This is an optimization exercise on Yosys and OpenROAD, whose aim is small area, not a production implementation. Only simulation tests tie the RTL to the original design; equivalence was not proved. Some runs may be left out. An edit can pass the tests and still lose a function that they never use.

<file path="flow/design.v">
module OpCodeALUCodeDecoder(ALUCode, ExecuteIR);
    input [31:0] ExecuteIR;
    output [4:0] ALUCode;
    wire IsRType, ALUShouldAdd;
    wire [4:0] RTypeCode, NotRTypeCode;
    assign IsRType = (~ExecuteIR[31] & ~ExecuteIR[30] & ~ExecuteIR[29] & ~ExecuteIR[28] & ~ExecuteIR[27]);
    assign RTypeCode = ExecuteIR[6:2];
    assign ALUShouldAdd = (~ExecuteIR[31] & ~ExecuteIR[30] & ExecuteIR[29] & ExecuteIR[27]) | (~ExecuteIR[31] & ExecuteIR[30] & ~ExecuteIR[29] & ~ExecuteIR[28] & ~ExecuteIR[27]);  
    assign NotRTypeCode = ALUShouldAdd ? 5'b0 : 5'b00001;
    assign ALUCode = IsRType ? RTypeCode : NotRTypeCode;
endmodule
module adder_cell(S, A, B, Cin);
    input A, B, Cin;
    output S;
    xor CALC(S, A, B, Cin); 
endmodule
module alu(data_operandA, data_operandB, ctrl_ALUopcode, ctrl_shiftamt, data_result, isNotEqual, isLessThan, overflow);
    input [31:0] data_operandA, data_operandB;
    input [4:0] ctrl_ALUopcode, ctrl_shiftamt;
    output [31:0] data_result;
    output isNotEqual, isLessThan, overflow;
    wire [31:0] NOTdata_operandB, ApmB, selectB, bitwiseAND, bitwiseOR, leftShiftedA, rightShiftedA, dontCare;
    assign dontCare = 32'd0;
    bitwise_not BNOT(NOTdata_operandB, data_operandB);
    busmux_2 NCCB(selectB, ctrl_ALUopcode[0], data_operandB, NOTdata_operandB);
    carry_lookahead_adder ADDER(ApmB, overflow, isLessThan, isNotEqual, data_operandA, selectB, ctrl_ALUopcode[0]);
    logical_left_shifter LLS(leftShiftedA, ctrl_shiftamt, data_operandA);
    arithmetic_right_shifter ARS(rightShiftedA, ctrl_shiftamt, data_operandA);
    bitwise_and BWAND(bitwiseAND, data_operandA, data_operandB);
    bitwise_or BWOR(bitwiseOR, data_operandA, data_operandB);
    busmux_32 FINALSELECT(data_result, ctrl_ALUopcode, ApmB, ApmB, bitwiseAND, bitwiseOR, leftShiftedA, rightShiftedA, dontCare, dontCare, dontCare, dontCare, dontCare, dontCare, dontCare, dontCare, dontCare, dontCare, dontCare, dontCare, dontCare, dontCare, dontCare, dontCare, dontCare, dontCare, dontCare, dontCare, dontCare, dontCare, dontCare, dontCare, dontCare, dontCare);
endmodule
module arithmetic_right_shifter(out, shamt, A);
    input [31:0] A;
    input [4:0] shamt;
    output [31:0] out;
    wire [31:0] w1, w2, w3, w4;
    ars_1 BY_ONE(w1, shamt[0], A);
    ars_2 BY_TWO(w2, shamt[1], w1);
    ars_4 BY_FOUR(w3, shamt[2], w2);
    ars_8 BY_EIGHT(w4, shamt[3], w3);
    ars_16 BY_SIXTEEN(out, shamt[4], w4);
endmodule
module ars_1(out, s, A);
    input s;
    input [31:0] A;
    output [31:0] out;
    mux_2 BIT0(out[0], s, A[0], A[1]);
    mux_2 BIT1(out[1], s, A[1], A[2]);
    mux_2 BIT2(out[2], s, A[2], A[3]);
    mux_2 BIT3(out[3], s, A[3], A[4]);
    mux_2 BIT4(out[4], s, A[4], A[5]);
    mux_2 BIT5(out[5], s, A[5], A[6]);
    mux_2 BIT6(out[6], s, A[6], A[7]);
    mux_2 BIT7(out[7], s, A[7], A[8]);
    mux_2 BIT8(out[8], s, A[8], A[9]);
    mux_2 BIT9(out[9], s, A[9], A[10]);
    mux_2 BIT10(out[10], s, A[10], A[11]);
    mux_2 BIT11(out[11], s, A[11], A[12]);
    mux_2 BIT12(out[12], s, A[12], A[13]);
    mux_2 BIT13(out[13], s, A[13], A[14]);
    mux_2 BIT14(out[14], s, A[14], A[15]);
    mux_2 BIT15(out[15], s, A[15], A[16]);
    mux_2 BIT16(out[16], s, A[16], A[17]);
    mux_2 BIT17(out[17], s, A[17], A[18]);
    mux_2 BIT18(out[18], s, A[18], A[19]);
    mux_2 BIT19(out[19], s, A[19], A[20]);
    mux_2 BIT20(out[20], s, A[20], A[21]);
    mux_2 BIT21(out[21], s, A[21], A[22]);
    mux_2 BIT22(out[22], s, A[22], A[23]);
    mux_2 BIT23(out[23], s, A[23], A[24]);
    mux_2 BIT24(out[24], s, A[24], A[25]);
    mux_2 BIT25(out[25], s, A[25], A[26]);
    mux_2 BIT26(out[26], s, A[26], A[27]);
    mux_2 BIT27(out[27], s, A[27], A[28]);
    mux_2 BIT28(out[28], s, A[28], A[29]);
    mux_2 BIT29(out[29], s, A[29], A[30]);
    mux_2 BIT30(out[30], s, A[30], A[31]);
    mux_2 BIT31(out[31], s, A[31], A[31]);
endmodule
module ars_16(out, s, A);
    input s;
    input [31:0] A;
    output [31:0] out;
    mux_2 BIT0(out[0], s, A[0], A[16]);
    mux_2 BIT1(out[1], s, A[1], A[17]);
    mux_2 BIT2(out[2], s, A[2], A[18]);
    mux_2 BIT3(out[3], s, A[3], A[19]);
    mux_2 BIT4(out[4], s, A[4], A[20]);
    mux_2 BIT5(out[5], s, A[5], A[21]);
    mux_2 BIT6(out[6], s, A[6], A[22]);
    mux_2 BIT7(out[7], s, A[7], A[23]);
    mux_2 BIT8(out[8], s, A[8], A[24]);
    mux_2 BIT9(out[9], s, A[9], A[25]);
    mux_2 BIT10(out[10], s, A[10], A[26]);
    mux_2 BIT11(out[11], s, A[11], A[27]);
    mux_2 BIT12(out[12], s, A[12], A[28]);
    mux_2 BIT13(out[13], s, A[13], A[29]);
    mux_2 BIT14(out[14], s, A[14], A[30]);
    mux_2 BIT15(out[15], s, A[15], A[31]);
    mux_2 BIT16(out[16], s, A[16], A[31]);
    mux_2 BIT17(out[17], s, A[17], A[31]);
    mux_2 BIT18(out[18], s, A[18], A[31]);
    mux_2 BIT19(out[19], s, A[19], A[31]);
    mux_2 BIT20(out[20], s, A[20], A[31]);
    mux_2 BIT21(out[21], s, A[21], A[31]);
    mux_2 BIT22(out[22], s, A[22], A[31]);
    mux_2 BIT23(out[23], s, A[23], A[31]);
    mux_2 BIT24(out[24], s, A[24], A[31]);
    mux_2 BIT25(out[25], s, A[25], A[31]);
    mux_2 BIT26(out[26], s, A[26], A[31]);
    mux_2 BIT27(out[27], s, A[27], A[31]);
    mux_2 BIT28(out[28], s, A[28], A[31]);
    mux_2 BIT29(out[29], s, A[29], A[31]);
    mux_2 BIT30(out[30], s, A[30], A[31]);
    mux_2 BIT31(out[31], s, A[31], A[31]);
endmodule
module ars_2(out, s, A);
    input s;
    input [31:0] A;
    output [31:0] out;
    mux_2 BIT0(out[0], s, A[0], A[2]);
    mux_2 BIT1(out[1], s, A[1], A[3]);
    mux_2 BIT2(out[2], s, A[2], A[4]);
    mux_2 BIT3(out[3], s, A[3], A[5]);
    mux_2 BIT4(out[4], s, A[4], A[6]);
    mux_2 BIT5(out[5], s, A[5], A[7]);
    mux_2 BIT6(out[6], s, A[6], A[8]);
    mux_2 BIT7(out[7], s, A[7], A[9]);
    mux_2 BIT8(out[8], s, A[8], A[10]);
    mux_2 BIT9(out[9], s, A[9], A[11]);
    mux_2 BIT10(out[10], s, A[10], A[12]);
    mux_2 BIT11(out[11], s, A[11], A[13]);
    mux_2 BIT12(out[12], s, A[12], A[14]);
    mux_2 BIT13(out[13], s, A[13], A[15]);
    mux_2 BIT14(out[14], s, A[14], A[16]);
    mux_2 BIT15(out[15], s, A[15], A[17]);
    mux_2 BIT16(out[16], s, A[16], A[18]);
    mux_2 BIT17(out[17], s, A[17], A[19]);
    mux_2 BIT18(out[18], s, A[18], A[20]);
    mux_2 BIT19(out[19], s, A[19], A[21]);
    mux_2 BIT20(out[20], s, A[20], A[22]);
    mux_2 BIT21(out[21], s, A[21], A[23]);
    mux_2 BIT22(out[22], s, A[22], A[24]);
    mux_2 BIT23(out[23], s, A[23], A[25]);
    mux_2 BIT24(out[24], s, A[24], A[26]);
    mux_2 BIT25(out[25], s, A[25], A[27]);
    mux_2 BIT26(out[26], s, A[26], A[28]);
    mux_2 BIT27(out[27], s, A[27], A[29]);
    mux_2 BIT28(out[28], s, A[28], A[30]);
    mux_2 BIT29(out[29], s, A[29], A[31]);
    mux_2 BIT30(out[30], s, A[30], A[31]);
    mux_2 BIT31(out[31], s, A[31], A[31]);
endmodule
module ars_2_65bit(out, s, A);
    input s;
    input [64:0] A;
    output [64:0] out;
    mux_2 BIT0(out[0], s, A[0], A[2]);
    mux_2 BIT1(out[1], s, A[1], A[3]);
    mux_2 BIT2(out[2], s, A[2], A[4]);
    mux_2 BIT3(out[3], s, A[3], A[5]);
    mux_2 BIT4(out[4], s, A[4], A[6]);
    mux_2 BIT5(out[5], s, A[5], A[7]);
    mux_2 BIT6(out[6], s, A[6], A[8]);
    mux_2 BIT7(out[7], s, A[7], A[9]);
    mux_2 BIT8(out[8], s, A[8], A[10]);
    mux_2 BIT9(out[9], s, A[9], A[11]);
    mux_2 BIT10(out[10], s, A[10], A[12]);
    mux_2 BIT11(out[11], s, A[11], A[13]);
    mux_2 BIT12(out[12], s, A[12], A[14]);
    mux_2 BIT13(out[13], s, A[13], A[15]);
    mux_2 BIT14(out[14], s, A[14], A[16]);
    mux_2 BIT15(out[15], s, A[15], A[17]);
    mux_2 BIT16(out[16], s, A[16], A[18]);
    mux_2 BIT17(out[17], s, A[17], A[19]);
    mux_2 BIT18(out[18], s, A[18], A[20]);
    mux_2 BIT19(out[19], s, A[19], A[21]);
    mux_2 BIT20(out[20], s, A[20], A[22]);
    mux_2 BIT21(out[21], s, A[21], A[23]);
    mux_2 BIT22(out[22], s, A[22], A[24]);
    mux_2 BIT23(out[23], s, A[23], A[25]);
    mux_2 BIT24(out[24], s, A[24], A[26]);
    mux_2 BIT25(out[25], s, A[25], A[27]);
    mux_2 BIT26(out[26], s, A[26], A[28]);
    mux_2 BIT27(out[27], s, A[27], A[29]);
    mux_2 BIT28(out[28], s, A[28], A[30]);
    mux_2 BIT29(out[29], s, A[29], A[31]);
    mux_2 BIT30(out[30], s, A[30], A[32]);
    mux_2 BIT31(out[31], s, A[31], A[33]);
    mux_2 BIT32(out[32], s, A[32], A[34]);
    mux_2 BIT33(out[33], s, A[33], A[35]);
    mux_2 BIT34(out[34], s, A[34], A[36]);
    mux_2 BIT35(out[35], s, A[35], A[37]);
    mux_2 BIT36(out[36], s, A[36], A[38]);
    mux_2 BIT37(out[37], s, A[37], A[39]);
    mux_2 BIT38(out[38], s, A[38], A[40]);
    mux_2 BIT39(out[39], s, A[39], A[41]);
    mux_2 BIT40(out[40], s, A[40], A[42]);
    mux_2 BIT41(out[41], s, A[41], A[43]);
    mux_2 BIT42(out[42], s, A[42], A[44]);
    mux_2 BIT43(out[43], s, A[43], A[45]);
    mux_2 BIT44(out[44], s, A[44], A[46]);
    mux_2 BIT45(out[45], s, A[45], A[47]);
    mux_2 BIT46(out[46], s, A[46], A[48]);
    mux_2 BIT47(out[47], s, A[47], A[49]);
    mux_2 BIT48(out[48], s, A[48], A[50]);
    mux_2 BIT49(out[49], s, A[49], A[51]);
    mux_2 BIT50(out[50], s, A[50], A[52]);
    mux_2 BIT51(out[51], s, A[51], A[53]);
    mux_2 BIT52(out[52], s, A[52], A[54]);
    mux_2 BIT53(out[53], s, A[53], A[55]);
    mux_2 BIT54(out[54], s, A[54], A[56]);
    mux_2 BIT55(out[55], s, A[55], A[57]);
    mux_2 BIT56(out[56], s, A[56], A[58]);
    mux_2 BIT57(out[57], s, A[57], A[59]);
    mux_2 BIT58(out[58], s, A[58], A[60]);
    mux_2 BIT59(out[59], s, A[59], A[61]);
    mux_2 BIT60(out[60], s, A[60], A[62]);
    mux_2 BIT61(out[61], s, A[61], A[63]);
    mux_2 BIT62(out[62], s, A[62], A[64]);
    mux_2 BIT63(out[63], s, A[63], A[64]);
    mux_2 BIT64(out[64], s, A[64], A[64]);
endmodule
module ars_4(out, s, A);
    input s;
    input [31:0] A;
    output [31:0] out;
    mux_2 BIT0(out[0], s, A[0], A[4]);
    mux_2 BIT1(out[1], s, A[1], A[5]);
    mux_2 BIT2(out[2], s, A[2], A[6]);
    mux_2 BIT3(out[3], s, A[3], A[7]);
    mux_2 BIT4(out[4], s, A[4], A[8]);
    mux_2 BIT5(out[5], s, A[5], A[9]);
    mux_2 BIT6(out[6], s, A[6], A[10]);
    mux_2 BIT7(out[7], s, A[7], A[11]);
    mux_2 BIT8(out[8], s, A[8], A[12]);
    mux_2 BIT9(out[9], s, A[9], A[13]);
    mux_2 BIT10(out[10], s, A[10], A[14]);
    mux_2 BIT11(out[11], s, A[11], A[15]);
    mux_2 BIT12(out[12], s, A[12], A[16]);
    mux_2 BIT13(out[13], s, A[13], A[17]);
    mux_2 BIT14(out[14], s, A[14], A[18]);
    mux_2 BIT15(out[15], s, A[15], A[19]);
    mux_2 BIT16(out[16], s, A[16], A[20]);
    mux_2 BIT17(out[17], s, A[17], A[21]);
    mux_2 BIT18(out[18], s, A[18], A[22]);
    mux_2 BIT19(out[19], s, A[19], A[23]);
    mux_2 BIT20(out[20], s, A[20], A[24]);
    mux_2 BIT21(out[21], s, A[21], A[25]);
    mux_2 BIT22(out[22], s, A[22], A[26]);
    mux_2 BIT23(out[23], s, A[23], A[27]);
    mux_2 BIT24(out[24], s, A[24], A[28]);
    mux_2 BIT25(out[25], s, A[25], A[29]);
    mux_2 BIT26(out[26], s, A[26], A[30]);
    mux_2 BIT27(out[27], s, A[27], A[31]);
    mux_2 BIT28(out[28], s, A[28], A[31]);
    mux_2 BIT29(out[29], s, A[29], A[31]);
    mux_2 BIT30(out[30], s, A[30], A[31]);
    mux_2 BIT31(out[31], s, A[31], A[31]);
endmodule
module ars_8(out, s, A);
    input s;
    input [31:0] A;
    output [31:0] out;
    mux_2 BIT0(out[0], s, A[0], A[8]);
    mux_2 BIT1(out[1], s, A[1], A[9]);
    mux_2 BIT2(out[2], s, A[2], A[10]);
    mux_2 BIT3(out[3], s, A[3], A[11]);
    mux_2 BIT4(out[4], s, A[4], A[12]);
    mux_2 BIT5(out[5], s, A[5], A[13]);
    mux_2 BIT6(out[6], s, A[6], A[14]);
    mux_2 BIT7(out[7], s, A[7], A[15]);
    mux_2 BIT8(out[8], s, A[8], A[16]);
    mux_2 BIT9(out[9], s, A[9], A[17]);
    mux_2 BIT10(out[10], s, A[10], A[18]);
    mux_2 BIT11(out[11], s, A[11], A[19]);
    mux_2 BIT12(out[12], s, A[12], A[20]);
    mux_2 BIT13(out[13], s, A[13], A[21]);
    mux_2 BIT14(out[14], s, A[14], A[22]);
    mux_2 BIT15(out[15], s, A[15], A[23]);
    mux_2 BIT16(out[16], s, A[16], A[24]);
    mux_2 BIT17(out[17], s, A[17], A[25]);
    mux_2 BIT18(out[18], s, A[18], A[26]);
    mux_2 BIT19(out[19], s, A[19], A[27]);
    mux_2 BIT20(out[20], s, A[20], A[28]);
    mux_2 BIT21(out[21], s, A[21], A[29]);
    mux_2 BIT22(out[22], s, A[22], A[30]);
    mux_2 BIT23(out[23], s, A[23], A[31]);
    mux_2 BIT24(out[24], s, A[24], A[31]);
    mux_2 BIT25(out[25], s, A[25], A[31]);
    mux_2 BIT26(out[26], s, A[26], A[31]);
    mux_2 BIT27(out[27], s, A[27], A[31]);
    mux_2 BIT28(out[28], s, A[28], A[31]);
    mux_2 BIT29(out[29], s, A[29], A[31]);
    mux_2 BIT30(out[30], s, A[30], A[31]);
    mux_2 BIT31(out[31], s, A[31], A[31]);
endmodule
module bitwise_and(out, A, B);
    input [31:0] A, B;
    output [31:0] out;
    and GATE0(out[0], A[0], B[0]);
    and GATE1(out[1], A[1], B[1]);
    and GATE2(out[2], A[2], B[2]);
    and GATE3(out[3], A[3], B[3]);
    and GATE4(out[4], A[4], B[4]);
    and GATE5(out[5], A[5], B[5]);
    and GATE6(out[6], A[6], B[6]);
    and GATE7(out[7], A[7], B[7]);
    and GATE8(out[8], A[8], B[8]);
    and GATE9(out[9], A[9], B[9]);
    and GATE10(out[10], A[10], B[10]);
    and GATE11(out[11], A[11], B[11]);
    and GATE12(out[12], A[12], B[12]);
    and GATE13(out[13], A[13], B[13]);
    and GATE14(out[14], A[14], B[14]);
    and GATE15(out[15], A[15], B[15]);
    and GATE16(out[16], A[16], B[16]);
    and GATE17(out[17], A[17], B[17]);
    and GATE18(out[18], A[18], B[18]);
    and GATE19(out[19], A[19], B[19]);
    and GATE20(out[20], A[20], B[20]);
    and GATE21(out[21], A[21], B[21]);
    and GATE22(out[22], A[22], B[22]);
    and GATE23(out[23], A[23], B[23]);
    and GATE24(out[24], A[24], B[24]);
    and GATE25(out[25], A[25], B[25]);
    and GATE26(out[26], A[26], B[26]);
    and GATE27(out[27], A[27], B[27]);
    and GATE28(out[28], A[28], B[28]);
    and GATE29(out[29], A[29], B[29]);
    and GATE30(out[30], A[30], B[30]);
    and GATE31(out[31], A[31], B[31]);
endmodule
module bitwise_not(out, A);
    input [31:0] A;
    output [31:0] out;
    not BIT0(out[0], A[0]);
    not BIT1(out[1], A[1]);
    not BIT2(out[2], A[2]);
    not BIT3(out[3], A[3]);
    not BIT4(out[4], A[4]);
    not BIT5(out[5], A[5]);
    not BIT6(out[6], A[6]);
    not BIT7(out[7], A[7]);
    not BIT8(out[8], A[8]);
    not BIT9(out[9], A[9]);
    not BIT10(out[10], A[10]);
    not BIT11(out[11], A[11]);
    not BIT12(out[12], A[12]);
    not BIT13(out[13], A[13]);
    not BIT14(out[14], A[14]);
    not BIT15(out[15], A[15]);
    not BIT16(out[16], A[16]);
    not BIT17(out[17], A[17]);
    not BIT18(out[18], A[18]);
    not BIT19(out[19], A[19]);
    not BIT20(out[20], A[20]);
    not BIT21(out[21], A[21]);
    not BIT22(out[22], A[22]);
    not BIT23(out[23], A[23]);
    not BIT24(out[24], A[24]);
    not BIT25(out[25], A[25]);
    not BIT26(out[26], A[26]);
    not BIT27(out[27], A[27]);
    not BIT28(out[28], A[28]);
    not BIT29(out[29], A[29]);
    not BIT30(out[30], A[30]);
    not BIT31(out[31], A[31]);
endmodule
module bitwise_or(out, A, B);
    input [31:0] A, B;
    output [31:0] out;
    or GATE0(out[0], A[0], B[0]);
    or GATE1(out[1], A[1], B[1]);
    or GATE2(out[2], A[2], B[2]);
    or GATE3(out[3], A[3], B[3]);
    or GATE4(out[4], A[4], B[4]);
    or GATE5(out[5], A[5], B[5]);
    or GATE6(out[6], A[6], B[6]);
    or GATE7(out[7], A[7], B[7]);
    or GATE8(out[8], A[8], B[8]);
    or GATE9(out[9], A[9], B[9]);
    or GATE10(out[10], A[10], B[10]);
    or GATE11(out[11], A[11], B[11]);
    or GATE12(out[12], A[12], B[12]);
    or GATE13(out[13], A[13], B[13]);
    or GATE14(out[14], A[14], B[14]);
    or GATE15(out[15], A[15], B[15]);
    or GATE16(out[16], A[16], B[16]);
    or GATE17(out[17], A[17], B[17]);
    or GATE18(out[18], A[18], B[18]);
    or GATE19(out[19], A[19], B[19]);
    or GATE20(out[20], A[20], B[20]);
    or GATE21(out[21], A[21], B[21]);
    or GATE22(out[22], A[22], B[22]);
    or GATE23(out[23], A[23], B[23]);
    or GATE24(out[24], A[24], B[24]);
    or GATE25(out[25], A[25], B[25]);
    or GATE26(out[26], A[26], B[26]);
    or GATE27(out[27], A[27], B[27]);
    or GATE28(out[28], A[28], B[28]);
    or GATE29(out[29], A[29], B[29]);
    or GATE30(out[30], A[30], B[30]);
    or GATE31(out[31], A[31], B[31]);
endmodule
module boothControlUnit(multiTimesTwo, addOrSub, result_or_zero, count, clk, reset, lowBits);
    input clk, reset;
    input [2:0] lowBits;
    output multiTimesTwo, addOrSub, result_or_zero;
    output [3:0] count;
    assign addOrSub = lowBits[2];
    assign multiTimesTwo = ~(lowBits[1] ^ lowBits[0]);
    assign result_or_zero = ((~lowBits[2]) & (~lowBits[1]) & (~lowBits[0])) | ((lowBits[2]) & (lowBits[1]) & (lowBits[0]));
    counter ITERCOUNTER(count, clk, reset);
endmodule
module busmux65bit_2(out, select, in0, in1);
    input select;
    input [64:0] in0, in1;
    output [64:0] out;
    assign out = select ? in1 : in0;
endmodule
module busmux_2(out, select, in0, in1);
    input select;
    input [31:0] in0, in1;
    output [31:0] out;
    assign out = select ? in1 : in0;
endmodule
module busmux_32(out, select, in0, in1, in2, in3, in4, in5, in6, in7, in8, in9, in10, in11, in12, in13, in14, in15, in16, in17, in18, in19, in20, in21, in22, in23, in24, in25, in26, in27, in28, in29, in30, in31);
    input [4:0] select;
    input [31:0] in0, in1, in2, in3, in4, in5, in6, in7, in8, in9, in10, in11, in12, in13, in14, in15, in16, in17, in18, in19, in20, in21, in22, in23, in24, in25, in26, in27, in28, in29, in30, in31;
    output [31:0] out;
    wire [31:0] w1, w2, w3, w4;
    busmux_8 first_top(w1, select[2:0], in0, in1, in2, in3, in4, in5, in6, in7);
    busmux_8 first_midtop(w2, select[2:0], in8, in9, in10, in11, in12, in13, in14, in15);
    busmux_8 first_midbottom(w3, select[2:0], in16, in17, in18, in19, in20, in21, in22, in23);
    busmux_8 first_bottom(w4, select[2:0], in24, in25, in26, in27, in28, in29, in30, in31);
    busmux_4 second(out, select[4:3], w1, w2, w3, w4);
endmodule
module busmux_4(out, select, in0, in1, in2, in3);
    input [1:0] select;
    input [31:0] in0, in1, in2, in3;
    output [31:0] out;
    wire [31:0] w1, w2;
    busmux_2 first_top(w1, select[0], in0, in1);
    busmux_2 first_bottom(w2, select[0], in2, in3);
    busmux_2 second(out, select[1], w1, w2);
endmodule
module busmux_8(out, select, in0, in1, in2, in3, in4, in5, in6, in7);
    input [2:0] select;
    input [31:0] in0, in1, in2, in3, in4, in5, in6, in7;
    output [31:0] out;
    wire [31:0] w1, w2;
    busmux_4 first_top(w1, select[1:0], in0, in1, in2, in3);
    busmux_4 first_bottom(w2, select[1:0], in4, in5, in6, in7);
    busmux_2 second(out, select[2], w1, w2);
endmodule
module carry_lookahead_adder(out, ovf, AleB, AneB, A, B, c0);
    input c0;
    input [31:0] A, B;
    output ovf, AleB, AneB;
    output [31:0] out;
    wire [7:0] w0, w1, w2, w3;
    wire P0, G0, P1, G1, P2, G2, P3, G3;
    wire c8, c16, c24, c32, w8_0, w16_0, w16_1, w24_0, w24_1, w24_2, w32_0, w32_1, w32_2, w32_3;
    wire notA_MSB, notB_MSB, notOUT_MSB, ovf1, ovf2;
    eightbit_adder_block B0_7(w0, G0, P0, A[7:0], B[7:0], c0);
    and C8T1(w8_0, P0, c0);
    or C8CALC(c8, G0, w8_0);
    eightbit_adder_block B8_15(w1, G1, P1, A[15:8], B[15:8], c8);
    and C16T1(w16_0, P1, P0, c0);
    and C16T2(w16_1, P1, G0);
    or C16CALC(c16, G1, w16_1, w16_0);
    eightbit_adder_block B16_23(w2, G2, P2, A[23:16], B[23:16], c16);
    and C24T1(w24_0, P2, P1, P0, c0);
    and C24T2(w24_1, P2, P1, G0);
    and C24T3(w24_2, P2, G1);
    or C24CALC(c24, G2, w24_2, w24_1, w24_0);
    eightbit_adder_block B24_31(w3, G3, P3, A[31:24], B[31:24], c24);
    and C32T1(w32_0, P3, P2, P1, P0, c0);
    and C32T2(w32_1, P3, P2, P1, G0);
    and C32T3(w32_2, P3, P2, G1);
    and C32T4(w32_3, P3, G2);
    or C32CALC(c32, G3, w32_3, w32_2, w32_1, w32_0);
    assign out = {w3, w2, w1, w0};
    not ANOT(notA_MSB, A[31]);
    not BNOT(notB_MSB, B[31]);
    not OUTNOT(notOUT_MSB, out[31]);
    and FIRSTOVF(ovf1, notA_MSB, notB_MSB, out[31]);
    and SECONDOVF(ovf2, A[31], B[31], notOUT_MSB);
    or OVFCALC(ovf, ovf1, ovf2);
    xor(AleB, out[31], ovf);
    or NOTEQUAL(AneB, out[0], out[1], out[2], out[3], out[4], out[5], out[6], out[7], out[8], out[9], out[10], out[11], out[12], out[13], out[14], out[15], out[16], out[17], out[18], out[19], out[20], out[21], out[22], out[23], out[24], out[25], out[26], out[27], out[28], out[29], out[30], out[31]);
endmodule
module counter(out, clk, reset);
    input clk, reset;
    output [3:0] out;
    wire in3, in2, in1, in0, q3, q2, q1, q0;
    assign in3 = (~q3 & q2 & q1 & q0) | (q3 & ~q2) | (q3 & ~q1) | (q3 & ~q0);
    assign in2 = (~q2 & q1 & q0) | (q2 & ~q1) | (q2 & ~q0);
    assign in1 = (q1 ^ q0);
    assign in0 = ~q0;
    dffe_sync BIT3(q3, in3, clk, 1'b1, reset);  
    dffe_sync BIT2(q2, in2, clk, 1'b1, reset);
    dffe_sync BIT1(q1, in1, clk, 1'b1, reset);
    dffe_sync BIT0(q0, in0, clk, 1'b1, reset);  
    assign out = {q3, q2, q1, q0};
endmodule
module decoder32(out, select, enable);
    input [4:0] select;
    input enable;
    output [31:0] out;
    assign out = enable << select;
endmodule
module dffe_ref (q, d, clk, en, clr);
   input d, clk, en, clr;
   wire clr;
   output q;
   reg q;
   always @(posedge clk or posedge clr) begin
       if (clr) begin
           q <= 1'b0;
       end else if (en) begin
           q <= d;
       end
   end
endmodule
module dffe_ref_n (q, d, clk, en, clr);
   input d, clk, en, clr;
   wire clr;
   output q;
   reg q;
   always @(negedge clk or posedge clr) begin
       if (clr) begin
           q <= 1'b0;
       end else if (en) begin
           q <= d;
       end
   end
endmodule
module dffe_sync (q, d, clk, en, clr);
   input d, clk, en, clr;
   output q;
   reg q;
   always @(posedge clk) begin
       if (clr) begin
           q <= 1'b0;
       end else if (en) begin
           q <= d;
       end
   end
endmodule
module divControlUnit(n_iter, newDiv, clk);
    output [4:0] n_iter;
    input newDiv, clk;
    wire in4, in3, in2, in1, in0, q4, q3, q2, q1, q0;
    assign in4 = (~(q4) & q3 & q2 & q1 & q0) | (q4 & ~(q3)) | (q4 & ~(q2)) | (q4 & ~(q1)) | (q4 & ~(q0));
    assign in3 = (~(q3) & q2 & q1 & q0) | (q3 & ~(q2)) | (q3 & ~(q1)) | (q3 & ~(q0));
    assign in2 = (~(q2) & q1 & q0) | (q2 & ~(q1)) | (q2 & ~(q0));
    assign in1 = (q1 ^ q0);
    assign in0 = ~q0;
    dffe_sync BIT4(q4, in4, clk, 1'b1, newDiv);  
    dffe_sync BIT3(q3, in3, clk, 1'b1, newDiv);
    dffe_sync BIT2(q2, in2, clk, 1'b1, newDiv);
    dffe_sync BIT1(q1, in1, clk, 1'b1, newDiv);
    dffe_sync BIT0(q0, in0, clk, 1'b1, newDiv);  
    assign n_iter = {q4, q3, q2, q1, q0};
endmodule
module eightbit_adder_block(out, G, P, A, B, c0);
    input [7:0] A, B;
    input c0;
    output [7:0] out;
    output G, P;
    wire c1, c2, c3, c4, c5, c6, c7;
    wire g0, g1, g2, g3, g4, g5, g6, g7, p0, p1, p2, p3, p4, p5, p6, p7, w1_0, w2_0, w2_1, w3_0, w3_1, w3_2, w4_0, w4_1, w4_2, w4_3, w5_0, w5_1, w5_2, w5_3, w5_4, w6_0, w6_1, w6_2, w6_3, w6_4, w6_5, w7_0, w7_1, w7_2, w7_3, w7_4, w7_5, w7_6, wg0, wg1, wg2, wg3, wg4, wg5, wg6;
    and A0ANDB0(g0, A[0], B[0]);
    and A1ANDB1(g1, A[1], B[1]);
    and A2ANDB2(g2, A[2], B[2]);
    and A3ANDB3(g3, A[3], B[3]);
    and A4ANDB4(g4, A[4], B[4]);
    and A5ANDB5(g5, A[5], B[5]);
    and A6ANDB6(g6, A[6], B[6]);
    and A7ANDB7(g7, A[7], B[7]);
    or A0ORB0(p0, A[0], B[0]);
    or A1ORB1(p1, A[1], B[1]);
    or A2ORB2(p2, A[2], B[2]);
    or A3ORB3(p3, A[3], B[3]);
    or A4ORB4(p4, A[4], B[4]);
    or A5ORB5(p5, A[5], B[5]);
    or A6ORB6(p6, A[6], B[6]);
    or A7ORB7(p7, A[7], B[7]);
    and C1T1(w1_0, p0, c0);
    or C1CALC(c1, g0, w1_0);
    and C2T1(w2_0, p1, p0, c0);
    and C2T2(w2_1, p1, g0);
    or C2CALC(c2, g1, w2_1, w2_0);
    and C3T1(w3_0, p2, p1, p0, c0);
    and C3T2(w3_1, p2, p1, g0);
    and C3T3(w3_2, p2, g1);
    or C3CALC(c3, g2, w3_2, w3_1, w3_0);
    and C4T1(w4_0, p3, p2, p1, p0, c0);
    and C4T2(w4_1, p3, p2, p1, g0);
    and C4T3(w4_2, p3, p2, g1);
    and C4T4(w4_3, p3, g2);
    or C4CALC(c4, g3, w4_3, w4_2, w4_1, w4_0);
    and C5T1(w5_0, p4, p3, p2, p1, p0, c0);
    and C5T2(w5_1, p4, p3, p2, p1, g0);
    and C5T3(w5_2, p4, p3, p2, g1);
    and C5T4(w5_3, p4, p3, g2);
    and C5T5(w5_4, p4, g3);
    or C5CALC(c5, g4, w5_4, w5_3, w5_2, w5_1, w5_0);
    and C6T1(w6_0, p5, p4, p3, p2, p1, p0, c0);
    and C6T2(w6_1, p5, p4, p3, p2, p1, g0);
    and C6T3(w6_2, p5, p4, p3, p2, g1);
    and C6T4(w6_3, p5, p4, p3, g2);
    and C6T5(w6_4, p5, p4, g3);
    and C6T6(w6_5, p5, g4);
    or C6CALC(c6, g5, w6_5, w6_4, w6_3, w6_2, w6_1, w6_0);
    and C7T1(w7_0, p6, p5, p4, p3, p2, p1, p0, c0);
    and C7T2(w7_1, p6, p5, p4, p3, p2, p1, g0);
    and C7T3(w7_2, p6, p5, p4, p3, p2, g1);
    and C7T4(w7_3, p6, p5, p4, p3, g2);
    and C7T5(w7_4, p6, p5, p4, g3);
    and C7T6(w7_5, p6, p5, g4);
    and C7T7(w7_6, p6, g5);
    or C7CALC(c7, g6, w7_6, w7_5, w7_4, w7_3, w7_2, w7_1, w7_0);
    and PCALC(P, p7, p6, p5, p4, p3, p2, p1, p0);
    and WG1(wg0, p7, p6, p5, p4, p3, p2, p1, g0);
    and WG2(wg1, p7, p6, p5, p4, p3, p2, g1);
    and WG3(wg2, p7, p6, p5, p4, p3, g2);
    and WG4(wg3, p7, p6, p5, p4, g3);
    and WG5(wg4, p7, p6, p5, g4);
    and WG6(wg5, p7, p6, g5);
    and WG7(wg6, p7, g6);
    or GCALC(G, g7, wg6, wg5, wg4, wg3, wg2, wg1, wg0);
    adder_cell O0(out[0], A[0], B[0], c0);
    adder_cell O1(out[1], A[1], B[1], c1);
    adder_cell O2(out[2], A[2], B[2], c2);
    adder_cell O3(out[3], A[3], B[3], c3);
    adder_cell O4(out[4], A[4], B[4], c4);
    adder_cell O5(out[5], A[5], B[5], c5);
    adder_cell O6(out[6], A[6], B[6], c6);
    adder_cell O7(out[7], A[7], B[7], c7);
endmodule
module lls_1(out, s, A);
    input s;
    input [31:0] A;
    output [31:0] out;
    mux_2 BIT0(out[0], s, A[0], 1'b0);
    mux_2 BIT1(out[1], s, A[1], A[0]);
    mux_2 BIT2(out[2], s, A[2], A[1]);
    mux_2 BIT3(out[3], s, A[3], A[2]);
    mux_2 BIT4(out[4], s, A[4], A[3]);
    mux_2 BIT5(out[5], s, A[5], A[4]);
    mux_2 BIT6(out[6], s, A[6], A[5]);
    mux_2 BIT7(out[7], s, A[7], A[6]);
    mux_2 BIT8(out[8], s, A[8], A[7]);
    mux_2 BIT9(out[9], s, A[9], A[8]);
    mux_2 BIT10(out[10], s, A[10], A[9]);
    mux_2 BIT11(out[11], s, A[11], A[10]);
    mux_2 BIT12(out[12], s, A[12], A[11]);
    mux_2 BIT13(out[13], s, A[13], A[12]);
    mux_2 BIT14(out[14], s, A[14], A[13]);
    mux_2 BIT15(out[15], s, A[15], A[14]);
    mux_2 BIT16(out[16], s, A[16], A[15]);
    mux_2 BIT17(out[17], s, A[17], A[16]);
    mux_2 BIT18(out[18], s, A[18], A[17]);
    mux_2 BIT19(out[19], s, A[19], A[18]);
    mux_2 BIT20(out[20], s, A[20], A[19]);
    mux_2 BIT21(out[21], s, A[21], A[20]);
    mux_2 BIT22(out[22], s, A[22], A[21]);
    mux_2 BIT23(out[23], s, A[23], A[22]);
    mux_2 BIT24(out[24], s, A[24], A[23]);
    mux_2 BIT25(out[25], s, A[25], A[24]);
    mux_2 BIT26(out[26], s, A[26], A[25]);
    mux_2 BIT27(out[27], s, A[27], A[26]);
    mux_2 BIT28(out[28], s, A[28], A[27]);
    mux_2 BIT29(out[29], s, A[29], A[28]);
    mux_2 BIT30(out[30], s, A[30], A[29]);
    mux_2 BIT31(out[31], s, A[31], A[30]);
endmodule
module lls_16(out, s, A);
    input s;
    input [31:0] A;
    output [31:0] out;
    mux_2 BIT0(out[0], s, A[0], 1'b0);
    mux_2 BIT1(out[1], s, A[1], 1'b0);
    mux_2 BIT2(out[2], s, A[2], 1'b0);
    mux_2 BIT3(out[3], s, A[3], 1'b0);
    mux_2 BIT4(out[4], s, A[4], 1'b0);
    mux_2 BIT5(out[5], s, A[5], 1'b0);
    mux_2 BIT6(out[6], s, A[6], 1'b0);
    mux_2 BIT7(out[7], s, A[7], 1'b0);
    mux_2 BIT8(out[8], s, A[8], 1'b0);
    mux_2 BIT9(out[9], s, A[9], 1'b0);
    mux_2 BIT10(out[10], s, A[10], 1'b0);
    mux_2 BIT11(out[11], s, A[11], 1'b0);
    mux_2 BIT12(out[12], s, A[12], 1'b0);
    mux_2 BIT13(out[13], s, A[13], 1'b0);
    mux_2 BIT14(out[14], s, A[14], 1'b0);
    mux_2 BIT15(out[15], s, A[15], 1'b0);
    mux_2 BIT16(out[16], s, A[16], A[0]);
    mux_2 BIT17(out[17], s, A[17], A[1]);
    mux_2 BIT18(out[18], s, A[18], A[2]);
    mux_2 BIT19(out[19], s, A[19], A[3]);
    mux_2 BIT20(out[20], s, A[20], A[4]);
    mux_2 BIT21(out[21], s, A[21], A[5]);
    mux_2 BIT22(out[22], s, A[22], A[6]);
    mux_2 BIT23(out[23], s, A[23], A[7]);
    mux_2 BIT24(out[24], s, A[24], A[8]);
    mux_2 BIT25(out[25], s, A[25], A[9]);
    mux_2 BIT26(out[26], s, A[26], A[10]);
    mux_2 BIT27(out[27], s, A[27], A[11]);
    mux_2 BIT28(out[28], s, A[28], A[12]);
    mux_2 BIT29(out[29], s, A[29], A[13]);
    mux_2 BIT30(out[30], s, A[30], A[14]);
    mux_2 BIT31(out[31], s, A[31], A[15]);
endmodule
module lls_2(out, s, A);
    input s;
    input [31:0] A;
    output [31:0] out;
    mux_2 BIT0(out[0], s, A[0], 1'b0);
    mux_2 BIT1(out[1], s, A[1], 1'b0);
    mux_2 BIT2(out[2], s, A[2], A[0]);
    mux_2 BIT3(out[3], s, A[3], A[1]);
    mux_2 BIT4(out[4], s, A[4], A[2]);
    mux_2 BIT5(out[5], s, A[5], A[3]);
    mux_2 BIT6(out[6], s, A[6], A[4]);
    mux_2 BIT7(out[7], s, A[7], A[5]);
    mux_2 BIT8(out[8], s, A[8], A[6]);
    mux_2 BIT9(out[9], s, A[9], A[7]);
    mux_2 BIT10(out[10], s, A[10], A[8]);
    mux_2 BIT11(out[11], s, A[11], A[9]);
    mux_2 BIT12(out[12], s, A[12], A[10]);
    mux_2 BIT13(out[13], s, A[13], A[11]);
    mux_2 BIT14(out[14], s, A[14], A[12]);
    mux_2 BIT15(out[15], s, A[15], A[13]);
    mux_2 BIT16(out[16], s, A[16], A[14]);
    mux_2 BIT17(out[17], s, A[17], A[15]);
    mux_2 BIT18(out[18], s, A[18], A[16]);
    mux_2 BIT19(out[19], s, A[19], A[17]);
    mux_2 BIT20(out[20], s, A[20], A[18]);
    mux_2 BIT21(out[21], s, A[21], A[19]);
    mux_2 BIT22(out[22], s, A[22], A[20]);
    mux_2 BIT23(out[23], s, A[23], A[21]);
    mux_2 BIT24(out[24], s, A[24], A[22]);
    mux_2 BIT25(out[25], s, A[25], A[23]);
    mux_2 BIT26(out[26], s, A[26], A[24]);
    mux_2 BIT27(out[27], s, A[27], A[25]);
    mux_2 BIT28(out[28], s, A[28], A[26]);
    mux_2 BIT29(out[29], s, A[29], A[27]);
    mux_2 BIT30(out[30], s, A[30], A[28]);
    mux_2 BIT31(out[31], s, A[31], A[29]);
endmodule
module lls_4(out, s, A);
    input s;
    input [31:0] A;
    output [31:0] out;
    mux_2 BIT0(out[0], s, A[0], 1'b0);
    mux_2 BIT1(out[1], s, A[1], 1'b0);
    mux_2 BIT2(out[2], s, A[2], 1'b0);
    mux_2 BIT3(out[3], s, A[3], 1'b0);
    mux_2 BIT4(out[4], s, A[4], A[0]);
    mux_2 BIT5(out[5], s, A[5], A[1]);
    mux_2 BIT6(out[6], s, A[6], A[2]);
    mux_2 BIT7(out[7], s, A[7], A[3]);
    mux_2 BIT8(out[8], s, A[8], A[4]);
    mux_2 BIT9(out[9], s, A[9], A[5]);
    mux_2 BIT10(out[10], s, A[10], A[6]);
    mux_2 BIT11(out[11], s, A[11], A[7]);
    mux_2 BIT12(out[12], s, A[12], A[8]);
    mux_2 BIT13(out[13], s, A[13], A[9]);
    mux_2 BIT14(out[14], s, A[14], A[10]);
    mux_2 BIT15(out[15], s, A[15], A[11]);
    mux_2 BIT16(out[16], s, A[16], A[12]);
    mux_2 BIT17(out[17], s, A[17], A[13]);
    mux_2 BIT18(out[18], s, A[18], A[14]);
    mux_2 BIT19(out[19], s, A[19], A[15]);
    mux_2 BIT20(out[20], s, A[20], A[16]);
    mux_2 BIT21(out[21], s, A[21], A[17]);
    mux_2 BIT22(out[22], s, A[22], A[18]);
    mux_2 BIT23(out[23], s, A[23], A[19]);
    mux_2 BIT24(out[24], s, A[24], A[20]);
    mux_2 BIT25(out[25], s, A[25], A[21]);
    mux_2 BIT26(out[26], s, A[26], A[22]);
    mux_2 BIT27(out[27], s, A[27], A[23]);
    mux_2 BIT28(out[28], s, A[28], A[24]);
    mux_2 BIT29(out[29], s, A[29], A[25]);
    mux_2 BIT30(out[30], s, A[30], A[26]);
    mux_2 BIT31(out[31], s, A[31], A[27]);
endmodule
module lls_8(out, s, A);
    input s;
    input [31:0] A;
    output [31:0] out;
    mux_2 BIT0(out[0], s, A[0], 1'b0);
    mux_2 BIT1(out[1], s, A[1], 1'b0);
    mux_2 BIT2(out[2], s, A[2], 1'b0);
    mux_2 BIT3(out[3], s, A[3], 1'b0);
    mux_2 BIT4(out[4], s, A[4], 1'b0);
    mux_2 BIT5(out[5], s, A[5], 1'b0);
    mux_2 BIT6(out[6], s, A[6], 1'b0);
    mux_2 BIT7(out[7], s, A[7], 1'b0);
    mux_2 BIT8(out[8], s, A[8], A[0]);
    mux_2 BIT9(out[9], s, A[9], A[1]);
    mux_2 BIT10(out[10], s, A[10], A[2]);
    mux_2 BIT11(out[11], s, A[11], A[3]);
    mux_2 BIT12(out[12], s, A[12], A[4]);
    mux_2 BIT13(out[13], s, A[13], A[5]);
    mux_2 BIT14(out[14], s, A[14], A[6]);
    mux_2 BIT15(out[15], s, A[15], A[7]);
    mux_2 BIT16(out[16], s, A[16], A[8]);
    mux_2 BIT17(out[17], s, A[17], A[9]);
    mux_2 BIT18(out[18], s, A[18], A[10]);
    mux_2 BIT19(out[19], s, A[19], A[11]);
    mux_2 BIT20(out[20], s, A[20], A[12]);
    mux_2 BIT21(out[21], s, A[21], A[13]);
    mux_2 BIT22(out[22], s, A[22], A[14]);
    mux_2 BIT23(out[23], s, A[23], A[15]);
    mux_2 BIT24(out[24], s, A[24], A[16]);
    mux_2 BIT25(out[25], s, A[25], A[17]);
    mux_2 BIT26(out[26], s, A[26], A[18]);
    mux_2 BIT27(out[27], s, A[27], A[19]);
    mux_2 BIT28(out[28], s, A[28], A[20]);
    mux_2 BIT29(out[29], s, A[29], A[21]);
    mux_2 BIT30(out[30], s, A[30], A[22]);
    mux_2 BIT31(out[31], s, A[31], A[23]);
endmodule
module logical_left_shifter(out, shamt, A);
    input [31:0] A;
    input [4:0] shamt;
    output [31:0] out;
    wire [31:0] w1, w2, w3, w4;
    lls_1 BY_ONE(w1, shamt[0], A);
    lls_2 BY_TWO(w2, shamt[1], w1);
    lls_4 BY_FOUR(w3, shamt[2], w2);
    lls_8 BY_EIGHT(w4, shamt[3], w3);
    lls_16 BY_SIXTEEN(out, shamt[4], w4);
endmodule
module minialu(data_result, data_operandA, data_operandB, ctrl_ALUopcode);
    input [31:0] data_operandA, data_operandB;
    input ctrl_ALUopcode;
    output [31:0] data_result;
    wire [31:0] NOTdata_operandB, cla_input;
    bitwise_not BNOT(NOTdata_operandB, data_operandB);
    busmux_2 NCCB(cla_input, ctrl_ALUopcode, data_operandB, NOTdata_operandB);
    minicla ADDER(data_result, data_operandA, cla_input, ctrl_ALUopcode);
endmodule
module minicla(out, A, B, c0);
    input c0;
    input [31:0] A, B;
    output [31:0] out;
    wire [7:0] w0, w1, w2, w3;
    wire P0, G0, P1, G1, P2, G2, P3, G3;
    wire c8, c16, c24, c32, w8_0, w16_0, w16_1, w24_0, w24_1, w24_2, w32_0, w32_1, w32_2, w32_3;
    wire notA_MSB, notB_MSB, notOUT_MSB, ovf1, ovf2;
    eightbit_adder_block B0_7(w0, G0, P0, A[7:0], B[7:0], c0);
    and C8T1(w8_0, P0, c0);
    or C8CALC(c8, G0, w8_0);
    eightbit_adder_block B8_15(w1, G1, P1, A[15:8], B[15:8], c8);
    and C16T1(w16_0, P1, P0, c0);
    and C16T2(w16_1, P1, G0);
    or C16CALC(c16, G1, w16_1, w16_0);
    eightbit_adder_block B16_23(w2, G2, P2, A[23:16], B[23:16], c16);
    and C24T1(w24_0, P2, P1, P0, c0);
    and C24T2(w24_1, P2, P1, G0);
    and C24T3(w24_2, P2, G1);
    or C24CALC(c24, G2, w24_2, w24_1, w24_0);
    eightbit_adder_block B24_31(w3, G3, P3, A[31:24], B[31:24], c24);
    and C32T1(w32_0, P3, P2, P1, P0, c0);
    and C32T2(w32_1, P3, P2, P1, G0);
    and C32T3(w32_2, P3, P2, G1);
    and C32T4(w32_3, P3, G2);
    or C32CALC(c32, G3, w32_3, w32_2, w32_1, w32_0);
    assign out = {w3, w2, w1, w0};
endmodule
module multModBooths(data_out, result_ready, ovf, multiplicand, multiplier, clk, newMult);
    input newMult, clk; 
    input [31:0] multiplicand, multiplier;
    output result_ready, ovf;
    output [31:0] data_out;
    wire [3:0] n_iter;
    wire [2:0] low3bitsAdj;
    wire [31:0] multiplicand_bus, twotimes_multiplicand_bus, sum_input_bus, sum_out_bus, next_high_32_product_reg;
    wire [64:0] result_reg_output, result_reg_input, resetProductReg, shiftedSum, beforeShiftSum;
    wire twotimes_multiplicand_control, add_or_sub_control, result_or_zero, notOvf;
    reg32 MULTIPLICANDREG(multiplicand_bus, multiplicand, clk, newMult, 1'b0);
    assign resetProductReg = {32'b0, multiplier, 1'b0};
    busmux65bit_2 SHIFTEDSUM_OR_MULTIPLIER(result_reg_input, newMult, shiftedSum, resetProductReg);
    reg65 RESULTREG(result_reg_output, result_reg_input, clk, 1'b1, 1'b0);
    lls_1 TWOTIMESMULTIPLICAND(twotimes_multiplicand_bus, 1'b1, multiplicand_bus);
    busmux_2 TWOTIMESMULTIPLICAND_OR_NOT(sum_input_bus, twotimes_multiplicand_control, multiplicand_bus, twotimes_multiplicand_bus);
    minialu BOOTHADDER(sum_out_bus, result_reg_output[64:33], sum_input_bus, add_or_sub_control);
    busmux_2 RESULTORZERO(next_high_32_product_reg, result_or_zero, sum_out_bus, result_reg_output[64:33]);
    assign beforeShiftSum = {next_high_32_product_reg, result_reg_output[32:0]};
    ars_2_65bit SHIFTER(shiftedSum, 1'b1, beforeShiftSum);
    assign low3bitsAdj = newMult ? resetProductReg[2:0] : result_reg_output[2:0];
    boothControlUnit CTRL(twotimes_multiplicand_control, add_or_sub_control, result_or_zero, n_iter, clk, newMult, low3bitsAdj);
    assign data_out = result_reg_output[32:1];
    dffe_sync PRODREADY(result_ready, (n_iter[3] & n_iter[2] & n_iter[1] & n_iter[0]), clk, 1'b1, newMult);
    assign notOvf = (result_reg_output[32] & result_reg_output[33] & result_reg_output[34] & result_reg_output[35] & result_reg_output[36] & result_reg_output[37] & result_reg_output[38] & result_reg_output[39] & result_reg_output[40] & result_reg_output[41] & result_reg_output[42] & result_reg_output[43] & result_reg_output[44] & result_reg_output[45] & result_reg_output[46] & result_reg_output[47] & result_reg_output[48] & result_reg_output[49] & result_reg_output[50] & result_reg_output[51] & result_reg_output[52] & result_reg_output[53] & result_reg_output[54] & result_reg_output[55] & result_reg_output[56] & result_reg_output[57] & result_reg_output[58] & result_reg_output[59] & result_reg_output[60] & result_reg_output[61] & result_reg_output[62] & result_reg_output[63] & result_reg_output[64]) | ~(result_reg_output[32] | result_reg_output[33] | result_reg_output[34] | result_reg_output[35] | result_reg_output[36] | result_reg_output[37] | result_reg_output[38] | result_reg_output[39] | result_reg_output[40] | result_reg_output[41] | result_reg_output[42] | result_reg_output[43] | result_reg_output[44] | result_reg_output[45] | result_reg_output[46] | result_reg_output[47] | result_reg_output[48] | result_reg_output[49] | result_reg_output[50] | result_reg_output[51] | result_reg_output[52] | result_reg_output[53] | result_reg_output[54] | result_reg_output[55] | result_reg_output[56] | result_reg_output[57] | result_reg_output[58] | result_reg_output[59] | result_reg_output[60] | result_reg_output[61] | result_reg_output[62] | result_reg_output[63] | result_reg_output[64]);
    assign ovf = (~notOvf) | (multiplicand[31] & multiplier[31] & result_reg_output[32]);
endmodule
module multdiv(
	data_operandA, data_operandB, 
	ctrl_MULT, ctrl_DIV, 
	clock, 
	data_result, data_exception, data_resultRDY);
    input [31:0] data_operandA, data_operandB;
    input ctrl_MULT, ctrl_DIV, clock;
    output [31:0] data_result;
    output data_exception, data_resultRDY;
    wire [31:0] multResult, divResult;
    wire multOverflow, multReady, divException, divReady, currentlyMult;
    multModBooths multUnit(multResult, multReady, multOverflow, data_operandA, data_operandB, clock, ctrl_MULT);
    nonRestDiv divUnit(divResult, divReady, divException, data_operandA, data_operandB, clock, ctrl_DIV);
    dffe_sync multOp(currentlyMult, ctrl_MULT, clock, ctrl_MULT, ctrl_DIV);
    assign data_result = currentlyMult ? multResult : divResult;
    assign data_resultRDY = ~(ctrl_MULT | ctrl_DIV) & (currentlyMult ? multReady : divReady);
    assign data_exception = currentlyMult ? multOverflow : divException;
endmodule
module mux_16(out, select, in0, in1, in2, in3, in4, in5, in6, in7, in8, in9, in10, in11, in12, in13, in14, in15);
    input [3:0] select;
    input in0, in1, in2, in3, in4, in5, in6, in7, in8, in9, in10, in11, in12, in13, in14, in15;
    output out;
    wire w1, w2;
    mux_8 TOPLEFT(w1, select[2:0], in0, in1, in2, in3, in4, in5, in6, in7);
    mux_8 BOTTOMLEFT(w2, select[2:0], in8, in9, in10, in11, in12, in13, in14, in15);
    mux_2 FINAL(out, select[3], w1, w2);
endmodule
module mux_2(out, select, in0, in1);
    input select, in0, in1;
    output out;
    assign out = select ? in1 : in0;
endmodule
module mux_4(out, select, in0, in1, in2, in3);
    input [1:0] select;
    input in0, in1, in2, in3;
    output out;
    wire w1, w2;
    mux_2 TOPLEFT(w1, select[0], in0, in1);
    mux_2 BOTTOMLEFT(w2, select[0], in2, in3);
    mux_2 FINAL(out, select[1], w1, w2);
endmodule
module mux_8(out, select, in0, in1, in2, in3, in4, in5, in6, in7);
    input [2:0] select;
    input in0, in1, in2, in3, in4, in5, in6, in7;
    output out;
    wire w1, w2;
    mux_4 TOPLEFT(w1, select[1:0], in0, in1, in2, in3);
    mux_4 BOTTOMLEFT(w2, select[1:0], in4, in5, in6, in7);
    mux_2 FINAL(out, select[2], w1, w2);
endmodule
module nonRestDiv(signed_data_out, result_ready, exception, signed_dividend, signed_divisor, clk, newDiv);
    input newDiv, clk; 
    input [31:0] signed_dividend, signed_divisor;
    output result_ready, exception;
    output [31:0] signed_data_out;
    wire [63:0] result_reg_input, result_reg_output, shiftedAQ, sumNewLSB, OpInput;
    wire [31:0] sum_out, dividend, divisor, data_out, notDividend, notDivisor, not_data_out;
    wire [4:0] n_iter;
    wire signMisMatch;
    assign signMisMatch = signed_dividend[31] ^ signed_divisor[31];
    minialu dividentInverter(notDividend, ~signed_dividend, 32'b1, 1'b0);
    minialu divisorInverter(notDivisor, ~signed_divisor, 32'b1, 1'b0);
    assign dividend = signed_dividend[31] ? notDividend : signed_dividend;
    assign divisor = signed_divisor[31] ? notDivisor : signed_divisor;
    assign result_reg_input = newDiv ? {32'b0, dividend} : sumNewLSB;
    reg64 AQreg(result_reg_output, result_reg_input, clk, 1'b1, 1'b0);
    assign OpInput = newDiv ? {32'b0, dividend} : result_reg_output;
    assign shiftedAQ = OpInput << 1;
    minialu divAdder(sum_out, shiftedAQ[63:32], divisor, ~shiftedAQ[63]);
    assign sumNewLSB = {sum_out, shiftedAQ[31:1], ~(sum_out[31])};
    divControlUnit CTRL(n_iter, newDiv, clk);
    assign data_out = result_reg_output[31:0];
    minialu resultInverter(not_data_out, ~data_out, 32'b1, 1'b0);
    assign signed_data_out = signMisMatch ? not_data_out : data_out;
    dffe_sync divReady(result_ready, (n_iter[4] & n_iter[3] & n_iter[2] & n_iter[1] & n_iter[0]), clk, 1'b1, newDiv);
    assign exception = ~(divisor[0] | divisor[1] | divisor[2] | divisor[3] | divisor[4] | divisor[5] | divisor[6] | divisor[7] | divisor[8] | divisor[9] | divisor[10] | divisor[11] | divisor[12] | divisor[13] | divisor[14] | divisor[15] | divisor[16] | divisor[17] | divisor[18] | divisor[19] | divisor[20] | divisor[21] | divisor[22] | divisor[23] | divisor[24] | divisor[25] | divisor[26] | divisor[27] | divisor[28] | divisor[29] | divisor[30] | divisor[31]);
endmodule
module reg32(data_out, data_in, clk, writeEnable, reset);
    input [31:0] data_in;
    input clk, writeEnable, reset;
    output [31:0] data_out;
    dffe_ref BIT0(data_out[0], data_in[0], clk, writeEnable, reset);
    dffe_ref BIT1(data_out[1], data_in[1], clk, writeEnable, reset);
    dffe_ref BIT2(data_out[2], data_in[2], clk, writeEnable, reset);
    dffe_ref BIT3(data_out[3], data_in[3], clk, writeEnable, reset);
    dffe_ref BIT4(data_out[4], data_in[4], clk, writeEnable, reset);
    dffe_ref BIT5(data_out[5], data_in[5], clk, writeEnable, reset);
    dffe_ref BIT6(data_out[6], data_in[6], clk, writeEnable, reset);
    dffe_ref BIT7(data_out[7], data_in[7], clk, writeEnable, reset);
    dffe_ref BIT8(data_out[8], data_in[8], clk, writeEnable, reset);
    dffe_ref BIT9(data_out[9], data_in[9], clk, writeEnable, reset);
    dffe_ref BIT10(data_out[10], data_in[10], clk, writeEnable, reset);
    dffe_ref BIT11(data_out[11], data_in[11], clk, writeEnable, reset);
    dffe_ref BIT12(data_out[12], data_in[12], clk, writeEnable, reset);
    dffe_ref BIT13(data_out[13], data_in[13], clk, writeEnable, reset);
    dffe_ref BIT14(data_out[14], data_in[14], clk, writeEnable, reset);
    dffe_ref BIT15(data_out[15], data_in[15], clk, writeEnable, reset);
    dffe_ref BIT16(data_out[16], data_in[16], clk, writeEnable, reset);
    dffe_ref BIT17(data_out[17], data_in[17], clk, writeEnable, reset);
    dffe_ref BIT18(data_out[18], data_in[18], clk, writeEnable, reset);
    dffe_ref BIT19(data_out[19], data_in[19], clk, writeEnable, reset);
    dffe_ref BIT20(data_out[20], data_in[20], clk, writeEnable, reset);
    dffe_ref BIT21(data_out[21], data_in[21], clk, writeEnable, reset);
    dffe_ref BIT22(data_out[22], data_in[22], clk, writeEnable, reset);
    dffe_ref BIT23(data_out[23], data_in[23], clk, writeEnable, reset);
    dffe_ref BIT24(data_out[24], data_in[24], clk, writeEnable, reset);
    dffe_ref BIT25(data_out[25], data_in[25], clk, writeEnable, reset);
    dffe_ref BIT26(data_out[26], data_in[26], clk, writeEnable, reset);
    dffe_ref BIT27(data_out[27], data_in[27], clk, writeEnable, reset);
    dffe_ref BIT28(data_out[28], data_in[28], clk, writeEnable, reset);
    dffe_ref BIT29(data_out[29], data_in[29], clk, writeEnable, reset);
    dffe_ref BIT30(data_out[30], data_in[30], clk, writeEnable, reset);
    dffe_ref BIT31(data_out[31], data_in[31], clk, writeEnable, reset);
endmodule
module reg64(data_out, data_in, clk, writeEnable, reset);
    input [63:0] data_in;
    input clk, writeEnable, reset;
    output [63:0] data_out;
    dffe_ref BIT0(data_out[0], data_in[0], clk, writeEnable, reset);
    dffe_ref BIT1(data_out[1], data_in[1], clk, writeEnable, reset);
    dffe_ref BIT2(data_out[2], data_in[2], clk, writeEnable, reset);
    dffe_ref BIT3(data_out[3], data_in[3], clk, writeEnable, reset);
    dffe_ref BIT4(data_out[4], data_in[4], clk, writeEnable, reset);
    dffe_ref BIT5(data_out[5], data_in[5], clk, writeEnable, reset);
    dffe_ref BIT6(data_out[6], data_in[6], clk, writeEnable, reset);
    dffe_ref BIT7(data_out[7], data_in[7], clk, writeEnable, reset);
    dffe_ref BIT8(data_out[8], data_in[8], clk, writeEnable, reset);
    dffe_ref BIT9(data_out[9], data_in[9], clk, writeEnable, reset);
    dffe_ref BIT10(data_out[10], data_in[10], clk, writeEnable, reset);
    dffe_ref BIT11(data_out[11], data_in[11], clk, writeEnable, reset);
    dffe_ref BIT12(data_out[12], data_in[12], clk, writeEnable, reset);
    dffe_ref BIT13(data_out[13], data_in[13], clk, writeEnable, reset);
    dffe_ref BIT14(data_out[14], data_in[14], clk, writeEnable, reset);
    dffe_ref BIT15(data_out[15], data_in[15], clk, writeEnable, reset);
    dffe_ref BIT16(data_out[16], data_in[16], clk, writeEnable, reset);
    dffe_ref BIT17(data_out[17], data_in[17], clk, writeEnable, reset);
    dffe_ref BIT18(data_out[18], data_in[18], clk, writeEnable, reset);
    dffe_ref BIT19(data_out[19], data_in[19], clk, writeEnable, reset);
    dffe_ref BIT20(data_out[20], data_in[20], clk, writeEnable, reset);
    dffe_ref BIT21(data_out[21], data_in[21], clk, writeEnable, reset);
    dffe_ref BIT22(data_out[22], data_in[22], clk, writeEnable, reset);
    dffe_ref BIT23(data_out[23], data_in[23], clk, writeEnable, reset);
    dffe_ref BIT24(data_out[24], data_in[24], clk, writeEnable, reset);
    dffe_ref BIT25(data_out[25], data_in[25], clk, writeEnable, reset);
    dffe_ref BIT26(data_out[26], data_in[26], clk, writeEnable, reset);
    dffe_ref BIT27(data_out[27], data_in[27], clk, writeEnable, reset);
    dffe_ref BIT28(data_out[28], data_in[28], clk, writeEnable, reset);
    dffe_ref BIT29(data_out[29], data_in[29], clk, writeEnable, reset);
    dffe_ref BIT30(data_out[30], data_in[30], clk, writeEnable, reset);
    dffe_ref BIT31(data_out[31], data_in[31], clk, writeEnable, reset);
    dffe_ref BIT32(data_out[32], data_in[32], clk, writeEnable, reset);
    dffe_ref BIT33(data_out[33], data_in[33], clk, writeEnable, reset);
    dffe_ref BIT34(data_out[34], data_in[34], clk, writeEnable, reset);
    dffe_ref BIT35(data_out[35], data_in[35], clk, writeEnable, reset);
    dffe_ref BIT36(data_out[36], data_in[36], clk, writeEnable, reset);
    dffe_ref BIT37(data_out[37], data_in[37], clk, writeEnable, reset);
    dffe_ref BIT38(data_out[38], data_in[38], clk, writeEnable, reset);
    dffe_ref BIT39(data_out[39], data_in[39], clk, writeEnable, reset);
    dffe_ref BIT40(data_out[40], data_in[40], clk, writeEnable, reset);
    dffe_ref BIT41(data_out[41], data_in[41], clk, writeEnable, reset);
    dffe_ref BIT42(data_out[42], data_in[42], clk, writeEnable, reset);
    dffe_ref BIT43(data_out[43], data_in[43], clk, writeEnable, reset);
    dffe_ref BIT44(data_out[44], data_in[44], clk, writeEnable, reset);
    dffe_ref BIT45(data_out[45], data_in[45], clk, writeEnable, reset);
    dffe_ref BIT46(data_out[46], data_in[46], clk, writeEnable, reset);
    dffe_ref BIT47(data_out[47], data_in[47], clk, writeEnable, reset);
    dffe_ref BIT48(data_out[48], data_in[48], clk, writeEnable, reset);
    dffe_ref BIT49(data_out[49], data_in[49], clk, writeEnable, reset);
    dffe_ref BIT50(data_out[50], data_in[50], clk, writeEnable, reset);
    dffe_ref BIT51(data_out[51], data_in[51], clk, writeEnable, reset);
    dffe_ref BIT52(data_out[52], data_in[52], clk, writeEnable, reset);
    dffe_ref BIT53(data_out[53], data_in[53], clk, writeEnable, reset);
    dffe_ref BIT54(data_out[54], data_in[54], clk, writeEnable, reset);
    dffe_ref BIT55(data_out[55], data_in[55], clk, writeEnable, reset);
    dffe_ref BIT56(data_out[56], data_in[56], clk, writeEnable, reset);
    dffe_ref BIT57(data_out[57], data_in[57], clk, writeEnable, reset);
    dffe_ref BIT58(data_out[58], data_in[58], clk, writeEnable, reset);
    dffe_ref BIT59(data_out[59], data_in[59], clk, writeEnable, reset);
    dffe_ref BIT60(data_out[60], data_in[60], clk, writeEnable, reset);
    dffe_ref BIT61(data_out[61], data_in[61], clk, writeEnable, reset);
    dffe_ref BIT62(data_out[62], data_in[62], clk, writeEnable, reset);
    dffe_ref BIT63(data_out[63], data_in[63], clk, writeEnable, reset);
endmodule
module reg65(data_out, data_in, clk, writeEnable, reset);
    input [64:0] data_in;
    input clk, writeEnable, reset;
    output [64:0] data_out;
    dffe_ref BIT0(data_out[0], data_in[0], clk, writeEnable, reset);
    dffe_ref BIT1(data_out[1], data_in[1], clk, writeEnable, reset);
    dffe_ref BIT2(data_out[2], data_in[2], clk, writeEnable, reset);
    dffe_ref BIT3(data_out[3], data_in[3], clk, writeEnable, reset);
    dffe_ref BIT4(data_out[4], data_in[4], clk, writeEnable, reset);
    dffe_ref BIT5(data_out[5], data_in[5], clk, writeEnable, reset);
    dffe_ref BIT6(data_out[6], data_in[6], clk, writeEnable, reset);
    dffe_ref BIT7(data_out[7], data_in[7], clk, writeEnable, reset);
    dffe_ref BIT8(data_out[8], data_in[8], clk, writeEnable, reset);
    dffe_ref BIT9(data_out[9], data_in[9], clk, writeEnable, reset);
    dffe_ref BIT10(data_out[10], data_in[10], clk, writeEnable, reset);
    dffe_ref BIT11(data_out[11], data_in[11], clk, writeEnable, reset);
    dffe_ref BIT12(data_out[12], data_in[12], clk, writeEnable, reset);
    dffe_ref BIT13(data_out[13], data_in[13], clk, writeEnable, reset);
    dffe_ref BIT14(data_out[14], data_in[14], clk, writeEnable, reset);
    dffe_ref BIT15(data_out[15], data_in[15], clk, writeEnable, reset);
    dffe_ref BIT16(data_out[16], data_in[16], clk, writeEnable, reset);
    dffe_ref BIT17(data_out[17], data_in[17], clk, writeEnable, reset);
    dffe_ref BIT18(data_out[18], data_in[18], clk, writeEnable, reset);
    dffe_ref BIT19(data_out[19], data_in[19], clk, writeEnable, reset);
    dffe_ref BIT20(data_out[20], data_in[20], clk, writeEnable, reset);
    dffe_ref BIT21(data_out[21], data_in[21], clk, writeEnable, reset);
    dffe_ref BIT22(data_out[22], data_in[22], clk, writeEnable, reset);
    dffe_ref BIT23(data_out[23], data_in[23], clk, writeEnable, reset);
    dffe_ref BIT24(data_out[24], data_in[24], clk, writeEnable, reset);
    dffe_ref BIT25(data_out[25], data_in[25], clk, writeEnable, reset);
    dffe_ref BIT26(data_out[26], data_in[26], clk, writeEnable, reset);
    dffe_ref BIT27(data_out[27], data_in[27], clk, writeEnable, reset);
    dffe_ref BIT28(data_out[28], data_in[28], clk, writeEnable, reset);
    dffe_ref BIT29(data_out[29], data_in[29], clk, writeEnable, reset);
    dffe_ref BIT30(data_out[30], data_in[30], clk, writeEnable, reset);
    dffe_ref BIT31(data_out[31], data_in[31], clk, writeEnable, reset);
    dffe_ref BIT32(data_out[32], data_in[32], clk, writeEnable, reset);
    dffe_ref BIT33(data_out[33], data_in[33], clk, writeEnable, reset);
    dffe_ref BIT34(data_out[34], data_in[34], clk, writeEnable, reset);
    dffe_ref BIT35(data_out[35], data_in[35], clk, writeEnable, reset);
    dffe_ref BIT36(data_out[36], data_in[36], clk, writeEnable, reset);
    dffe_ref BIT37(data_out[37], data_in[37], clk, writeEnable, reset);
    dffe_ref BIT38(data_out[38], data_in[38], clk, writeEnable, reset);
    dffe_ref BIT39(data_out[39], data_in[39], clk, writeEnable, reset);
    dffe_ref BIT40(data_out[40], data_in[40], clk, writeEnable, reset);
    dffe_ref BIT41(data_out[41], data_in[41], clk, writeEnable, reset);
    dffe_ref BIT42(data_out[42], data_in[42], clk, writeEnable, reset);
    dffe_ref BIT43(data_out[43], data_in[43], clk, writeEnable, reset);
    dffe_ref BIT44(data_out[44], data_in[44], clk, writeEnable, reset);
    dffe_ref BIT45(data_out[45], data_in[45], clk, writeEnable, reset);
    dffe_ref BIT46(data_out[46], data_in[46], clk, writeEnable, reset);
    dffe_ref BIT47(data_out[47], data_in[47], clk, writeEnable, reset);
    dffe_ref BIT48(data_out[48], data_in[48], clk, writeEnable, reset);
    dffe_ref BIT49(data_out[49], data_in[49], clk, writeEnable, reset);
    dffe_ref BIT50(data_out[50], data_in[50], clk, writeEnable, reset);
    dffe_ref BIT51(data_out[51], data_in[51], clk, writeEnable, reset);
    dffe_ref BIT52(data_out[52], data_in[52], clk, writeEnable, reset);
    dffe_ref BIT53(data_out[53], data_in[53], clk, writeEnable, reset);
    dffe_ref BIT54(data_out[54], data_in[54], clk, writeEnable, reset);
    dffe_ref BIT55(data_out[55], data_in[55], clk, writeEnable, reset);
    dffe_ref BIT56(data_out[56], data_in[56], clk, writeEnable, reset);
    dffe_ref BIT57(data_out[57], data_in[57], clk, writeEnable, reset);
    dffe_ref BIT58(data_out[58], data_in[58], clk, writeEnable, reset);
    dffe_ref BIT59(data_out[59], data_in[59], clk, writeEnable, reset);
    dffe_ref BIT60(data_out[60], data_in[60], clk, writeEnable, reset);
    dffe_ref BIT61(data_out[61], data_in[61], clk, writeEnable, reset);
    dffe_ref BIT62(data_out[62], data_in[62], clk, writeEnable, reset);
    dffe_ref BIT63(data_out[63], data_in[63], clk, writeEnable, reset);
    dffe_ref BIT64(data_out[64], data_in[64], clk, writeEnable, reset);
endmodule
module regfile (
	clock,
	ctrl_writeEnable, ctrl_reset, ctrl_writeReg,
	ctrl_readRegA, ctrl_readRegB, data_writeReg,
	data_readRegA, data_readRegB
);
	input clock, ctrl_writeEnable, ctrl_reset;
	input [4:0] ctrl_writeReg, ctrl_readRegA, ctrl_readRegB;
	input [31:0] data_writeReg;
	output [31:0] data_readRegA, data_readRegB;
	wire [31:0] write, read1, read2;
	wire [31:0] r0, r1, r2, r3, r4, r5, r6, r7, r8, r9, r10, r11, r12, r13, r14, r15, r16, r17, r18, r19, r20, r21, r22, r23, r24, r25, r26, r27, r28, r29, r30, r31;
	decoder32 WRITEREG(write, ctrl_writeReg, 1'b1);
	decoder32 READ1REG(read1, ctrl_readRegA, 1'b1);
	decoder32 READ2REG(read2, ctrl_readRegB, 1'b1);
	single_reg R0(r0, 32'b0, clock, write[0], ctrl_writeEnable, ctrl_reset);
	single_reg R1(r1, data_writeReg, clock, write[1], ctrl_writeEnable, ctrl_reset);
	single_reg R2(r2, data_writeReg, clock, write[2], ctrl_writeEnable, ctrl_reset);
	single_reg R3(r3, data_writeReg, clock, write[3], ctrl_writeEnable, ctrl_reset);
	single_reg R4(r4, data_writeReg, clock, write[4], ctrl_writeEnable, ctrl_reset);
	single_reg R5(r5, data_writeReg, clock, write[5], ctrl_writeEnable, ctrl_reset);
	single_reg R6(r6, data_writeReg, clock, write[6], ctrl_writeEnable, ctrl_reset);
	single_reg R7(r7, data_writeReg, clock, write[7], ctrl_writeEnable, ctrl_reset);
	single_reg R8(r8, data_writeReg, clock, write[8], ctrl_writeEnable, ctrl_reset);
	single_reg R9(r9, data_writeReg, clock, write[9], ctrl_writeEnable, ctrl_reset);
	single_reg R10(r10, data_writeReg, clock, write[10], ctrl_writeEnable, ctrl_reset);
	single_reg R11(r11, data_writeReg, clock, write[11], ctrl_writeEnable, ctrl_reset);
	single_reg R12(r12, data_writeReg, clock, write[12], ctrl_writeEnable, ctrl_reset);
	single_reg R13(r13, data_writeReg, clock, write[13], ctrl_writeEnable, ctrl_reset);
	single_reg R14(r14, data_writeReg, clock, write[14], ctrl_writeEnable, ctrl_reset);
	single_reg R15(r15, data_writeReg, clock, write[15], ctrl_writeEnable, ctrl_reset);
	single_reg R16(r16, data_writeReg, clock, write[16], ctrl_writeEnable, ctrl_reset);
	single_reg R17(r17, data_writeReg, clock, write[17], ctrl_writeEnable, ctrl_reset);
	single_reg R18(r18, data_writeReg, clock, write[18], ctrl_writeEnable, ctrl_reset);
	single_reg R19(r19, data_writeReg, clock, write[19], ctrl_writeEnable, ctrl_reset);
	single_reg R20(r20, data_writeReg, clock, write[20], ctrl_writeEnable, ctrl_reset);
	single_reg R21(r21, data_writeReg, clock, write[21], ctrl_writeEnable, ctrl_reset);
	single_reg R22(r22, data_writeReg, clock, write[22], ctrl_writeEnable, ctrl_reset);
	single_reg R23(r23, data_writeReg, clock, write[23], ctrl_writeEnable, ctrl_reset);
	single_reg R24(r24, data_writeReg, clock, write[24], ctrl_writeEnable, ctrl_reset);
	single_reg R25(r25, data_writeReg, clock, write[25], ctrl_writeEnable, ctrl_reset);
	single_reg R26(r26, data_writeReg, clock, write[26], ctrl_writeEnable, ctrl_reset);
	single_reg R27(r27, data_writeReg, clock, write[27], ctrl_writeEnable, ctrl_reset);
	single_reg R28(r28, data_writeReg, clock, write[28], ctrl_writeEnable, ctrl_reset);
	single_reg R29(r29, data_writeReg, clock, write[29], ctrl_writeEnable, ctrl_reset);
	single_reg R30(r30, data_writeReg, clock, write[30], ctrl_writeEnable, ctrl_reset);
	single_reg R31(r31, data_writeReg, clock, write[31], ctrl_writeEnable, ctrl_reset);
	assign data_readRegA = ({32{read1[0]}} & r0) |
		({32{read1[1]}} & r1) |
		({32{read1[2]}} & r2) |
		({32{read1[3]}} & r3) |
		({32{read1[4]}} & r4) |
		({32{read1[5]}} & r5) |
		({32{read1[6]}} & r6) |
		({32{read1[7]}} & r7) |
		({32{read1[8]}} & r8) |
		({32{read1[9]}} & r9) |
		({32{read1[10]}} & r10) |
		({32{read1[11]}} & r11) |
		({32{read1[12]}} & r12) |
		({32{read1[13]}} & r13) |
		({32{read1[14]}} & r14) |
		({32{read1[15]}} & r15) |
		({32{read1[16]}} & r16) |
		({32{read1[17]}} & r17) |
		({32{read1[18]}} & r18) |
		({32{read1[19]}} & r19) |
		({32{read1[20]}} & r20) |
		({32{read1[21]}} & r21) |
		({32{read1[22]}} & r22) |
		({32{read1[23]}} & r23) |
		({32{read1[24]}} & r24) |
		({32{read1[25]}} & r25) |
		({32{read1[26]}} & r26) |
		({32{read1[27]}} & r27) |
		({32{read1[28]}} & r28) |
		({32{read1[29]}} & r29) |
		({32{read1[30]}} & r30) |
		({32{read1[31]}} & r31);
	assign data_readRegB = ({32{read2[0]}} & r0) |
		({32{read2[1]}} & r1) |
		({32{read2[2]}} & r2) |
		({32{read2[3]}} & r3) |
		({32{read2[4]}} & r4) |
		({32{read2[5]}} & r5) |
		({32{read2[6]}} & r6) |
		({32{read2[7]}} & r7) |
		({32{read2[8]}} & r8) |
		({32{read2[9]}} & r9) |
		({32{read2[10]}} & r10) |
		({32{read2[11]}} & r11) |
		({32{read2[12]}} & r12) |
		({32{read2[13]}} & r13) |
		({32{read2[14]}} & r14) |
		({32{read2[15]}} & r15) |
		({32{read2[16]}} & r16) |
		({32{read2[17]}} & r17) |
		({32{read2[18]}} & r18) |
		({32{read2[19]}} & r19) |
		({32{read2[20]}} & r20) |
		({32{read2[21]}} & r21) |
		({32{read2[22]}} & r22) |
		({32{read2[23]}} & r23) |
		({32{read2[24]}} & r24) |
		({32{read2[25]}} & r25) |
		({32{read2[26]}} & r26) |
		({32{read2[27]}} & r27) |
		({32{read2[28]}} & r28) |
		({32{read2[29]}} & r29) |
		({32{read2[30]}} & r30) |
		({32{read2[31]}} & r31);
endmodule
module single_reg(data_out, data_in, clk, specificWriteEnable, generalWriteEnable, reset);
    input [31:0] data_in;
    input clk, specificWriteEnable, generalWriteEnable, reset;
    output [31:0] data_out;
    wire writeEnable;
    and WE(writeEnable, specificWriteEnable, generalWriteEnable);
    dffe_ref BIT0(data_out[0], data_in[0], clk, writeEnable, reset);
    dffe_ref BIT1(data_out[1], data_in[1], clk, writeEnable, reset);
    dffe_ref BIT2(data_out[2], data_in[2], clk, writeEnable, reset);
    dffe_ref BIT3(data_out[3], data_in[3], clk, writeEnable, reset);
    dffe_ref BIT4(data_out[4], data_in[4], clk, writeEnable, reset);
    dffe_ref BIT5(data_out[5], data_in[5], clk, writeEnable, reset);
    dffe_ref BIT6(data_out[6], data_in[6], clk, writeEnable, reset);
    dffe_ref BIT7(data_out[7], data_in[7], clk, writeEnable, reset);
    dffe_ref BIT8(data_out[8], data_in[8], clk, writeEnable, reset);
    dffe_ref BIT9(data_out[9], data_in[9], clk, writeEnable, reset);
    dffe_ref BIT10(data_out[10], data_in[10], clk, writeEnable, reset);
    dffe_ref BIT11(data_out[11], data_in[11], clk, writeEnable, reset);
    dffe_ref BIT12(data_out[12], data_in[12], clk, writeEnable, reset);
    dffe_ref BIT13(data_out[13], data_in[13], clk, writeEnable, reset);
    dffe_ref BIT14(data_out[14], data_in[14], clk, writeEnable, reset);
    dffe_ref BIT15(data_out[15], data_in[15], clk, writeEnable, reset);
    dffe_ref BIT16(data_out[16], data_in[16], clk, writeEnable, reset);
    dffe_ref BIT17(data_out[17], data_in[17], clk, writeEnable, reset);
    dffe_ref BIT18(data_out[18], data_in[18], clk, writeEnable, reset);
    dffe_ref BIT19(data_out[19], data_in[19], clk, writeEnable, reset);
    dffe_ref BIT20(data_out[20], data_in[20], clk, writeEnable, reset);
    dffe_ref BIT21(data_out[21], data_in[21], clk, writeEnable, reset);
    dffe_ref BIT22(data_out[22], data_in[22], clk, writeEnable, reset);
    dffe_ref BIT23(data_out[23], data_in[23], clk, writeEnable, reset);
    dffe_ref BIT24(data_out[24], data_in[24], clk, writeEnable, reset);
    dffe_ref BIT25(data_out[25], data_in[25], clk, writeEnable, reset);
    dffe_ref BIT26(data_out[26], data_in[26], clk, writeEnable, reset);
    dffe_ref BIT27(data_out[27], data_in[27], clk, writeEnable, reset);
    dffe_ref BIT28(data_out[28], data_in[28], clk, writeEnable, reset);
    dffe_ref BIT29(data_out[29], data_in[29], clk, writeEnable, reset);
    dffe_ref BIT30(data_out[30], data_in[30], clk, writeEnable, reset);
    dffe_ref BIT31(data_out[31], data_in[31], clk, writeEnable, reset);
endmodule
module single_reg_n(data_out, data_in, clk, specificWriteEnable, generalWriteEnable, reset);
    input [31:0] data_in;
    input clk, specificWriteEnable, generalWriteEnable, reset;
    output [31:0] data_out;
    wire writeEnable;
    and WE(writeEnable, specificWriteEnable, generalWriteEnable);
    dffe_ref_n BIT0(data_out[0], data_in[0], clk, writeEnable, reset);
    dffe_ref_n BIT1(data_out[1], data_in[1], clk, writeEnable, reset);
    dffe_ref_n BIT2(data_out[2], data_in[2], clk, writeEnable, reset);
    dffe_ref_n BIT3(data_out[3], data_in[3], clk, writeEnable, reset);
    dffe_ref_n BIT4(data_out[4], data_in[4], clk, writeEnable, reset);
    dffe_ref_n BIT5(data_out[5], data_in[5], clk, writeEnable, reset);
    dffe_ref_n BIT6(data_out[6], data_in[6], clk, writeEnable, reset);
    dffe_ref_n BIT7(data_out[7], data_in[7], clk, writeEnable, reset);
    dffe_ref_n BIT8(data_out[8], data_in[8], clk, writeEnable, reset);
    dffe_ref_n BIT9(data_out[9], data_in[9], clk, writeEnable, reset);
    dffe_ref_n BIT10(data_out[10], data_in[10], clk, writeEnable, reset);
    dffe_ref_n BIT11(data_out[11], data_in[11], clk, writeEnable, reset);
    dffe_ref_n BIT12(data_out[12], data_in[12], clk, writeEnable, reset);
    dffe_ref_n BIT13(data_out[13], data_in[13], clk, writeEnable, reset);
    dffe_ref_n BIT14(data_out[14], data_in[14], clk, writeEnable, reset);
    dffe_ref_n BIT15(data_out[15], data_in[15], clk, writeEnable, reset);
    dffe_ref_n BIT16(data_out[16], data_in[16], clk, writeEnable, reset);
    dffe_ref_n BIT17(data_out[17], data_in[17], clk, writeEnable, reset);
    dffe_ref_n BIT18(data_out[18], data_in[18], clk, writeEnable, reset);
    dffe_ref_n BIT19(data_out[19], data_in[19], clk, writeEnable, reset);
    dffe_ref_n BIT20(data_out[20], data_in[20], clk, writeEnable, reset);
    dffe_ref_n BIT21(data_out[21], data_in[21], clk, writeEnable, reset);
    dffe_ref_n BIT22(data_out[22], data_in[22], clk, writeEnable, reset);
    dffe_ref_n BIT23(data_out[23], data_in[23], clk, writeEnable, reset);
    dffe_ref_n BIT24(data_out[24], data_in[24], clk, writeEnable, reset);
    dffe_ref_n BIT25(data_out[25], data_in[25], clk, writeEnable, reset);
    dffe_ref_n BIT26(data_out[26], data_in[26], clk, writeEnable, reset);
    dffe_ref_n BIT27(data_out[27], data_in[27], clk, writeEnable, reset);
    dffe_ref_n BIT28(data_out[28], data_in[28], clk, writeEnable, reset);
    dffe_ref_n BIT29(data_out[29], data_in[29], clk, writeEnable, reset);
    dffe_ref_n BIT30(data_out[30], data_in[30], clk, writeEnable, reset);
    dffe_ref_n BIT31(data_out[31], data_in[31], clk, writeEnable, reset);
endmodule
module processor(
    clock,                           
    reset,                           
    address_imem,                    
    q_imem,                          
    address_dmem,                    
    data,                            
    wren,                            
    q_dmem,                          
    ctrl_writeEnable,                
    ctrl_writeReg,                   
    ctrl_readRegA,                   
    ctrl_readRegB,                   
    data_writeReg,                   
    data_readRegA,                   
    data_readRegB                    
	);
	input clock, reset;
    output [31:0] address_imem;
	input [31:0] q_imem;
	output [31:0] address_dmem, data;
	output wren;
	input [31:0] q_dmem;
	output ctrl_writeEnable;
	output [4:0] ctrl_writeReg, ctrl_readRegA, ctrl_readRegB;
	output [31:0] data_writeReg;
	input [31:0] data_readRegA, data_readRegB;
    wire [31:0] FetchPCP1, PCinput;
    wire [1:0] PCselect;
    wire DC1, DC2, DC3, BranchTaken;  
    single_reg_n PC_F(address_imem, PCinput, clock, PipelineOn, StallLogic, reset);
    carry_lookahead_adder PCADDER(FetchPCP1, DC1, DC2, DC3, address_imem, 32'b1, 1'b0);
    assign PCselect = {((~DXOpCode[4] & ~DXOpCode[3] & DXOpCode[2] & ~DXOpCode[1] & ~DXOpCode[0]) | (~DXOpCode[4] & ~DXOpCode[3] & DXOpCode[2] & DXOpCode[1] & ~DXOpCode[0] & rdLessThanRs) | (~DXOpCode[4] & ~DXOpCode[3] & ~DXOpCode[2] & DXOpCode[1] & ~DXOpCode[0] & rdNotEqualRs)), ((~DXOpCode[4] & ~DXOpCode[3] & ~DXOpCode[2] & DXOpCode[0]) | (~DXOpCode[4] & ~DXOpCode[3] & DXOpCode[2] & DXOpCode[1] & ~DXOpCode[0] & rdLessThanRs) | (~DXOpCode[4] & ~DXOpCode[3] & ~DXOpCode[2] & DXOpCode[1] & ~DXOpCode[0] & rdNotEqualRs) | (DXOpCode[4] & ~DXOpCode[3] & DXOpCode[2] & DXOpCode[1] & ~DXOpCode[0] & rstatusNotZero))};
    busmux_4 PCMUX(PCinput, PCselect, FetchPCP1, target, ALUinputB, PCP1PlusN);  
    assign BranchTaken = PCselect[1] | PCselect[0];
    wire [31:0] DecodePC, DecodeIR, IR_FD_INPUT;
    wire MultDivStall, StallLogic, BypassStall, LoadRDisNextRS, LoadRDisNextRT, LoadRDisNextRD;
    single_reg_n PC_FD(DecodePC, FetchPCP1, clock, PipelineOn, StallLogic, reset);
    assign IR_FD_INPUT = BranchTaken ? 32'b0 : q_imem;
    single_reg_n IR_FD(DecodeIR, IR_FD_INPUT, clock, PipelineOn, StallLogic, reset);
    assign ctrl_readRegA = (DecodeIR[31] & ~DecodeIR[30] & DecodeIR[29] & DecodeIR[28] & ~DecodeIR[27]) ? 5'b11110 : DecodeIR[21:17];
    assign ctrl_readRegB = ((~DecodeIR[31] & ~DecodeIR[30] & DecodeIR[29] & ~(DecodeIR[28] ^ DecodeIR[27])) | (~DecodeIR[31] & ~DecodeIR[30] & DecodeIR[28] & ~DecodeIR[27])) ? DecodeIR[26:22] : DecodeIR[16:12];  
    assign MultDivStall = (~DecodeIR[31] & ~DecodeIR[30] & ~DecodeIR[29] & ~DecodeIR[28] & ~DecodeIR[27] & ~DecodeIR[6] & ~DecodeIR[5] & DecodeIR[4] & DecodeIR[3] & ~ALUOp[4] & ~ALUOp[3] & ALUOp[2] & ALUOp[1]);  
    assign StallLogic = ~MultDivStall & ~BypassStall;
    assign BypassStall = (ExecuteIR[31:27] == 5'b01000) & ((LoadRDisNextRS | (LoadRDisNextRT & (DecodeIR[31:27] != 5'b00111))) | (LoadRDisNextRD & (DecodeIR[31:27] != 5'b00111) & ((DecodeIR[31:27] != 5'b00010) | (DecodeIR[31:27] != 5'b00100) | (DecodeIR[31:27] != 5'b00110))));
    assign LoadRDisNextRS = (DecodeIR[21:17] == ExecuteIR[26:22]);
    assign LoadRDisNextRT = (DecodeIR[16:12] == ExecuteIR[26:22]);
    assign LoadRDisNextRD = (DecodeIR[26:22] == ExecuteIR[26:22]);
    wire [31:0] ExecutePC, ExecuteIR, ALUinputA, ALUinputB, ImmSX, ALUinputBorImmSX, ALUResult, multDivResult, XstageResult, target, IR_DX_INPUT, PCP1PlusN, setxIsnIn, DXAReg, DXBReg, ALUinputAnoException, ALUinputBnoException;
    wire [4:0] DXOpCode, ALUOp;
    wire IsImmOp, ALessThanB, ALUovf, ctrlMult, ctrlDiv, dataException, multDivResultReady, rdLessThanRs, rdNotEqualRs, rstatusNotZero, isMultOp, isDivOp, delayedMultOp, delayedDivOp, addOverflow, addiOverflow, subOverflow, multOverflow, divOverflow, WBtoXBypassA, MtoXBypassA, WBtoXBypassB, MtoXBypassB, MchangesReg, MtoXBypassBRegular, MtoXBypassBjrbneblt, WBtoXBypassBRegular, WBtoXBypassBjrbneblt, MExceptionBypassA, MExceptionBypassB, ovfInExecute;
    wire DC5, DC6, DC7;
    single_reg_n PC_DX(ExecutePC, DecodePC, clock, PipelineOn, PipelineOn, reset);
    assign IR_DX_INPUT = BranchTaken | MultDivStall | BypassStall ? 32'b0 : DecodeIR;
    single_reg_n IR_DX(ExecuteIR, IR_DX_INPUT, clock, PipelineOn, PipelineOn, reset);
    single_reg_n A_DX(DXAReg, data_readRegA, clock, PipelineOn, PipelineOn, reset);
    single_reg_n B_DX(DXBReg, data_readRegB, clock, PipelineOn, PipelineOn, reset);
    busmux_4 InABypass(ALUinputAnoException, {WBtoXBypassA & ctrl_writeEnable, MtoXBypassA & MchangesReg}, DXAReg, address_dmem, data_writeReg, address_dmem);  
    assign WBtoXBypassA = (ExecuteIR[21:17] == ctrl_writeReg) & (ExecuteIR[21:17] != 5'b0);  
    assign MtoXBypassA = (ExecuteIR[21:17] == MemoryIR[26:22]) & (ExecuteIR[21:17] != 5'b0);
    assign MExceptionBypassA = (ExecuteIR[21:17] == 5'b11110) & (setxIsnOutXM[2] | setxIsnOutXM[1] | setxIsnOutXM[0]);
    assign ALUinputA = MExceptionBypassA ? {29'b0, setxIsnOutXM[2:0]} : ALUinputAnoException;
    busmux_4 InBBypass(ALUinputBnoException, {WBtoXBypassB & ctrl_writeEnable, MtoXBypassB & MchangesReg}, DXBReg, address_dmem, data_writeReg, address_dmem);  
    assign MtoXBypassBRegular = (ExecuteIR[16:12] == MemoryIR[26:22]) & (ExecuteIR[16:12] != 5'b0);
    assign MtoXBypassBjrbneblt = (ExecuteIR[26:22] == MemoryIR[26:22]) & (ExecuteIR[26:22] != 5'b0);
    assign MtoXBypassB = ((ExecuteIR[31:27] == 5'b00100) | (ExecuteIR[31:27] == 5'b00010) | (ExecuteIR[31:27] == 5'b00110)) ? MtoXBypassBjrbneblt : MtoXBypassBRegular;
    assign MchangesReg = ((~MemoryIR[31] & ~MemoryIR[29] & ~MemoryIR[28] & ~MemoryIR[27]) | (~MemoryIR[30] & MemoryIR[29] & ~MemoryIR[28] & MemoryIR[27]) | (~MemoryIR[31] & ~MemoryIR[30] & ~MemoryIR[29] & MemoryIR[28] & MemoryIR[27])) & ~(((MemoryIR[31:27] == 5'b00000) | (MemoryIR[31:27] == 5'b01000) | (MemoryIR[31:27] == 5'b00101)) & (MemoryIR[26:22] == 5'b0));
    assign WBtoXBypassBRegular = (ExecuteIR[16:12] == ctrl_writeReg);  
    assign WBtoXBypassBjrbneblt = (ExecuteIR[26:22] == ctrl_writeReg);
    assign WBtoXBypassB = ((ExecuteIR[31:27] == 5'b00100) | (ExecuteIR[31:27] == 5'b00010) | (ExecuteIR[31:27] == 5'b00110)) ? WBtoXBypassBjrbneblt : WBtoXBypassBRegular;
    assign MExceptionBypassB = (ExecuteIR[16:12] == 5'b11110) & (setxIsnOutXM[2] | setxIsnOutXM[1] | setxIsnOutXM[0]);
    assign ALUinputB = MExceptionBypassB ? {29'b0, setxIsnOutXM[2:0]} : ALUinputBnoException;
    assign DXOpCode = ExecuteIR[31:27];
    OpCodeALUCodeDecoder XALUDECODE(ALUOp, ExecuteIR);
    assign ImmSX = {ExecuteIR[16], ExecuteIR[16], ExecuteIR[16], ExecuteIR[16], ExecuteIR[16], ExecuteIR[16], ExecuteIR[16], ExecuteIR[16], ExecuteIR[16], ExecuteIR[16], ExecuteIR[16], ExecuteIR[16], ExecuteIR[16], ExecuteIR[16], ExecuteIR[16], ExecuteIR[16:0]};
    assign IsImmOp = (~DXOpCode[4] & ~DXOpCode[3] & DXOpCode[2] & ~DXOpCode[1] & DXOpCode[0]) | (~DXOpCode[4] & ~DXOpCode[3] & DXOpCode[2] & DXOpCode[1] & DXOpCode[0]) | (~DXOpCode[4] & DXOpCode[3] & ~DXOpCode[2] & ~DXOpCode[1] & ~DXOpCode[0]);  
    assign ALUinputBorImmSX = IsImmOp ? ImmSX : ALUinputB;
    alu MainALU(ALUinputA, ALUinputBorImmSX, ALUOp, ExecuteIR[11:7], ALUResult, rdNotEqualRs, ALessThanB, ALUovf);
    assign rstatusNotZero = (ALUinputA[0] | ALUinputA[1] | ALUinputA[2] | ALUinputA[3] | ALUinputA[4] | ALUinputA[5] | ALUinputA[6] | ALUinputA[7] | ALUinputA[8] | ALUinputA[9] | ALUinputA[10] | ALUinputA[11] | ALUinputA[12] | ALUinputA[13] | ALUinputA[14] | ALUinputA[15] | ALUinputA[16] | ALUinputA[17] | ALUinputA[18] | ALUinputA[19] | ALUinputA[20] | ALUinputA[21] | ALUinputA[22] | ALUinputA[23] | ALUinputA[24] | ALUinputA[25] | ALUinputA[26] | ALUinputA[27] | ALUinputA[28] | ALUinputA[29] | ALUinputA[30] | ALUinputA[31]);
    assign target = {5'b0, ExecuteIR[26:0]};
    assign rdLessThanRs = ~(~rdNotEqualRs | ALessThanB);
    carry_lookahead_adder PC_N_ADDER(PCP1PlusN, DC5, DC6, DC7, ExecutePC, ImmSX, 1'b0);
    wire PipelineOn, PipelineOff, PipelineOffReg;
    dffe_ref PIPELINE_CTRL(PipelineOffReg, (~ALUOp[4] & ~ALUOp[3] & ALUOp[2] & ALUOp[1]) & ~multDivResultReady, clock, 1'b1, reset);
    assign PipelineOff = PipelineOffReg & ~multDivResultReady;
    assign PipelineOn = ~PipelineOff;
    multdiv MD(ALUinputA, ALUinputB, ctrlMult, ctrlDiv, clock, multDivResult, dataException, multDivResultReady);
    assign isMultOp = (~ALUOp[4] & ~ALUOp[3] & ALUOp[2] & ALUOp[1] & ~ALUOp[0]);
    assign isDivOp = (~ALUOp[4] & ~ALUOp[3] & ALUOp[2] & ALUOp[1] & ALUOp[0]);
    dffe_ref_n DELAYED_MULT(delayedMultOp, isMultOp, clock, 1'b1, reset);
    dffe_ref_n DELAYED_DIV(delayedDivOp, isDivOp, clock, 1'b1, reset);
    assign ctrlMult = isMultOp & ~delayedMultOp;
    assign ctrlDiv = isDivOp & ~delayedDivOp;
    assign XstageResult = (~ALUOp[4] & ~ALUOp[3] & ALUOp[2] & ALUOp[1]) ? multDivResult : ALUResult;
    assign addOverflow = ALUovf & ~ExecuteIR[31] & ~ExecuteIR[30] & ~ExecuteIR[29] & ~ExecuteIR[28] & ~ExecuteIR[27] & ~ALUOp[4] & ~ALUOp[3] & ~ALUOp[2] & ~ALUOp[1] & ~ALUOp[0];
    assign addiOverflow = ALUovf & ~ExecuteIR[31] & ~ExecuteIR[30] & ExecuteIR[29] & ~ExecuteIR[28] & ExecuteIR[27] & ~ALUOp[4] & ~ALUOp[3] & ~ALUOp[2] & ~ALUOp[1] & ~ALUOp[0];
    assign subOverflow = ALUovf & ~ExecuteIR[31] & ~ExecuteIR[30] & ~ExecuteIR[29] & ~ExecuteIR[28] & ~ExecuteIR[27] & ~ALUOp[4] & ~ALUOp[3] & ~ALUOp[2] & ~ALUOp[1] & ALUOp[0];
    assign multOverflow = dataException & ~ExecuteIR[31] & ~ExecuteIR[30] & ~ExecuteIR[29] & ~ExecuteIR[28] & ~ExecuteIR[27] & ~ALUOp[4] & ~ALUOp[3] & ALUOp[2] & ALUOp[1] & ~ALUOp[0];
    assign divOverflow = dataException & ~ExecuteIR[31] & ~ExecuteIR[30] & ~ExecuteIR[29] & ~ExecuteIR[28] & ~ExecuteIR[27] & ~ALUOp[4] & ~ALUOp[3] & ALUOp[2] & ALUOp[1] & ALUOp[0];
    assign setxIsnIn = {5'b10101, 24'b0, (multOverflow | divOverflow), (addiOverflow | subOverflow), (addOverflow | subOverflow | divOverflow)};
    assign ovfInExecute = addOverflow | addiOverflow | subOverflow | multOverflow | divOverflow;
    wire [31:0] MemoryPC, MemoryIR, setxIsnOutXM, XMRegB, MemIRinput;
    wire [4:0] XMOpCode;
    wire isSetXInstruction, WMDependence;
    single_reg_n DATA_EXCEPTIONSXM(setxIsnOutXM, setxIsnIn, clock, PipelineOn, PipelineOn, reset);
    single_reg_n PC_XM(MemoryPC, ExecutePC, clock, PipelineOn, PipelineOn, reset);
    assign MemIRinput = ovfInExecute ? setxIsnIn : ExecuteIR;
    single_reg_n IR_XM(MemoryIR, MemIRinput, clock, PipelineOn, PipelineOn, reset);
    single_reg_n O_XM(address_dmem, XstageResult, clock, PipelineOn, PipelineOn, reset);
    single_reg_n B_XM(XMRegB, ALUinputB, clock, PipelineOn, PipelineOn, reset);
    assign XMOpCode = MemoryIR[31:27];
    assign wren = (~XMOpCode[4] & ~XMOpCode[3] & XMOpCode[2] & XMOpCode[1] & XMOpCode[0]);
    assign data = WMDependence & ctrl_writeEnable ? data_writeReg : XMRegB;  
    assign WMDependence = (ctrl_writeReg == MemoryIR[26:22]);
    wire [31:0] WriteBackPC, WriteBackIR, WB_ALUOut, WB_DMemOut, setxTarget, setxIsnOutMW, dataExceptionMWInput, WriteBackIRInput;
    wire [4:0] MWOpCode, WBrd, prelim_rd;
    wire [1:0] selectWB;
    wire IsJalInstruction, IsAddi;
    single_reg_n PC_MW(WriteBackPC, MemoryPC, clock, PipelineOn, PipelineOn, reset);
    single_reg_n IR_MW(WriteBackIR, MemoryIR, clock, PipelineOn, PipelineOn, reset);
    single_reg_n O_MW(WB_ALUOut, address_dmem, clock, PipelineOn, PipelineOn, reset);
    single_reg_n D_MW(WB_DMemOut, q_dmem, clock, PipelineOn, PipelineOn, reset);
    assign MWOpCode = WriteBackIR[31:27];
    assign IsJalInstruction = (~MWOpCode[4] & ~MWOpCode[3] & ~MWOpCode[2] & MWOpCode[1] & MWOpCode[0]);
    assign IsAddi = (~MWOpCode[4] & ~MWOpCode[3] & MWOpCode[2] & ~MWOpCode[1] & MWOpCode[0]);
    assign selectWB = {IsJalInstruction | isSetXInstruction, (~MWOpCode[4] & MWOpCode[3] & ~MWOpCode[2] & ~MWOpCode[1] & ~MWOpCode[0]) | isSetXInstruction};
    assign setxTarget = {5'b0, WriteBackIR[26:0]};
    assign isSetXInstruction = (MWOpCode[4] & ~MWOpCode[3] & MWOpCode[2] & ~MWOpCode[1] & MWOpCode[0]);
    busmux_4 WriteToRegFile(data_writeReg, selectWB, WB_ALUOut, WB_DMemOut, WriteBackPC, setxTarget);
    assign ctrl_writeEnable = ((~MWOpCode[4] & ~MWOpCode[2] & ~MWOpCode[1] & ~MWOpCode[0]) | IsJalInstruction | IsAddi | isSetXInstruction) & ~(((WriteBackIR[31:27] == 5'b00000) | (WriteBackIR[31:27] == 5'b01000) | (WriteBackIR[31:27] == 5'b00101)) & (WriteBackIR[26:22] == 5'b0));  
	assign WBrd = WriteBackIR[26:22];
    assign prelim_rd = IsJalInstruction ? 5'b11111 : WBrd;
    assign ctrl_writeReg = isSetXInstruction ? 5'b11110 : prelim_rd;
endmodule
module cpu(
    input         clock,
    input         reset,
    output [31:0] address_imem,
    input  [31:0] q_imem,
    output [31:0] address_dmem,
    output [31:0] data,
    output        wren,
    input  [31:0] q_dmem,
    output        ctrl_writeEnable,
    output [4:0]  ctrl_writeReg,
    output [31:0] data_writeReg
);
    wire [4:0] rs1, rs2;
    wire [31:0] regA, regB;
    processor CPU(.clock(clock), .reset(reset),
        .address_imem(address_imem), .q_imem(q_imem),
        .ctrl_writeEnable(ctrl_writeEnable), .ctrl_writeReg(ctrl_writeReg),
        .ctrl_readRegA(rs1), .ctrl_readRegB(rs2),
        .data_writeReg(data_writeReg), .data_readRegA(regA), .data_readRegB(regB),
        .wren(wren), .address_dmem(address_dmem),
        .data(data), .q_dmem(q_dmem));
    regfile RegisterFile(.clock(clock),
        .ctrl_writeEnable(ctrl_writeEnable), .ctrl_reset(reset),
        .ctrl_writeReg(ctrl_writeReg),
        .ctrl_readRegA(rs1), .ctrl_readRegB(rs2),
        .data_writeReg(data_writeReg), .data_readRegA(regA), .data_readRegB(regB));
endmodule
</file>
<file path="flow/run.sh">
#!/bin/bash
# synth_recipe.tcl (not shown) runs the flow's synth.tcl, then flattens the netlist and writes it again
# the make line also repeats each setting of config.mk as NAME=value (left out here)
make -C /OpenROAD-flow-scripts/flow DESIGN_CONFIG=/design/flow/config.mk WORK_HOME=/design/flow/orfs CLKGATE_MAP_FILE= SYNTH_SCRIPT=/design/flow/synth_recipe.tcl finish
</file>
<file path="flow/config.mk">
export PLATFORM = sky130hd
export DESIGN_NAME = cpu
export DESIGN_NICKNAME = cpu
export VERILOG_FILES = /design/flow/design.v
export SDC_FILE = /design/flow/constraint.sdc
export NUM_CORES = 4
export LEC_CHECK = 0
export CAP_MARGIN = 20
export CORE_MARGIN = 2
export CORE_UTILIZATION = 40
export SLEW_MARGIN = 20
</file>
<file path="flow/constraint.sdc">
create_clock -name core_clock -period 20.0 [get_ports {clock}]
set_input_delay 4.0000 -clock core_clock [delete_from_list [all_inputs] [get_ports {clock}]]
set_output_delay 4.0000 -clock core_clock [all_outputs]
set_load 0.01 [all_outputs]
</file>
==> flow_summary.json, run 1 <==
{
  "cp-endpoint": "data[7]",
  "synth_cell_type_count": 114,
  "final_common_cell": "nand2_1",
  "met2_usage_pct": 55.1,
  "root_buffer": "clkbuf_16",
  "layout_common_cells": "nand2_1, o21ai_0, dfrtp_1, dfrtn_1, nor2_1",
  "drive_above_1_share_pct": 9.19,
  "dpl.hpwl_mm": 320,
  "first_global_vias": 84500,
  "first_iter_violations": 15100,
  "synthXorXnorAreaFrac_pct": 3.20,
  "buffer_area_share_pct": 4.45,
  "ios": 201,
  "setup_ws_ps": 483,
  "r2r-start": "CPU.IR_MW.BIT28.q",
  "r2r_setup_slack_ps": 1020,
  "worstPathRequired_ps": 16000,
  "fin_hold_ws_ps": 412,
  "inv_count": 390,
  "sequential_cell_total": 1648,
  "antenna_found_initial": 55,
  "synth_seq_cells": 1648,
  "initial_utilization_pct": 40.2,
  "vias": 91100,
  "async_flop_share_pct": 89.7,
  "grt_max_degree": 206,
  "overflow": 0,
  "clock_latency_ps": 870,
  "slew_viol_final": 0,
  "status": "timing/DRC/antenna clean",
  "grt_setup_unrepaired": "false",
  "synth_top_family_by_area": "compound AO/OA/AOI/OAI gates",
  "multi_input_area_sq_um": 47100,
  "cp.depth": 9,
  "postCtsResizedCells": 0,
  "worstMarginPinSlew_ps": 1300,
  "crit_chain": "nor3b_1 > o21a_2 > nor2_1 > xor2_1 > nand4_1 > nor2_4 > nor2_1 > a21oi_1 > clkdlybuf4s50_1",
  "clk_share_pct": 6.41,
  "globalplace.congestion": 1.04,
  "cpMostUsedCell": "nor2_1",
  "finClkSkew_ps": 150,
  "area_growth_pct": 13.0,
  "nWellTaps": 3026,
  "drv_cap": 0,
  "track_usage_pct": 41.1,
  "hold_buffers": 0,
  "synth_commonest_cells": "nand2_1, o21ai_0, dfrtp_1",
  "synth_fp_nets": 10900,
  "critPathTopFamily": "simple AND/OR/NAND/NOR gates",
  "slew_headroom_pct": 13.3,
  "grt_pass1_wl_mm": 682,
  "post-place-ws_ps": 1120,
  "nets": 10600,
  "critPathKind": "reg -> out",
  "wl_met1_mm": 191,
  "min-delay-start": "CPU.O_MW.BIT27.q",
  "port_buffers": 200,
  "fin_setup_tns_ps": 0,
  "cp.arrival_ps": 15520
}
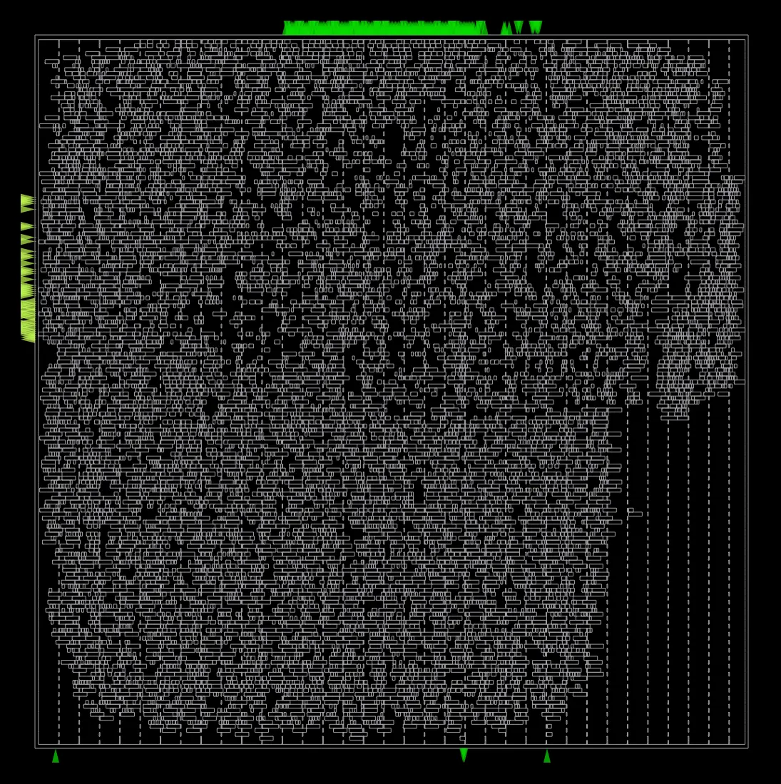
Run 1: placement view
post-layout instance count excluding filler cells: 13500
fraction of area in registers: 39.0%
fin util: 45.4%

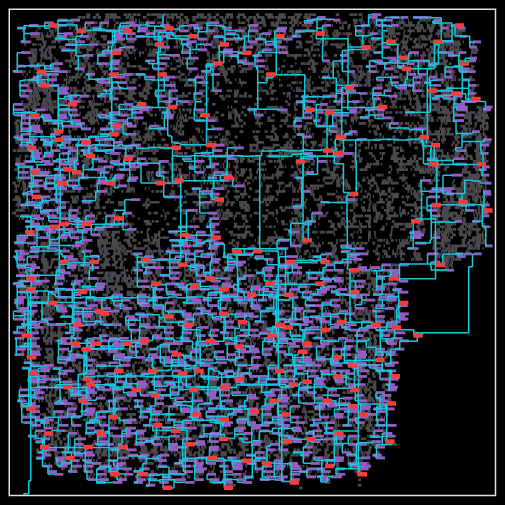
Run 1: clock wires, drivers and flops
Drawn at 1 px/um.
[red] cells driving clock nets | count: 187
[cyan] clock wires | length: 23.6 mm
[purple] flip-flops | count: 1648
flops lie: spread over the die

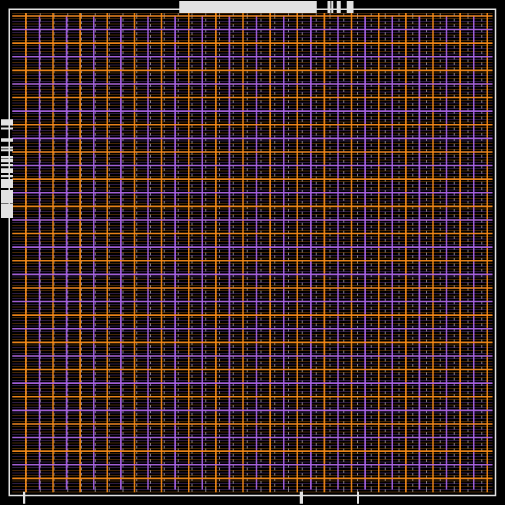
Run 1: PDN straps and rails
Drawn at 1 px/um. Pins as bars on the die edge. Tap cells in grey.
| colour | net |
|---|---|
| orange | VSS |
| purple | VDD |
rows: 176
signal pins: 201
tap cells: 3026
met4 straps: 35
Die Span Y: 485 um
core box area: 230000 sq um
Chip Width: 485 um

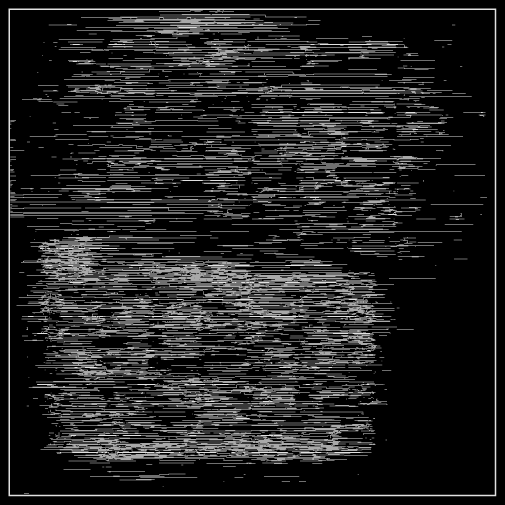
Run 1: metal 3
Drawn at 1 px/um.
wire length on this layer: 71.9 mm
longest straight run: 224 um

Run 1, worst path highlighted:
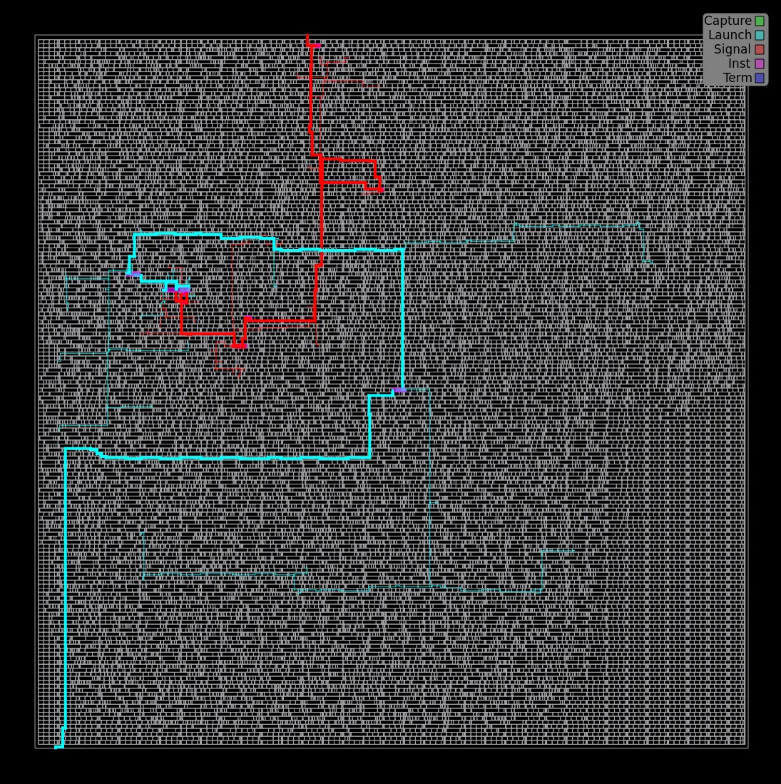

## Run 2: files that changed since run 1, shown whole
==> flow/design.v <==
module alu (
    input  [31:0] a,
    input  [31:0] b,
    input  [4:0]  op,
    input  [4:0]  shamt,
    output reg [31:0] result,
    output        ne,
    output        lt,
    output        ovf
);
    wire        sub = op[0];
    wire [31:0] bs  = sub ? ~b : b;
    wire [31:0] sum = a + bs + {31'b0, sub};
    assign ovf = (~a[31] & ~bs[31] & sum[31]) | (a[31] & bs[31] & ~sum[31]);
    assign lt  = sum[31] ^ ovf;
    assign ne  = |sum;
    wire        left = ~op[0];
    wire [31:0] ar;
    genvar i;
    generate
        for (i = 0; i < 32; i = i + 1) begin : REV
            assign ar[i] = a[31 - i];
        end
    endgenerate
    wire [31:0] sin = left ? ar : a;
    wire        fill = ~left & a[31];
    wire [31:0] s1 = shamt[0] ? {fill, sin[31:1]} : sin;
    wire [31:0] s2 = shamt[1] ? {{2{fill}}, s1[31:2]} : s1;
    wire [31:0] s3 = shamt[2] ? {{4{fill}}, s2[31:4]} : s2;
    wire [31:0] s4 = shamt[3] ? {{8{fill}}, s3[31:8]} : s3;
    wire [31:0] sh = shamt[4] ? {{16{fill}}, s4[31:16]} : s4;
    wire [31:0] shr;
    generate
        for (i = 0; i < 32; i = i + 1) begin : REV2
            assign shr[i] = sh[31 - i];
        end
    endgenerate
    always @* begin
        case (op)
            5'd0, 5'd1: result = sum;
            5'd2:       result = a & b;
            5'd3:       result = a | b;
            5'd4:       result = shr;
            5'd5:       result = sh;
            default:    result = 32'b0;
        endcase
    end
endmodule
module multdiv (
    input         clock,
    input  [31:0] a,
    input  [31:0] b,
    input         start_mul,
    input         start_div,
    output [31:0] result,
    output        exception,
    output        ready
);
    reg  [64:0] p;
    reg  [4:0]  cnt;
    reg         rdy;
    reg         mode;    
    wire zero   = (p[2:0] == 3'b000) | (p[2:0] == 3'b111);
    wire times2 = ~(p[1] ^ p[0]);
    reg         xz, sub;
    reg  [31:0] y;
    always @* begin
        if (start_div) begin
            xz = 1'b1; y = a; sub = a[31];                   
        end else if (mode) begin
            xz = 1'b0; sub = p[2];
            y = zero ? 32'b0 : (times2 ? {a[30:0], 1'b0} : a);
        end else if (rdy) begin
            xz = 1'b1; y = p[33:2]; sub = a[31] ^ b[31];     
        end else begin
            xz = 1'b0; y = b; sub = ~(p[64] ^ b[31]);        
        end
    end
    wire [31:0] x = xz ? 32'b0 : p[64:33];
    wire [31:0] sum = x + (sub ? ~y : y) + {31'b0, sub};
    always @(posedge clock) begin
        if (start_mul) begin
            p    <= {32'b0, b, 1'b0};
            cnt  <= 5'd16;
            mode <= 1'b1;
        end else if (start_div) begin
            p    <= {31'b0, sum, 2'b0};
            cnt  <= 5'd0;
            mode <= 1'b0;
        end else begin
            if (mode) p <= {sum[31], sum[31], sum, p[32:2]};
            else      p <= {sum[30:0], p[32:2], ~sum[31], p[1:0]};
            cnt <= cnt + 5'd1;
        end
        rdy <= ~(start_mul | start_div) & (cnt == 5'd31);
    end
    wire not_ovf = (&p[64:32]) | ~(|p[64:32]);
    wire mul_ovf = ~not_ovf | (a[31] & b[31] & p[32]);
    assign result    = mode ? p[32:1] : sum;
    assign exception = mode ? mul_ovf : ~(|b);
    assign ready     = ~(start_mul | start_div) & rdy;
endmodule
module regfile (
    input         clock,
    input         reset,
    input         we,
    input  [4:0]  wr,
    input  [31:0] wd,
    input  [4:0]  ra,
    input  [4:0]  rb,
    output [31:0] qa,
    output [31:0] qb
);
    reg  [31:1] vld;
    wire [31:0] sel_a, sel_b;
    wire [31:0] rf [0:31];
    assign rf[0] = 32'b0;
    assign sel_a[0] = 1'b0;
    assign sel_b[0] = 1'b0;
    always @(posedge clock or posedge reset) begin
        if (reset) vld <= 31'b0;
        else if (we) vld[wr] <= 1'b1;
    end
    genvar i;
    generate
        for (i = 1; i < 32; i = i + 1) begin : R
            reg [31:0] q;
            always @(posedge clock)
                if (we && wr == i) q <= wd;
            assign rf[i] = q;
            assign sel_a[i] = (ra == i) & vld[i];
            assign sel_b[i] = (rb == i) & vld[i];
        end
    endgenerate
    reg [31:0] oa, ob;
    integer k;
    always @* begin
        oa = 32'b0;
        ob = 32'b0;
        for (k = 1; k < 32; k = k + 1) begin
            oa = oa | ({32{sel_a[k]}} & rf[k]);
            ob = ob | ({32{sel_b[k]}} & rf[k]);
        end
    end
    assign qa = oa;
    assign qb = ob;
endmodule
module cpu(
    input         clock,
    input         reset,
    output [31:0] address_imem,
    input  [31:0] q_imem,
    output [31:0] address_dmem,
    output [31:0] data,
    output        wren,
    input  [31:0] q_dmem,
    output        ctrl_writeEnable,
    output [4:0]  ctrl_writeReg,
    output [31:0] data_writeReg
);
    reg  [31:0] pc;           
    reg  [31:0] ir_d;         
    reg  [31:0] ir_x;         
    reg  [31:0] a_x, b_x;     
    reg  [31:0] o_m;          
    reg  [31:0] b_m;          
    reg  [4:0]  rd_m;         
    reg         m_sw, m_lw, m_jal, m_setx, m_chg, m_exc;
    reg  [31:0] w_val;        
    reg  [4:0]  w_rd;
    reg         w_we;
    reg         dly_mul, dly_div;
    reg         p_off;
    wire        pipe_on;
    wire        stall_ok;
    wire        fetch_en = pipe_on & stall_ok;
    wire [4:0] op_x   = ir_x[31:27];
    wire       r_x    = (op_x == 5'b00000);
    wire       addi_x = (op_x == 5'b00101);
    wire       sw_x   = (op_x == 5'b00111);
    wire       lw_x   = (op_x == 5'b01000);
    wire       jr_x   = (op_x == 5'b00100);
    wire       bne_x  = (op_x == 5'b00010);
    wire       blt_x  = (op_x == 5'b00110);
    wire       bex_x  = (op_x == 5'b10110);
    wire       jal_x  = (op_x == 5'b00011);
    wire       setx_x = (op_x == 5'b10101);
    wire       jj_x   = (op_x[4:2] == 3'b000) & op_x[0];      
    wire       jbb_x  = jr_x | bne_x | blt_x;
    wire [4:0] aluop  = r_x ? ir_x[6:2] : ((addi_x | sw_x | lw_x) ? 5'd0 : 5'd1);
    wire       md_x   = (aluop[4:1] == 4'b0011);
    wire       mul_x  = md_x & ~aluop[0];
    wire       div_x  = md_x & aluop[0];
    wire [4:0] rs_x = ir_x[21:17];
    wire [4:0] rt_x = ir_x[16:12];
    wire [4:0] rd_x = ir_x[26:22];
    wire        fwd_m_a = m_chg & (rs_x == rd_m) & (rs_x != 5'b0);
    wire        fwd_w_a = w_we & (rs_x == w_rd) & (rs_x != 5'b0);
    wire        exc_a   = m_exc & (rs_x == 5'd30);
    wire [31:0] alu_a   = exc_a ? b_m : fwd_m_a ? o_m : fwd_w_a ? w_val : a_x;
    wire [4:0]  rb_x    = jbb_x ? rd_x : rt_x;
    wire        fwd_m_b = m_chg & (rb_x == rd_m) & (rb_x != 5'b0);
    wire        fwd_w_b = w_we & (rb_x == w_rd);
    wire        exc_b   = m_exc & (rt_x == 5'd30);
    wire [31:0] alu_b   = exc_b ? b_m : fwd_m_b ? o_m : fwd_w_b ? w_val : b_x;
    wire [31:0] immsx = {{15{ir_x[16]}}, ir_x[16:0]};
    wire [31:0] alu_bi = (addi_x | sw_x | lw_x) ? immsx : alu_b;
    wire [31:0] alu_res;
    wire        ne, lt, alu_ovf;
    alu ALU(.a(alu_a), .b(alu_bi), .op(aluop), .shamt(ir_x[11:7]),
            .result(alu_res), .ne(ne), .lt(lt), .ovf(alu_ovf));
    wire        start_mul = mul_x & ~dly_mul;
    wire        start_div = div_x & ~dly_div;
    wire [31:0] md_res;
    wire        md_exc, md_rdy;
    multdiv MD(.clock(clock), .a(alu_a), .b(alu_b), .start_mul(start_mul),
               .start_div(start_div), .result(md_res), .exception(md_exc), .ready(md_rdy));
    always @(posedge clock or posedge reset)
        if (reset) p_off <= 1'b0;
        else       p_off <= md_x & ~md_rdy;
    assign pipe_on = ~(p_off & ~md_rdy);
    always @(negedge clock or posedge reset)
        if (reset) begin
            dly_mul <= 1'b0;
            dly_div <= 1'b0;
        end else begin
            dly_mul <= mul_x;
            dly_div <= div_x;
        end
    wire [31:0] x_res = md_x ? md_res : alu_res;
    wire add_ov  = alu_ovf & r_x & (aluop == 5'd0);
    wire addi_ov = alu_ovf & addi_x;
    wire sub_ov  = alu_ovf & r_x & (aluop == 5'd1);
    wire mul_ov  = md_exc & mul_x;
    wire div_ov  = md_exc & div_x;
    wire [2:0] code = {mul_ov | div_ov, addi_ov | sub_ov, add_ov | sub_ov | div_ov};
    wire exc_x = add_ov | addi_ov | sub_ov | mul_ov | div_ov;
    wire [17:0] imm_m1 = (jal_x ? 18'd0 : {ir_x[16], ir_x[16:0]}) - 18'd1;
    wire [31:0] pcx    = pc + {{14{imm_m1[17]}}, imm_m1};    
    wire        rs_lt  = ne & ~lt;
    wire        tk_b   = (blt_x & rs_lt) | (bne_x & ne);
    wire        sel1   = jr_x | tk_b;
    wire        sel0   = jj_x | tk_b | (bex_x & (|alu_a));
    wire        branch = sel1 | sel0;
    wire [31:0] pc_p1  = pc + 32'd1;
    wire [31:0] pc_in  = sel1 ? (sel0 ? pcx : alu_b) : (sel0 ? {5'b0, ir_x[26:0]} : pc_p1);
    wire [4:0] op_d = ir_d[31:27];
    wire [4:0] ra = (op_d == 5'b10110) ? 5'd30 : ir_d[21:17];
    wire       rd_as_b = (op_d == 5'b00111) | (op_d == 5'b00100) | (op_d == 5'b00010) | (op_d == 5'b00110);
    wire [4:0] rb = rd_as_b ? ir_d[26:22] : ir_d[16:12];
    wire       sw_d = (op_d == 5'b00111);
    wire       md_stall = (op_d == 5'b00000) & (ir_d[6:3] == 4'b0011) & md_x;
    wire       ld_stall = lw_x & ((ir_d[21:17] == rd_x) | (((ir_d[16:12] == rd_x) | (ir_d[26:22] == rd_x)) & ~sw_d));
    assign stall_ok = ~md_stall & ~ld_stall;
    wire [31:0] rf_a, rf_b;
    regfile RF(.clock(clock), .reset(reset), .we(w_we), .wr(w_rd), .wd(w_val),
               .ra(ra), .rb(rb), .qa(rf_a), .qb(rf_b));
    always @(negedge clock or posedge reset)
        if (reset) begin
            pc   <= 32'b0;
            ir_d <= 32'b0;
        end else if (fetch_en) begin
            pc   <= pc_in;
            ir_d <= branch ? 32'b0 : q_imem;
        end
    always @(negedge clock or posedge reset)
        if (reset) begin
            ir_x <= 32'b0;
            a_x  <= 32'b0;
            b_x  <= 32'b0;
        end else if (pipe_on) begin
            ir_x <= (branch | ~stall_ok) ? 32'b0 : ir_d;
            a_x  <= rf_a;
            b_x  <= rf_b;
        end
    wire [4:0] op_mi = exc_x ? 5'b10101 : op_x;
    wire [4:0] rd_mi = exc_x ? 5'b0 : rd_x;
    wire chg_mi = ((op_mi == 5'b00000) | (op_mi == 5'b01000) | (op_mi == 5'b00101)) ? (rd_mi != 5'b0)
                : ((op_mi == 5'b00011) | (op_mi == 5'b10101));
    always @(negedge clock or posedge reset)
        if (reset) begin
            m_sw <= 1'b0; m_lw <= 1'b0; m_jal <= 1'b0; m_setx <= 1'b0; m_chg <= 1'b0; m_exc <= 1'b0;
        end else if (pipe_on) begin
            m_sw   <= (op_mi == 5'b00111);
            m_lw   <= (op_mi == 5'b01000);
            m_jal  <= (op_mi == 5'b00011);
            m_setx <= (op_mi == 5'b10101);
            m_chg  <= chg_mi;
            m_exc  <= exc_x;
        end
    always @(negedge clock)
        if (pipe_on) begin
            rd_m <= rd_mi;
            o_m  <= x_res;
            b_m  <= exc_x ? {29'b0, code} : setx_x ? {5'b0, ir_x[26:0]} : jal_x ? pcx : alu_b;
        end
    always @(negedge clock or posedge reset)
        if (reset)        w_we <= 1'b0;
        else if (pipe_on) w_we <= m_chg;
    always @(negedge clock)
        if (pipe_on) begin
            w_val <= m_lw ? q_dmem : (m_jal | m_setx) ? b_m : o_m;
            w_rd  <= m_setx ? 5'd30 : m_jal ? 5'd31 : rd_m;
        end
    assign address_imem     = pc;
    assign address_dmem     = o_m;
    assign wren             = m_sw;
    assign data             = (w_we & (w_rd == rd_m)) ? w_val : b_m;
    assign ctrl_writeEnable = w_we;
    assign ctrl_writeReg    = w_rd;
    assign data_writeReg    = w_val;
endmodule
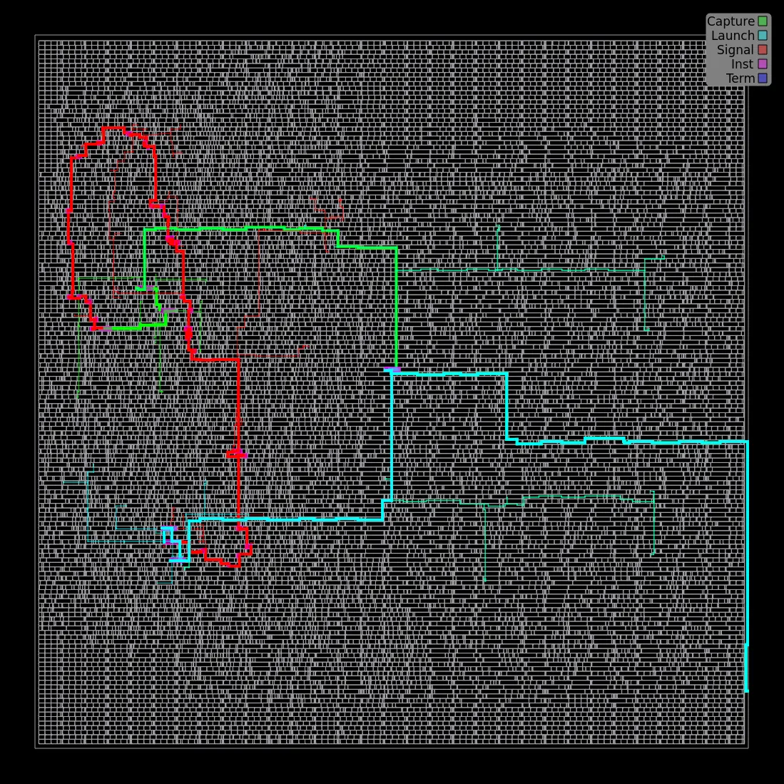
Run 2: worst path highlighted
post-layout instance count excluding filler cells: 8989
Fin Setup TNS: 0 ps
setup ws final: 1670 ps
fin util: 46.4%

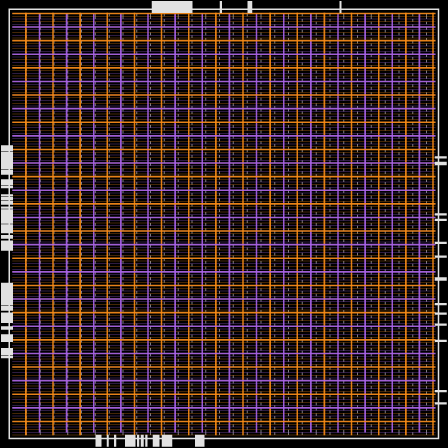
Run 2: PDN straps and rails
Drawn at 1 px/um. Pins as bars on the die edge. Tap cells in grey.
| colour | net |
|---|---|
| orange | VSS |
| purple | VDD |
met1 rails: 156
rows: 155
tap cells: 2355
met4 straps: 31
Chip Width: 428 um
Die Span Y: 428 um
core box area: 178000 sq um

==> flow_summary.json, run 2 <==
{
  "r2r_setup_slack_ps": 1670,
  "synth_seq_cells": 1371,
  "final_common_cell": "edfxtp_1",
  "hold_buffers": 0,
  "layout_common_cells": "edfxtp_1, a21oi_1, nor2_1, a22oi_1, nand2_1",
  "post-place-ws_ps": 1900,
  "finClkSkew_ps": 133,
  "nets": 6681,
  "postCtsResizedCells": 0,
  "antenna_found_initial": 31,
  "cp-endpoint": "MD.p[32]",
  "slew_headroom_pct": 17.3,
  "ios": 201,
  "track_usage_pct": 40.6,
  "drv_cap": 0,
  "synth_cell_type_count": 95,
  "status": "timing/DRC/antenna clean",
  "wl_met1_mm": 130,
  "inv_count": 115,
  "nWellTaps": 2355,
  "first_iter_violations": 14700,
  "min-delay-start": "m_sw",
  "cpMostUsedCell": "a21oi_1",
  "cp.arrival_ps": 19000,
  "clock_latency_ps": 840,
  "overflow": 0,
  "synthXorXnorAreaFrac_pct": 2.56,
  "grt_setup_unrepaired": "false",
  "async_flop_share_pct": 14.7,
  "first_global_vias": 62000,
  "fin_hold_ws_ps": 443,
  "port_buffers": 200,
  "grt_pass1_wl_mm": 514,
  "initial_utilization_pct": 40.3,
  "met2_usage_pct": 57.5,
  "grt_max_degree": 118,
  "worstMarginPinSlew_ps": 1230,
  "critPathTopFamily": "compound AO/OA/AOI/OAI gates",
  "area_growth_pct": 15.3,
  "synth_fp_nets": 6489,
  "worstPathRequired_ps": 20670,
  "r2r-start": "ir_x[29]",
  "multi_input_area_sq_um": 30400,
  "synth_commonest_cells": "edfxtp_1, clkbuf_1, nor2_1",
  "drive_above_1_share_pct": 10.6
}
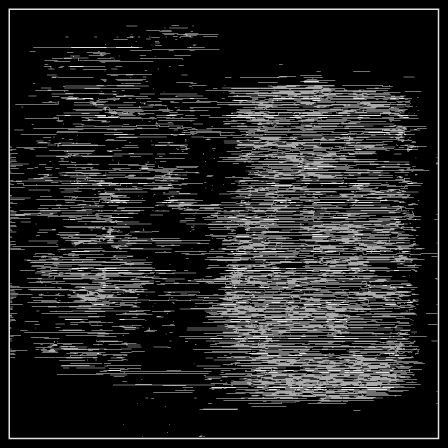
Run 2: metal 3
Drawn at 1 px/um.
longest straight run: 219 um
share of all routed wire: 16%
nets with wire on the layer: 1134
main direction: horizontal
wire length on this layer: 62.1 mm
vias post-DR: 66300
final WL: 382 mm
met3 GRT Util: 16.4%

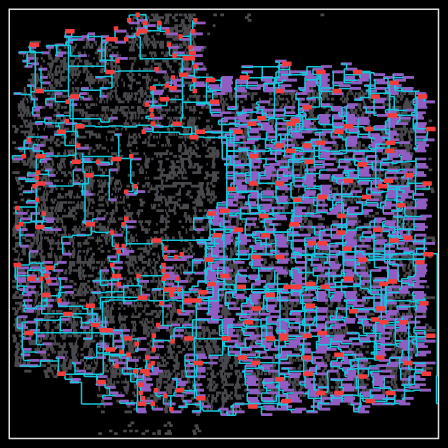
Run 2: clock wires, drivers and flops
Drawn at 1 px/um.
[red] cells driving clock nets | count: 259
[purple] flip-flops | count: 1371
[cyan] clock wires | length: 19100 um
routed clock nets: 260
flops lie: spread over the die

Run 2, placement view:
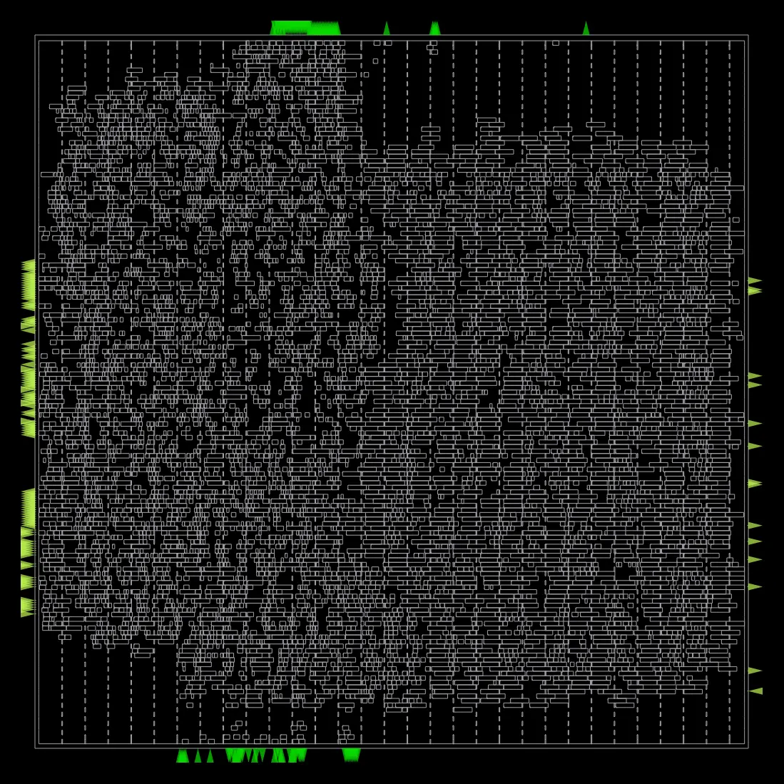

==> run 3, diff against run 2 <==
--- a/flow/design.v
+++ b/flow/design.v
@@ -1,3 +1,21 @@
+module rca #(parameter W = 32) (
+    input  [W-1:0] a,
+    input  [W-1:0] b,
+    input          ci,
+    output [W-1:0] s,
+    output         co
+);
+    wire [W:0] c;
+    assign c[0] = ci;
+    genvar j;
+    generate
+        for (j = 0; j < W; j = j + 1) begin : FA
+            assign s[j]   = a[j] ^ b[j] ^ c[j];
+            assign c[j+1] = (a[j] & b[j]) | (c[j] & (a[j] ^ b[j]));
+        end
+    endgenerate
+    assign co = c[W];
+endmodule
 module alu (
     input  [31:0] a,
     input  [31:0] b,
@@ -10,7 +28,9 @@
 );
     wire        sub = op[0];
     wire [31:0] bs  = sub ? ~b : b;
-    wire [31:0] sum = a + bs + {31'b0, sub};
+    wire [31:0] sum;
+    wire        co;
+    rca #(32) ADD(.a(a), .b(bs), .ci(sub), .s(sum), .co(co));
     assign ovf = (~a[31] & ~bs[31] & sum[31]) | (a[31] & bs[31] & ~sum[31]);
     assign lt  = sum[31] ^ ovf;
     assign ne  = |sum;
@@ -62,22 +82,16 @@
     reg         mode;    
     wire zero   = (p[2:0] == 3'b000) | (p[2:0] == 3'b111);
     wire times2 = ~(p[1] ^ p[0]);
-    reg         xz, sub;
-    reg  [31:0] y;
-    always @* begin
-        if (start_div) begin
-            xz = 1'b1; y = a; sub = a[31];                   
-        end else if (mode) begin
-            xz = 1'b0; sub = p[2];
-            y = zero ? 32'b0 : (times2 ? {a[30:0], 1'b0} : a);
-        end else if (rdy) begin
-            xz = 1'b1; y = p[33:2]; sub = a[31] ^ b[31];     
-        end else begin
-            xz = 1'b0; y = b; sub = ~(p[64] ^ b[31]);        
-        end
-    end
-    wire [31:0] x = xz ? 32'b0 : p[64:33];
-    wire [31:0] sum = x + (sub ? ~y : y) + {31'b0, sub};
+    wire sel_a  = start_div | (~start_div & mode & ~zero & ~times2);
+    wire sel_a2 = ~start_div & mode & ~zero & times2;
+    wire sel_q  = ~start_div & ~mode & rdy;
+    wire sel_b  = ~start_div & ~mode & ~rdy;
+    wire xz     = start_div | sel_q;
+    wire sub    = start_div ? a[31] : mode ? p[2] : rdy ? (a[31] ^ b[31]) : ~(p[64] ^ b[31]);
+    wire [31:0] y = ({32{sel_a}} & a) | ({32{sel_a2}} & {a[30:0], 1'b0})
+                  | ({32{sel_q}} & p[33:2]) | ({32{sel_b}} & b);
+    wire [31:0] x = {32{~xz}} & p[64:33];
+    wire [31:0] sum = x + (y ^ {32{sub}}) + {31'b0, sub};
     always @(posedge clock) begin
         if (start_mul) begin
             p    <= {32'b0, b, 1'b0};
@@ -107,16 +121,13 @@
     input  [4:0]  wr,
     input  [31:0] wd,
     input  [4:0]  ra,
-    input  [4:0]  rb,
-    output [31:0] qa,
-    output [31:0] qb
+    output [31:0] q
 );
     reg  [31:1] vld;
-    wire [31:0] sel_a, sel_b;
+    wire [31:0] sel;
     wire [31:0] rf [0:31];
     assign rf[0] = 32'b0;
-    assign sel_a[0] = 1'b0;
-    assign sel_b[0] = 1'b0;
+    assign sel[0] = 1'b0;
     always @(posedge clock or posedge reset) begin
         if (reset) vld <= 31'b0;
         else if (we) vld[wr] <= 1'b1;
@@ -128,22 +139,17 @@
             always @(posedge clock)
                 if (we && wr == i) q <= wd;
             assign rf[i] = q;
-            assign sel_a[i] = (ra == i) & vld[i];
-            assign sel_b[i] = (rb == i) & vld[i];
+            assign sel[i] = (ra == i) & vld[i];
         end
     endgenerate
-    reg [31:0] oa, ob;
+    reg [31:0] o;
     integer k;
     always @* begin
-        oa = 32'b0;
-        ob = 32'b0;
-        for (k = 1; k < 32; k = k + 1) begin
-            oa = oa | ({32{sel_a[k]}} & rf[k]);
-            ob = ob | ({32{sel_b[k]}} & rf[k]);
-        end
+        o = 32'b0;
+        for (k = 1; k < 32; k = k + 1)
+            o = o | ({32{sel[k]}} & rf[k]);
     end
-    assign qa = oa;
-    assign qb = ob;
+    assign q = o;
 endmodule
 module cpu(
     input         clock,
@@ -171,6 +177,7 @@
     reg         w_we;
     reg         dly_mul, dly_div;
     reg         p_off;
+    reg         x_ok;
     wire        pipe_on;
     wire        stall_ok;
     wire        fetch_en = pipe_on & stall_ok;
@@ -219,11 +226,7 @@
         if (reset) p_off <= 1'b0;
         else       p_off <= md_x & ~md_rdy;
     assign pipe_on = ~(p_off & ~md_rdy);
-    always @(negedge clock or posedge reset)
-        if (reset) begin
-            dly_mul <= 1'b0;
-            dly_div <= 1'b0;
-        end else begin
+    always @(negedge clock) begin
             dly_mul <= mul_x;
             dly_div <= div_x;
         end
@@ -234,9 +237,11 @@
     wire mul_ov  = md_exc & mul_x;
     wire div_ov  = md_exc & div_x;
     wire [2:0] code = {mul_ov | div_ov, addi_ov | sub_ov, add_ov | sub_ov | div_ov};
-    wire exc_x = add_ov | addi_ov | sub_ov | mul_ov | div_ov;
+    wire exc_x = (add_ov | addi_ov | sub_ov | mul_ov | div_ov) & x_ok;
     wire [17:0] imm_m1 = (jal_x ? 18'd0 : {ir_x[16], ir_x[16:0]}) - 18'd1;
-    wire [31:0] pcx    = pc + {{14{imm_m1[17]}}, imm_m1};    
+    wire [31:0] pcx;                                           
+    wire        pcx_co;
+    rca #(32) PCX(.a(pc), .b({{14{imm_m1[17]}}, imm_m1}), .ci(1'b0), .s(pcx), .co(pcx_co));
     wire        rs_lt  = ne & ~lt;
     wire        tk_b   = (blt_x & rs_lt) | (bne_x & ne);
     wire        sel1   = jr_x | tk_b;
@@ -252,26 +257,52 @@
     wire       md_stall = (op_d == 5'b00000) & (ir_d[6:3] == 4'b0011) & md_x;
     wire       ld_stall = lw_x & ((ir_d[21:17] == rd_x) | (((ir_d[16:12] == rd_x) | (ir_d[26:22] == rd_x)) & ~sw_d));
     assign stall_ok = ~md_stall & ~ld_stall;
-    wire [31:0] rf_a, rf_b;
+    reg tp, tn;
+    always @(posedge clock or posedge reset)
+        if (reset) tp <= 1'b0;
+        else       tp <= ~tp;
+    always @(negedge clock or posedge reset)
+        if (reset) tn <= 1'b0;
+        else       tn <= tp;
+    wire phase = tp ^ tn;
+    wire [31:0] rf_q;
     regfile RF(.clock(clock), .reset(reset), .we(w_we), .wr(w_rd), .wd(w_val),
-               .ra(ra), .rb(rb), .qa(rf_a), .qb(rf_b));
+               .ra(phase ? rb : ra), .q(rf_q));
+    reg [31:0] a_d;
+    always @(posedge clock)
+        a_d <= (w_we & (w_rd == ra) & (ra != 5'b0)) ? w_val : rf_q;
     always @(negedge clock or posedge reset)
         if (reset) begin
-            pc   <= 32'b0;
-            ir_d <= 32'b0;
+            pc            <= 32'b0;
+            ir_d[31:22]   <= 10'b0;
+            ir_d[6:2]     <= 5'b0;
         end else if (fetch_en) begin
-            pc   <= pc_in;
-            ir_d <= branch ? 32'b0 : q_imem;
+            pc            <= pc_in;
+            ir_d[31:22]   <= branch ? 10'b0 : q_imem[31:22];
+            ir_d[6:2]     <= branch ? 5'b0 : q_imem[6:2];
         end
+    always @(negedge clock)
+        if (fetch_en) begin
+            ir_d[21:7]    <= branch ? 15'b0 : q_imem[21:7];
+            ir_d[1:0]     <= branch ? 2'b0 : q_imem[1:0];
+        end
+    wire kill_x = branch | ~stall_ok;
     always @(negedge clock or posedge reset)
         if (reset) begin
-            ir_x <= 32'b0;
-            a_x  <= 32'b0;
-            b_x  <= 32'b0;
+            ir_x[31:22]   <= 10'b0;
+            ir_x[6:2]     <= 5'b0;
+            x_ok          <= 1'b0;
         end else if (pipe_on) begin
-            ir_x <= (branch | ~stall_ok) ? 32'b0 : ir_d;
-            a_x  <= rf_a;
-            b_x  <= rf_b;
+            ir_x[31:22]   <= kill_x ? 10'b0 : ir_d[31:22];
+            ir_x[6:2]     <= kill_x ? 5'b0 : ir_d[6:2];
+            x_ok          <= 1'b1;
+        end
+    always @(negedge clock)
+        if (pipe_on) begin
+            ir_x[21:7]    <= kill_x ? 15'b0 : ir_d[21:7];
+            ir_x[1:0]     <= kill_x ? 2'b0 : ir_d[1:0];
+            a_x           <= a_d;
+            b_x           <= rf_q;
         end
     wire [4:0] op_mi = exc_x ? 5'b10101 : op_x;
     wire [4:0] rd_mi = exc_x ? 5'b0 : rd_x;
--- a/flow/config.mk
+++ b/flow/config.mk
@@ -7,5 +7,7 @@
 export LEC_CHECK = 0
 export CAP_MARGIN = 20
 export CORE_MARGIN = 2
-export CORE_UTILIZATION = 40
+export CORE_UTILIZATION = 60
+export CTS_CLUSTER_DIAMETER = 100
+export CTS_CLUSTER_SIZE = 20
 export SLEW_MARGIN = 20
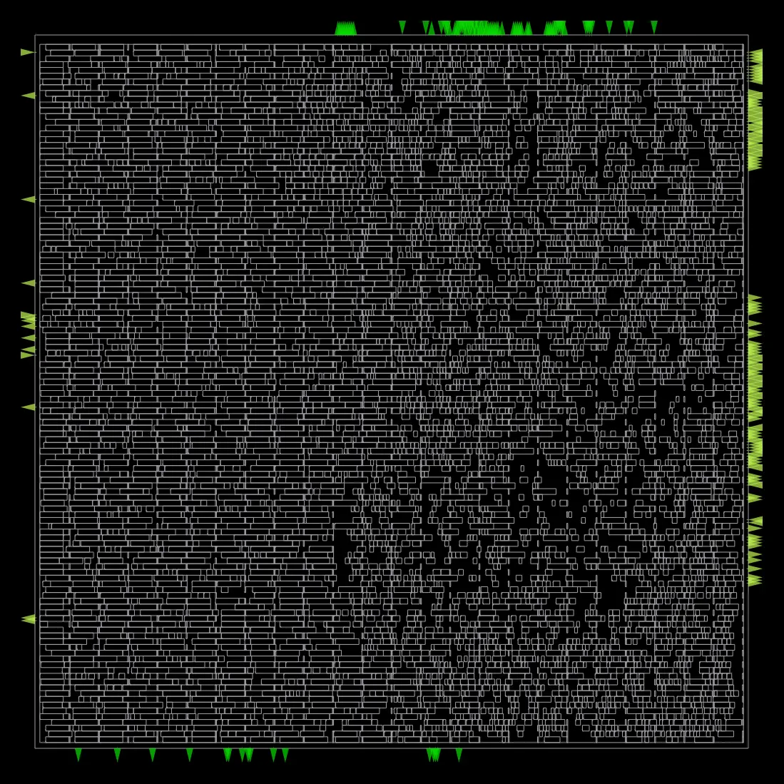
Run 3: placement view
filler instances: 7868
fraction of area in registers: 54.8%

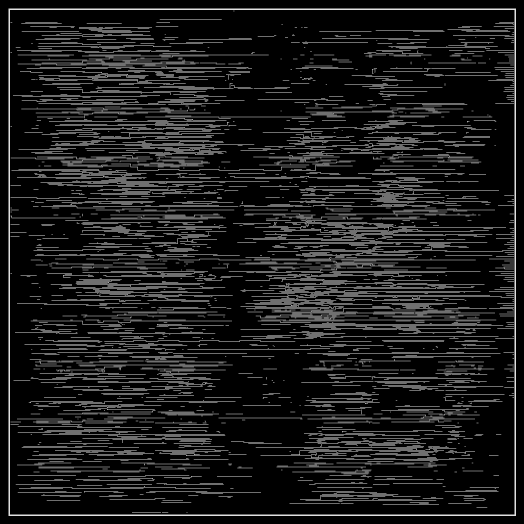
Run 3: metal 3
Drawn at 1.5 px/um.
nets with wire on the layer: 996
share of all routed wire: 15%
wire length on this layer: 40.2 mm
longest straight run: 138 um

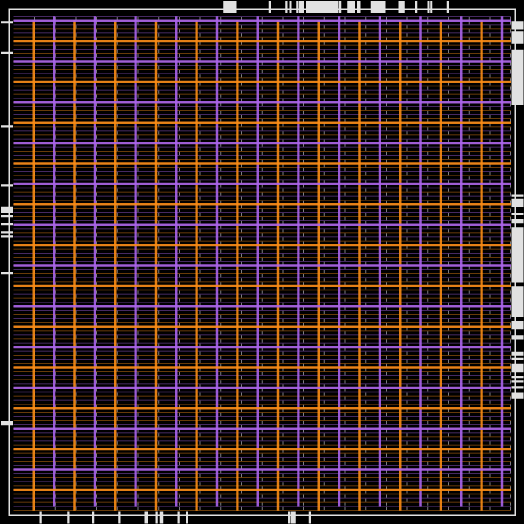
Run 3: PDN straps and rails
Drawn at 1.5 px/um. Pins as bars on the die edge. Tap cells in grey.
| colour | net |
|---|---|
| purple | VDD |
| orange | VSS |
rows: 121
met1 rails: 122
signal pins: 201

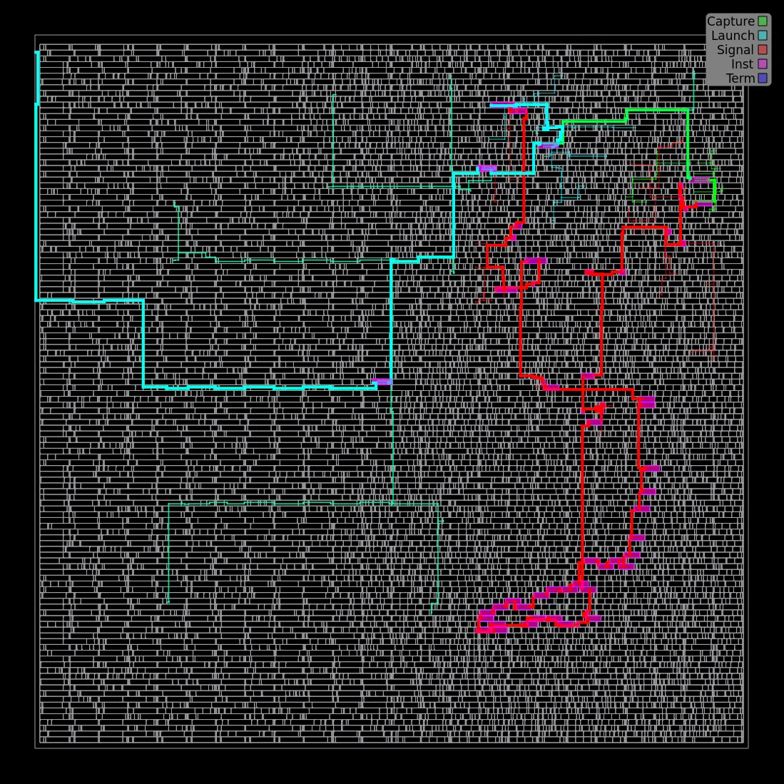
Run 3: worst path highlighted
post-route minimum period: 19340 ps
post-layout instance count excluding filler cells: 7191
fin util: 68.0%
setup ws final: 657 ps

==> flow_summary.json, run 3 <==
{
  "grt_pass1_wl_mm": 370,
  "inv_count": 80,
  "hold_buffers": 0,
  "overflow": 0,
  "grt_setup_unrepaired": "false",
  "async_flop_share_pct": 7.40,
  "coreArea_sq_um": 109000,
  "routed_wl_mm": 266,
  "initial_utilization_pct": 60.7,
  "synth_commonest_cells": "edfxtp_1, a22oi_1, nand2_1",
  "r2r-start": "rd_m[3]",
  "status": "timing/DRC/antenna clean",
  "synth_seq_cells": 1406,
  "layout_common_cells": "edfxtp_1, a22oi_1, nand2_1, inv_1, nor2_1",
  "clock_latency_ps": 750,
  "drive_above_1_share_pct": 11.1,
  "wl_met1_mm": 91.3,
  "buffer_area_share_pct": 5.26,
  "post-place-ws_ps": 303,
  "cp.arrival_ps": 30010,
  "nWellTaps": 1476,
  "postCtsResizedCells": 0,
  "root_buffer": "clkbuf_16",
  "synth_top_family_by_area": "compound AO/OA/AOI/OAI gates",
  "min-delay-start": "m_sw",
  "grt_max_degree": 77,
  "dpl.hpwl_mm": 166,
  "synth_cell_type_count": 96,
  "ios": 201,
  "met2_usage_pct": 68.9,
  "globalplace.congestion": 1.09,
  "port_buffers": 200,
  "slew_viol_final": 0,
  "sequential_cell_total": 1406,
  "track_usage_pct": 46.7,
  "synthXorXnorAreaFrac_pct": 2.09,
  "cpMostUsedCell": "fa_1",
  "first_iter_violations": 10100,
  "cp.depth": 52
}
Run 3, clock wires, drivers and flops:
Drawn at 1.5 px/um.
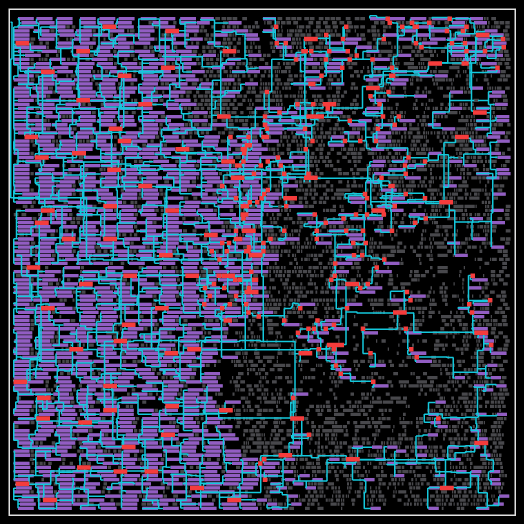

==> run 4, diff against run 3 <==
--- a/flow/design.v
+++ b/flow/design.v
@@ -82,14 +82,15 @@
     reg         mode;    
     wire zero   = (p[2:0] == 3'b000) | (p[2:0] == 3'b111);
     wire times2 = ~(p[1] ^ p[0]);
-    wire sel_a  = start_div | (~start_div & mode & ~zero & ~times2);
-    wire sel_a2 = ~start_div & mode & ~zero & times2;
+    wire sel_a  = start_div | (~start_div & mode & ~rdy & ~zero & ~times2);
+    wire sel_a2 = ~start_div & mode & ~rdy & ~zero & times2;
     wire sel_q  = ~start_div & ~mode & rdy;
+    wire sel_p  = ~start_div & mode & rdy;
     wire sel_b  = ~start_div & ~mode & ~rdy;
-    wire xz     = start_div | sel_q;
-    wire sub    = start_div ? a[31] : mode ? p[2] : rdy ? (a[31] ^ b[31]) : ~(p[64] ^ b[31]);
+    wire xz     = start_div | rdy;
+    wire sub    = start_div ? a[31] : mode ? (p[2] & ~rdy) : rdy ? (a[31] ^ b[31]) : ~(p[64] ^ b[31]);
     wire [31:0] y = ({32{sel_a}} & a) | ({32{sel_a2}} & {a[30:0], 1'b0})
-                  | ({32{sel_q}} & p[33:2]) | ({32{sel_b}} & b);
+                  | ({32{sel_q}} & p[33:2]) | ({32{sel_p}} & p[32:1]) | ({32{sel_b}} & b);
     wire [31:0] x = {32{~xz}} & p[64:33];
     wire [31:0] sum = x + (y ^ {32{sub}}) + {31'b0, sub};
     always @(posedge clock) begin
@@ -110,7 +111,7 @@
     end
     wire not_ovf = (&p[64:32]) | ~(|p[64:32]);
     wire mul_ovf = ~not_ovf | (a[31] & b[31] & p[32]);
-    assign result    = mode ? p[32:1] : sum;
+    assign result    = sum;
     assign exception = mode ? mul_ovf : ~(|b);
     assign ready     = ~(start_mul | start_div) & rdy;
 endmodule
@@ -204,12 +205,12 @@
     wire        fwd_m_a = m_chg & (rs_x == rd_m) & (rs_x != 5'b0);
     wire        fwd_w_a = w_we & (rs_x == w_rd) & (rs_x != 5'b0);
     wire        exc_a   = m_exc & (rs_x == 5'd30);
-    wire [31:0] alu_a   = exc_a ? b_m : fwd_m_a ? o_m : fwd_w_a ? w_val : a_x;
+    wire [31:0] alu_a   = exc_a ? {29'b0, b_m[2:0]} : fwd_m_a ? o_m : fwd_w_a ? w_val : a_x;
     wire [4:0]  rb_x    = jbb_x ? rd_x : rt_x;
     wire        fwd_m_b = m_chg & (rb_x == rd_m) & (rb_x != 5'b0);
     wire        fwd_w_b = w_we & (rb_x == w_rd);
     wire        exc_b   = m_exc & (rt_x == 5'd30);
-    wire [31:0] alu_b   = exc_b ? b_m : fwd_m_b ? o_m : fwd_w_b ? w_val : b_x;
+    wire [31:0] alu_b   = exc_b ? {29'b0, b_m[2:0]} : fwd_m_b ? o_m : fwd_w_b ? w_val : b_x;
     wire [31:0] immsx = {{15{ir_x[16]}}, ir_x[16:0]};
     wire [31:0] alu_bi = (addi_x | sw_x | lw_x) ? immsx : alu_b;
     wire [31:0] alu_res;
@@ -238,17 +239,15 @@
     wire div_ov  = md_exc & div_x;
     wire [2:0] code = {mul_ov | div_ov, addi_ov | sub_ov, add_ov | sub_ov | div_ov};
     wire exc_x = (add_ov | addi_ov | sub_ov | mul_ov | div_ov) & x_ok;
-    wire [17:0] imm_m1 = (jal_x ? 18'd0 : {ir_x[16], ir_x[16:0]}) - 18'd1;
-    wire [31:0] pcx;                                           
-    wire        pcx_co;
-    rca #(32) PCX(.a(pc), .b({{14{imm_m1[17]}}, imm_m1}), .ci(1'b0), .s(pcx), .co(pcx_co));
     wire        rs_lt  = ne & ~lt;
     wire        tk_b   = (blt_x & rs_lt) | (bne_x & ne);
+    wire [16:0] off    = jal_x ? 17'd0 : tk_b ? ir_x[16:0] : 17'd2;
+    wire [17:0] off_m1 = {off[16], off} - 18'd1;
+    wire [31:0] pcx    = pc + {{14{off_m1[17]}}, off_m1};
     wire        sel1   = jr_x | tk_b;
     wire        sel0   = jj_x | tk_b | (bex_x & (|alu_a));
     wire        branch = sel1 | sel0;
-    wire [31:0] pc_p1  = pc + 32'd1;
-    wire [31:0] pc_in  = sel1 ? (sel0 ? pcx : alu_b) : (sel0 ? {5'b0, ir_x[26:0]} : pc_p1);
+    wire [31:0] pc_in  = (sel1 & ~sel0) ? alu_b : (sel0 & ~sel1) ? {5'b0, ir_x[26:0]} : pcx;
     wire [4:0] op_d = ir_d[31:27];
     wire [4:0] ra = (op_d == 5'b10110) ? 5'd30 : ir_d[21:17];
     wire       rd_as_b = (op_d == 5'b00111) | (op_d == 5'b00100) | (op_d == 5'b00010) | (op_d == 5'b00110);
==> flow/flow/run.sh (new file) <==
#!/bin/bash
# The standard layout (standard.sh: ORFS synthesis, floorplan, placement,
# CTS and routing, unchanged), with two settings that make it smaller:
#  - the port buffers that every input and output gets are buf_1 cells rather
#    than the 10 um2 delay buffers ORFS picks by default;
#  - clock tree synthesis inserts no dummy loads.
# Each tool's full output goes to ORFS's own logs under orfs/logs; the make
# output goes to standard.log here.
set -euo pipefail
export BUFFER_PORTS_ARGS="-buffer_cell sky130_fd_sc_hd__buf_1"
export CTS_ARGS="-sink_clustering_enable -repair_clock_nets -sink_clustering_size 20 -sink_clustering_max_diameter 100 -dont_use_dummy_load"
bash standard.sh > standard.log 2>&1
==> flow/standard.sh (new file) <==
#!/bin/bash
# synth_recipe.tcl (not shown) runs the flow's synth.tcl, then flattens the netlist and writes it again
# the make line also repeats each setting of config.mk as NAME=value (left out here)
make -C /OpenROAD-flow-scripts/flow DESIGN_CONFIG=/design/flow/config.mk WORK_HOME=/design/flow/orfs CLKGATE_MAP_FILE= SYNTH_SCRIPT=/design/flow/synth_recipe.tcl "${@:-finish}"
removed: flow/run.sh
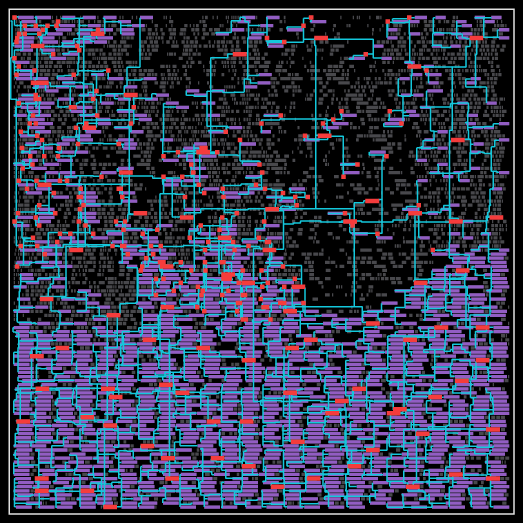
Run 4: clock wires, drivers and flops
Drawn at 1.5 px/um.
[purple] flip-flops | count: 1406
[cyan] clock wires | length: 15900 um
[red] cells driving clock nets | count: 290
flops lie: spread over the die
Setup Skew: 121 ps

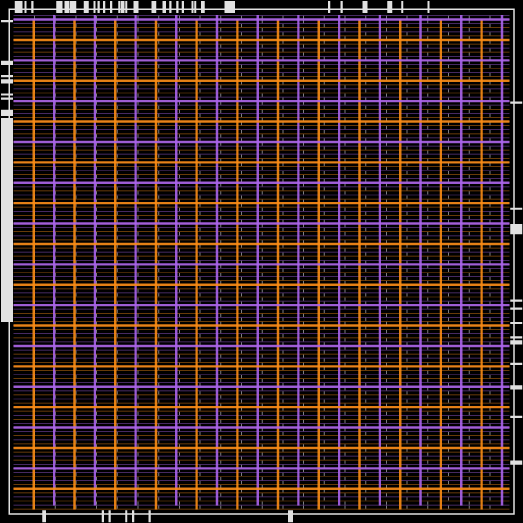
Run 4: PDN straps and rails
Drawn at 1.5 px/um. Pins as bars on the die edge. Tap cells in grey.
| colour | net |
|---|---|
| purple | VDD |
| orange | VSS |
met4 straps: 24
rows: 121
signal pins: 201

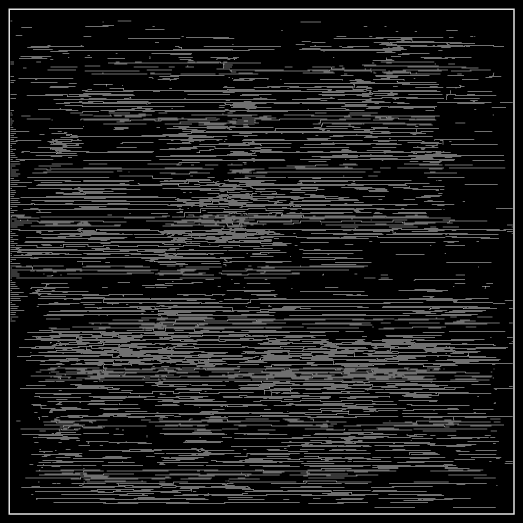
Run 4: metal 3
Drawn at 1.5 px/um.
wire length on this layer: 44.8 mm
longest straight run: 192 um
nets with wire on the layer: 955

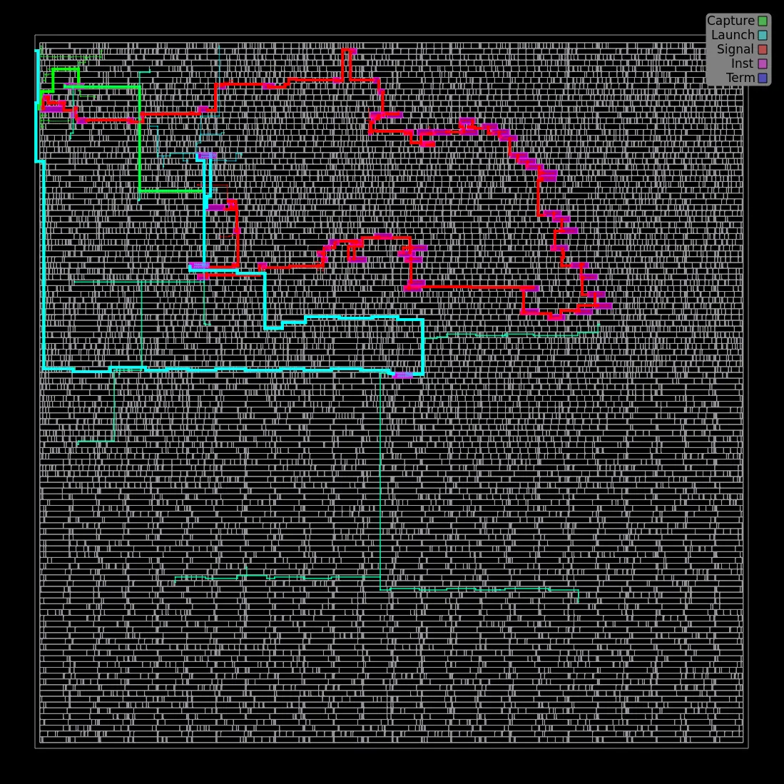
Run 4: worst path highlighted
post-layout instance count excluding filler cells: 7224
fin util: 67.9%
setup ws final: 693 ps
post-route minimum period: 19310 ps

==> flow_summary.json, run 4 <==
{
  "status": "timing/DRC/antenna clean",
  "cp.depth": 66,
  "cp.arrival_ps": 29760,
  "synth_cell_type_count": 99,
  "grt_use_met3_pct": 15.5,
  "port_buffers": 200,
  "sequential_cell_total": 1406,
  "met2_usage_pct": 65.4,
  "r2r_setup_slack_ps": 690,
  "slew_headroom_pct": 15.6,
  "grt_max_degree": 91,
  "synth_seq_cells": 1406,
  "globalplace.congestion": 1.11,
  "nets": 5983,
  "grt_pass1_wl_mm": 364,
  "overflow": 0,
  "wl_met1_mm": 94.1,
  "hold_buffers": 0,
  "vias": 53000,
  "root_buffer": "clkbuf_16",
  "worstPathRequired_ps": 30450,
  "seq-cell-share_pct": 55.0,
  "grt_setup_unrepaired": "false",
  "critPathKind": "reg -> reg",
  "r2r-start": "ir_x[27]",
  "clk_share_pct": 3.89,
  "fin_setup_tns_ps": 0,
  "nWellTaps": 1414,
  "async_flop_share_pct": 7.40,
  "dpl.hpwl_mm": 167,
  "worstMarginPinSlew_ps": 1270,
  "critPathTopFamily": "adder cells",
  "area_growth_pct": 12.0,
  "dpl_cell_area_sq_um": 70800,
  "synth_fp_nets": 5436,
  "cpMostUsedCell": "fa_2",
  "die_h_um": 335,
  "clock_latency_ps": 740,
  "multi_input_area_share_pct": 32.6,
  "synth_commonest_cells": "edfxtp_1, nand2_1, clkbuf_1",
  "final_common_cell": "edfxtp_1",
  "antenna_found_initial": 20,
  "cp-endpoint": "b_m[30]",
  "drive_above_1_share_pct": 13.9,
  "first_iter_violations": 10100,
  "inv_count": 93,
  "fill_cells": 7790,
  "ios": 201,
  "postCtsResizedCells": 31,
  "initial_utilization_pct": 60.6,
  "routed_wl_mm": 263,
  "min-delay-start": "x_ok",
  "post-place-ws_ps": -692,
  "drv_cap": 0,
  "coreArea_sq_um": 109000,
  "multi_input_area_sq_um": 24100,
  "synthXorXnorAreaFrac_pct": 2.30
}
Run 4, placement view:
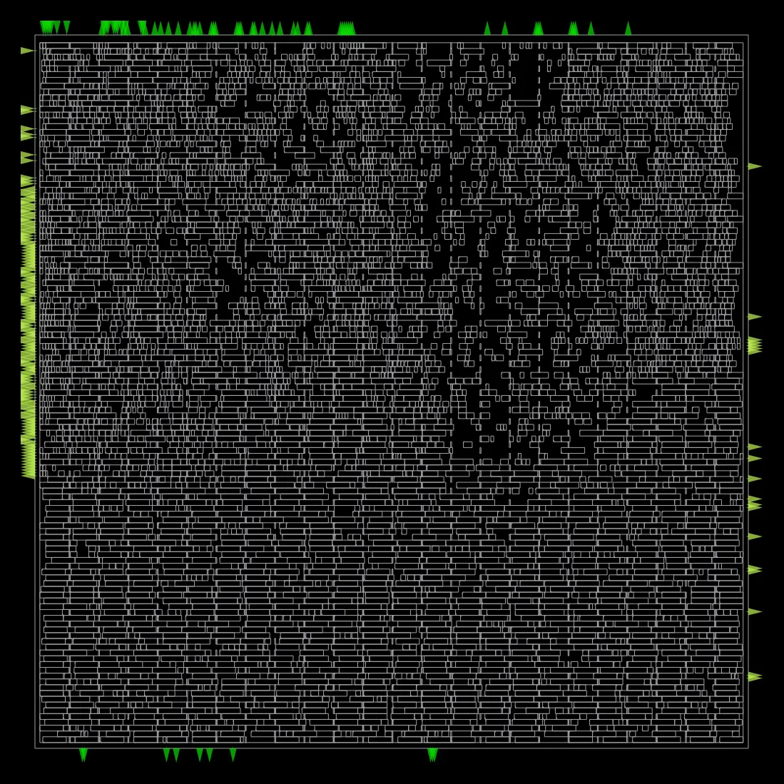

==> run 5, diff against run 4 <==
--- a/flow/design.v
+++ b/flow/design.v
@@ -239,15 +239,15 @@
     wire div_ov  = md_exc & div_x;
     wire [2:0] code = {mul_ov | div_ov, addi_ov | sub_ov, add_ov | sub_ov | div_ov};
     wire exc_x = (add_ov | addi_ov | sub_ov | mul_ov | div_ov) & x_ok;
+    wire [17:0] imm_m1 = (jal_x ? 18'd0 : {ir_x[16], ir_x[16:0]}) - 18'd1;
+    wire [31:0] pcx    = pc + {{14{imm_m1[17]}}, imm_m1};    
     wire        rs_lt  = ne & ~lt;
     wire        tk_b   = (blt_x & rs_lt) | (bne_x & ne);
-    wire [16:0] off    = jal_x ? 17'd0 : tk_b ? ir_x[16:0] : 17'd2;
-    wire [17:0] off_m1 = {off[16], off} - 18'd1;
-    wire [31:0] pcx    = pc + {{14{off_m1[17]}}, off_m1};
     wire        sel1   = jr_x | tk_b;
     wire        sel0   = jj_x | tk_b | (bex_x & (|alu_a));
     wire        branch = sel1 | sel0;
-    wire [31:0] pc_in  = (sel1 & ~sel0) ? alu_b : (sel0 & ~sel1) ? {5'b0, ir_x[26:0]} : pcx;
+    wire [31:0] pc_p1  = pc + 32'd1;
+    wire [31:0] pc_in  = sel1 ? (sel0 ? pcx : alu_b) : (sel0 ? {5'b0, ir_x[26:0]} : pc_p1);
     wire [4:0] op_d = ir_d[31:27];
     wire [4:0] ra = (op_d == 5'b10110) ? 5'd30 : ir_d[21:17];
     wire       rd_as_b = (op_d == 5'b00111) | (op_d == 5'b00100) | (op_d == 5'b00010) | (op_d == 5'b00110);
==> flow/flow/run.sh (replaced) <==
#!/bin/bash
# The standard layout (standard.sh: ORFS synthesis with the standard flow's
# synthesis script, floorplan, placement, CTS and routing) with three changes
# that make it smaller:
#  - synthesis maps the logic with an area-oriented ABC script (flow/abc.script)
#    in place of ORFS's abc_speed.script; everything else in synthesis, the
#    flip-flop mapping and register names included, is the standard one;
#  - the port buffers that every input and output gets are buf_1 cells rather
#    than the 10 um2 delay buffers ORFS picks by default;
#  - clock tree synthesis inserts no dummy loads.
# Each tool's full output goes to ORFS's logs under orfs/logs; the make output
# goes to synth.log and standard.log here.
set -euo pipefail
export BUFFER_PORTS_ARGS="-buffer_cell sky130_fd_sc_hd__buf_1"
export CTS_ARGS="-sink_clustering_enable -repair_clock_nets -sink_clustering_size 20 -sink_clustering_max_diameter 100 -dont_use_dummy_load"

rm -rf scripts_abc
cp -r "$FLOW_HOME/scripts" scripts_abc
cp flow/abc.script scripts_abc/abc_speed.script
sed "s|CLKGATE_MAP_FILE= |CLKGATE_MAP_FILE= SCRIPTS_DIR=$PWD/scripts_abc |" standard.sh > standard_abc.sh
grep -q "SCRIPTS_DIR=$PWD/scripts_abc" standard_abc.sh
bash standard_abc.sh synth > synth.log 2>&1
bash standard.sh > standard.log 2>&1
==> flow/flow/abc.script (new file) <==
strash
&get -n
&st
&syn2
&dch -f
&nf -R 1000 -p -C 32
&st
&syn2
&dch -f
&nf -R 1000 -p -C 32
&st
&syn2
&dch -f
&nf -R 1000 -p -C 32
&put
buffer -c
topo
stime -c
upsize -c
dnsize -c
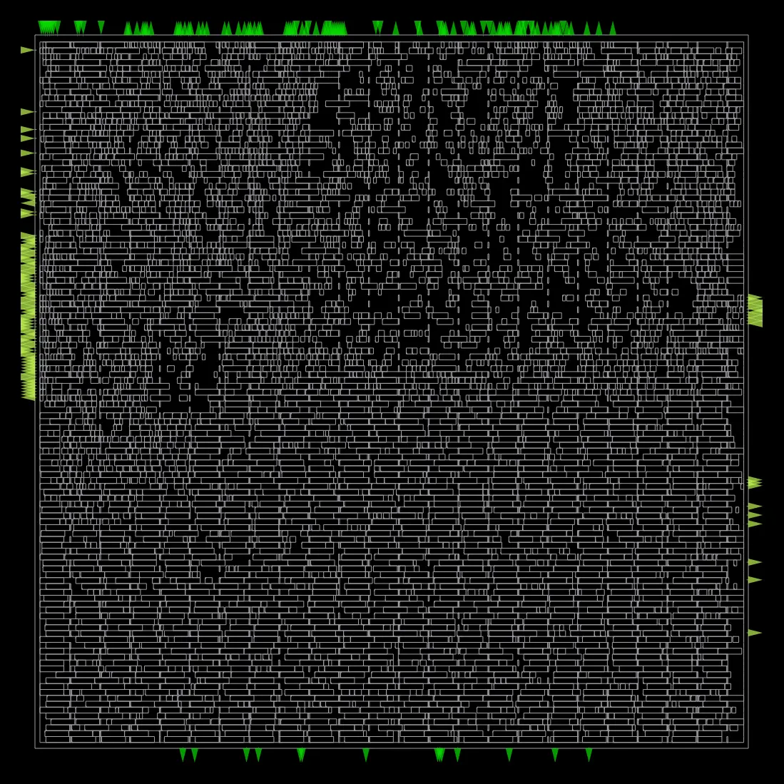
Run 5: placement view
post-layout instance count excluding filler cells: 6772
n_taps: 1391
# rows: 119
filler instances: 7752
FF+latch count: 1406

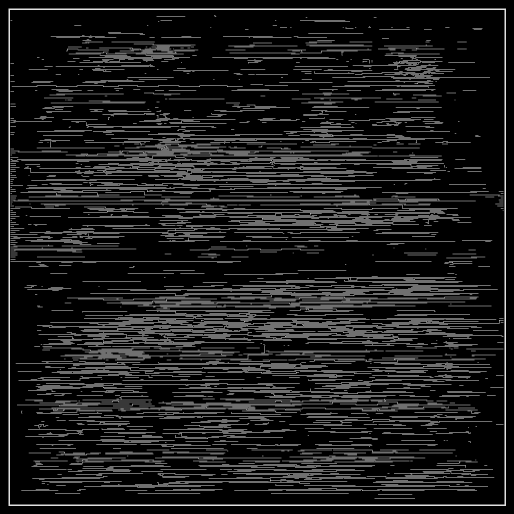
Run 5: metal 3
Drawn at 1.5 px/um.
main direction: horizontal
longest straight run: 221 um
wire length on this layer: 41.1 mm
share of all routed wire: 16%
final WL: 251 mm
vias post-DR: 49800
met3 GRT Util: 15.8%

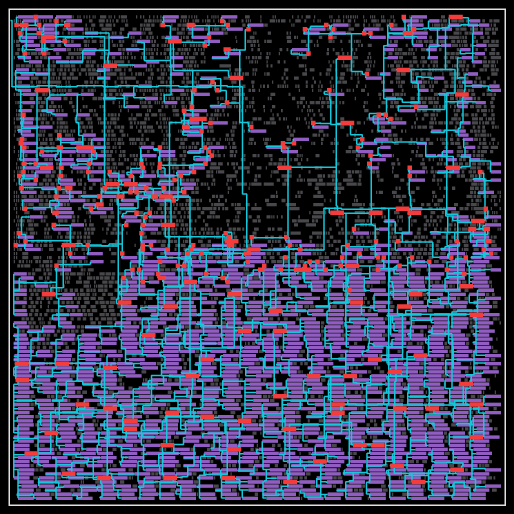
Run 5: clock wires, drivers and flops
Drawn at 1.5 px/um.
[purple] flip-flops | count: 1406
[red] cells driving clock nets | count: 291
[cyan] clock wires | length: 15200 um
flops lie: spread over the die

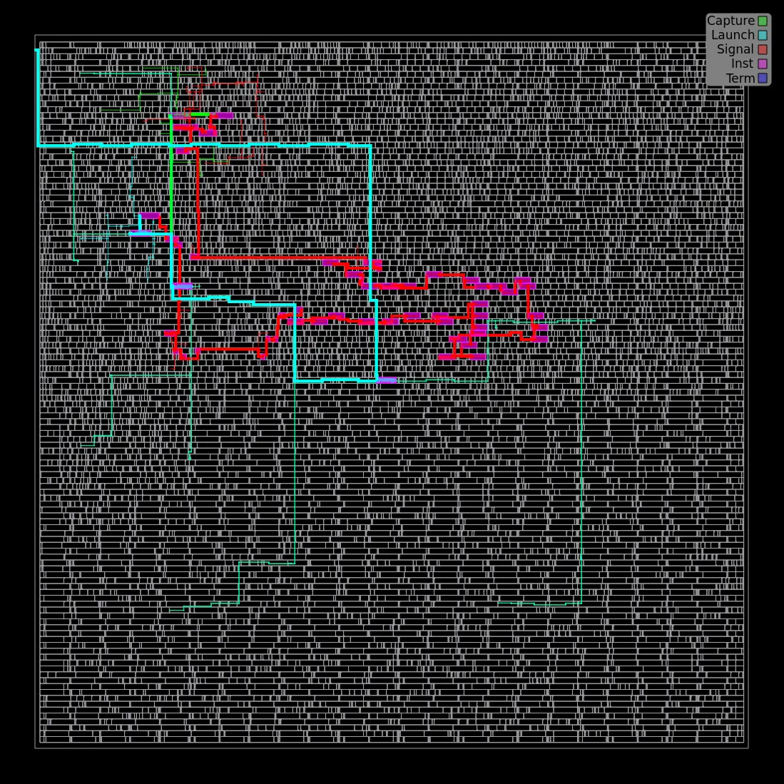
Run 5: worst path highlighted
setup ws final: 516 ps
fin util: 66.8%
post-route minimum period: 19480 ps

==> flow_summary.json, run 5 <==
{
  "clk_share_pct": 4.12,
  "clock_latency_ps": 730,
  "dieArea_sq_um": 109000,
  "overflow": 0,
  "setup_viol": 0,
  "r2r-end": "pc[15]",
  "htree_num_levels": 3,
  "top_layer_used": "met5",
  "globalplace.congestion": 1.04,
  "buffer_area_share_pct": 4.12,
  "synth_seq_cells": 1406,
  "hold_buffers": 0,
  "r2r_setup_slack_ps": 520,
  "multi_input_area_sq_um": 21900,
  "seq_area_sq_um": 40700,
  "postCtsSetupRepairBufs": 0,
  "inv_count": 71,
  "cp.arrival_ps": 29990,
  "postCtsResizedCells": 1,
  "final_common_cell": "edfxtp_1",
  "coreArea_sq_um": 105000,
  "nets": 5557,
  "first_iter_violations": 9714,
  "track_usage_pct": 45.6,
  "drive_above_1_share_pct": 10.6,
  "hold_violations": 0,
  "slew_headroom_pct": 22.2,
  "r2r-start": "ir_x[27]",
  "largestClassByArea": "flip-flops and latches",
  "grt_max_degree": 77,
  "ys_warn_count": 4,
  "die_width_um": 330,
  "dpl.hpwl_mm": 155,
  "fin_hold_ws_ps": 446,
  "cts.clk_slew.worst_paths_ps": 80,
  "cts_buffer_depth": 3,
  "dpl_cell_area_sq_um": 67200,
  "path_max_fanout": 29,
  "root_buffer": "clkbuf_16",
  "cp.depth": 55,
  "area_growth_pct": 10.6,
  "signal_buffers": 472,
  "ios": 201,
  "gr-usage-met1_pct": 62.6,
  "cp-endpoint": "pc[15]",
  "cp_slowest_cell": "fa_1",
  "first_global_vias": 46600,
  "min_to": "MD.cnt[0]",
  "largest-register": "RF.R.q",
  "seq-cell-share_pct": 57.8,
  "synth_commonest_cells": "edfxtp_1, nand2_1, clkbuf_1",
  "antenna_found_initial": 15,
  "async_flop_share_pct": 7.40,
  "synthMuxAreaShare_pct": 4.04,
  "post-place-ws_ps": 43.9,
  "worstPathRequired_ps": 30500,
  "critPathKind": "reg -> reg",
  "layout_common_cells": "edfxtp_1, nand2_1, o21ai_0, a21oi_1, inv_1",
  "met2_usage_pct": 64.7,
  "drt-vias-per-instance": 7.35,
  "wl_met1_mm": 89.4,
  "cpMostUsedCell": "fa_1",
  "end_kind": "flip-flop",
  "synth_cell_type_count": 80,
  "worstMarginPinSlew_ps": 1160,
  "synth_area_sq_um": 63600,
  "synth_top_family_by_area": "compound AO/OA/AOI/OAI gates",
  "die_h_um": 330,
  "initial_utilization_pct": 60.4,
  "slew_viol_final": 0,
  "fin_setup_tns_ps": 0,
  "grt_pass1_wl_mm": 345,
  "finClkSkew_ps": 100,
  "drc": 0,
  "synth_fp_nets": 5142,
  "drv_cap": 0,
  "status": "timing/DRC/antenna clean",
  "multi_input_area_share_pct": 31.1,
  "min-delay-start": "MD.cnt[0]",
  "synthXorXnorAreaFrac_pct": 2.51,
  "critPathTopFamily": "adder cells",
  "port_buffers": 200
}
Run 5, PDN straps and rails:
Drawn at 1.5 px/um. Pins as bars on the die edge. Tap cells in grey.
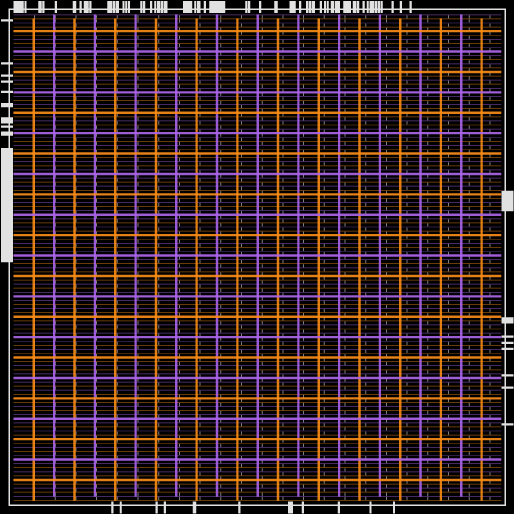

==> run 6, diff against run 5 <==
--- a/flow/design.v
+++ b/flow/design.v
@@ -176,7 +176,7 @@
     reg  [31:0] w_val;        
     reg  [4:0]  w_rd;
     reg         w_we;
-    reg         dly_mul, dly_div;
+    reg         dly_md;
     reg         p_off;
     reg         x_ok;
     wire        pipe_on;
@@ -217,8 +217,8 @@
     wire        ne, lt, alu_ovf;
     alu ALU(.a(alu_a), .b(alu_bi), .op(aluop), .shamt(ir_x[11:7]),
             .result(alu_res), .ne(ne), .lt(lt), .ovf(alu_ovf));
-    wire        start_mul = mul_x & ~dly_mul;
-    wire        start_div = div_x & ~dly_div;
+    wire        start_mul = mul_x & ~dly_md;
+    wire        start_div = div_x & ~dly_md;
     wire [31:0] md_res;
     wire        md_exc, md_rdy;
     multdiv MD(.clock(clock), .a(alu_a), .b(alu_b), .start_mul(start_mul),
@@ -227,10 +227,8 @@
         if (reset) p_off <= 1'b0;
         else       p_off <= md_x & ~md_rdy;
     assign pipe_on = ~(p_off & ~md_rdy);
-    always @(negedge clock) begin
-            dly_mul <= mul_x;
-            dly_div <= div_x;
-        end
+    always @(negedge clock)
+        dly_md <= md_x;
     wire [31:0] x_res = md_x ? md_res : alu_res;
     wire add_ov  = alu_ovf & r_x & (aluop == 5'd0);
     wire addi_ov = alu_ovf & addi_x;
--- a/flow/flow/run.sh
+++ b/flow/flow/run.sh
@@ -12,7 +12,7 @@
 # goes to synth.log and standard.log here.
 set -euo pipefail
 export BUFFER_PORTS_ARGS="-buffer_cell sky130_fd_sc_hd__buf_1"
-export CTS_ARGS="-sink_clustering_enable -repair_clock_nets -sink_clustering_size 20 -sink_clustering_max_diameter 100 -dont_use_dummy_load"
+export CTS_ARGS="-sink_clustering_enable -repair_clock_nets -sink_clustering_size 25 -sink_clustering_max_diameter 80 -dont_use_dummy_load"
 
 rm -rf scripts_abc
 cp -r "$FLOW_HOME/scripts" scripts_abc
--- a/flow/config.mk
+++ b/flow/config.mk
@@ -8,6 +8,6 @@
 export CAP_MARGIN = 20
 export CORE_MARGIN = 2
 export CORE_UTILIZATION = 60
-export CTS_CLUSTER_DIAMETER = 100
-export CTS_CLUSTER_SIZE = 20
+export CTS_CLUSTER_DIAMETER = 80
+export CTS_CLUSTER_SIZE = 25
 export SLEW_MARGIN = 20
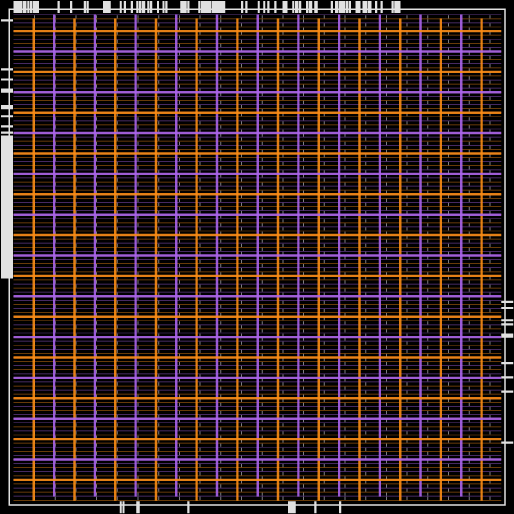
Run 6: PDN straps and rails
Drawn at 1.5 px/um. Pins as bars on the die edge. Tap cells in grey.
| colour | net |
|---|---|
| orange | VSS |
| purple | VDD |
met1 rails: 120
rows: 119
signal pins: 201
met4 straps: 23
Die Span Y: 330 um
core box area: 105000 sq um
Chip Width: 330 um

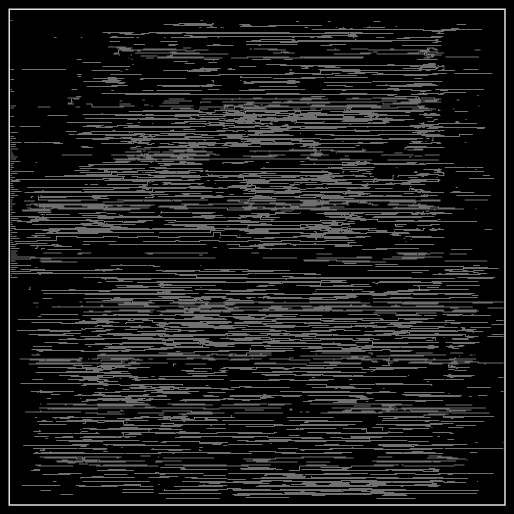
Run 6: metal 3
Drawn at 1.5 px/um.
wire length on this layer: 42.9 mm
main direction: horizontal

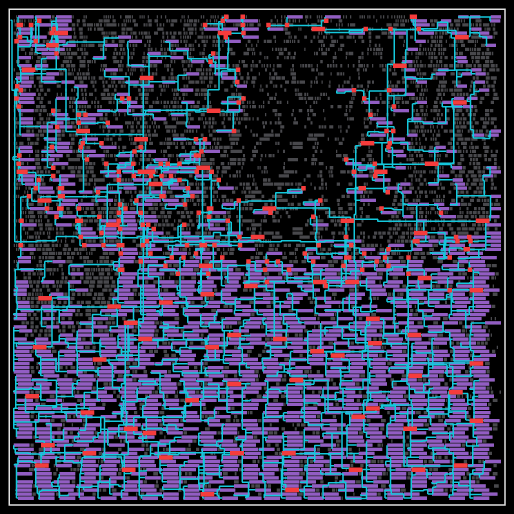
Run 6: clock wires, drivers and flops
Drawn at 1.5 px/um.
[red] cells driving clock nets | count: 277
[purple] flip-flops | count: 1405
[cyan] clock wires | length: 15100 um
routed clock nets: 278
Clock Latency Late Sink: 720 ps

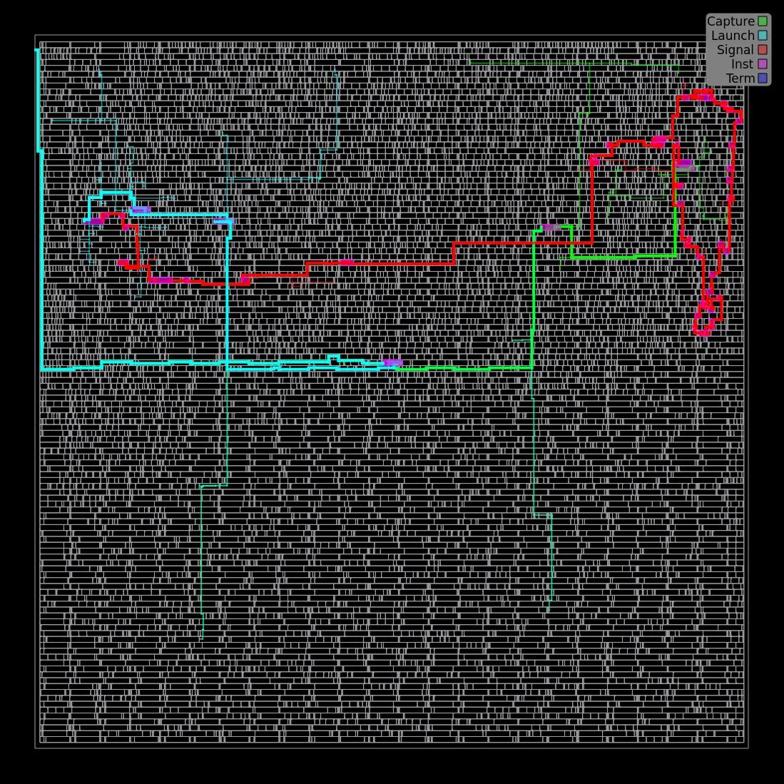
Run 6: worst path highlighted
setup ws final: 598 ps
post-layout instance count excluding filler cells: 6798
post-route minimum period: 19400 ps
fin util: 66.2%

==> flow_summary.json, run 6 <==
{
  "ys_warn_count": 4,
  "critPathTopFamily": "compound AO/OA/AOI/OAI gates",
  "cp.depth": 46,
  "wl_met1_mm": 88.2,
  "grt_setup_unrepaired": "true",
  "largest-register": "RF.R.q",
  "dpl_cell_area_sq_um": 67000,
  "async_flop_share_pct": 7.40,
  "cts_buffer_depth": 3,
  "worstPathRequired_ps": 20490,
  "track_usage_pct": 45.4,
  "min_to": "ir_x[2]",
  "area_growth_pct": 9.61,
  "nWellTaps": 1391,
  "initial_utilization_pct": 60.4,
  "ios": 201,
  "fin_hold_ws_ps": 451,
  "seq-cell-share_pct": 58.3,
  "cpMostUsedCell": "a21o_1",
  "postCtsResizedCells": 0,
  "crit_buf_inv": 3,
  "met2_usage_pct": 64.4,
  "met2WireLength_mm": 104,
  "hold_buffers": 0,
  "nets": 5582,
  "critPathKind": "reg -> reg",
  "drive_above_1_share_pct": 9.91,
  "drv_cap": 0,
  "finClkSkew_ps": 122,
  "drc": 0,
  "largestClassByArea": "flip-flops and latches",
  "slew_viol_final": 0,
  "first_iter_violations": 9626,
  "post-place-ws_ps": 279,
  "seq_area_sq_um": 40600,
  "grt_use_met3_pct": 15.1,
  "dieArea_sq_um": 109000,
  "cp-endpoint": "MD.p[64]",
  "port_buffers": 200,
  "htree_num_levels": 3,
  "status": "timing/DRC/antenna clean",
  "cp.arrival_ps": 19890,
  "end_kind": "flip-flop",
  "signal_buffers": 456,
  "inv_count": 87,
  "overflow": 0,
  "dpl.hpwl_mm": 155,
  "synthXorXnorAreaFrac_pct": 2.20,
  "hold_depth": 1,
  "clk_share_pct": 3.69,
  "synth_fp_nets": 5191,
  "buffer_area_share_pct": 3.86,
  "synth_area_sq_um": 63600,
  "grt_pass1_wl_mm": 344,
  "multi_input_area_sq_um": 21700,
  "fin_setup_tns_ps": 0,
  "multi_input_area_share_pct": 31.2,
  "synth_seq_cells": 1405,
  "synth_commonest_cells": "edfxtp_1, nand2_1, nor2_1",
  "antenna_found_initial": 19,
  "setup_viol": 0,
  "first_global_vias": 46300,
  "r2r-end": "MD.p[64]",
  "cp_slowest_cell": "mux2i_1",
  "fp-row-count": 119,
  "r2r-start": "ir_x[27]",
  "cts.clk_slew.worst_paths_ps": 70,
  "synth_cell_type_count": 93,
  "path_max_fanout": 9,
  "hold_violations": 0,
  "postCtsSetupRepairBufs": 0,
  "worstMarginPinSlew_ps": 1290,
  "root_buffer": "clkbuf_16",
  "globalplace.congestion": 1.10,
  "slew_headroom_pct": 13.0,
  "final_common_cell": "edfxtp_1",
  "gr-usage-met1_pct": 63.5,
  "layout_common_cells": "edfxtp_1, nand2_1, inv_1, nor2_1, a21oi_1",
  "sequential_cell_total": 1405
}
Run 6, placement view:
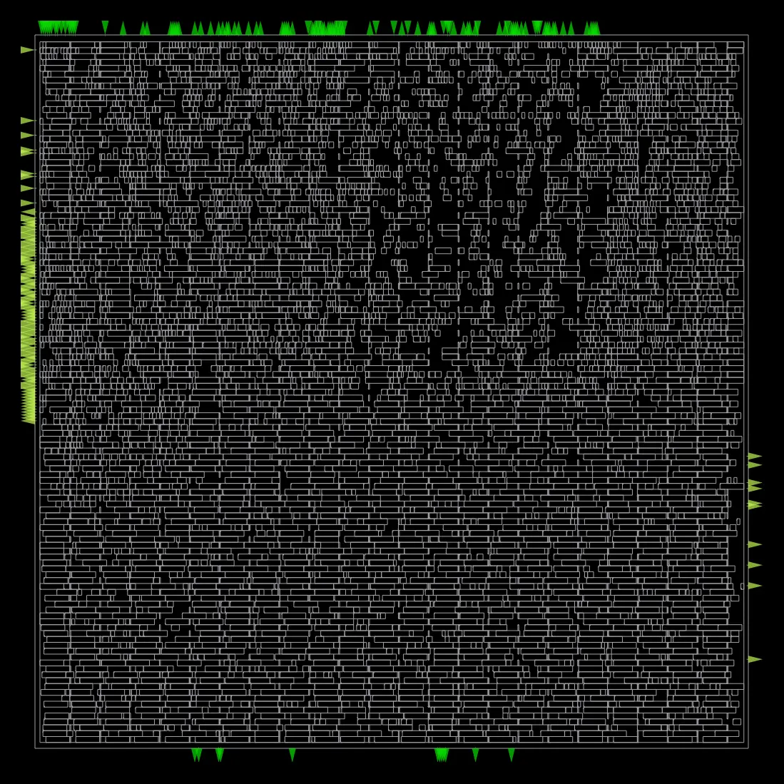

==> run 7, diff against run 6 <==
--- a/flow/design.v
+++ b/flow/design.v
@@ -74,7 +74,8 @@
     input         start_div,
     output [31:0] result,
     output        exception,
-    output        ready
+    output        ready,
+    output        ready_next    
 );
     reg  [64:0] p;
     reg  [4:0]  cnt;
@@ -114,6 +115,7 @@
     assign result    = sum;
     assign exception = mode ? mul_ovf : ~(|b);
     assign ready     = ~(start_mul | start_div) & rdy;
+    assign ready_next = ~(start_mul | start_div) & (cnt == 5'd31);
 endmodule
 module regfile (
     input         clock,
@@ -220,13 +222,15 @@
     wire        start_mul = mul_x & ~dly_md;
     wire        start_div = div_x & ~dly_md;
     wire [31:0] md_res;
-    wire        md_exc, md_rdy;
+    wire        md_exc, md_rdy, md_rdy_next;
     multdiv MD(.clock(clock), .a(alu_a), .b(alu_b), .start_mul(start_mul),
-               .start_div(start_div), .result(md_res), .exception(md_exc), .ready(md_rdy));
+               .start_div(start_div), .result(md_res), .exception(md_exc), .ready(md_rdy),
+               .ready_next(md_rdy_next));
     always @(posedge clock or posedge reset)
         if (reset) p_off <= 1'b0;
         else       p_off <= md_x & ~md_rdy;
     assign pipe_on = ~(p_off & ~md_rdy);
+    wire   on_next = ~(md_x & ~md_rdy & ~md_rdy_next);
     always @(negedge clock)
         dly_md <= md_x;
     wire [31:0] x_res = md_x ? md_res : alu_res;
@@ -262,12 +266,14 @@
         if (reset) tn <= 1'b0;
         else       tn <= tp;
     wire phase = tp ^ tn;
+    wire [4:0]  ra_p = on_next ? ra : rs_x;
+    wire [4:0]  rb_p = pipe_on ? rb : rb_x;
     wire [31:0] rf_q;
     regfile RF(.clock(clock), .reset(reset), .we(w_we), .wr(w_rd), .wd(w_val),
-               .ra(phase ? rb : ra), .q(rf_q));
+               .ra(phase ? rb_p : ra_p), .q(rf_q));
     reg [31:0] a_d;
     always @(posedge clock)
-        a_d <= (w_we & (w_rd == ra) & (ra != 5'b0)) ? w_val : rf_q;
+        a_d <= (w_we & (w_rd == ra_p) & (ra_p != 5'b0)) ? w_val : rf_q;
     always @(negedge clock or posedge reset)
         if (reset) begin
             pc            <= 32'b0;
@@ -298,9 +304,11 @@
         if (pipe_on) begin
             ir_x[21:7]    <= kill_x ? 15'b0 : ir_d[21:7];
             ir_x[1:0]     <= kill_x ? 2'b0 : ir_d[1:0];
-            a_x           <= a_d;
-            b_x           <= rf_q;
         end
+    always @(negedge clock) begin
+        a_x <= a_d;
+        b_x <= rf_q;
+    end
     wire [4:0] op_mi = exc_x ? 5'b10101 : op_x;
     wire [4:0] rd_mi = exc_x ? 5'b0 : rd_x;
     wire chg_mi = ((op_mi == 5'b00000) | (op_mi == 5'b01000) | (op_mi == 5'b00101)) ? (rd_mi != 5'b0)
--- a/flow/config.mk
+++ b/flow/config.mk
@@ -10,4 +10,5 @@
 export CORE_UTILIZATION = 60
 export CTS_CLUSTER_DIAMETER = 80
 export CTS_CLUSTER_SIZE = 25
+export PLACE_DENSITY = 0.75
 export SLEW_MARGIN = 20
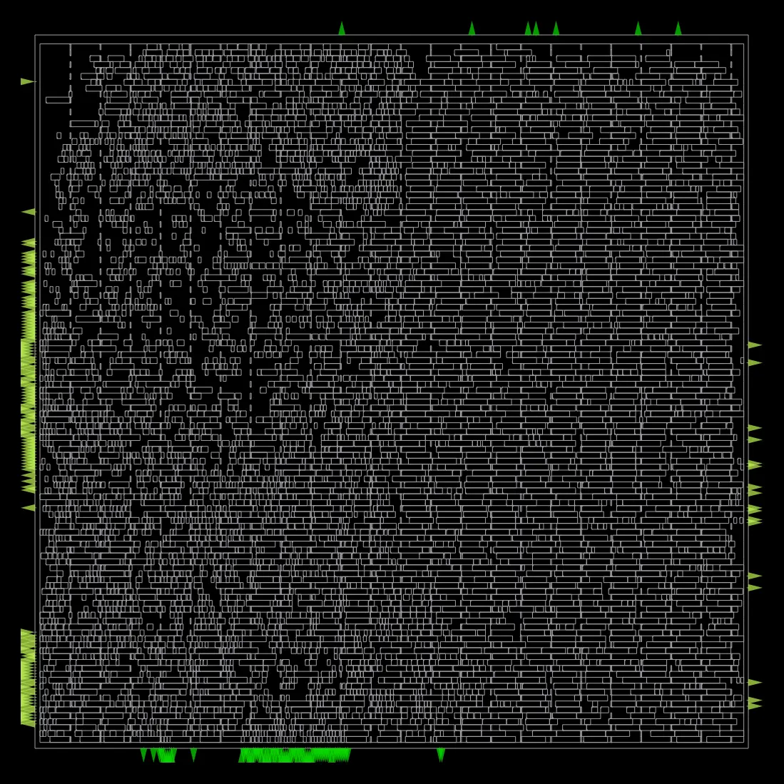
Run 7: placement view
fraction of area in registers: 57.8%
fin util: 66.6%
FF+latch count: 1405
# rows: 118
core box area: 104000 sq um

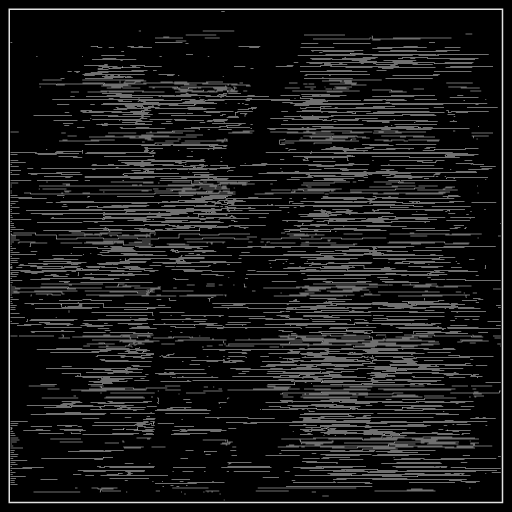
Run 7: metal 3
Drawn at 1.5 px/um.
main direction: horizontal
nets with wire on the layer: 877
longest straight run: 144 um

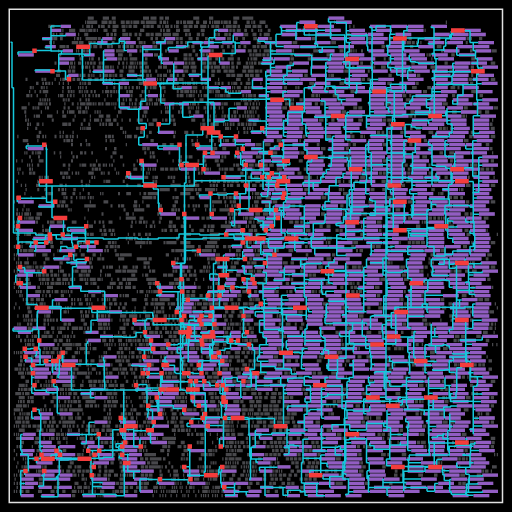
Run 7: clock wires, drivers and flops
Drawn at 1.5 px/um.
[cyan] clock wires | length: 15000 um
[red] cells driving clock nets | count: 277
[purple] flip-flops | count: 1405
flops lie: spread over the die
routed clock nets: 278
Setup Skew: 115 ps

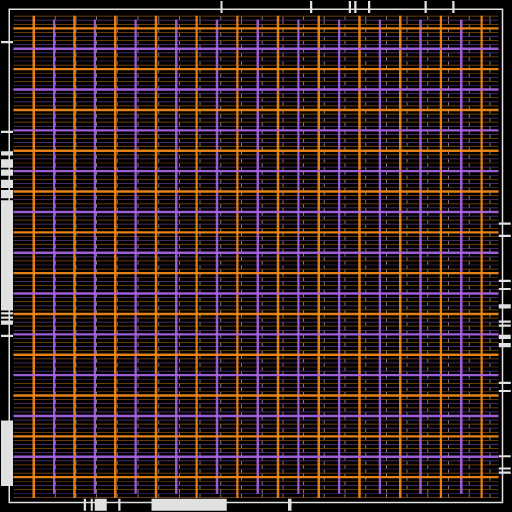
Run 7: PDN straps and rails
Drawn at 1.5 px/um. Pins as bars on the die edge. Tap cells in grey.
| colour | net |
|---|---|
| purple | VDD |
| orange | VSS |
tap cells: 1380
rows: 118
signal pins: 201

==> flow_summary.json, run 7 <==
{
  "setup_ws_ps": 649,
  "htree_num_levels": 3,
  "largest-register": "RF.R.q",
  "synth_seq_cells": 1405,
  "cp.depth": 58,
  "routed_wl_mm": 245,
  "fin_crit_ps": 19350,
  "dpl_cell_area_sq_um": 66300,
  "grt_use_met3_pct": 11.4,
  "grt_pass1_wl_mm": 340,
  "clk_share_pct": 3.72,
  "synth_fp_nets": 5193,
  "grt_max_degree": 79,
  "min_to": "m_sw",
  "final_common_cell": "edfxtp_1",
  "synth_cell_type_count": 88,
  "port_buffers": 200,
  "root_buffer": "clkbuf_16",
  "hold_violations": 0,
  "fin_hold_ws_ps": 427,
  "met2WireLength_mm": 107,
  "min-delay-start": "m_sw",
  "critPathKind": "reg -> reg",
  "signal_buffers": 459,
  "worstMarginPinSlew_ps": 1240,
  "path_max_fanout": 39,
  "ys_warn_count": 4,
  "cts_buffer_depth": 3,
  "first_iter_violations": 9252,
  "multi_input_area_share_pct": 31.5,
  "die_h_um": 328,
  "inv_count": 63,
  "dieArea_sq_um": 107000,
  "synth_top_family_by_area": "compound AO/OA/AOI/OAI gates",
  "vias": 49500,
  "top_layer_used": "met4",
  "drive_above_1_share_pct": 10.0,
  "grt_setup_unrepaired": "false",
  "track_usage_pct": 44.8,
  "synth_area_sq_um": 62900,
  "place_inst": 6492,
  "nets": 5583,
  "r2r_setup_slack_ps": 650,
  "overflow": 0,
  "initial_utilization_pct": 60.6,
  "synth_commonest_cells": "edfxtp_1, nand2_1, nor2_1",
  "postCtsResizedCells": 1,
  "antenna_found_initial": 10,
  "synthMuxAreaShare_pct": 3.37,
  "hold_depth": 2,
  "seq_area_sq_um": 40000,
  "drt-vias-per-instance": 7.30,
  "cp.arrival_ps": 29840,
  "end_kind": "flip-flop",
  "crit_buf_inv": 6,
  "critPathTopFamily": "adder cells",
  "cpMostUsedCell": "fa_1",
  "status": "timing/DRC/antenna clean",
  "instances_no_fill": 6791,
  "setup_viol": 0,
  "cp_slowest_cell": "fa_2",
  "nWellTaps": 1380,
  "met2_usage_pct": 68.2,
  "async_flop_share_pct": 7.40,
  "worstPathRequired_ps": 30490,
  "layout_common_cells": "edfxtp_1, nand2_1, nor2_1, inv_1, o21ai_0",
  "area_growth_pct": 9.94,
  "fill_cells": 7723,
  "globalplace.congestion": 1.09,
  "fin_setup_tns_ps": 0,
  "drc": 0,
  "post-place-ws_ps": -79.6,
  "dpl.hpwl_mm": 152,
  "r2r-start": "ir_x[27]",
  "largestClassByArea": "flip-flops and latches"
}
Run 7, worst path highlighted:
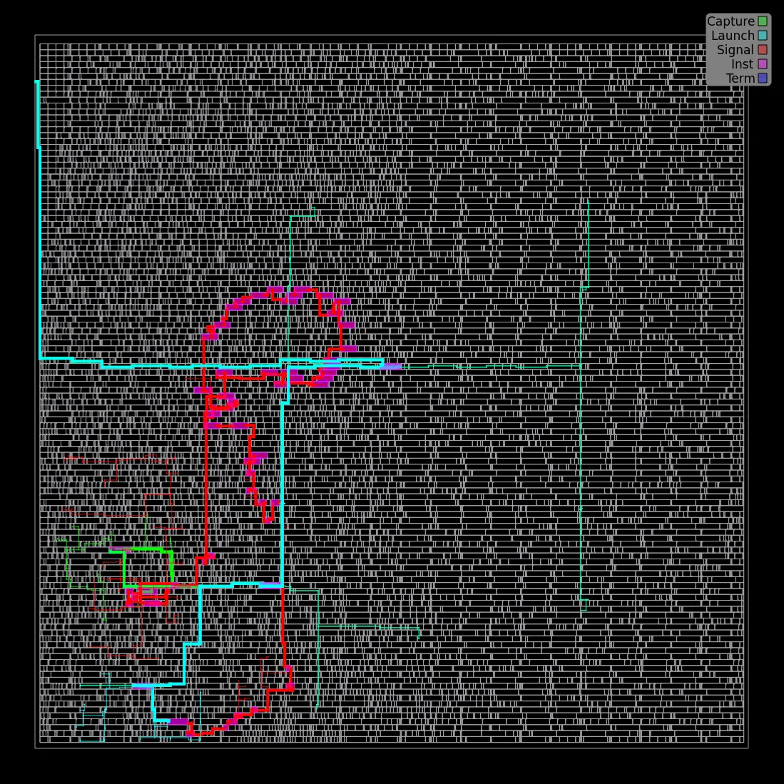

==> run 8, diff against run 7 <==
--- a/flow/design.v
+++ b/flow/design.v
@@ -55,16 +55,14 @@
             assign shr[i] = sh[31 - i];
         end
     endgenerate
-    always @* begin
-        case (op)
-            5'd0, 5'd1: result = sum;
-            5'd2:       result = a & b;
-            5'd3:       result = a | b;
-            5'd4:       result = shr;
-            5'd5:       result = sh;
-            default:    result = 32'b0;
-        endcase
-    end
+    wire op_as  = (op[4:1] == 4'd0);
+    wire op_and = (op == 5'd2);
+    wire op_or  = (op == 5'd3);
+    wire op_sl  = (op == 5'd4);
+    wire op_sr  = (op == 5'd5);
+    always @*
+        result = ({32{op_as}} & sum) | ({32{op_and}} & (a & b)) | ({32{op_or}} & (a | b))
+               | ({32{op_sl}} & shr) | ({32{op_sr}} & sh);
 endmodule
 module multdiv (
     input         clock,
@@ -207,12 +205,18 @@
     wire        fwd_m_a = m_chg & (rs_x == rd_m) & (rs_x != 5'b0);
     wire        fwd_w_a = w_we & (rs_x == w_rd) & (rs_x != 5'b0);
     wire        exc_a   = m_exc & (rs_x == 5'd30);
-    wire [31:0] alu_a   = exc_a ? {29'b0, b_m[2:0]} : fwd_m_a ? o_m : fwd_w_a ? w_val : a_x;
+    wire        sa_m = ~exc_a & fwd_m_a;
+    wire        sa_w = ~exc_a & ~fwd_m_a & fwd_w_a;
+    wire        sa_x = ~exc_a & ~fwd_m_a & ~fwd_w_a;
+    wire [31:0] alu_a   = ({32{exc_a}} & {29'b0, b_m[2:0]}) | ({32{sa_m}} & o_m) | ({32{sa_w}} & w_val) | ({32{sa_x}} & a_x);
     wire [4:0]  rb_x    = jbb_x ? rd_x : rt_x;
     wire        fwd_m_b = m_chg & (rb_x == rd_m) & (rb_x != 5'b0);
     wire        fwd_w_b = w_we & (rb_x == w_rd);
     wire        exc_b   = m_exc & (rt_x == 5'd30);
-    wire [31:0] alu_b   = exc_b ? {29'b0, b_m[2:0]} : fwd_m_b ? o_m : fwd_w_b ? w_val : b_x;
+    wire        sb_m = ~exc_b & fwd_m_b;
+    wire        sb_w = ~exc_b & ~fwd_m_b & fwd_w_b;
+    wire        sb_x = ~exc_b & ~fwd_m_b & ~fwd_w_b;
+    wire [31:0] alu_b   = ({32{exc_b}} & {29'b0, b_m[2:0]}) | ({32{sb_m}} & o_m) | ({32{sb_w}} & w_val) | ({32{sb_x}} & b_x);
     wire [31:0] immsx = {{15{ir_x[16]}}, ir_x[16:0]};
     wire [31:0] alu_bi = (addi_x | sw_x | lw_x) ? immsx : alu_b;
     wire [31:0] alu_res;
@@ -249,7 +253,8 @@
     wire        sel0   = jj_x | tk_b | (bex_x & (|alu_a));
     wire        branch = sel1 | sel0;
     wire [31:0] pc_p1  = pc + 32'd1;
-    wire [31:0] pc_in  = sel1 ? (sel0 ? pcx : alu_b) : (sel0 ? {5'b0, ir_x[26:0]} : pc_p1);
+    wire [31:0] pc_in  = ({32{sel1 & sel0}} & pcx) | ({32{sel1 & ~sel0}} & alu_b)
+                       | ({32{~sel1 & sel0}} & {5'b0, ir_x[26:0]}) | ({32{~sel1 & ~sel0}} & pc_p1);
     wire [4:0] op_d = ir_d[31:27];
     wire [4:0] ra = (op_d == 5'b10110) ? 5'd30 : ir_d[21:17];
     wire       rd_as_b = (op_d == 5'b00111) | (op_d == 5'b00100) | (op_d == 5'b00010) | (op_d == 5'b00110);
@@ -328,14 +333,16 @@
         if (pipe_on) begin
             rd_m <= rd_mi;
             o_m  <= x_res;
-            b_m  <= exc_x ? {29'b0, code} : setx_x ? {5'b0, ir_x[26:0]} : jal_x ? pcx : alu_b;
+            b_m  <= ({32{exc_x}} & {29'b0, code}) | ({32{~exc_x & setx_x}} & {5'b0, ir_x[26:0]})
+                  | ({32{~exc_x & jal_x}} & pcx) | ({32{~exc_x & ~setx_x & ~jal_x}} & alu_b);
         end
     always @(negedge clock or posedge reset)
         if (reset)        w_we <= 1'b0;
         else if (pipe_on) w_we <= m_chg;
     always @(negedge clock)
         if (pipe_on) begin
-            w_val <= m_lw ? q_dmem : (m_jal | m_setx) ? b_m : o_m;
+            w_val <= ({32{m_lw}} & q_dmem) | ({32{~m_lw & (m_jal | m_setx)}} & b_m)
+                   | ({32{~m_lw & ~m_jal & ~m_setx}} & o_m);
             w_rd  <= m_setx ? 5'd30 : m_jal ? 5'd31 : rd_m;
         end
     assign address_imem     = pc;
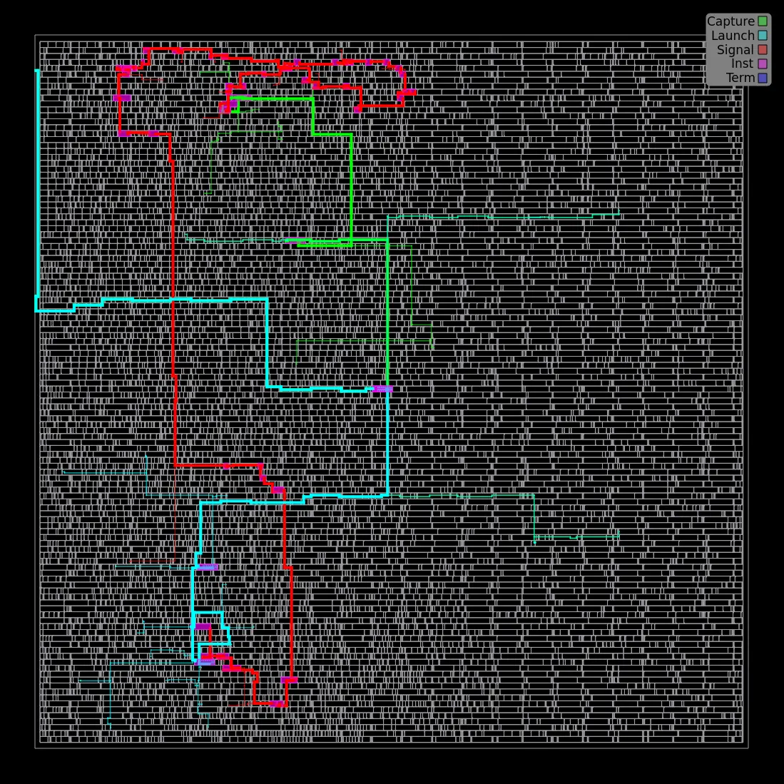
Run 8: worst path highlighted
fin util: 66.6%
post-layout instance count excluding filler cells: 6674

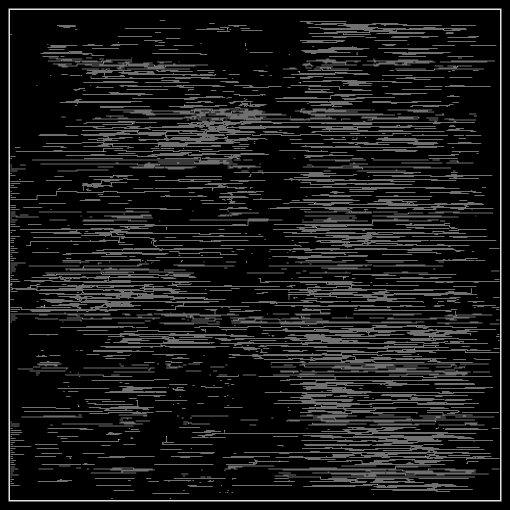
Run 8: metal 3
Drawn at 1.5 px/um.
nets with wire on the layer: 906
main direction: horizontal
vias post-DR: 49300
final WL: 249 mm
met3 GRT Util: 11.1%

==> flow_summary.json, run 8 <==
{
  "status": "timing/DRC/antenna clean",
  "dpl.hpwl_mm": 155,
  "synthMuxAreaShare_pct": 3.00,
  "met2_usage_pct": 69.1,
  "crit_buf_inv": 2,
  "synth_cell_type_count": 95,
  "cp_slowest_cell": "or4_1",
  "min_to": "x_ok",
  "r2r-end": "MD.p[32]",
  "seq_area_sq_um": 40000,
  "cp.arrival_ps": 19980,
  "largestClassByArea": "flip-flops and latches",
  "seq-cell-share_pct": 58.1,
  "globalplace.congestion": 1.07,
  "area_growth_pct": 10.1,
  "ys_warn_count": 4,
  "synth_area_sq_um": 62500,
  "setup_ws_ps": 571,
  "hold_violations": 0,
  "signal_buffers": 458,
  "largest-register": "RF.R.q",
  "synth_seq_cells": 1405,
  "die_h_um": 327,
  "fp-row-count": 118,
  "die_width_um": 327,
  "antenna_found_initial": 12,
  "drv_cap": 0,
  "initial_utilization_pct": 60.5,
  "dr.pass1.iters": 9,
  "buffer_area_share_pct": 4.05,
  "nets": 5473,
  "slew_headroom_pct": 18.6,
  "post-place-ws_ps": -31.3,
  "multi_input_area_share_pct": 31.0,
  "top_layer_used": "met5",
  "overflow": 0,
  "async_flop_share_pct": 7.40,
  "dieArea_sq_um": 107000,
  "synth_fp_nets": 5079,
  "first_iter_violations": 10700,
  "root_buffer": "clkbuf_16",
  "drc": 0,
  "grt_setup_unrepaired": "false",
  "hold_buffers": 0,
  "htree_num_levels": 3,
  "fin_hold_ws_ps": 436,
  "clk_share_pct": 3.85,
  "multi_input_area_sq_um": 21300,
  "final_common_cell": "edfxtp_1",
  "synth_top_family_by_area": "compound AO/OA/AOI/OAI gates",
  "place_inst": 6379,
  "inv_count": 88,
  "port_buffers": 200,
  "synthXorXnorAreaFrac_pct": 2.18,
  "worstPathRequired_ps": 20550,
  "r2r_setup_slack_ps": 570,
  "track_usage_pct": 45.7,
  "wl_met1_mm": 84.2,
  "fin_setup_tns_ps": 0,
  "setup_viol": 0,
  "end_kind": "flip-flop",
  "cp.depth": 45,
  "worstMarginPinSlew_ps": 1220,
  "critPathTopFamily": "compound AO/OA/AOI/OAI gates",
  "cpMostUsedCell": "a21o_1",
  "gr-usage-met1_pct": 60.5,
  "synth_commonest_cells": "edfxtp_1, nand2_1, clkbuf_1",
  "ios": 201,
  "sequential_cell_total": 1405,
  "slew_viol_final": 0,
  "cp-endpoint": "MD.p[32]",
  "min-delay-start": "x_ok",
  "postCtsResizedCells": 1,
  "clock_latency_ps": 720,
  "critPathKind": "reg -> reg",
  "drt-vias-per-instance": 7.39,
  "first_global_vias": 45900,
  "layout_common_cells": "edfxtp_1, nand2_1, inv_1, nor2_1, a21oi_1",
  "r2r-start": "ir_x[30]",
  "cts.clk_slew.worst_paths_ps": 70,
  "grt_max_degree": 74,
  "hold_depth": 1,
  "postCtsSetupRepairBufs": 0,
  "fin_crit_ps": 19430,
  "drive_above_1_share_pct": 10.2,
  "dpl_cell_area_sq_um": 65900,
  "cts_buffer_depth": 3
}
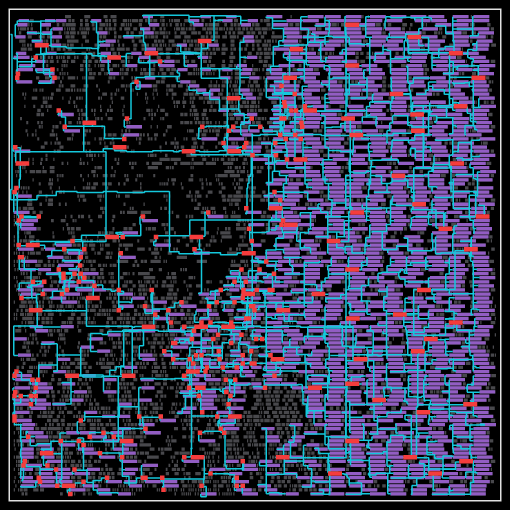
Run 8: clock wires, drivers and flops
Drawn at 1.5 px/um.
[purple] flip-flops | count: 1405
[cyan] clock wires | length: 15300 um
[red] cells driving clock nets | count: 280
routed clock nets: 281
Setup Skew: 108 ps

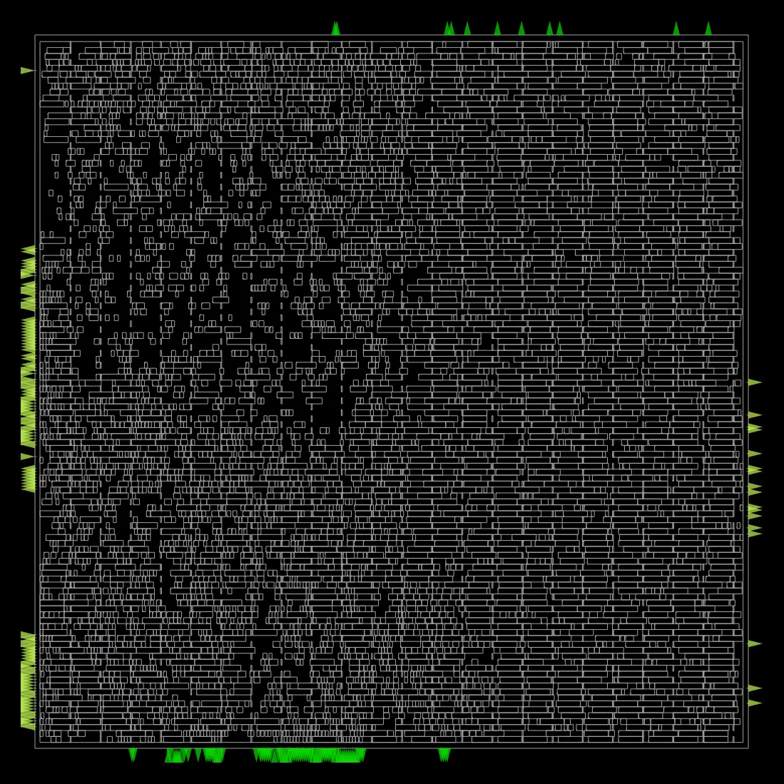
Run 8: placement view
filler instances: 7520
core box area: 103000 sq um
n_taps: 1380

Run 8, PDN straps and rails:
Drawn at 1.5 px/um. Pins as bars on the die edge. Tap cells in grey.
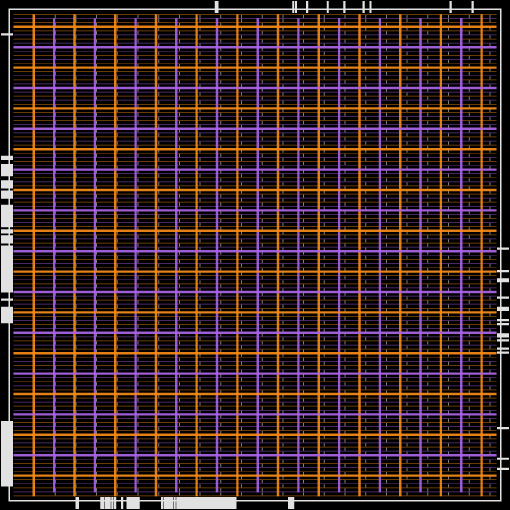

==> run 9, diff against run 8 <==
--- a/flow/design.v
+++ b/flow/design.v
@@ -347,7 +347,7 @@
         end
     assign address_imem     = pc;
     assign address_dmem     = o_m;
-    assign wren             = m_sw;
+    assign wren             = m_sw & ~reset;
     assign data             = (w_we & (w_rd == rd_m)) ? w_val : b_m;
     assign ctrl_writeEnable = w_we;
     assign ctrl_writeReg    = w_rd;
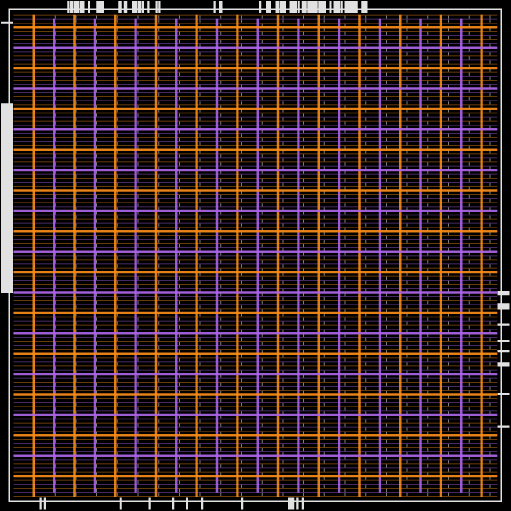
Run 9: PDN straps and rails
Drawn at 1.5 px/um. Pins as bars on the die edge. Tap cells in grey.
| colour | net |
|---|---|
| orange | VSS |
| purple | VDD |
tap cells: 1380
signal pins: 201
rows: 118
met5 straps: 23
Chip Width: 327 um
core box area: 103000 sq um
Die Span Y: 327 um

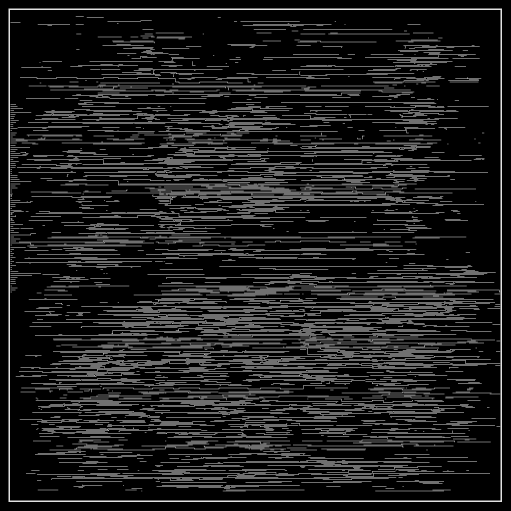
Run 9: metal 3
Drawn at 1.5 px/um.
wire length on this layer: 42.0 mm
nets with wire on the layer: 876
share of all routed wire: 17%
main direction: horizontal
longest straight run: 164 um

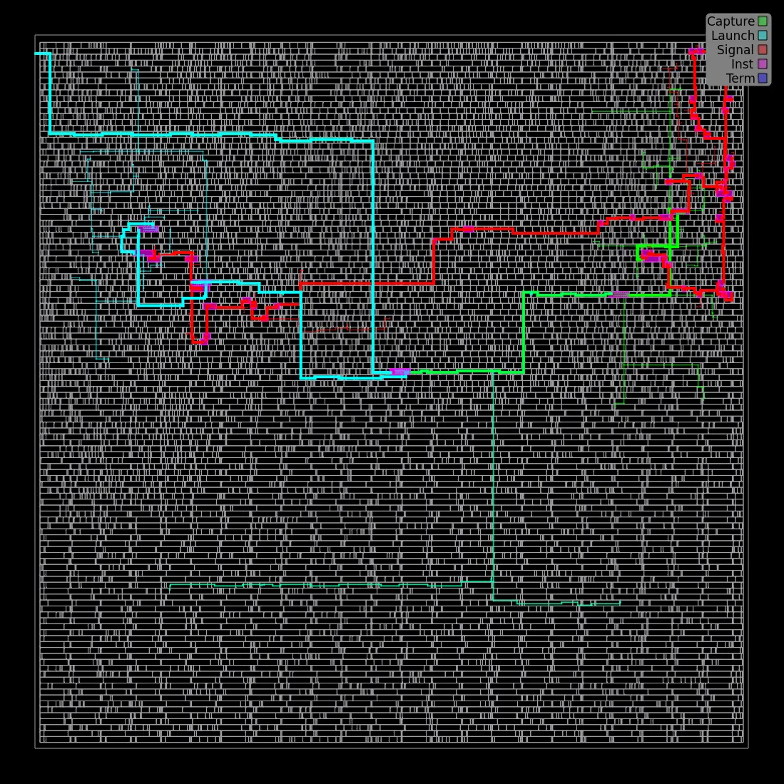
Run 9: worst path highlighted
fin util: 66.5%
post-layout instance count excluding filler cells: 6678

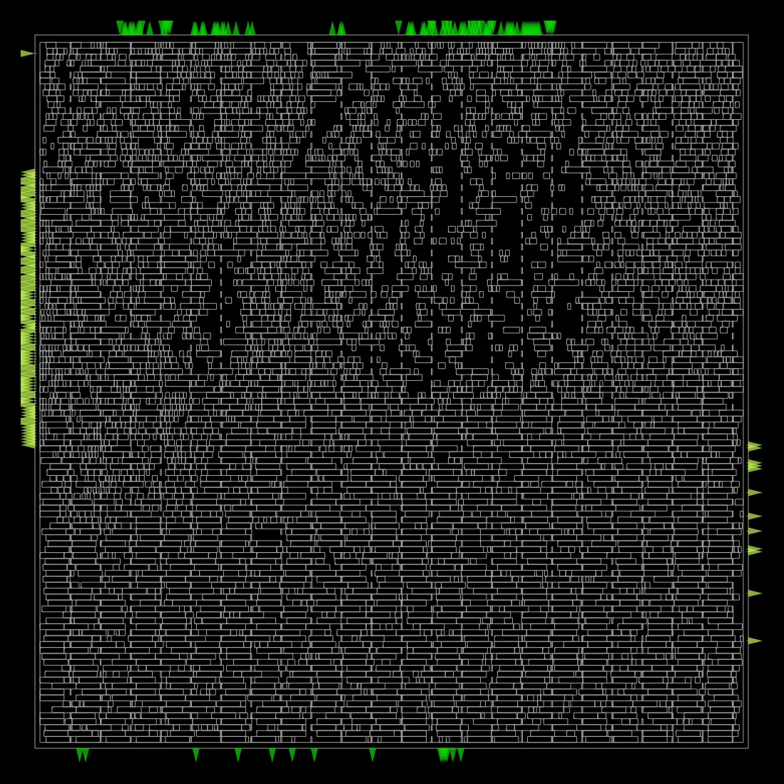
Run 9: placement view
fraction of area in registers: 58.1%
filler instances: 7651

==> flow_summary.json, run 9 <==
{
  "worstPathRequired_ps": 20580,
  "port_buffers": 200,
  "finClkSkew_ps": 123,
  "routed_wl_mm": 249,
  "grt_pass1_wl_mm": 345,
  "globalplace.congestion": 1.09,
  "met2_usage_pct": 65.7,
  "track_usage_pct": 45.9,
  "inv_count": 71,
  "crit_start": "ir_x[30]",
  "slew_headroom_pct": 18.3,
  "min-delay-start": "RF.vld[6]",
  "critPathKind": "reg -> reg",
  "ys_warn_count": 4,
  "cp_slowest_stage_delay_ps": 380,
  "ios": 201,
  "postCtsResizedCells": 0,
  "dpl.hpwl_mm": 158,
  "synth_area_sq_um": 62600,
  "synthMuxAreaShare_pct": 3.40,
  "nWellTaps": 1380,
  "area_growth_pct": 9.83,
  "hold_buffers": 0,
  "drv_cap": 0,
  "async_flop_share_pct": 7.40,
  "r2r-end": "MD.p[32]",
  "postCtsSetupRepairBufs": 0,
  "cp.depth": 49,
  "status": "timing/DRC/antenna clean",
  "htree_num_levels": 3,
  "top_layer_used": "met5",
  "worstMarginPinSlew_ps": 1220,
  "syn_inst": 4906,
  "dr.pass1.iters": 8,
  "sequential_cell_total": 1405,
  "gr-usage-met1_pct": 63.7,
  "hold_violations": 0,
  "synthXorXnorAreaFrac_pct": 2.17,
  "dieArea_sq_um": 107000,
  "clk_share_pct": 3.77,
  "path_max_fanout": 15,
  "synth_cell_type_count": 91,
  "grt_use_met3_pct": 15.4,
  "drive_above_1_share_pct": 9.91,
  "wl_met1_mm": 87.9,
  "synth_commonest_cells": "edfxtp_1, nand2_1, clkbuf_1",
  "first_iter_violations": 10500,
  "seq_area_sq_um": 40000,
  "antenna_found_initial": 16,
  "cts_buffer_depth": 3,
  "ys_seq_area_share_pct": 63.9,
  "r2r_setup_slack_ps": 520,
  "clock_latency_ps": 730,
  "multi_input_area_sq_um": 21500,
  "first_global_vias": 46200,
  "synth_fp_nets": 5087,
  "synth_top_family_by_area": "compound AO/OA/AOI/OAI gates",
  "setup_ws_ps": 525,
  "vias": 49400,
  "cpMostUsedCell": "a21o_1",
  "largestClassByArea": "flip-flops and latches",
  "r2r-start": "ir_x[30]",
  "signal_buffers": 451,
  "dpl_cell_area_sq_um": 66100,
  "post-place-ws_ps": 225,
  "cp.arrival_ps": 20050,
  "critPathTopFamily": "compound AO/OA/AOI/OAI gates",
  "place_inst": 6391,
  "setup_viol": 0,
  "synth_seq_cells": 1405,
  "grt_max_degree": 81,
  "cts.clk_slew.worst_paths_ps": 100,
  "final_area_sq_um": 68800,
  "overflow": 0,
  "fin_hold_ws_ps": 457,
  "drt-vias-per-instance": 7.39,
  "root_buffer": "clkbuf_16",
  "fp-row-count": 118,
  "crit_buf_inv": 5,
  "drc": 0,
  "layout_common_cells": "edfxtp_1, nand2_1, a21oi_1, inv_1, nor2_1",
  "largest-register": "RF.R.q",
  "initial_utilization_pct": 60.5,
  "reg2reg_depth": 49,
  "hold_depth": 1,
  "ant_nets": 0,
  "slew_viol_final": 0,
  "met2WireLength_mm": 105,
  "multi_input_area_share_pct": 31.3,
  "nets": 5472,
  "fin_setup_tns_ps": 0,
  "cp-endpoint": "MD.p[32]",
  "cp_slowest_cell": "dfrtn_1",
  "end_kind": "flip-flop"
}
Run 9, clock wires, drivers and flops:
Drawn at 1.5 px/um.
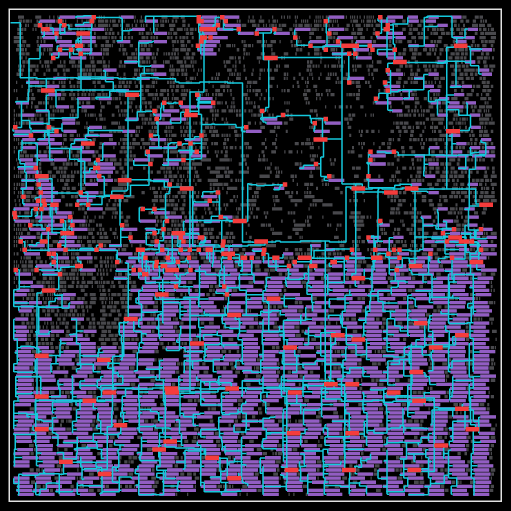

==> run 10, diff against run 9 <==
--- a/flow/design.v
+++ b/flow/design.v
@@ -28,9 +28,12 @@
 );
     wire        sub = op[0];
     wire [31:0] bs  = sub ? ~b : b;
-    wire [31:0] sum;
-    wire        co;
-    rca #(32) ADD(.a(a), .b(bs), .ci(sub), .s(sum), .co(co));
+    wire [15:0] s_lo, s_h0, s_h1;
+    wire        c16, co0, co1;
+    rca #(16) ADDL (.a(a[15:0]),  .b(bs[15:0]),  .ci(sub),  .s(s_lo), .co(c16));
+    rca #(16) ADDH0(.a(a[31:16]), .b(bs[31:16]), .ci(1'b0), .s(s_h0), .co(co0));
+    rca #(16) ADDH1(.a(a[31:16]), .b(bs[31:16]), .ci(1'b1), .s(s_h1), .co(co1));
+    wire [31:0] sum = {c16 ? s_h1 : s_h0, s_lo};
     assign ovf = (~a[31] & ~bs[31] & sum[31]) | (a[31] & bs[31] & ~sum[31]);
     assign lt  = sum[31] ^ ovf;
     assign ne  = |sum;
--- a/flow/flow/run.sh
+++ b/flow/flow/run.sh
@@ -12,7 +12,7 @@
 # goes to synth.log and standard.log here.
 set -euo pipefail
 export BUFFER_PORTS_ARGS="-buffer_cell sky130_fd_sc_hd__buf_1"
-export CTS_ARGS="-sink_clustering_enable -repair_clock_nets -sink_clustering_size 25 -sink_clustering_max_diameter 80 -dont_use_dummy_load"
+export CTS_ARGS="-sink_clustering_enable -repair_clock_nets -sink_clustering_size 14 -sink_clustering_max_diameter 60 -buf_list sky130_fd_sc_hd__clkbuf_8 -dont_use_dummy_load"
 
 rm -rf scripts_abc
 cp -r "$FLOW_HOME/scripts" scripts_abc
--- a/flow/config.mk
+++ b/flow/config.mk
@@ -8,7 +8,8 @@
 export CAP_MARGIN = 20
 export CORE_MARGIN = 2
 export CORE_UTILIZATION = 60
-export CTS_CLUSTER_DIAMETER = 80
-export CTS_CLUSTER_SIZE = 25
+export CTS_BUF_LIST = sky130_fd_sc_hd__clkbuf_8
+export CTS_CLUSTER_DIAMETER = 60
+export CTS_CLUSTER_SIZE = 14
 export PLACE_DENSITY = 0.75
 export SLEW_MARGIN = 20
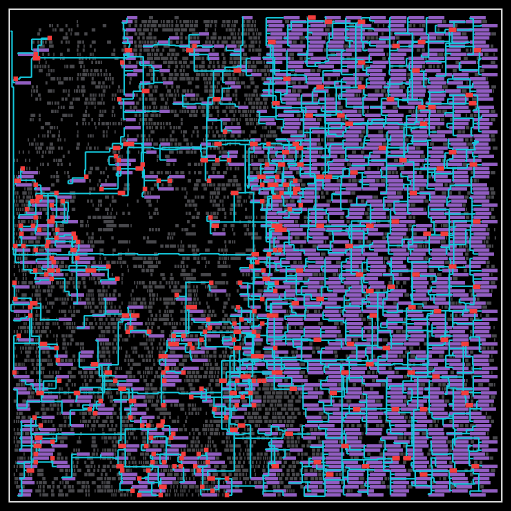
Run 10: clock wires, drivers and flops
Drawn at 1.5 px/um.
[red] cells driving clock nets | count: 335
[cyan] clock wires | length: 15900 um
[purple] flip-flops | count: 1405
flops lie: spread over the die
routed clock nets: 336
Setup Skew: 181 ps

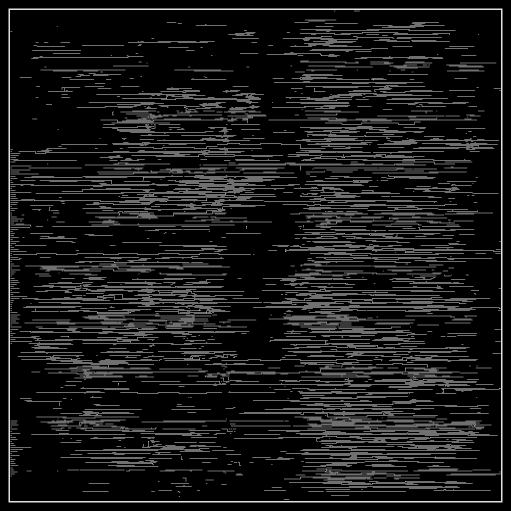
Run 10: metal 3
Drawn at 1.5 px/um.
wire length on this layer: 35.7 mm
main direction: horizontal
nets with wire on the layer: 936
longest straight run: 158 um
final WL: 244 mm
vias post-DR: 49500

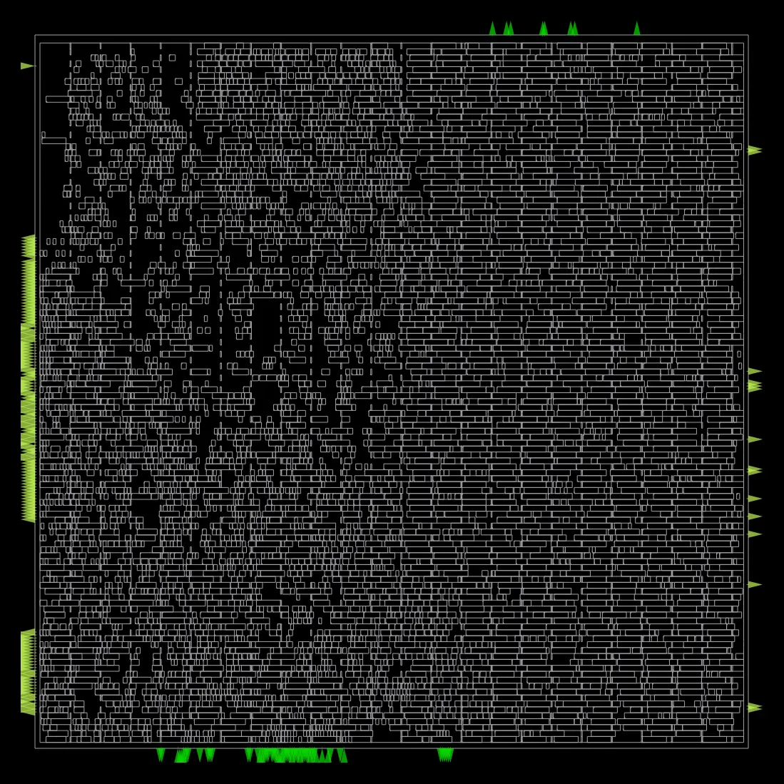
Run 10: placement view
fin util: 66.4%
fraction of area in registers: 58.1%
post-layout instance count excluding filler cells: 6763
core box area: 104000 sq um

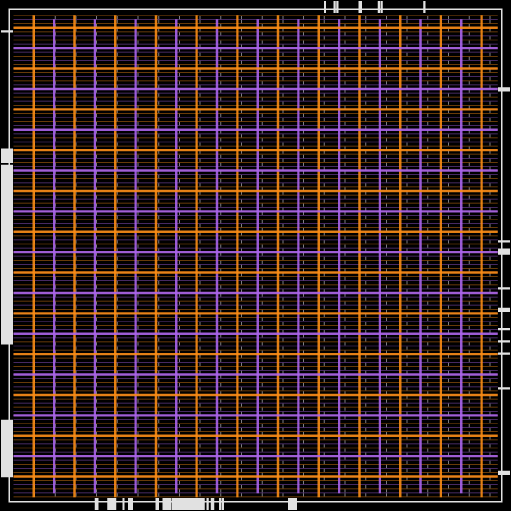
Run 10: PDN straps and rails
Drawn at 1.5 px/um. Pins as bars on the die edge. Tap cells in grey.
| colour | net |
|---|---|
| orange | VSS |
| purple | VDD |
met5 straps: 23
met1 rails: 119
rows: 118
signal pins: 201

==> flow_summary.json, run 10 <==
{
  "status": "timing/DRC/antenna clean",
  "largestClassByArea": "flip-flops and latches",
  "synth_top_family_by_area": "compound AO/OA/AOI/OAI gates",
  "dpl_cell_area_sq_um": 66000,
  "root_buffer": "clkbuf_8",
  "reg2reg_depth": 44,
  "dieArea_sq_um": 107000,
  "end_kind": "flip-flop",
  "clk_share_pct": 3.72,
  "critPathLaunchType": "flip-flop",
  "hold_violations": 0,
  "setup_viol": 0,
  "cp.arrival_ps": 20010,
  "ant_nets": 0,
  "inv_count": 74,
  "post-place-ws_ps": 535,
  "cp_slowest_stage_delay_ps": 570,
  "seq_area_sq_um": 40000,
  "met2WireLength_mm": 108,
  "die_width_um": 327,
  "hold_depth": 2,
  "postCtsSetupRepairBufs": 0,
  "ys_warn_count": 4,
  "slew_viol_final": 0,
  "cts.clk_slew.worst_paths_ps": 90,
  "place_inst": 6411,
  "synth_commonest_cells": "edfxtp_1, nand2_1, a21oi_1",
  "fin_setup_tns_ps": 0,
  "drc": 0,
  "dpl.hpwl_mm": 153,
  "top_layer_used": "met5",
  "fp-row-count": 118,
  "gr-usage-met1_pct": 58.2,
  "setup_ws_ps": 683,
  "initial_utilization_pct": 60.5,
  "grt_pass1_wl_mm": 341,
  "nets": 5562,
  "dr.pass1.iters": 17,
  "drv_cap": 0,
  "grt_setup_unrepaired": "false",
  "port_buffers": 200,
  "clock_latency_ps": 880,
  "crit_start": "ir_x[29]",
  "largest-register": "RF.R.q",
  "crit_buf_inv": 4,
  "synthXorXnorAreaFrac_pct": 2.30,
  "die_h_um": 327,
  "globalplace.congestion": 1.06,
  "ys_seq_area_share_pct": 63.7,
  "path_max_fanout": 20,
  "hold_buffers": 0,
  "r2r-start": "ir_x[29]",
  "synth_area_sq_um": 62700,
  "cp-endpoint": "MD.p[32]",
  "first_global_vias": 46800,
  "grt_use_met3_pct": 11.8,
  "track_usage_pct": 45.2,
  "ios": 201,
  "final_area_sq_um": 68800,
  "fin_hold_ws_ps": 419,
  "antenna_found_initial": 12,
  "min-delay-start": "m_sw",
  "first_iter_violations": 9707,
  "worstPathRequired_ps": 20700,
  "wl_met1_mm": 82.9,
  "cpMostUsedCell": "a21o_1",
  "cts_buffer_depth": 3,
  "synth_cell_type_count": 88,
  "overflow": 0,
  "met2_usage_pct": 69.5,
  "synthMuxAreaShare_pct": 2.59,
  "diodes": 5,
  "synth_fp_nets": 5138,
  "slew_headroom_pct": 9.66,
  "buffer_area_share_pct": 3.85,
  "nWellTaps": 1380,
  "drive_above_1_share_pct": 10.7,
  "async_flop_share_pct": 7.40,
  "cp.depth": 44,
  "syn_inst": 4956,
  "signal_buffers": 441,
  "r2r-end": "MD.p[32]",
  "fill_cells": 7644,
  "critPathKind": "reg -> reg",
  "postCtsResizedCells": 0,
  "area_growth_pct": 9.63,
  "multi_input_area_sq_um": 21600,
  "grt_max_degree": 85,
  "sequential_cell_total": 1405,
  "synth_seq_cells": 1405,
  "drt-vias-per-instance": 7.32,
  "htree_num_levels": 4,
  "layout_common_cells": "edfxtp_1, nand2_1, a21oi_1, nor2_1, inv_1",
  "critPathTopFamily": "compound AO/OA/AOI/OAI gates",
  "cp_slowest_cell": "or4_4"
}
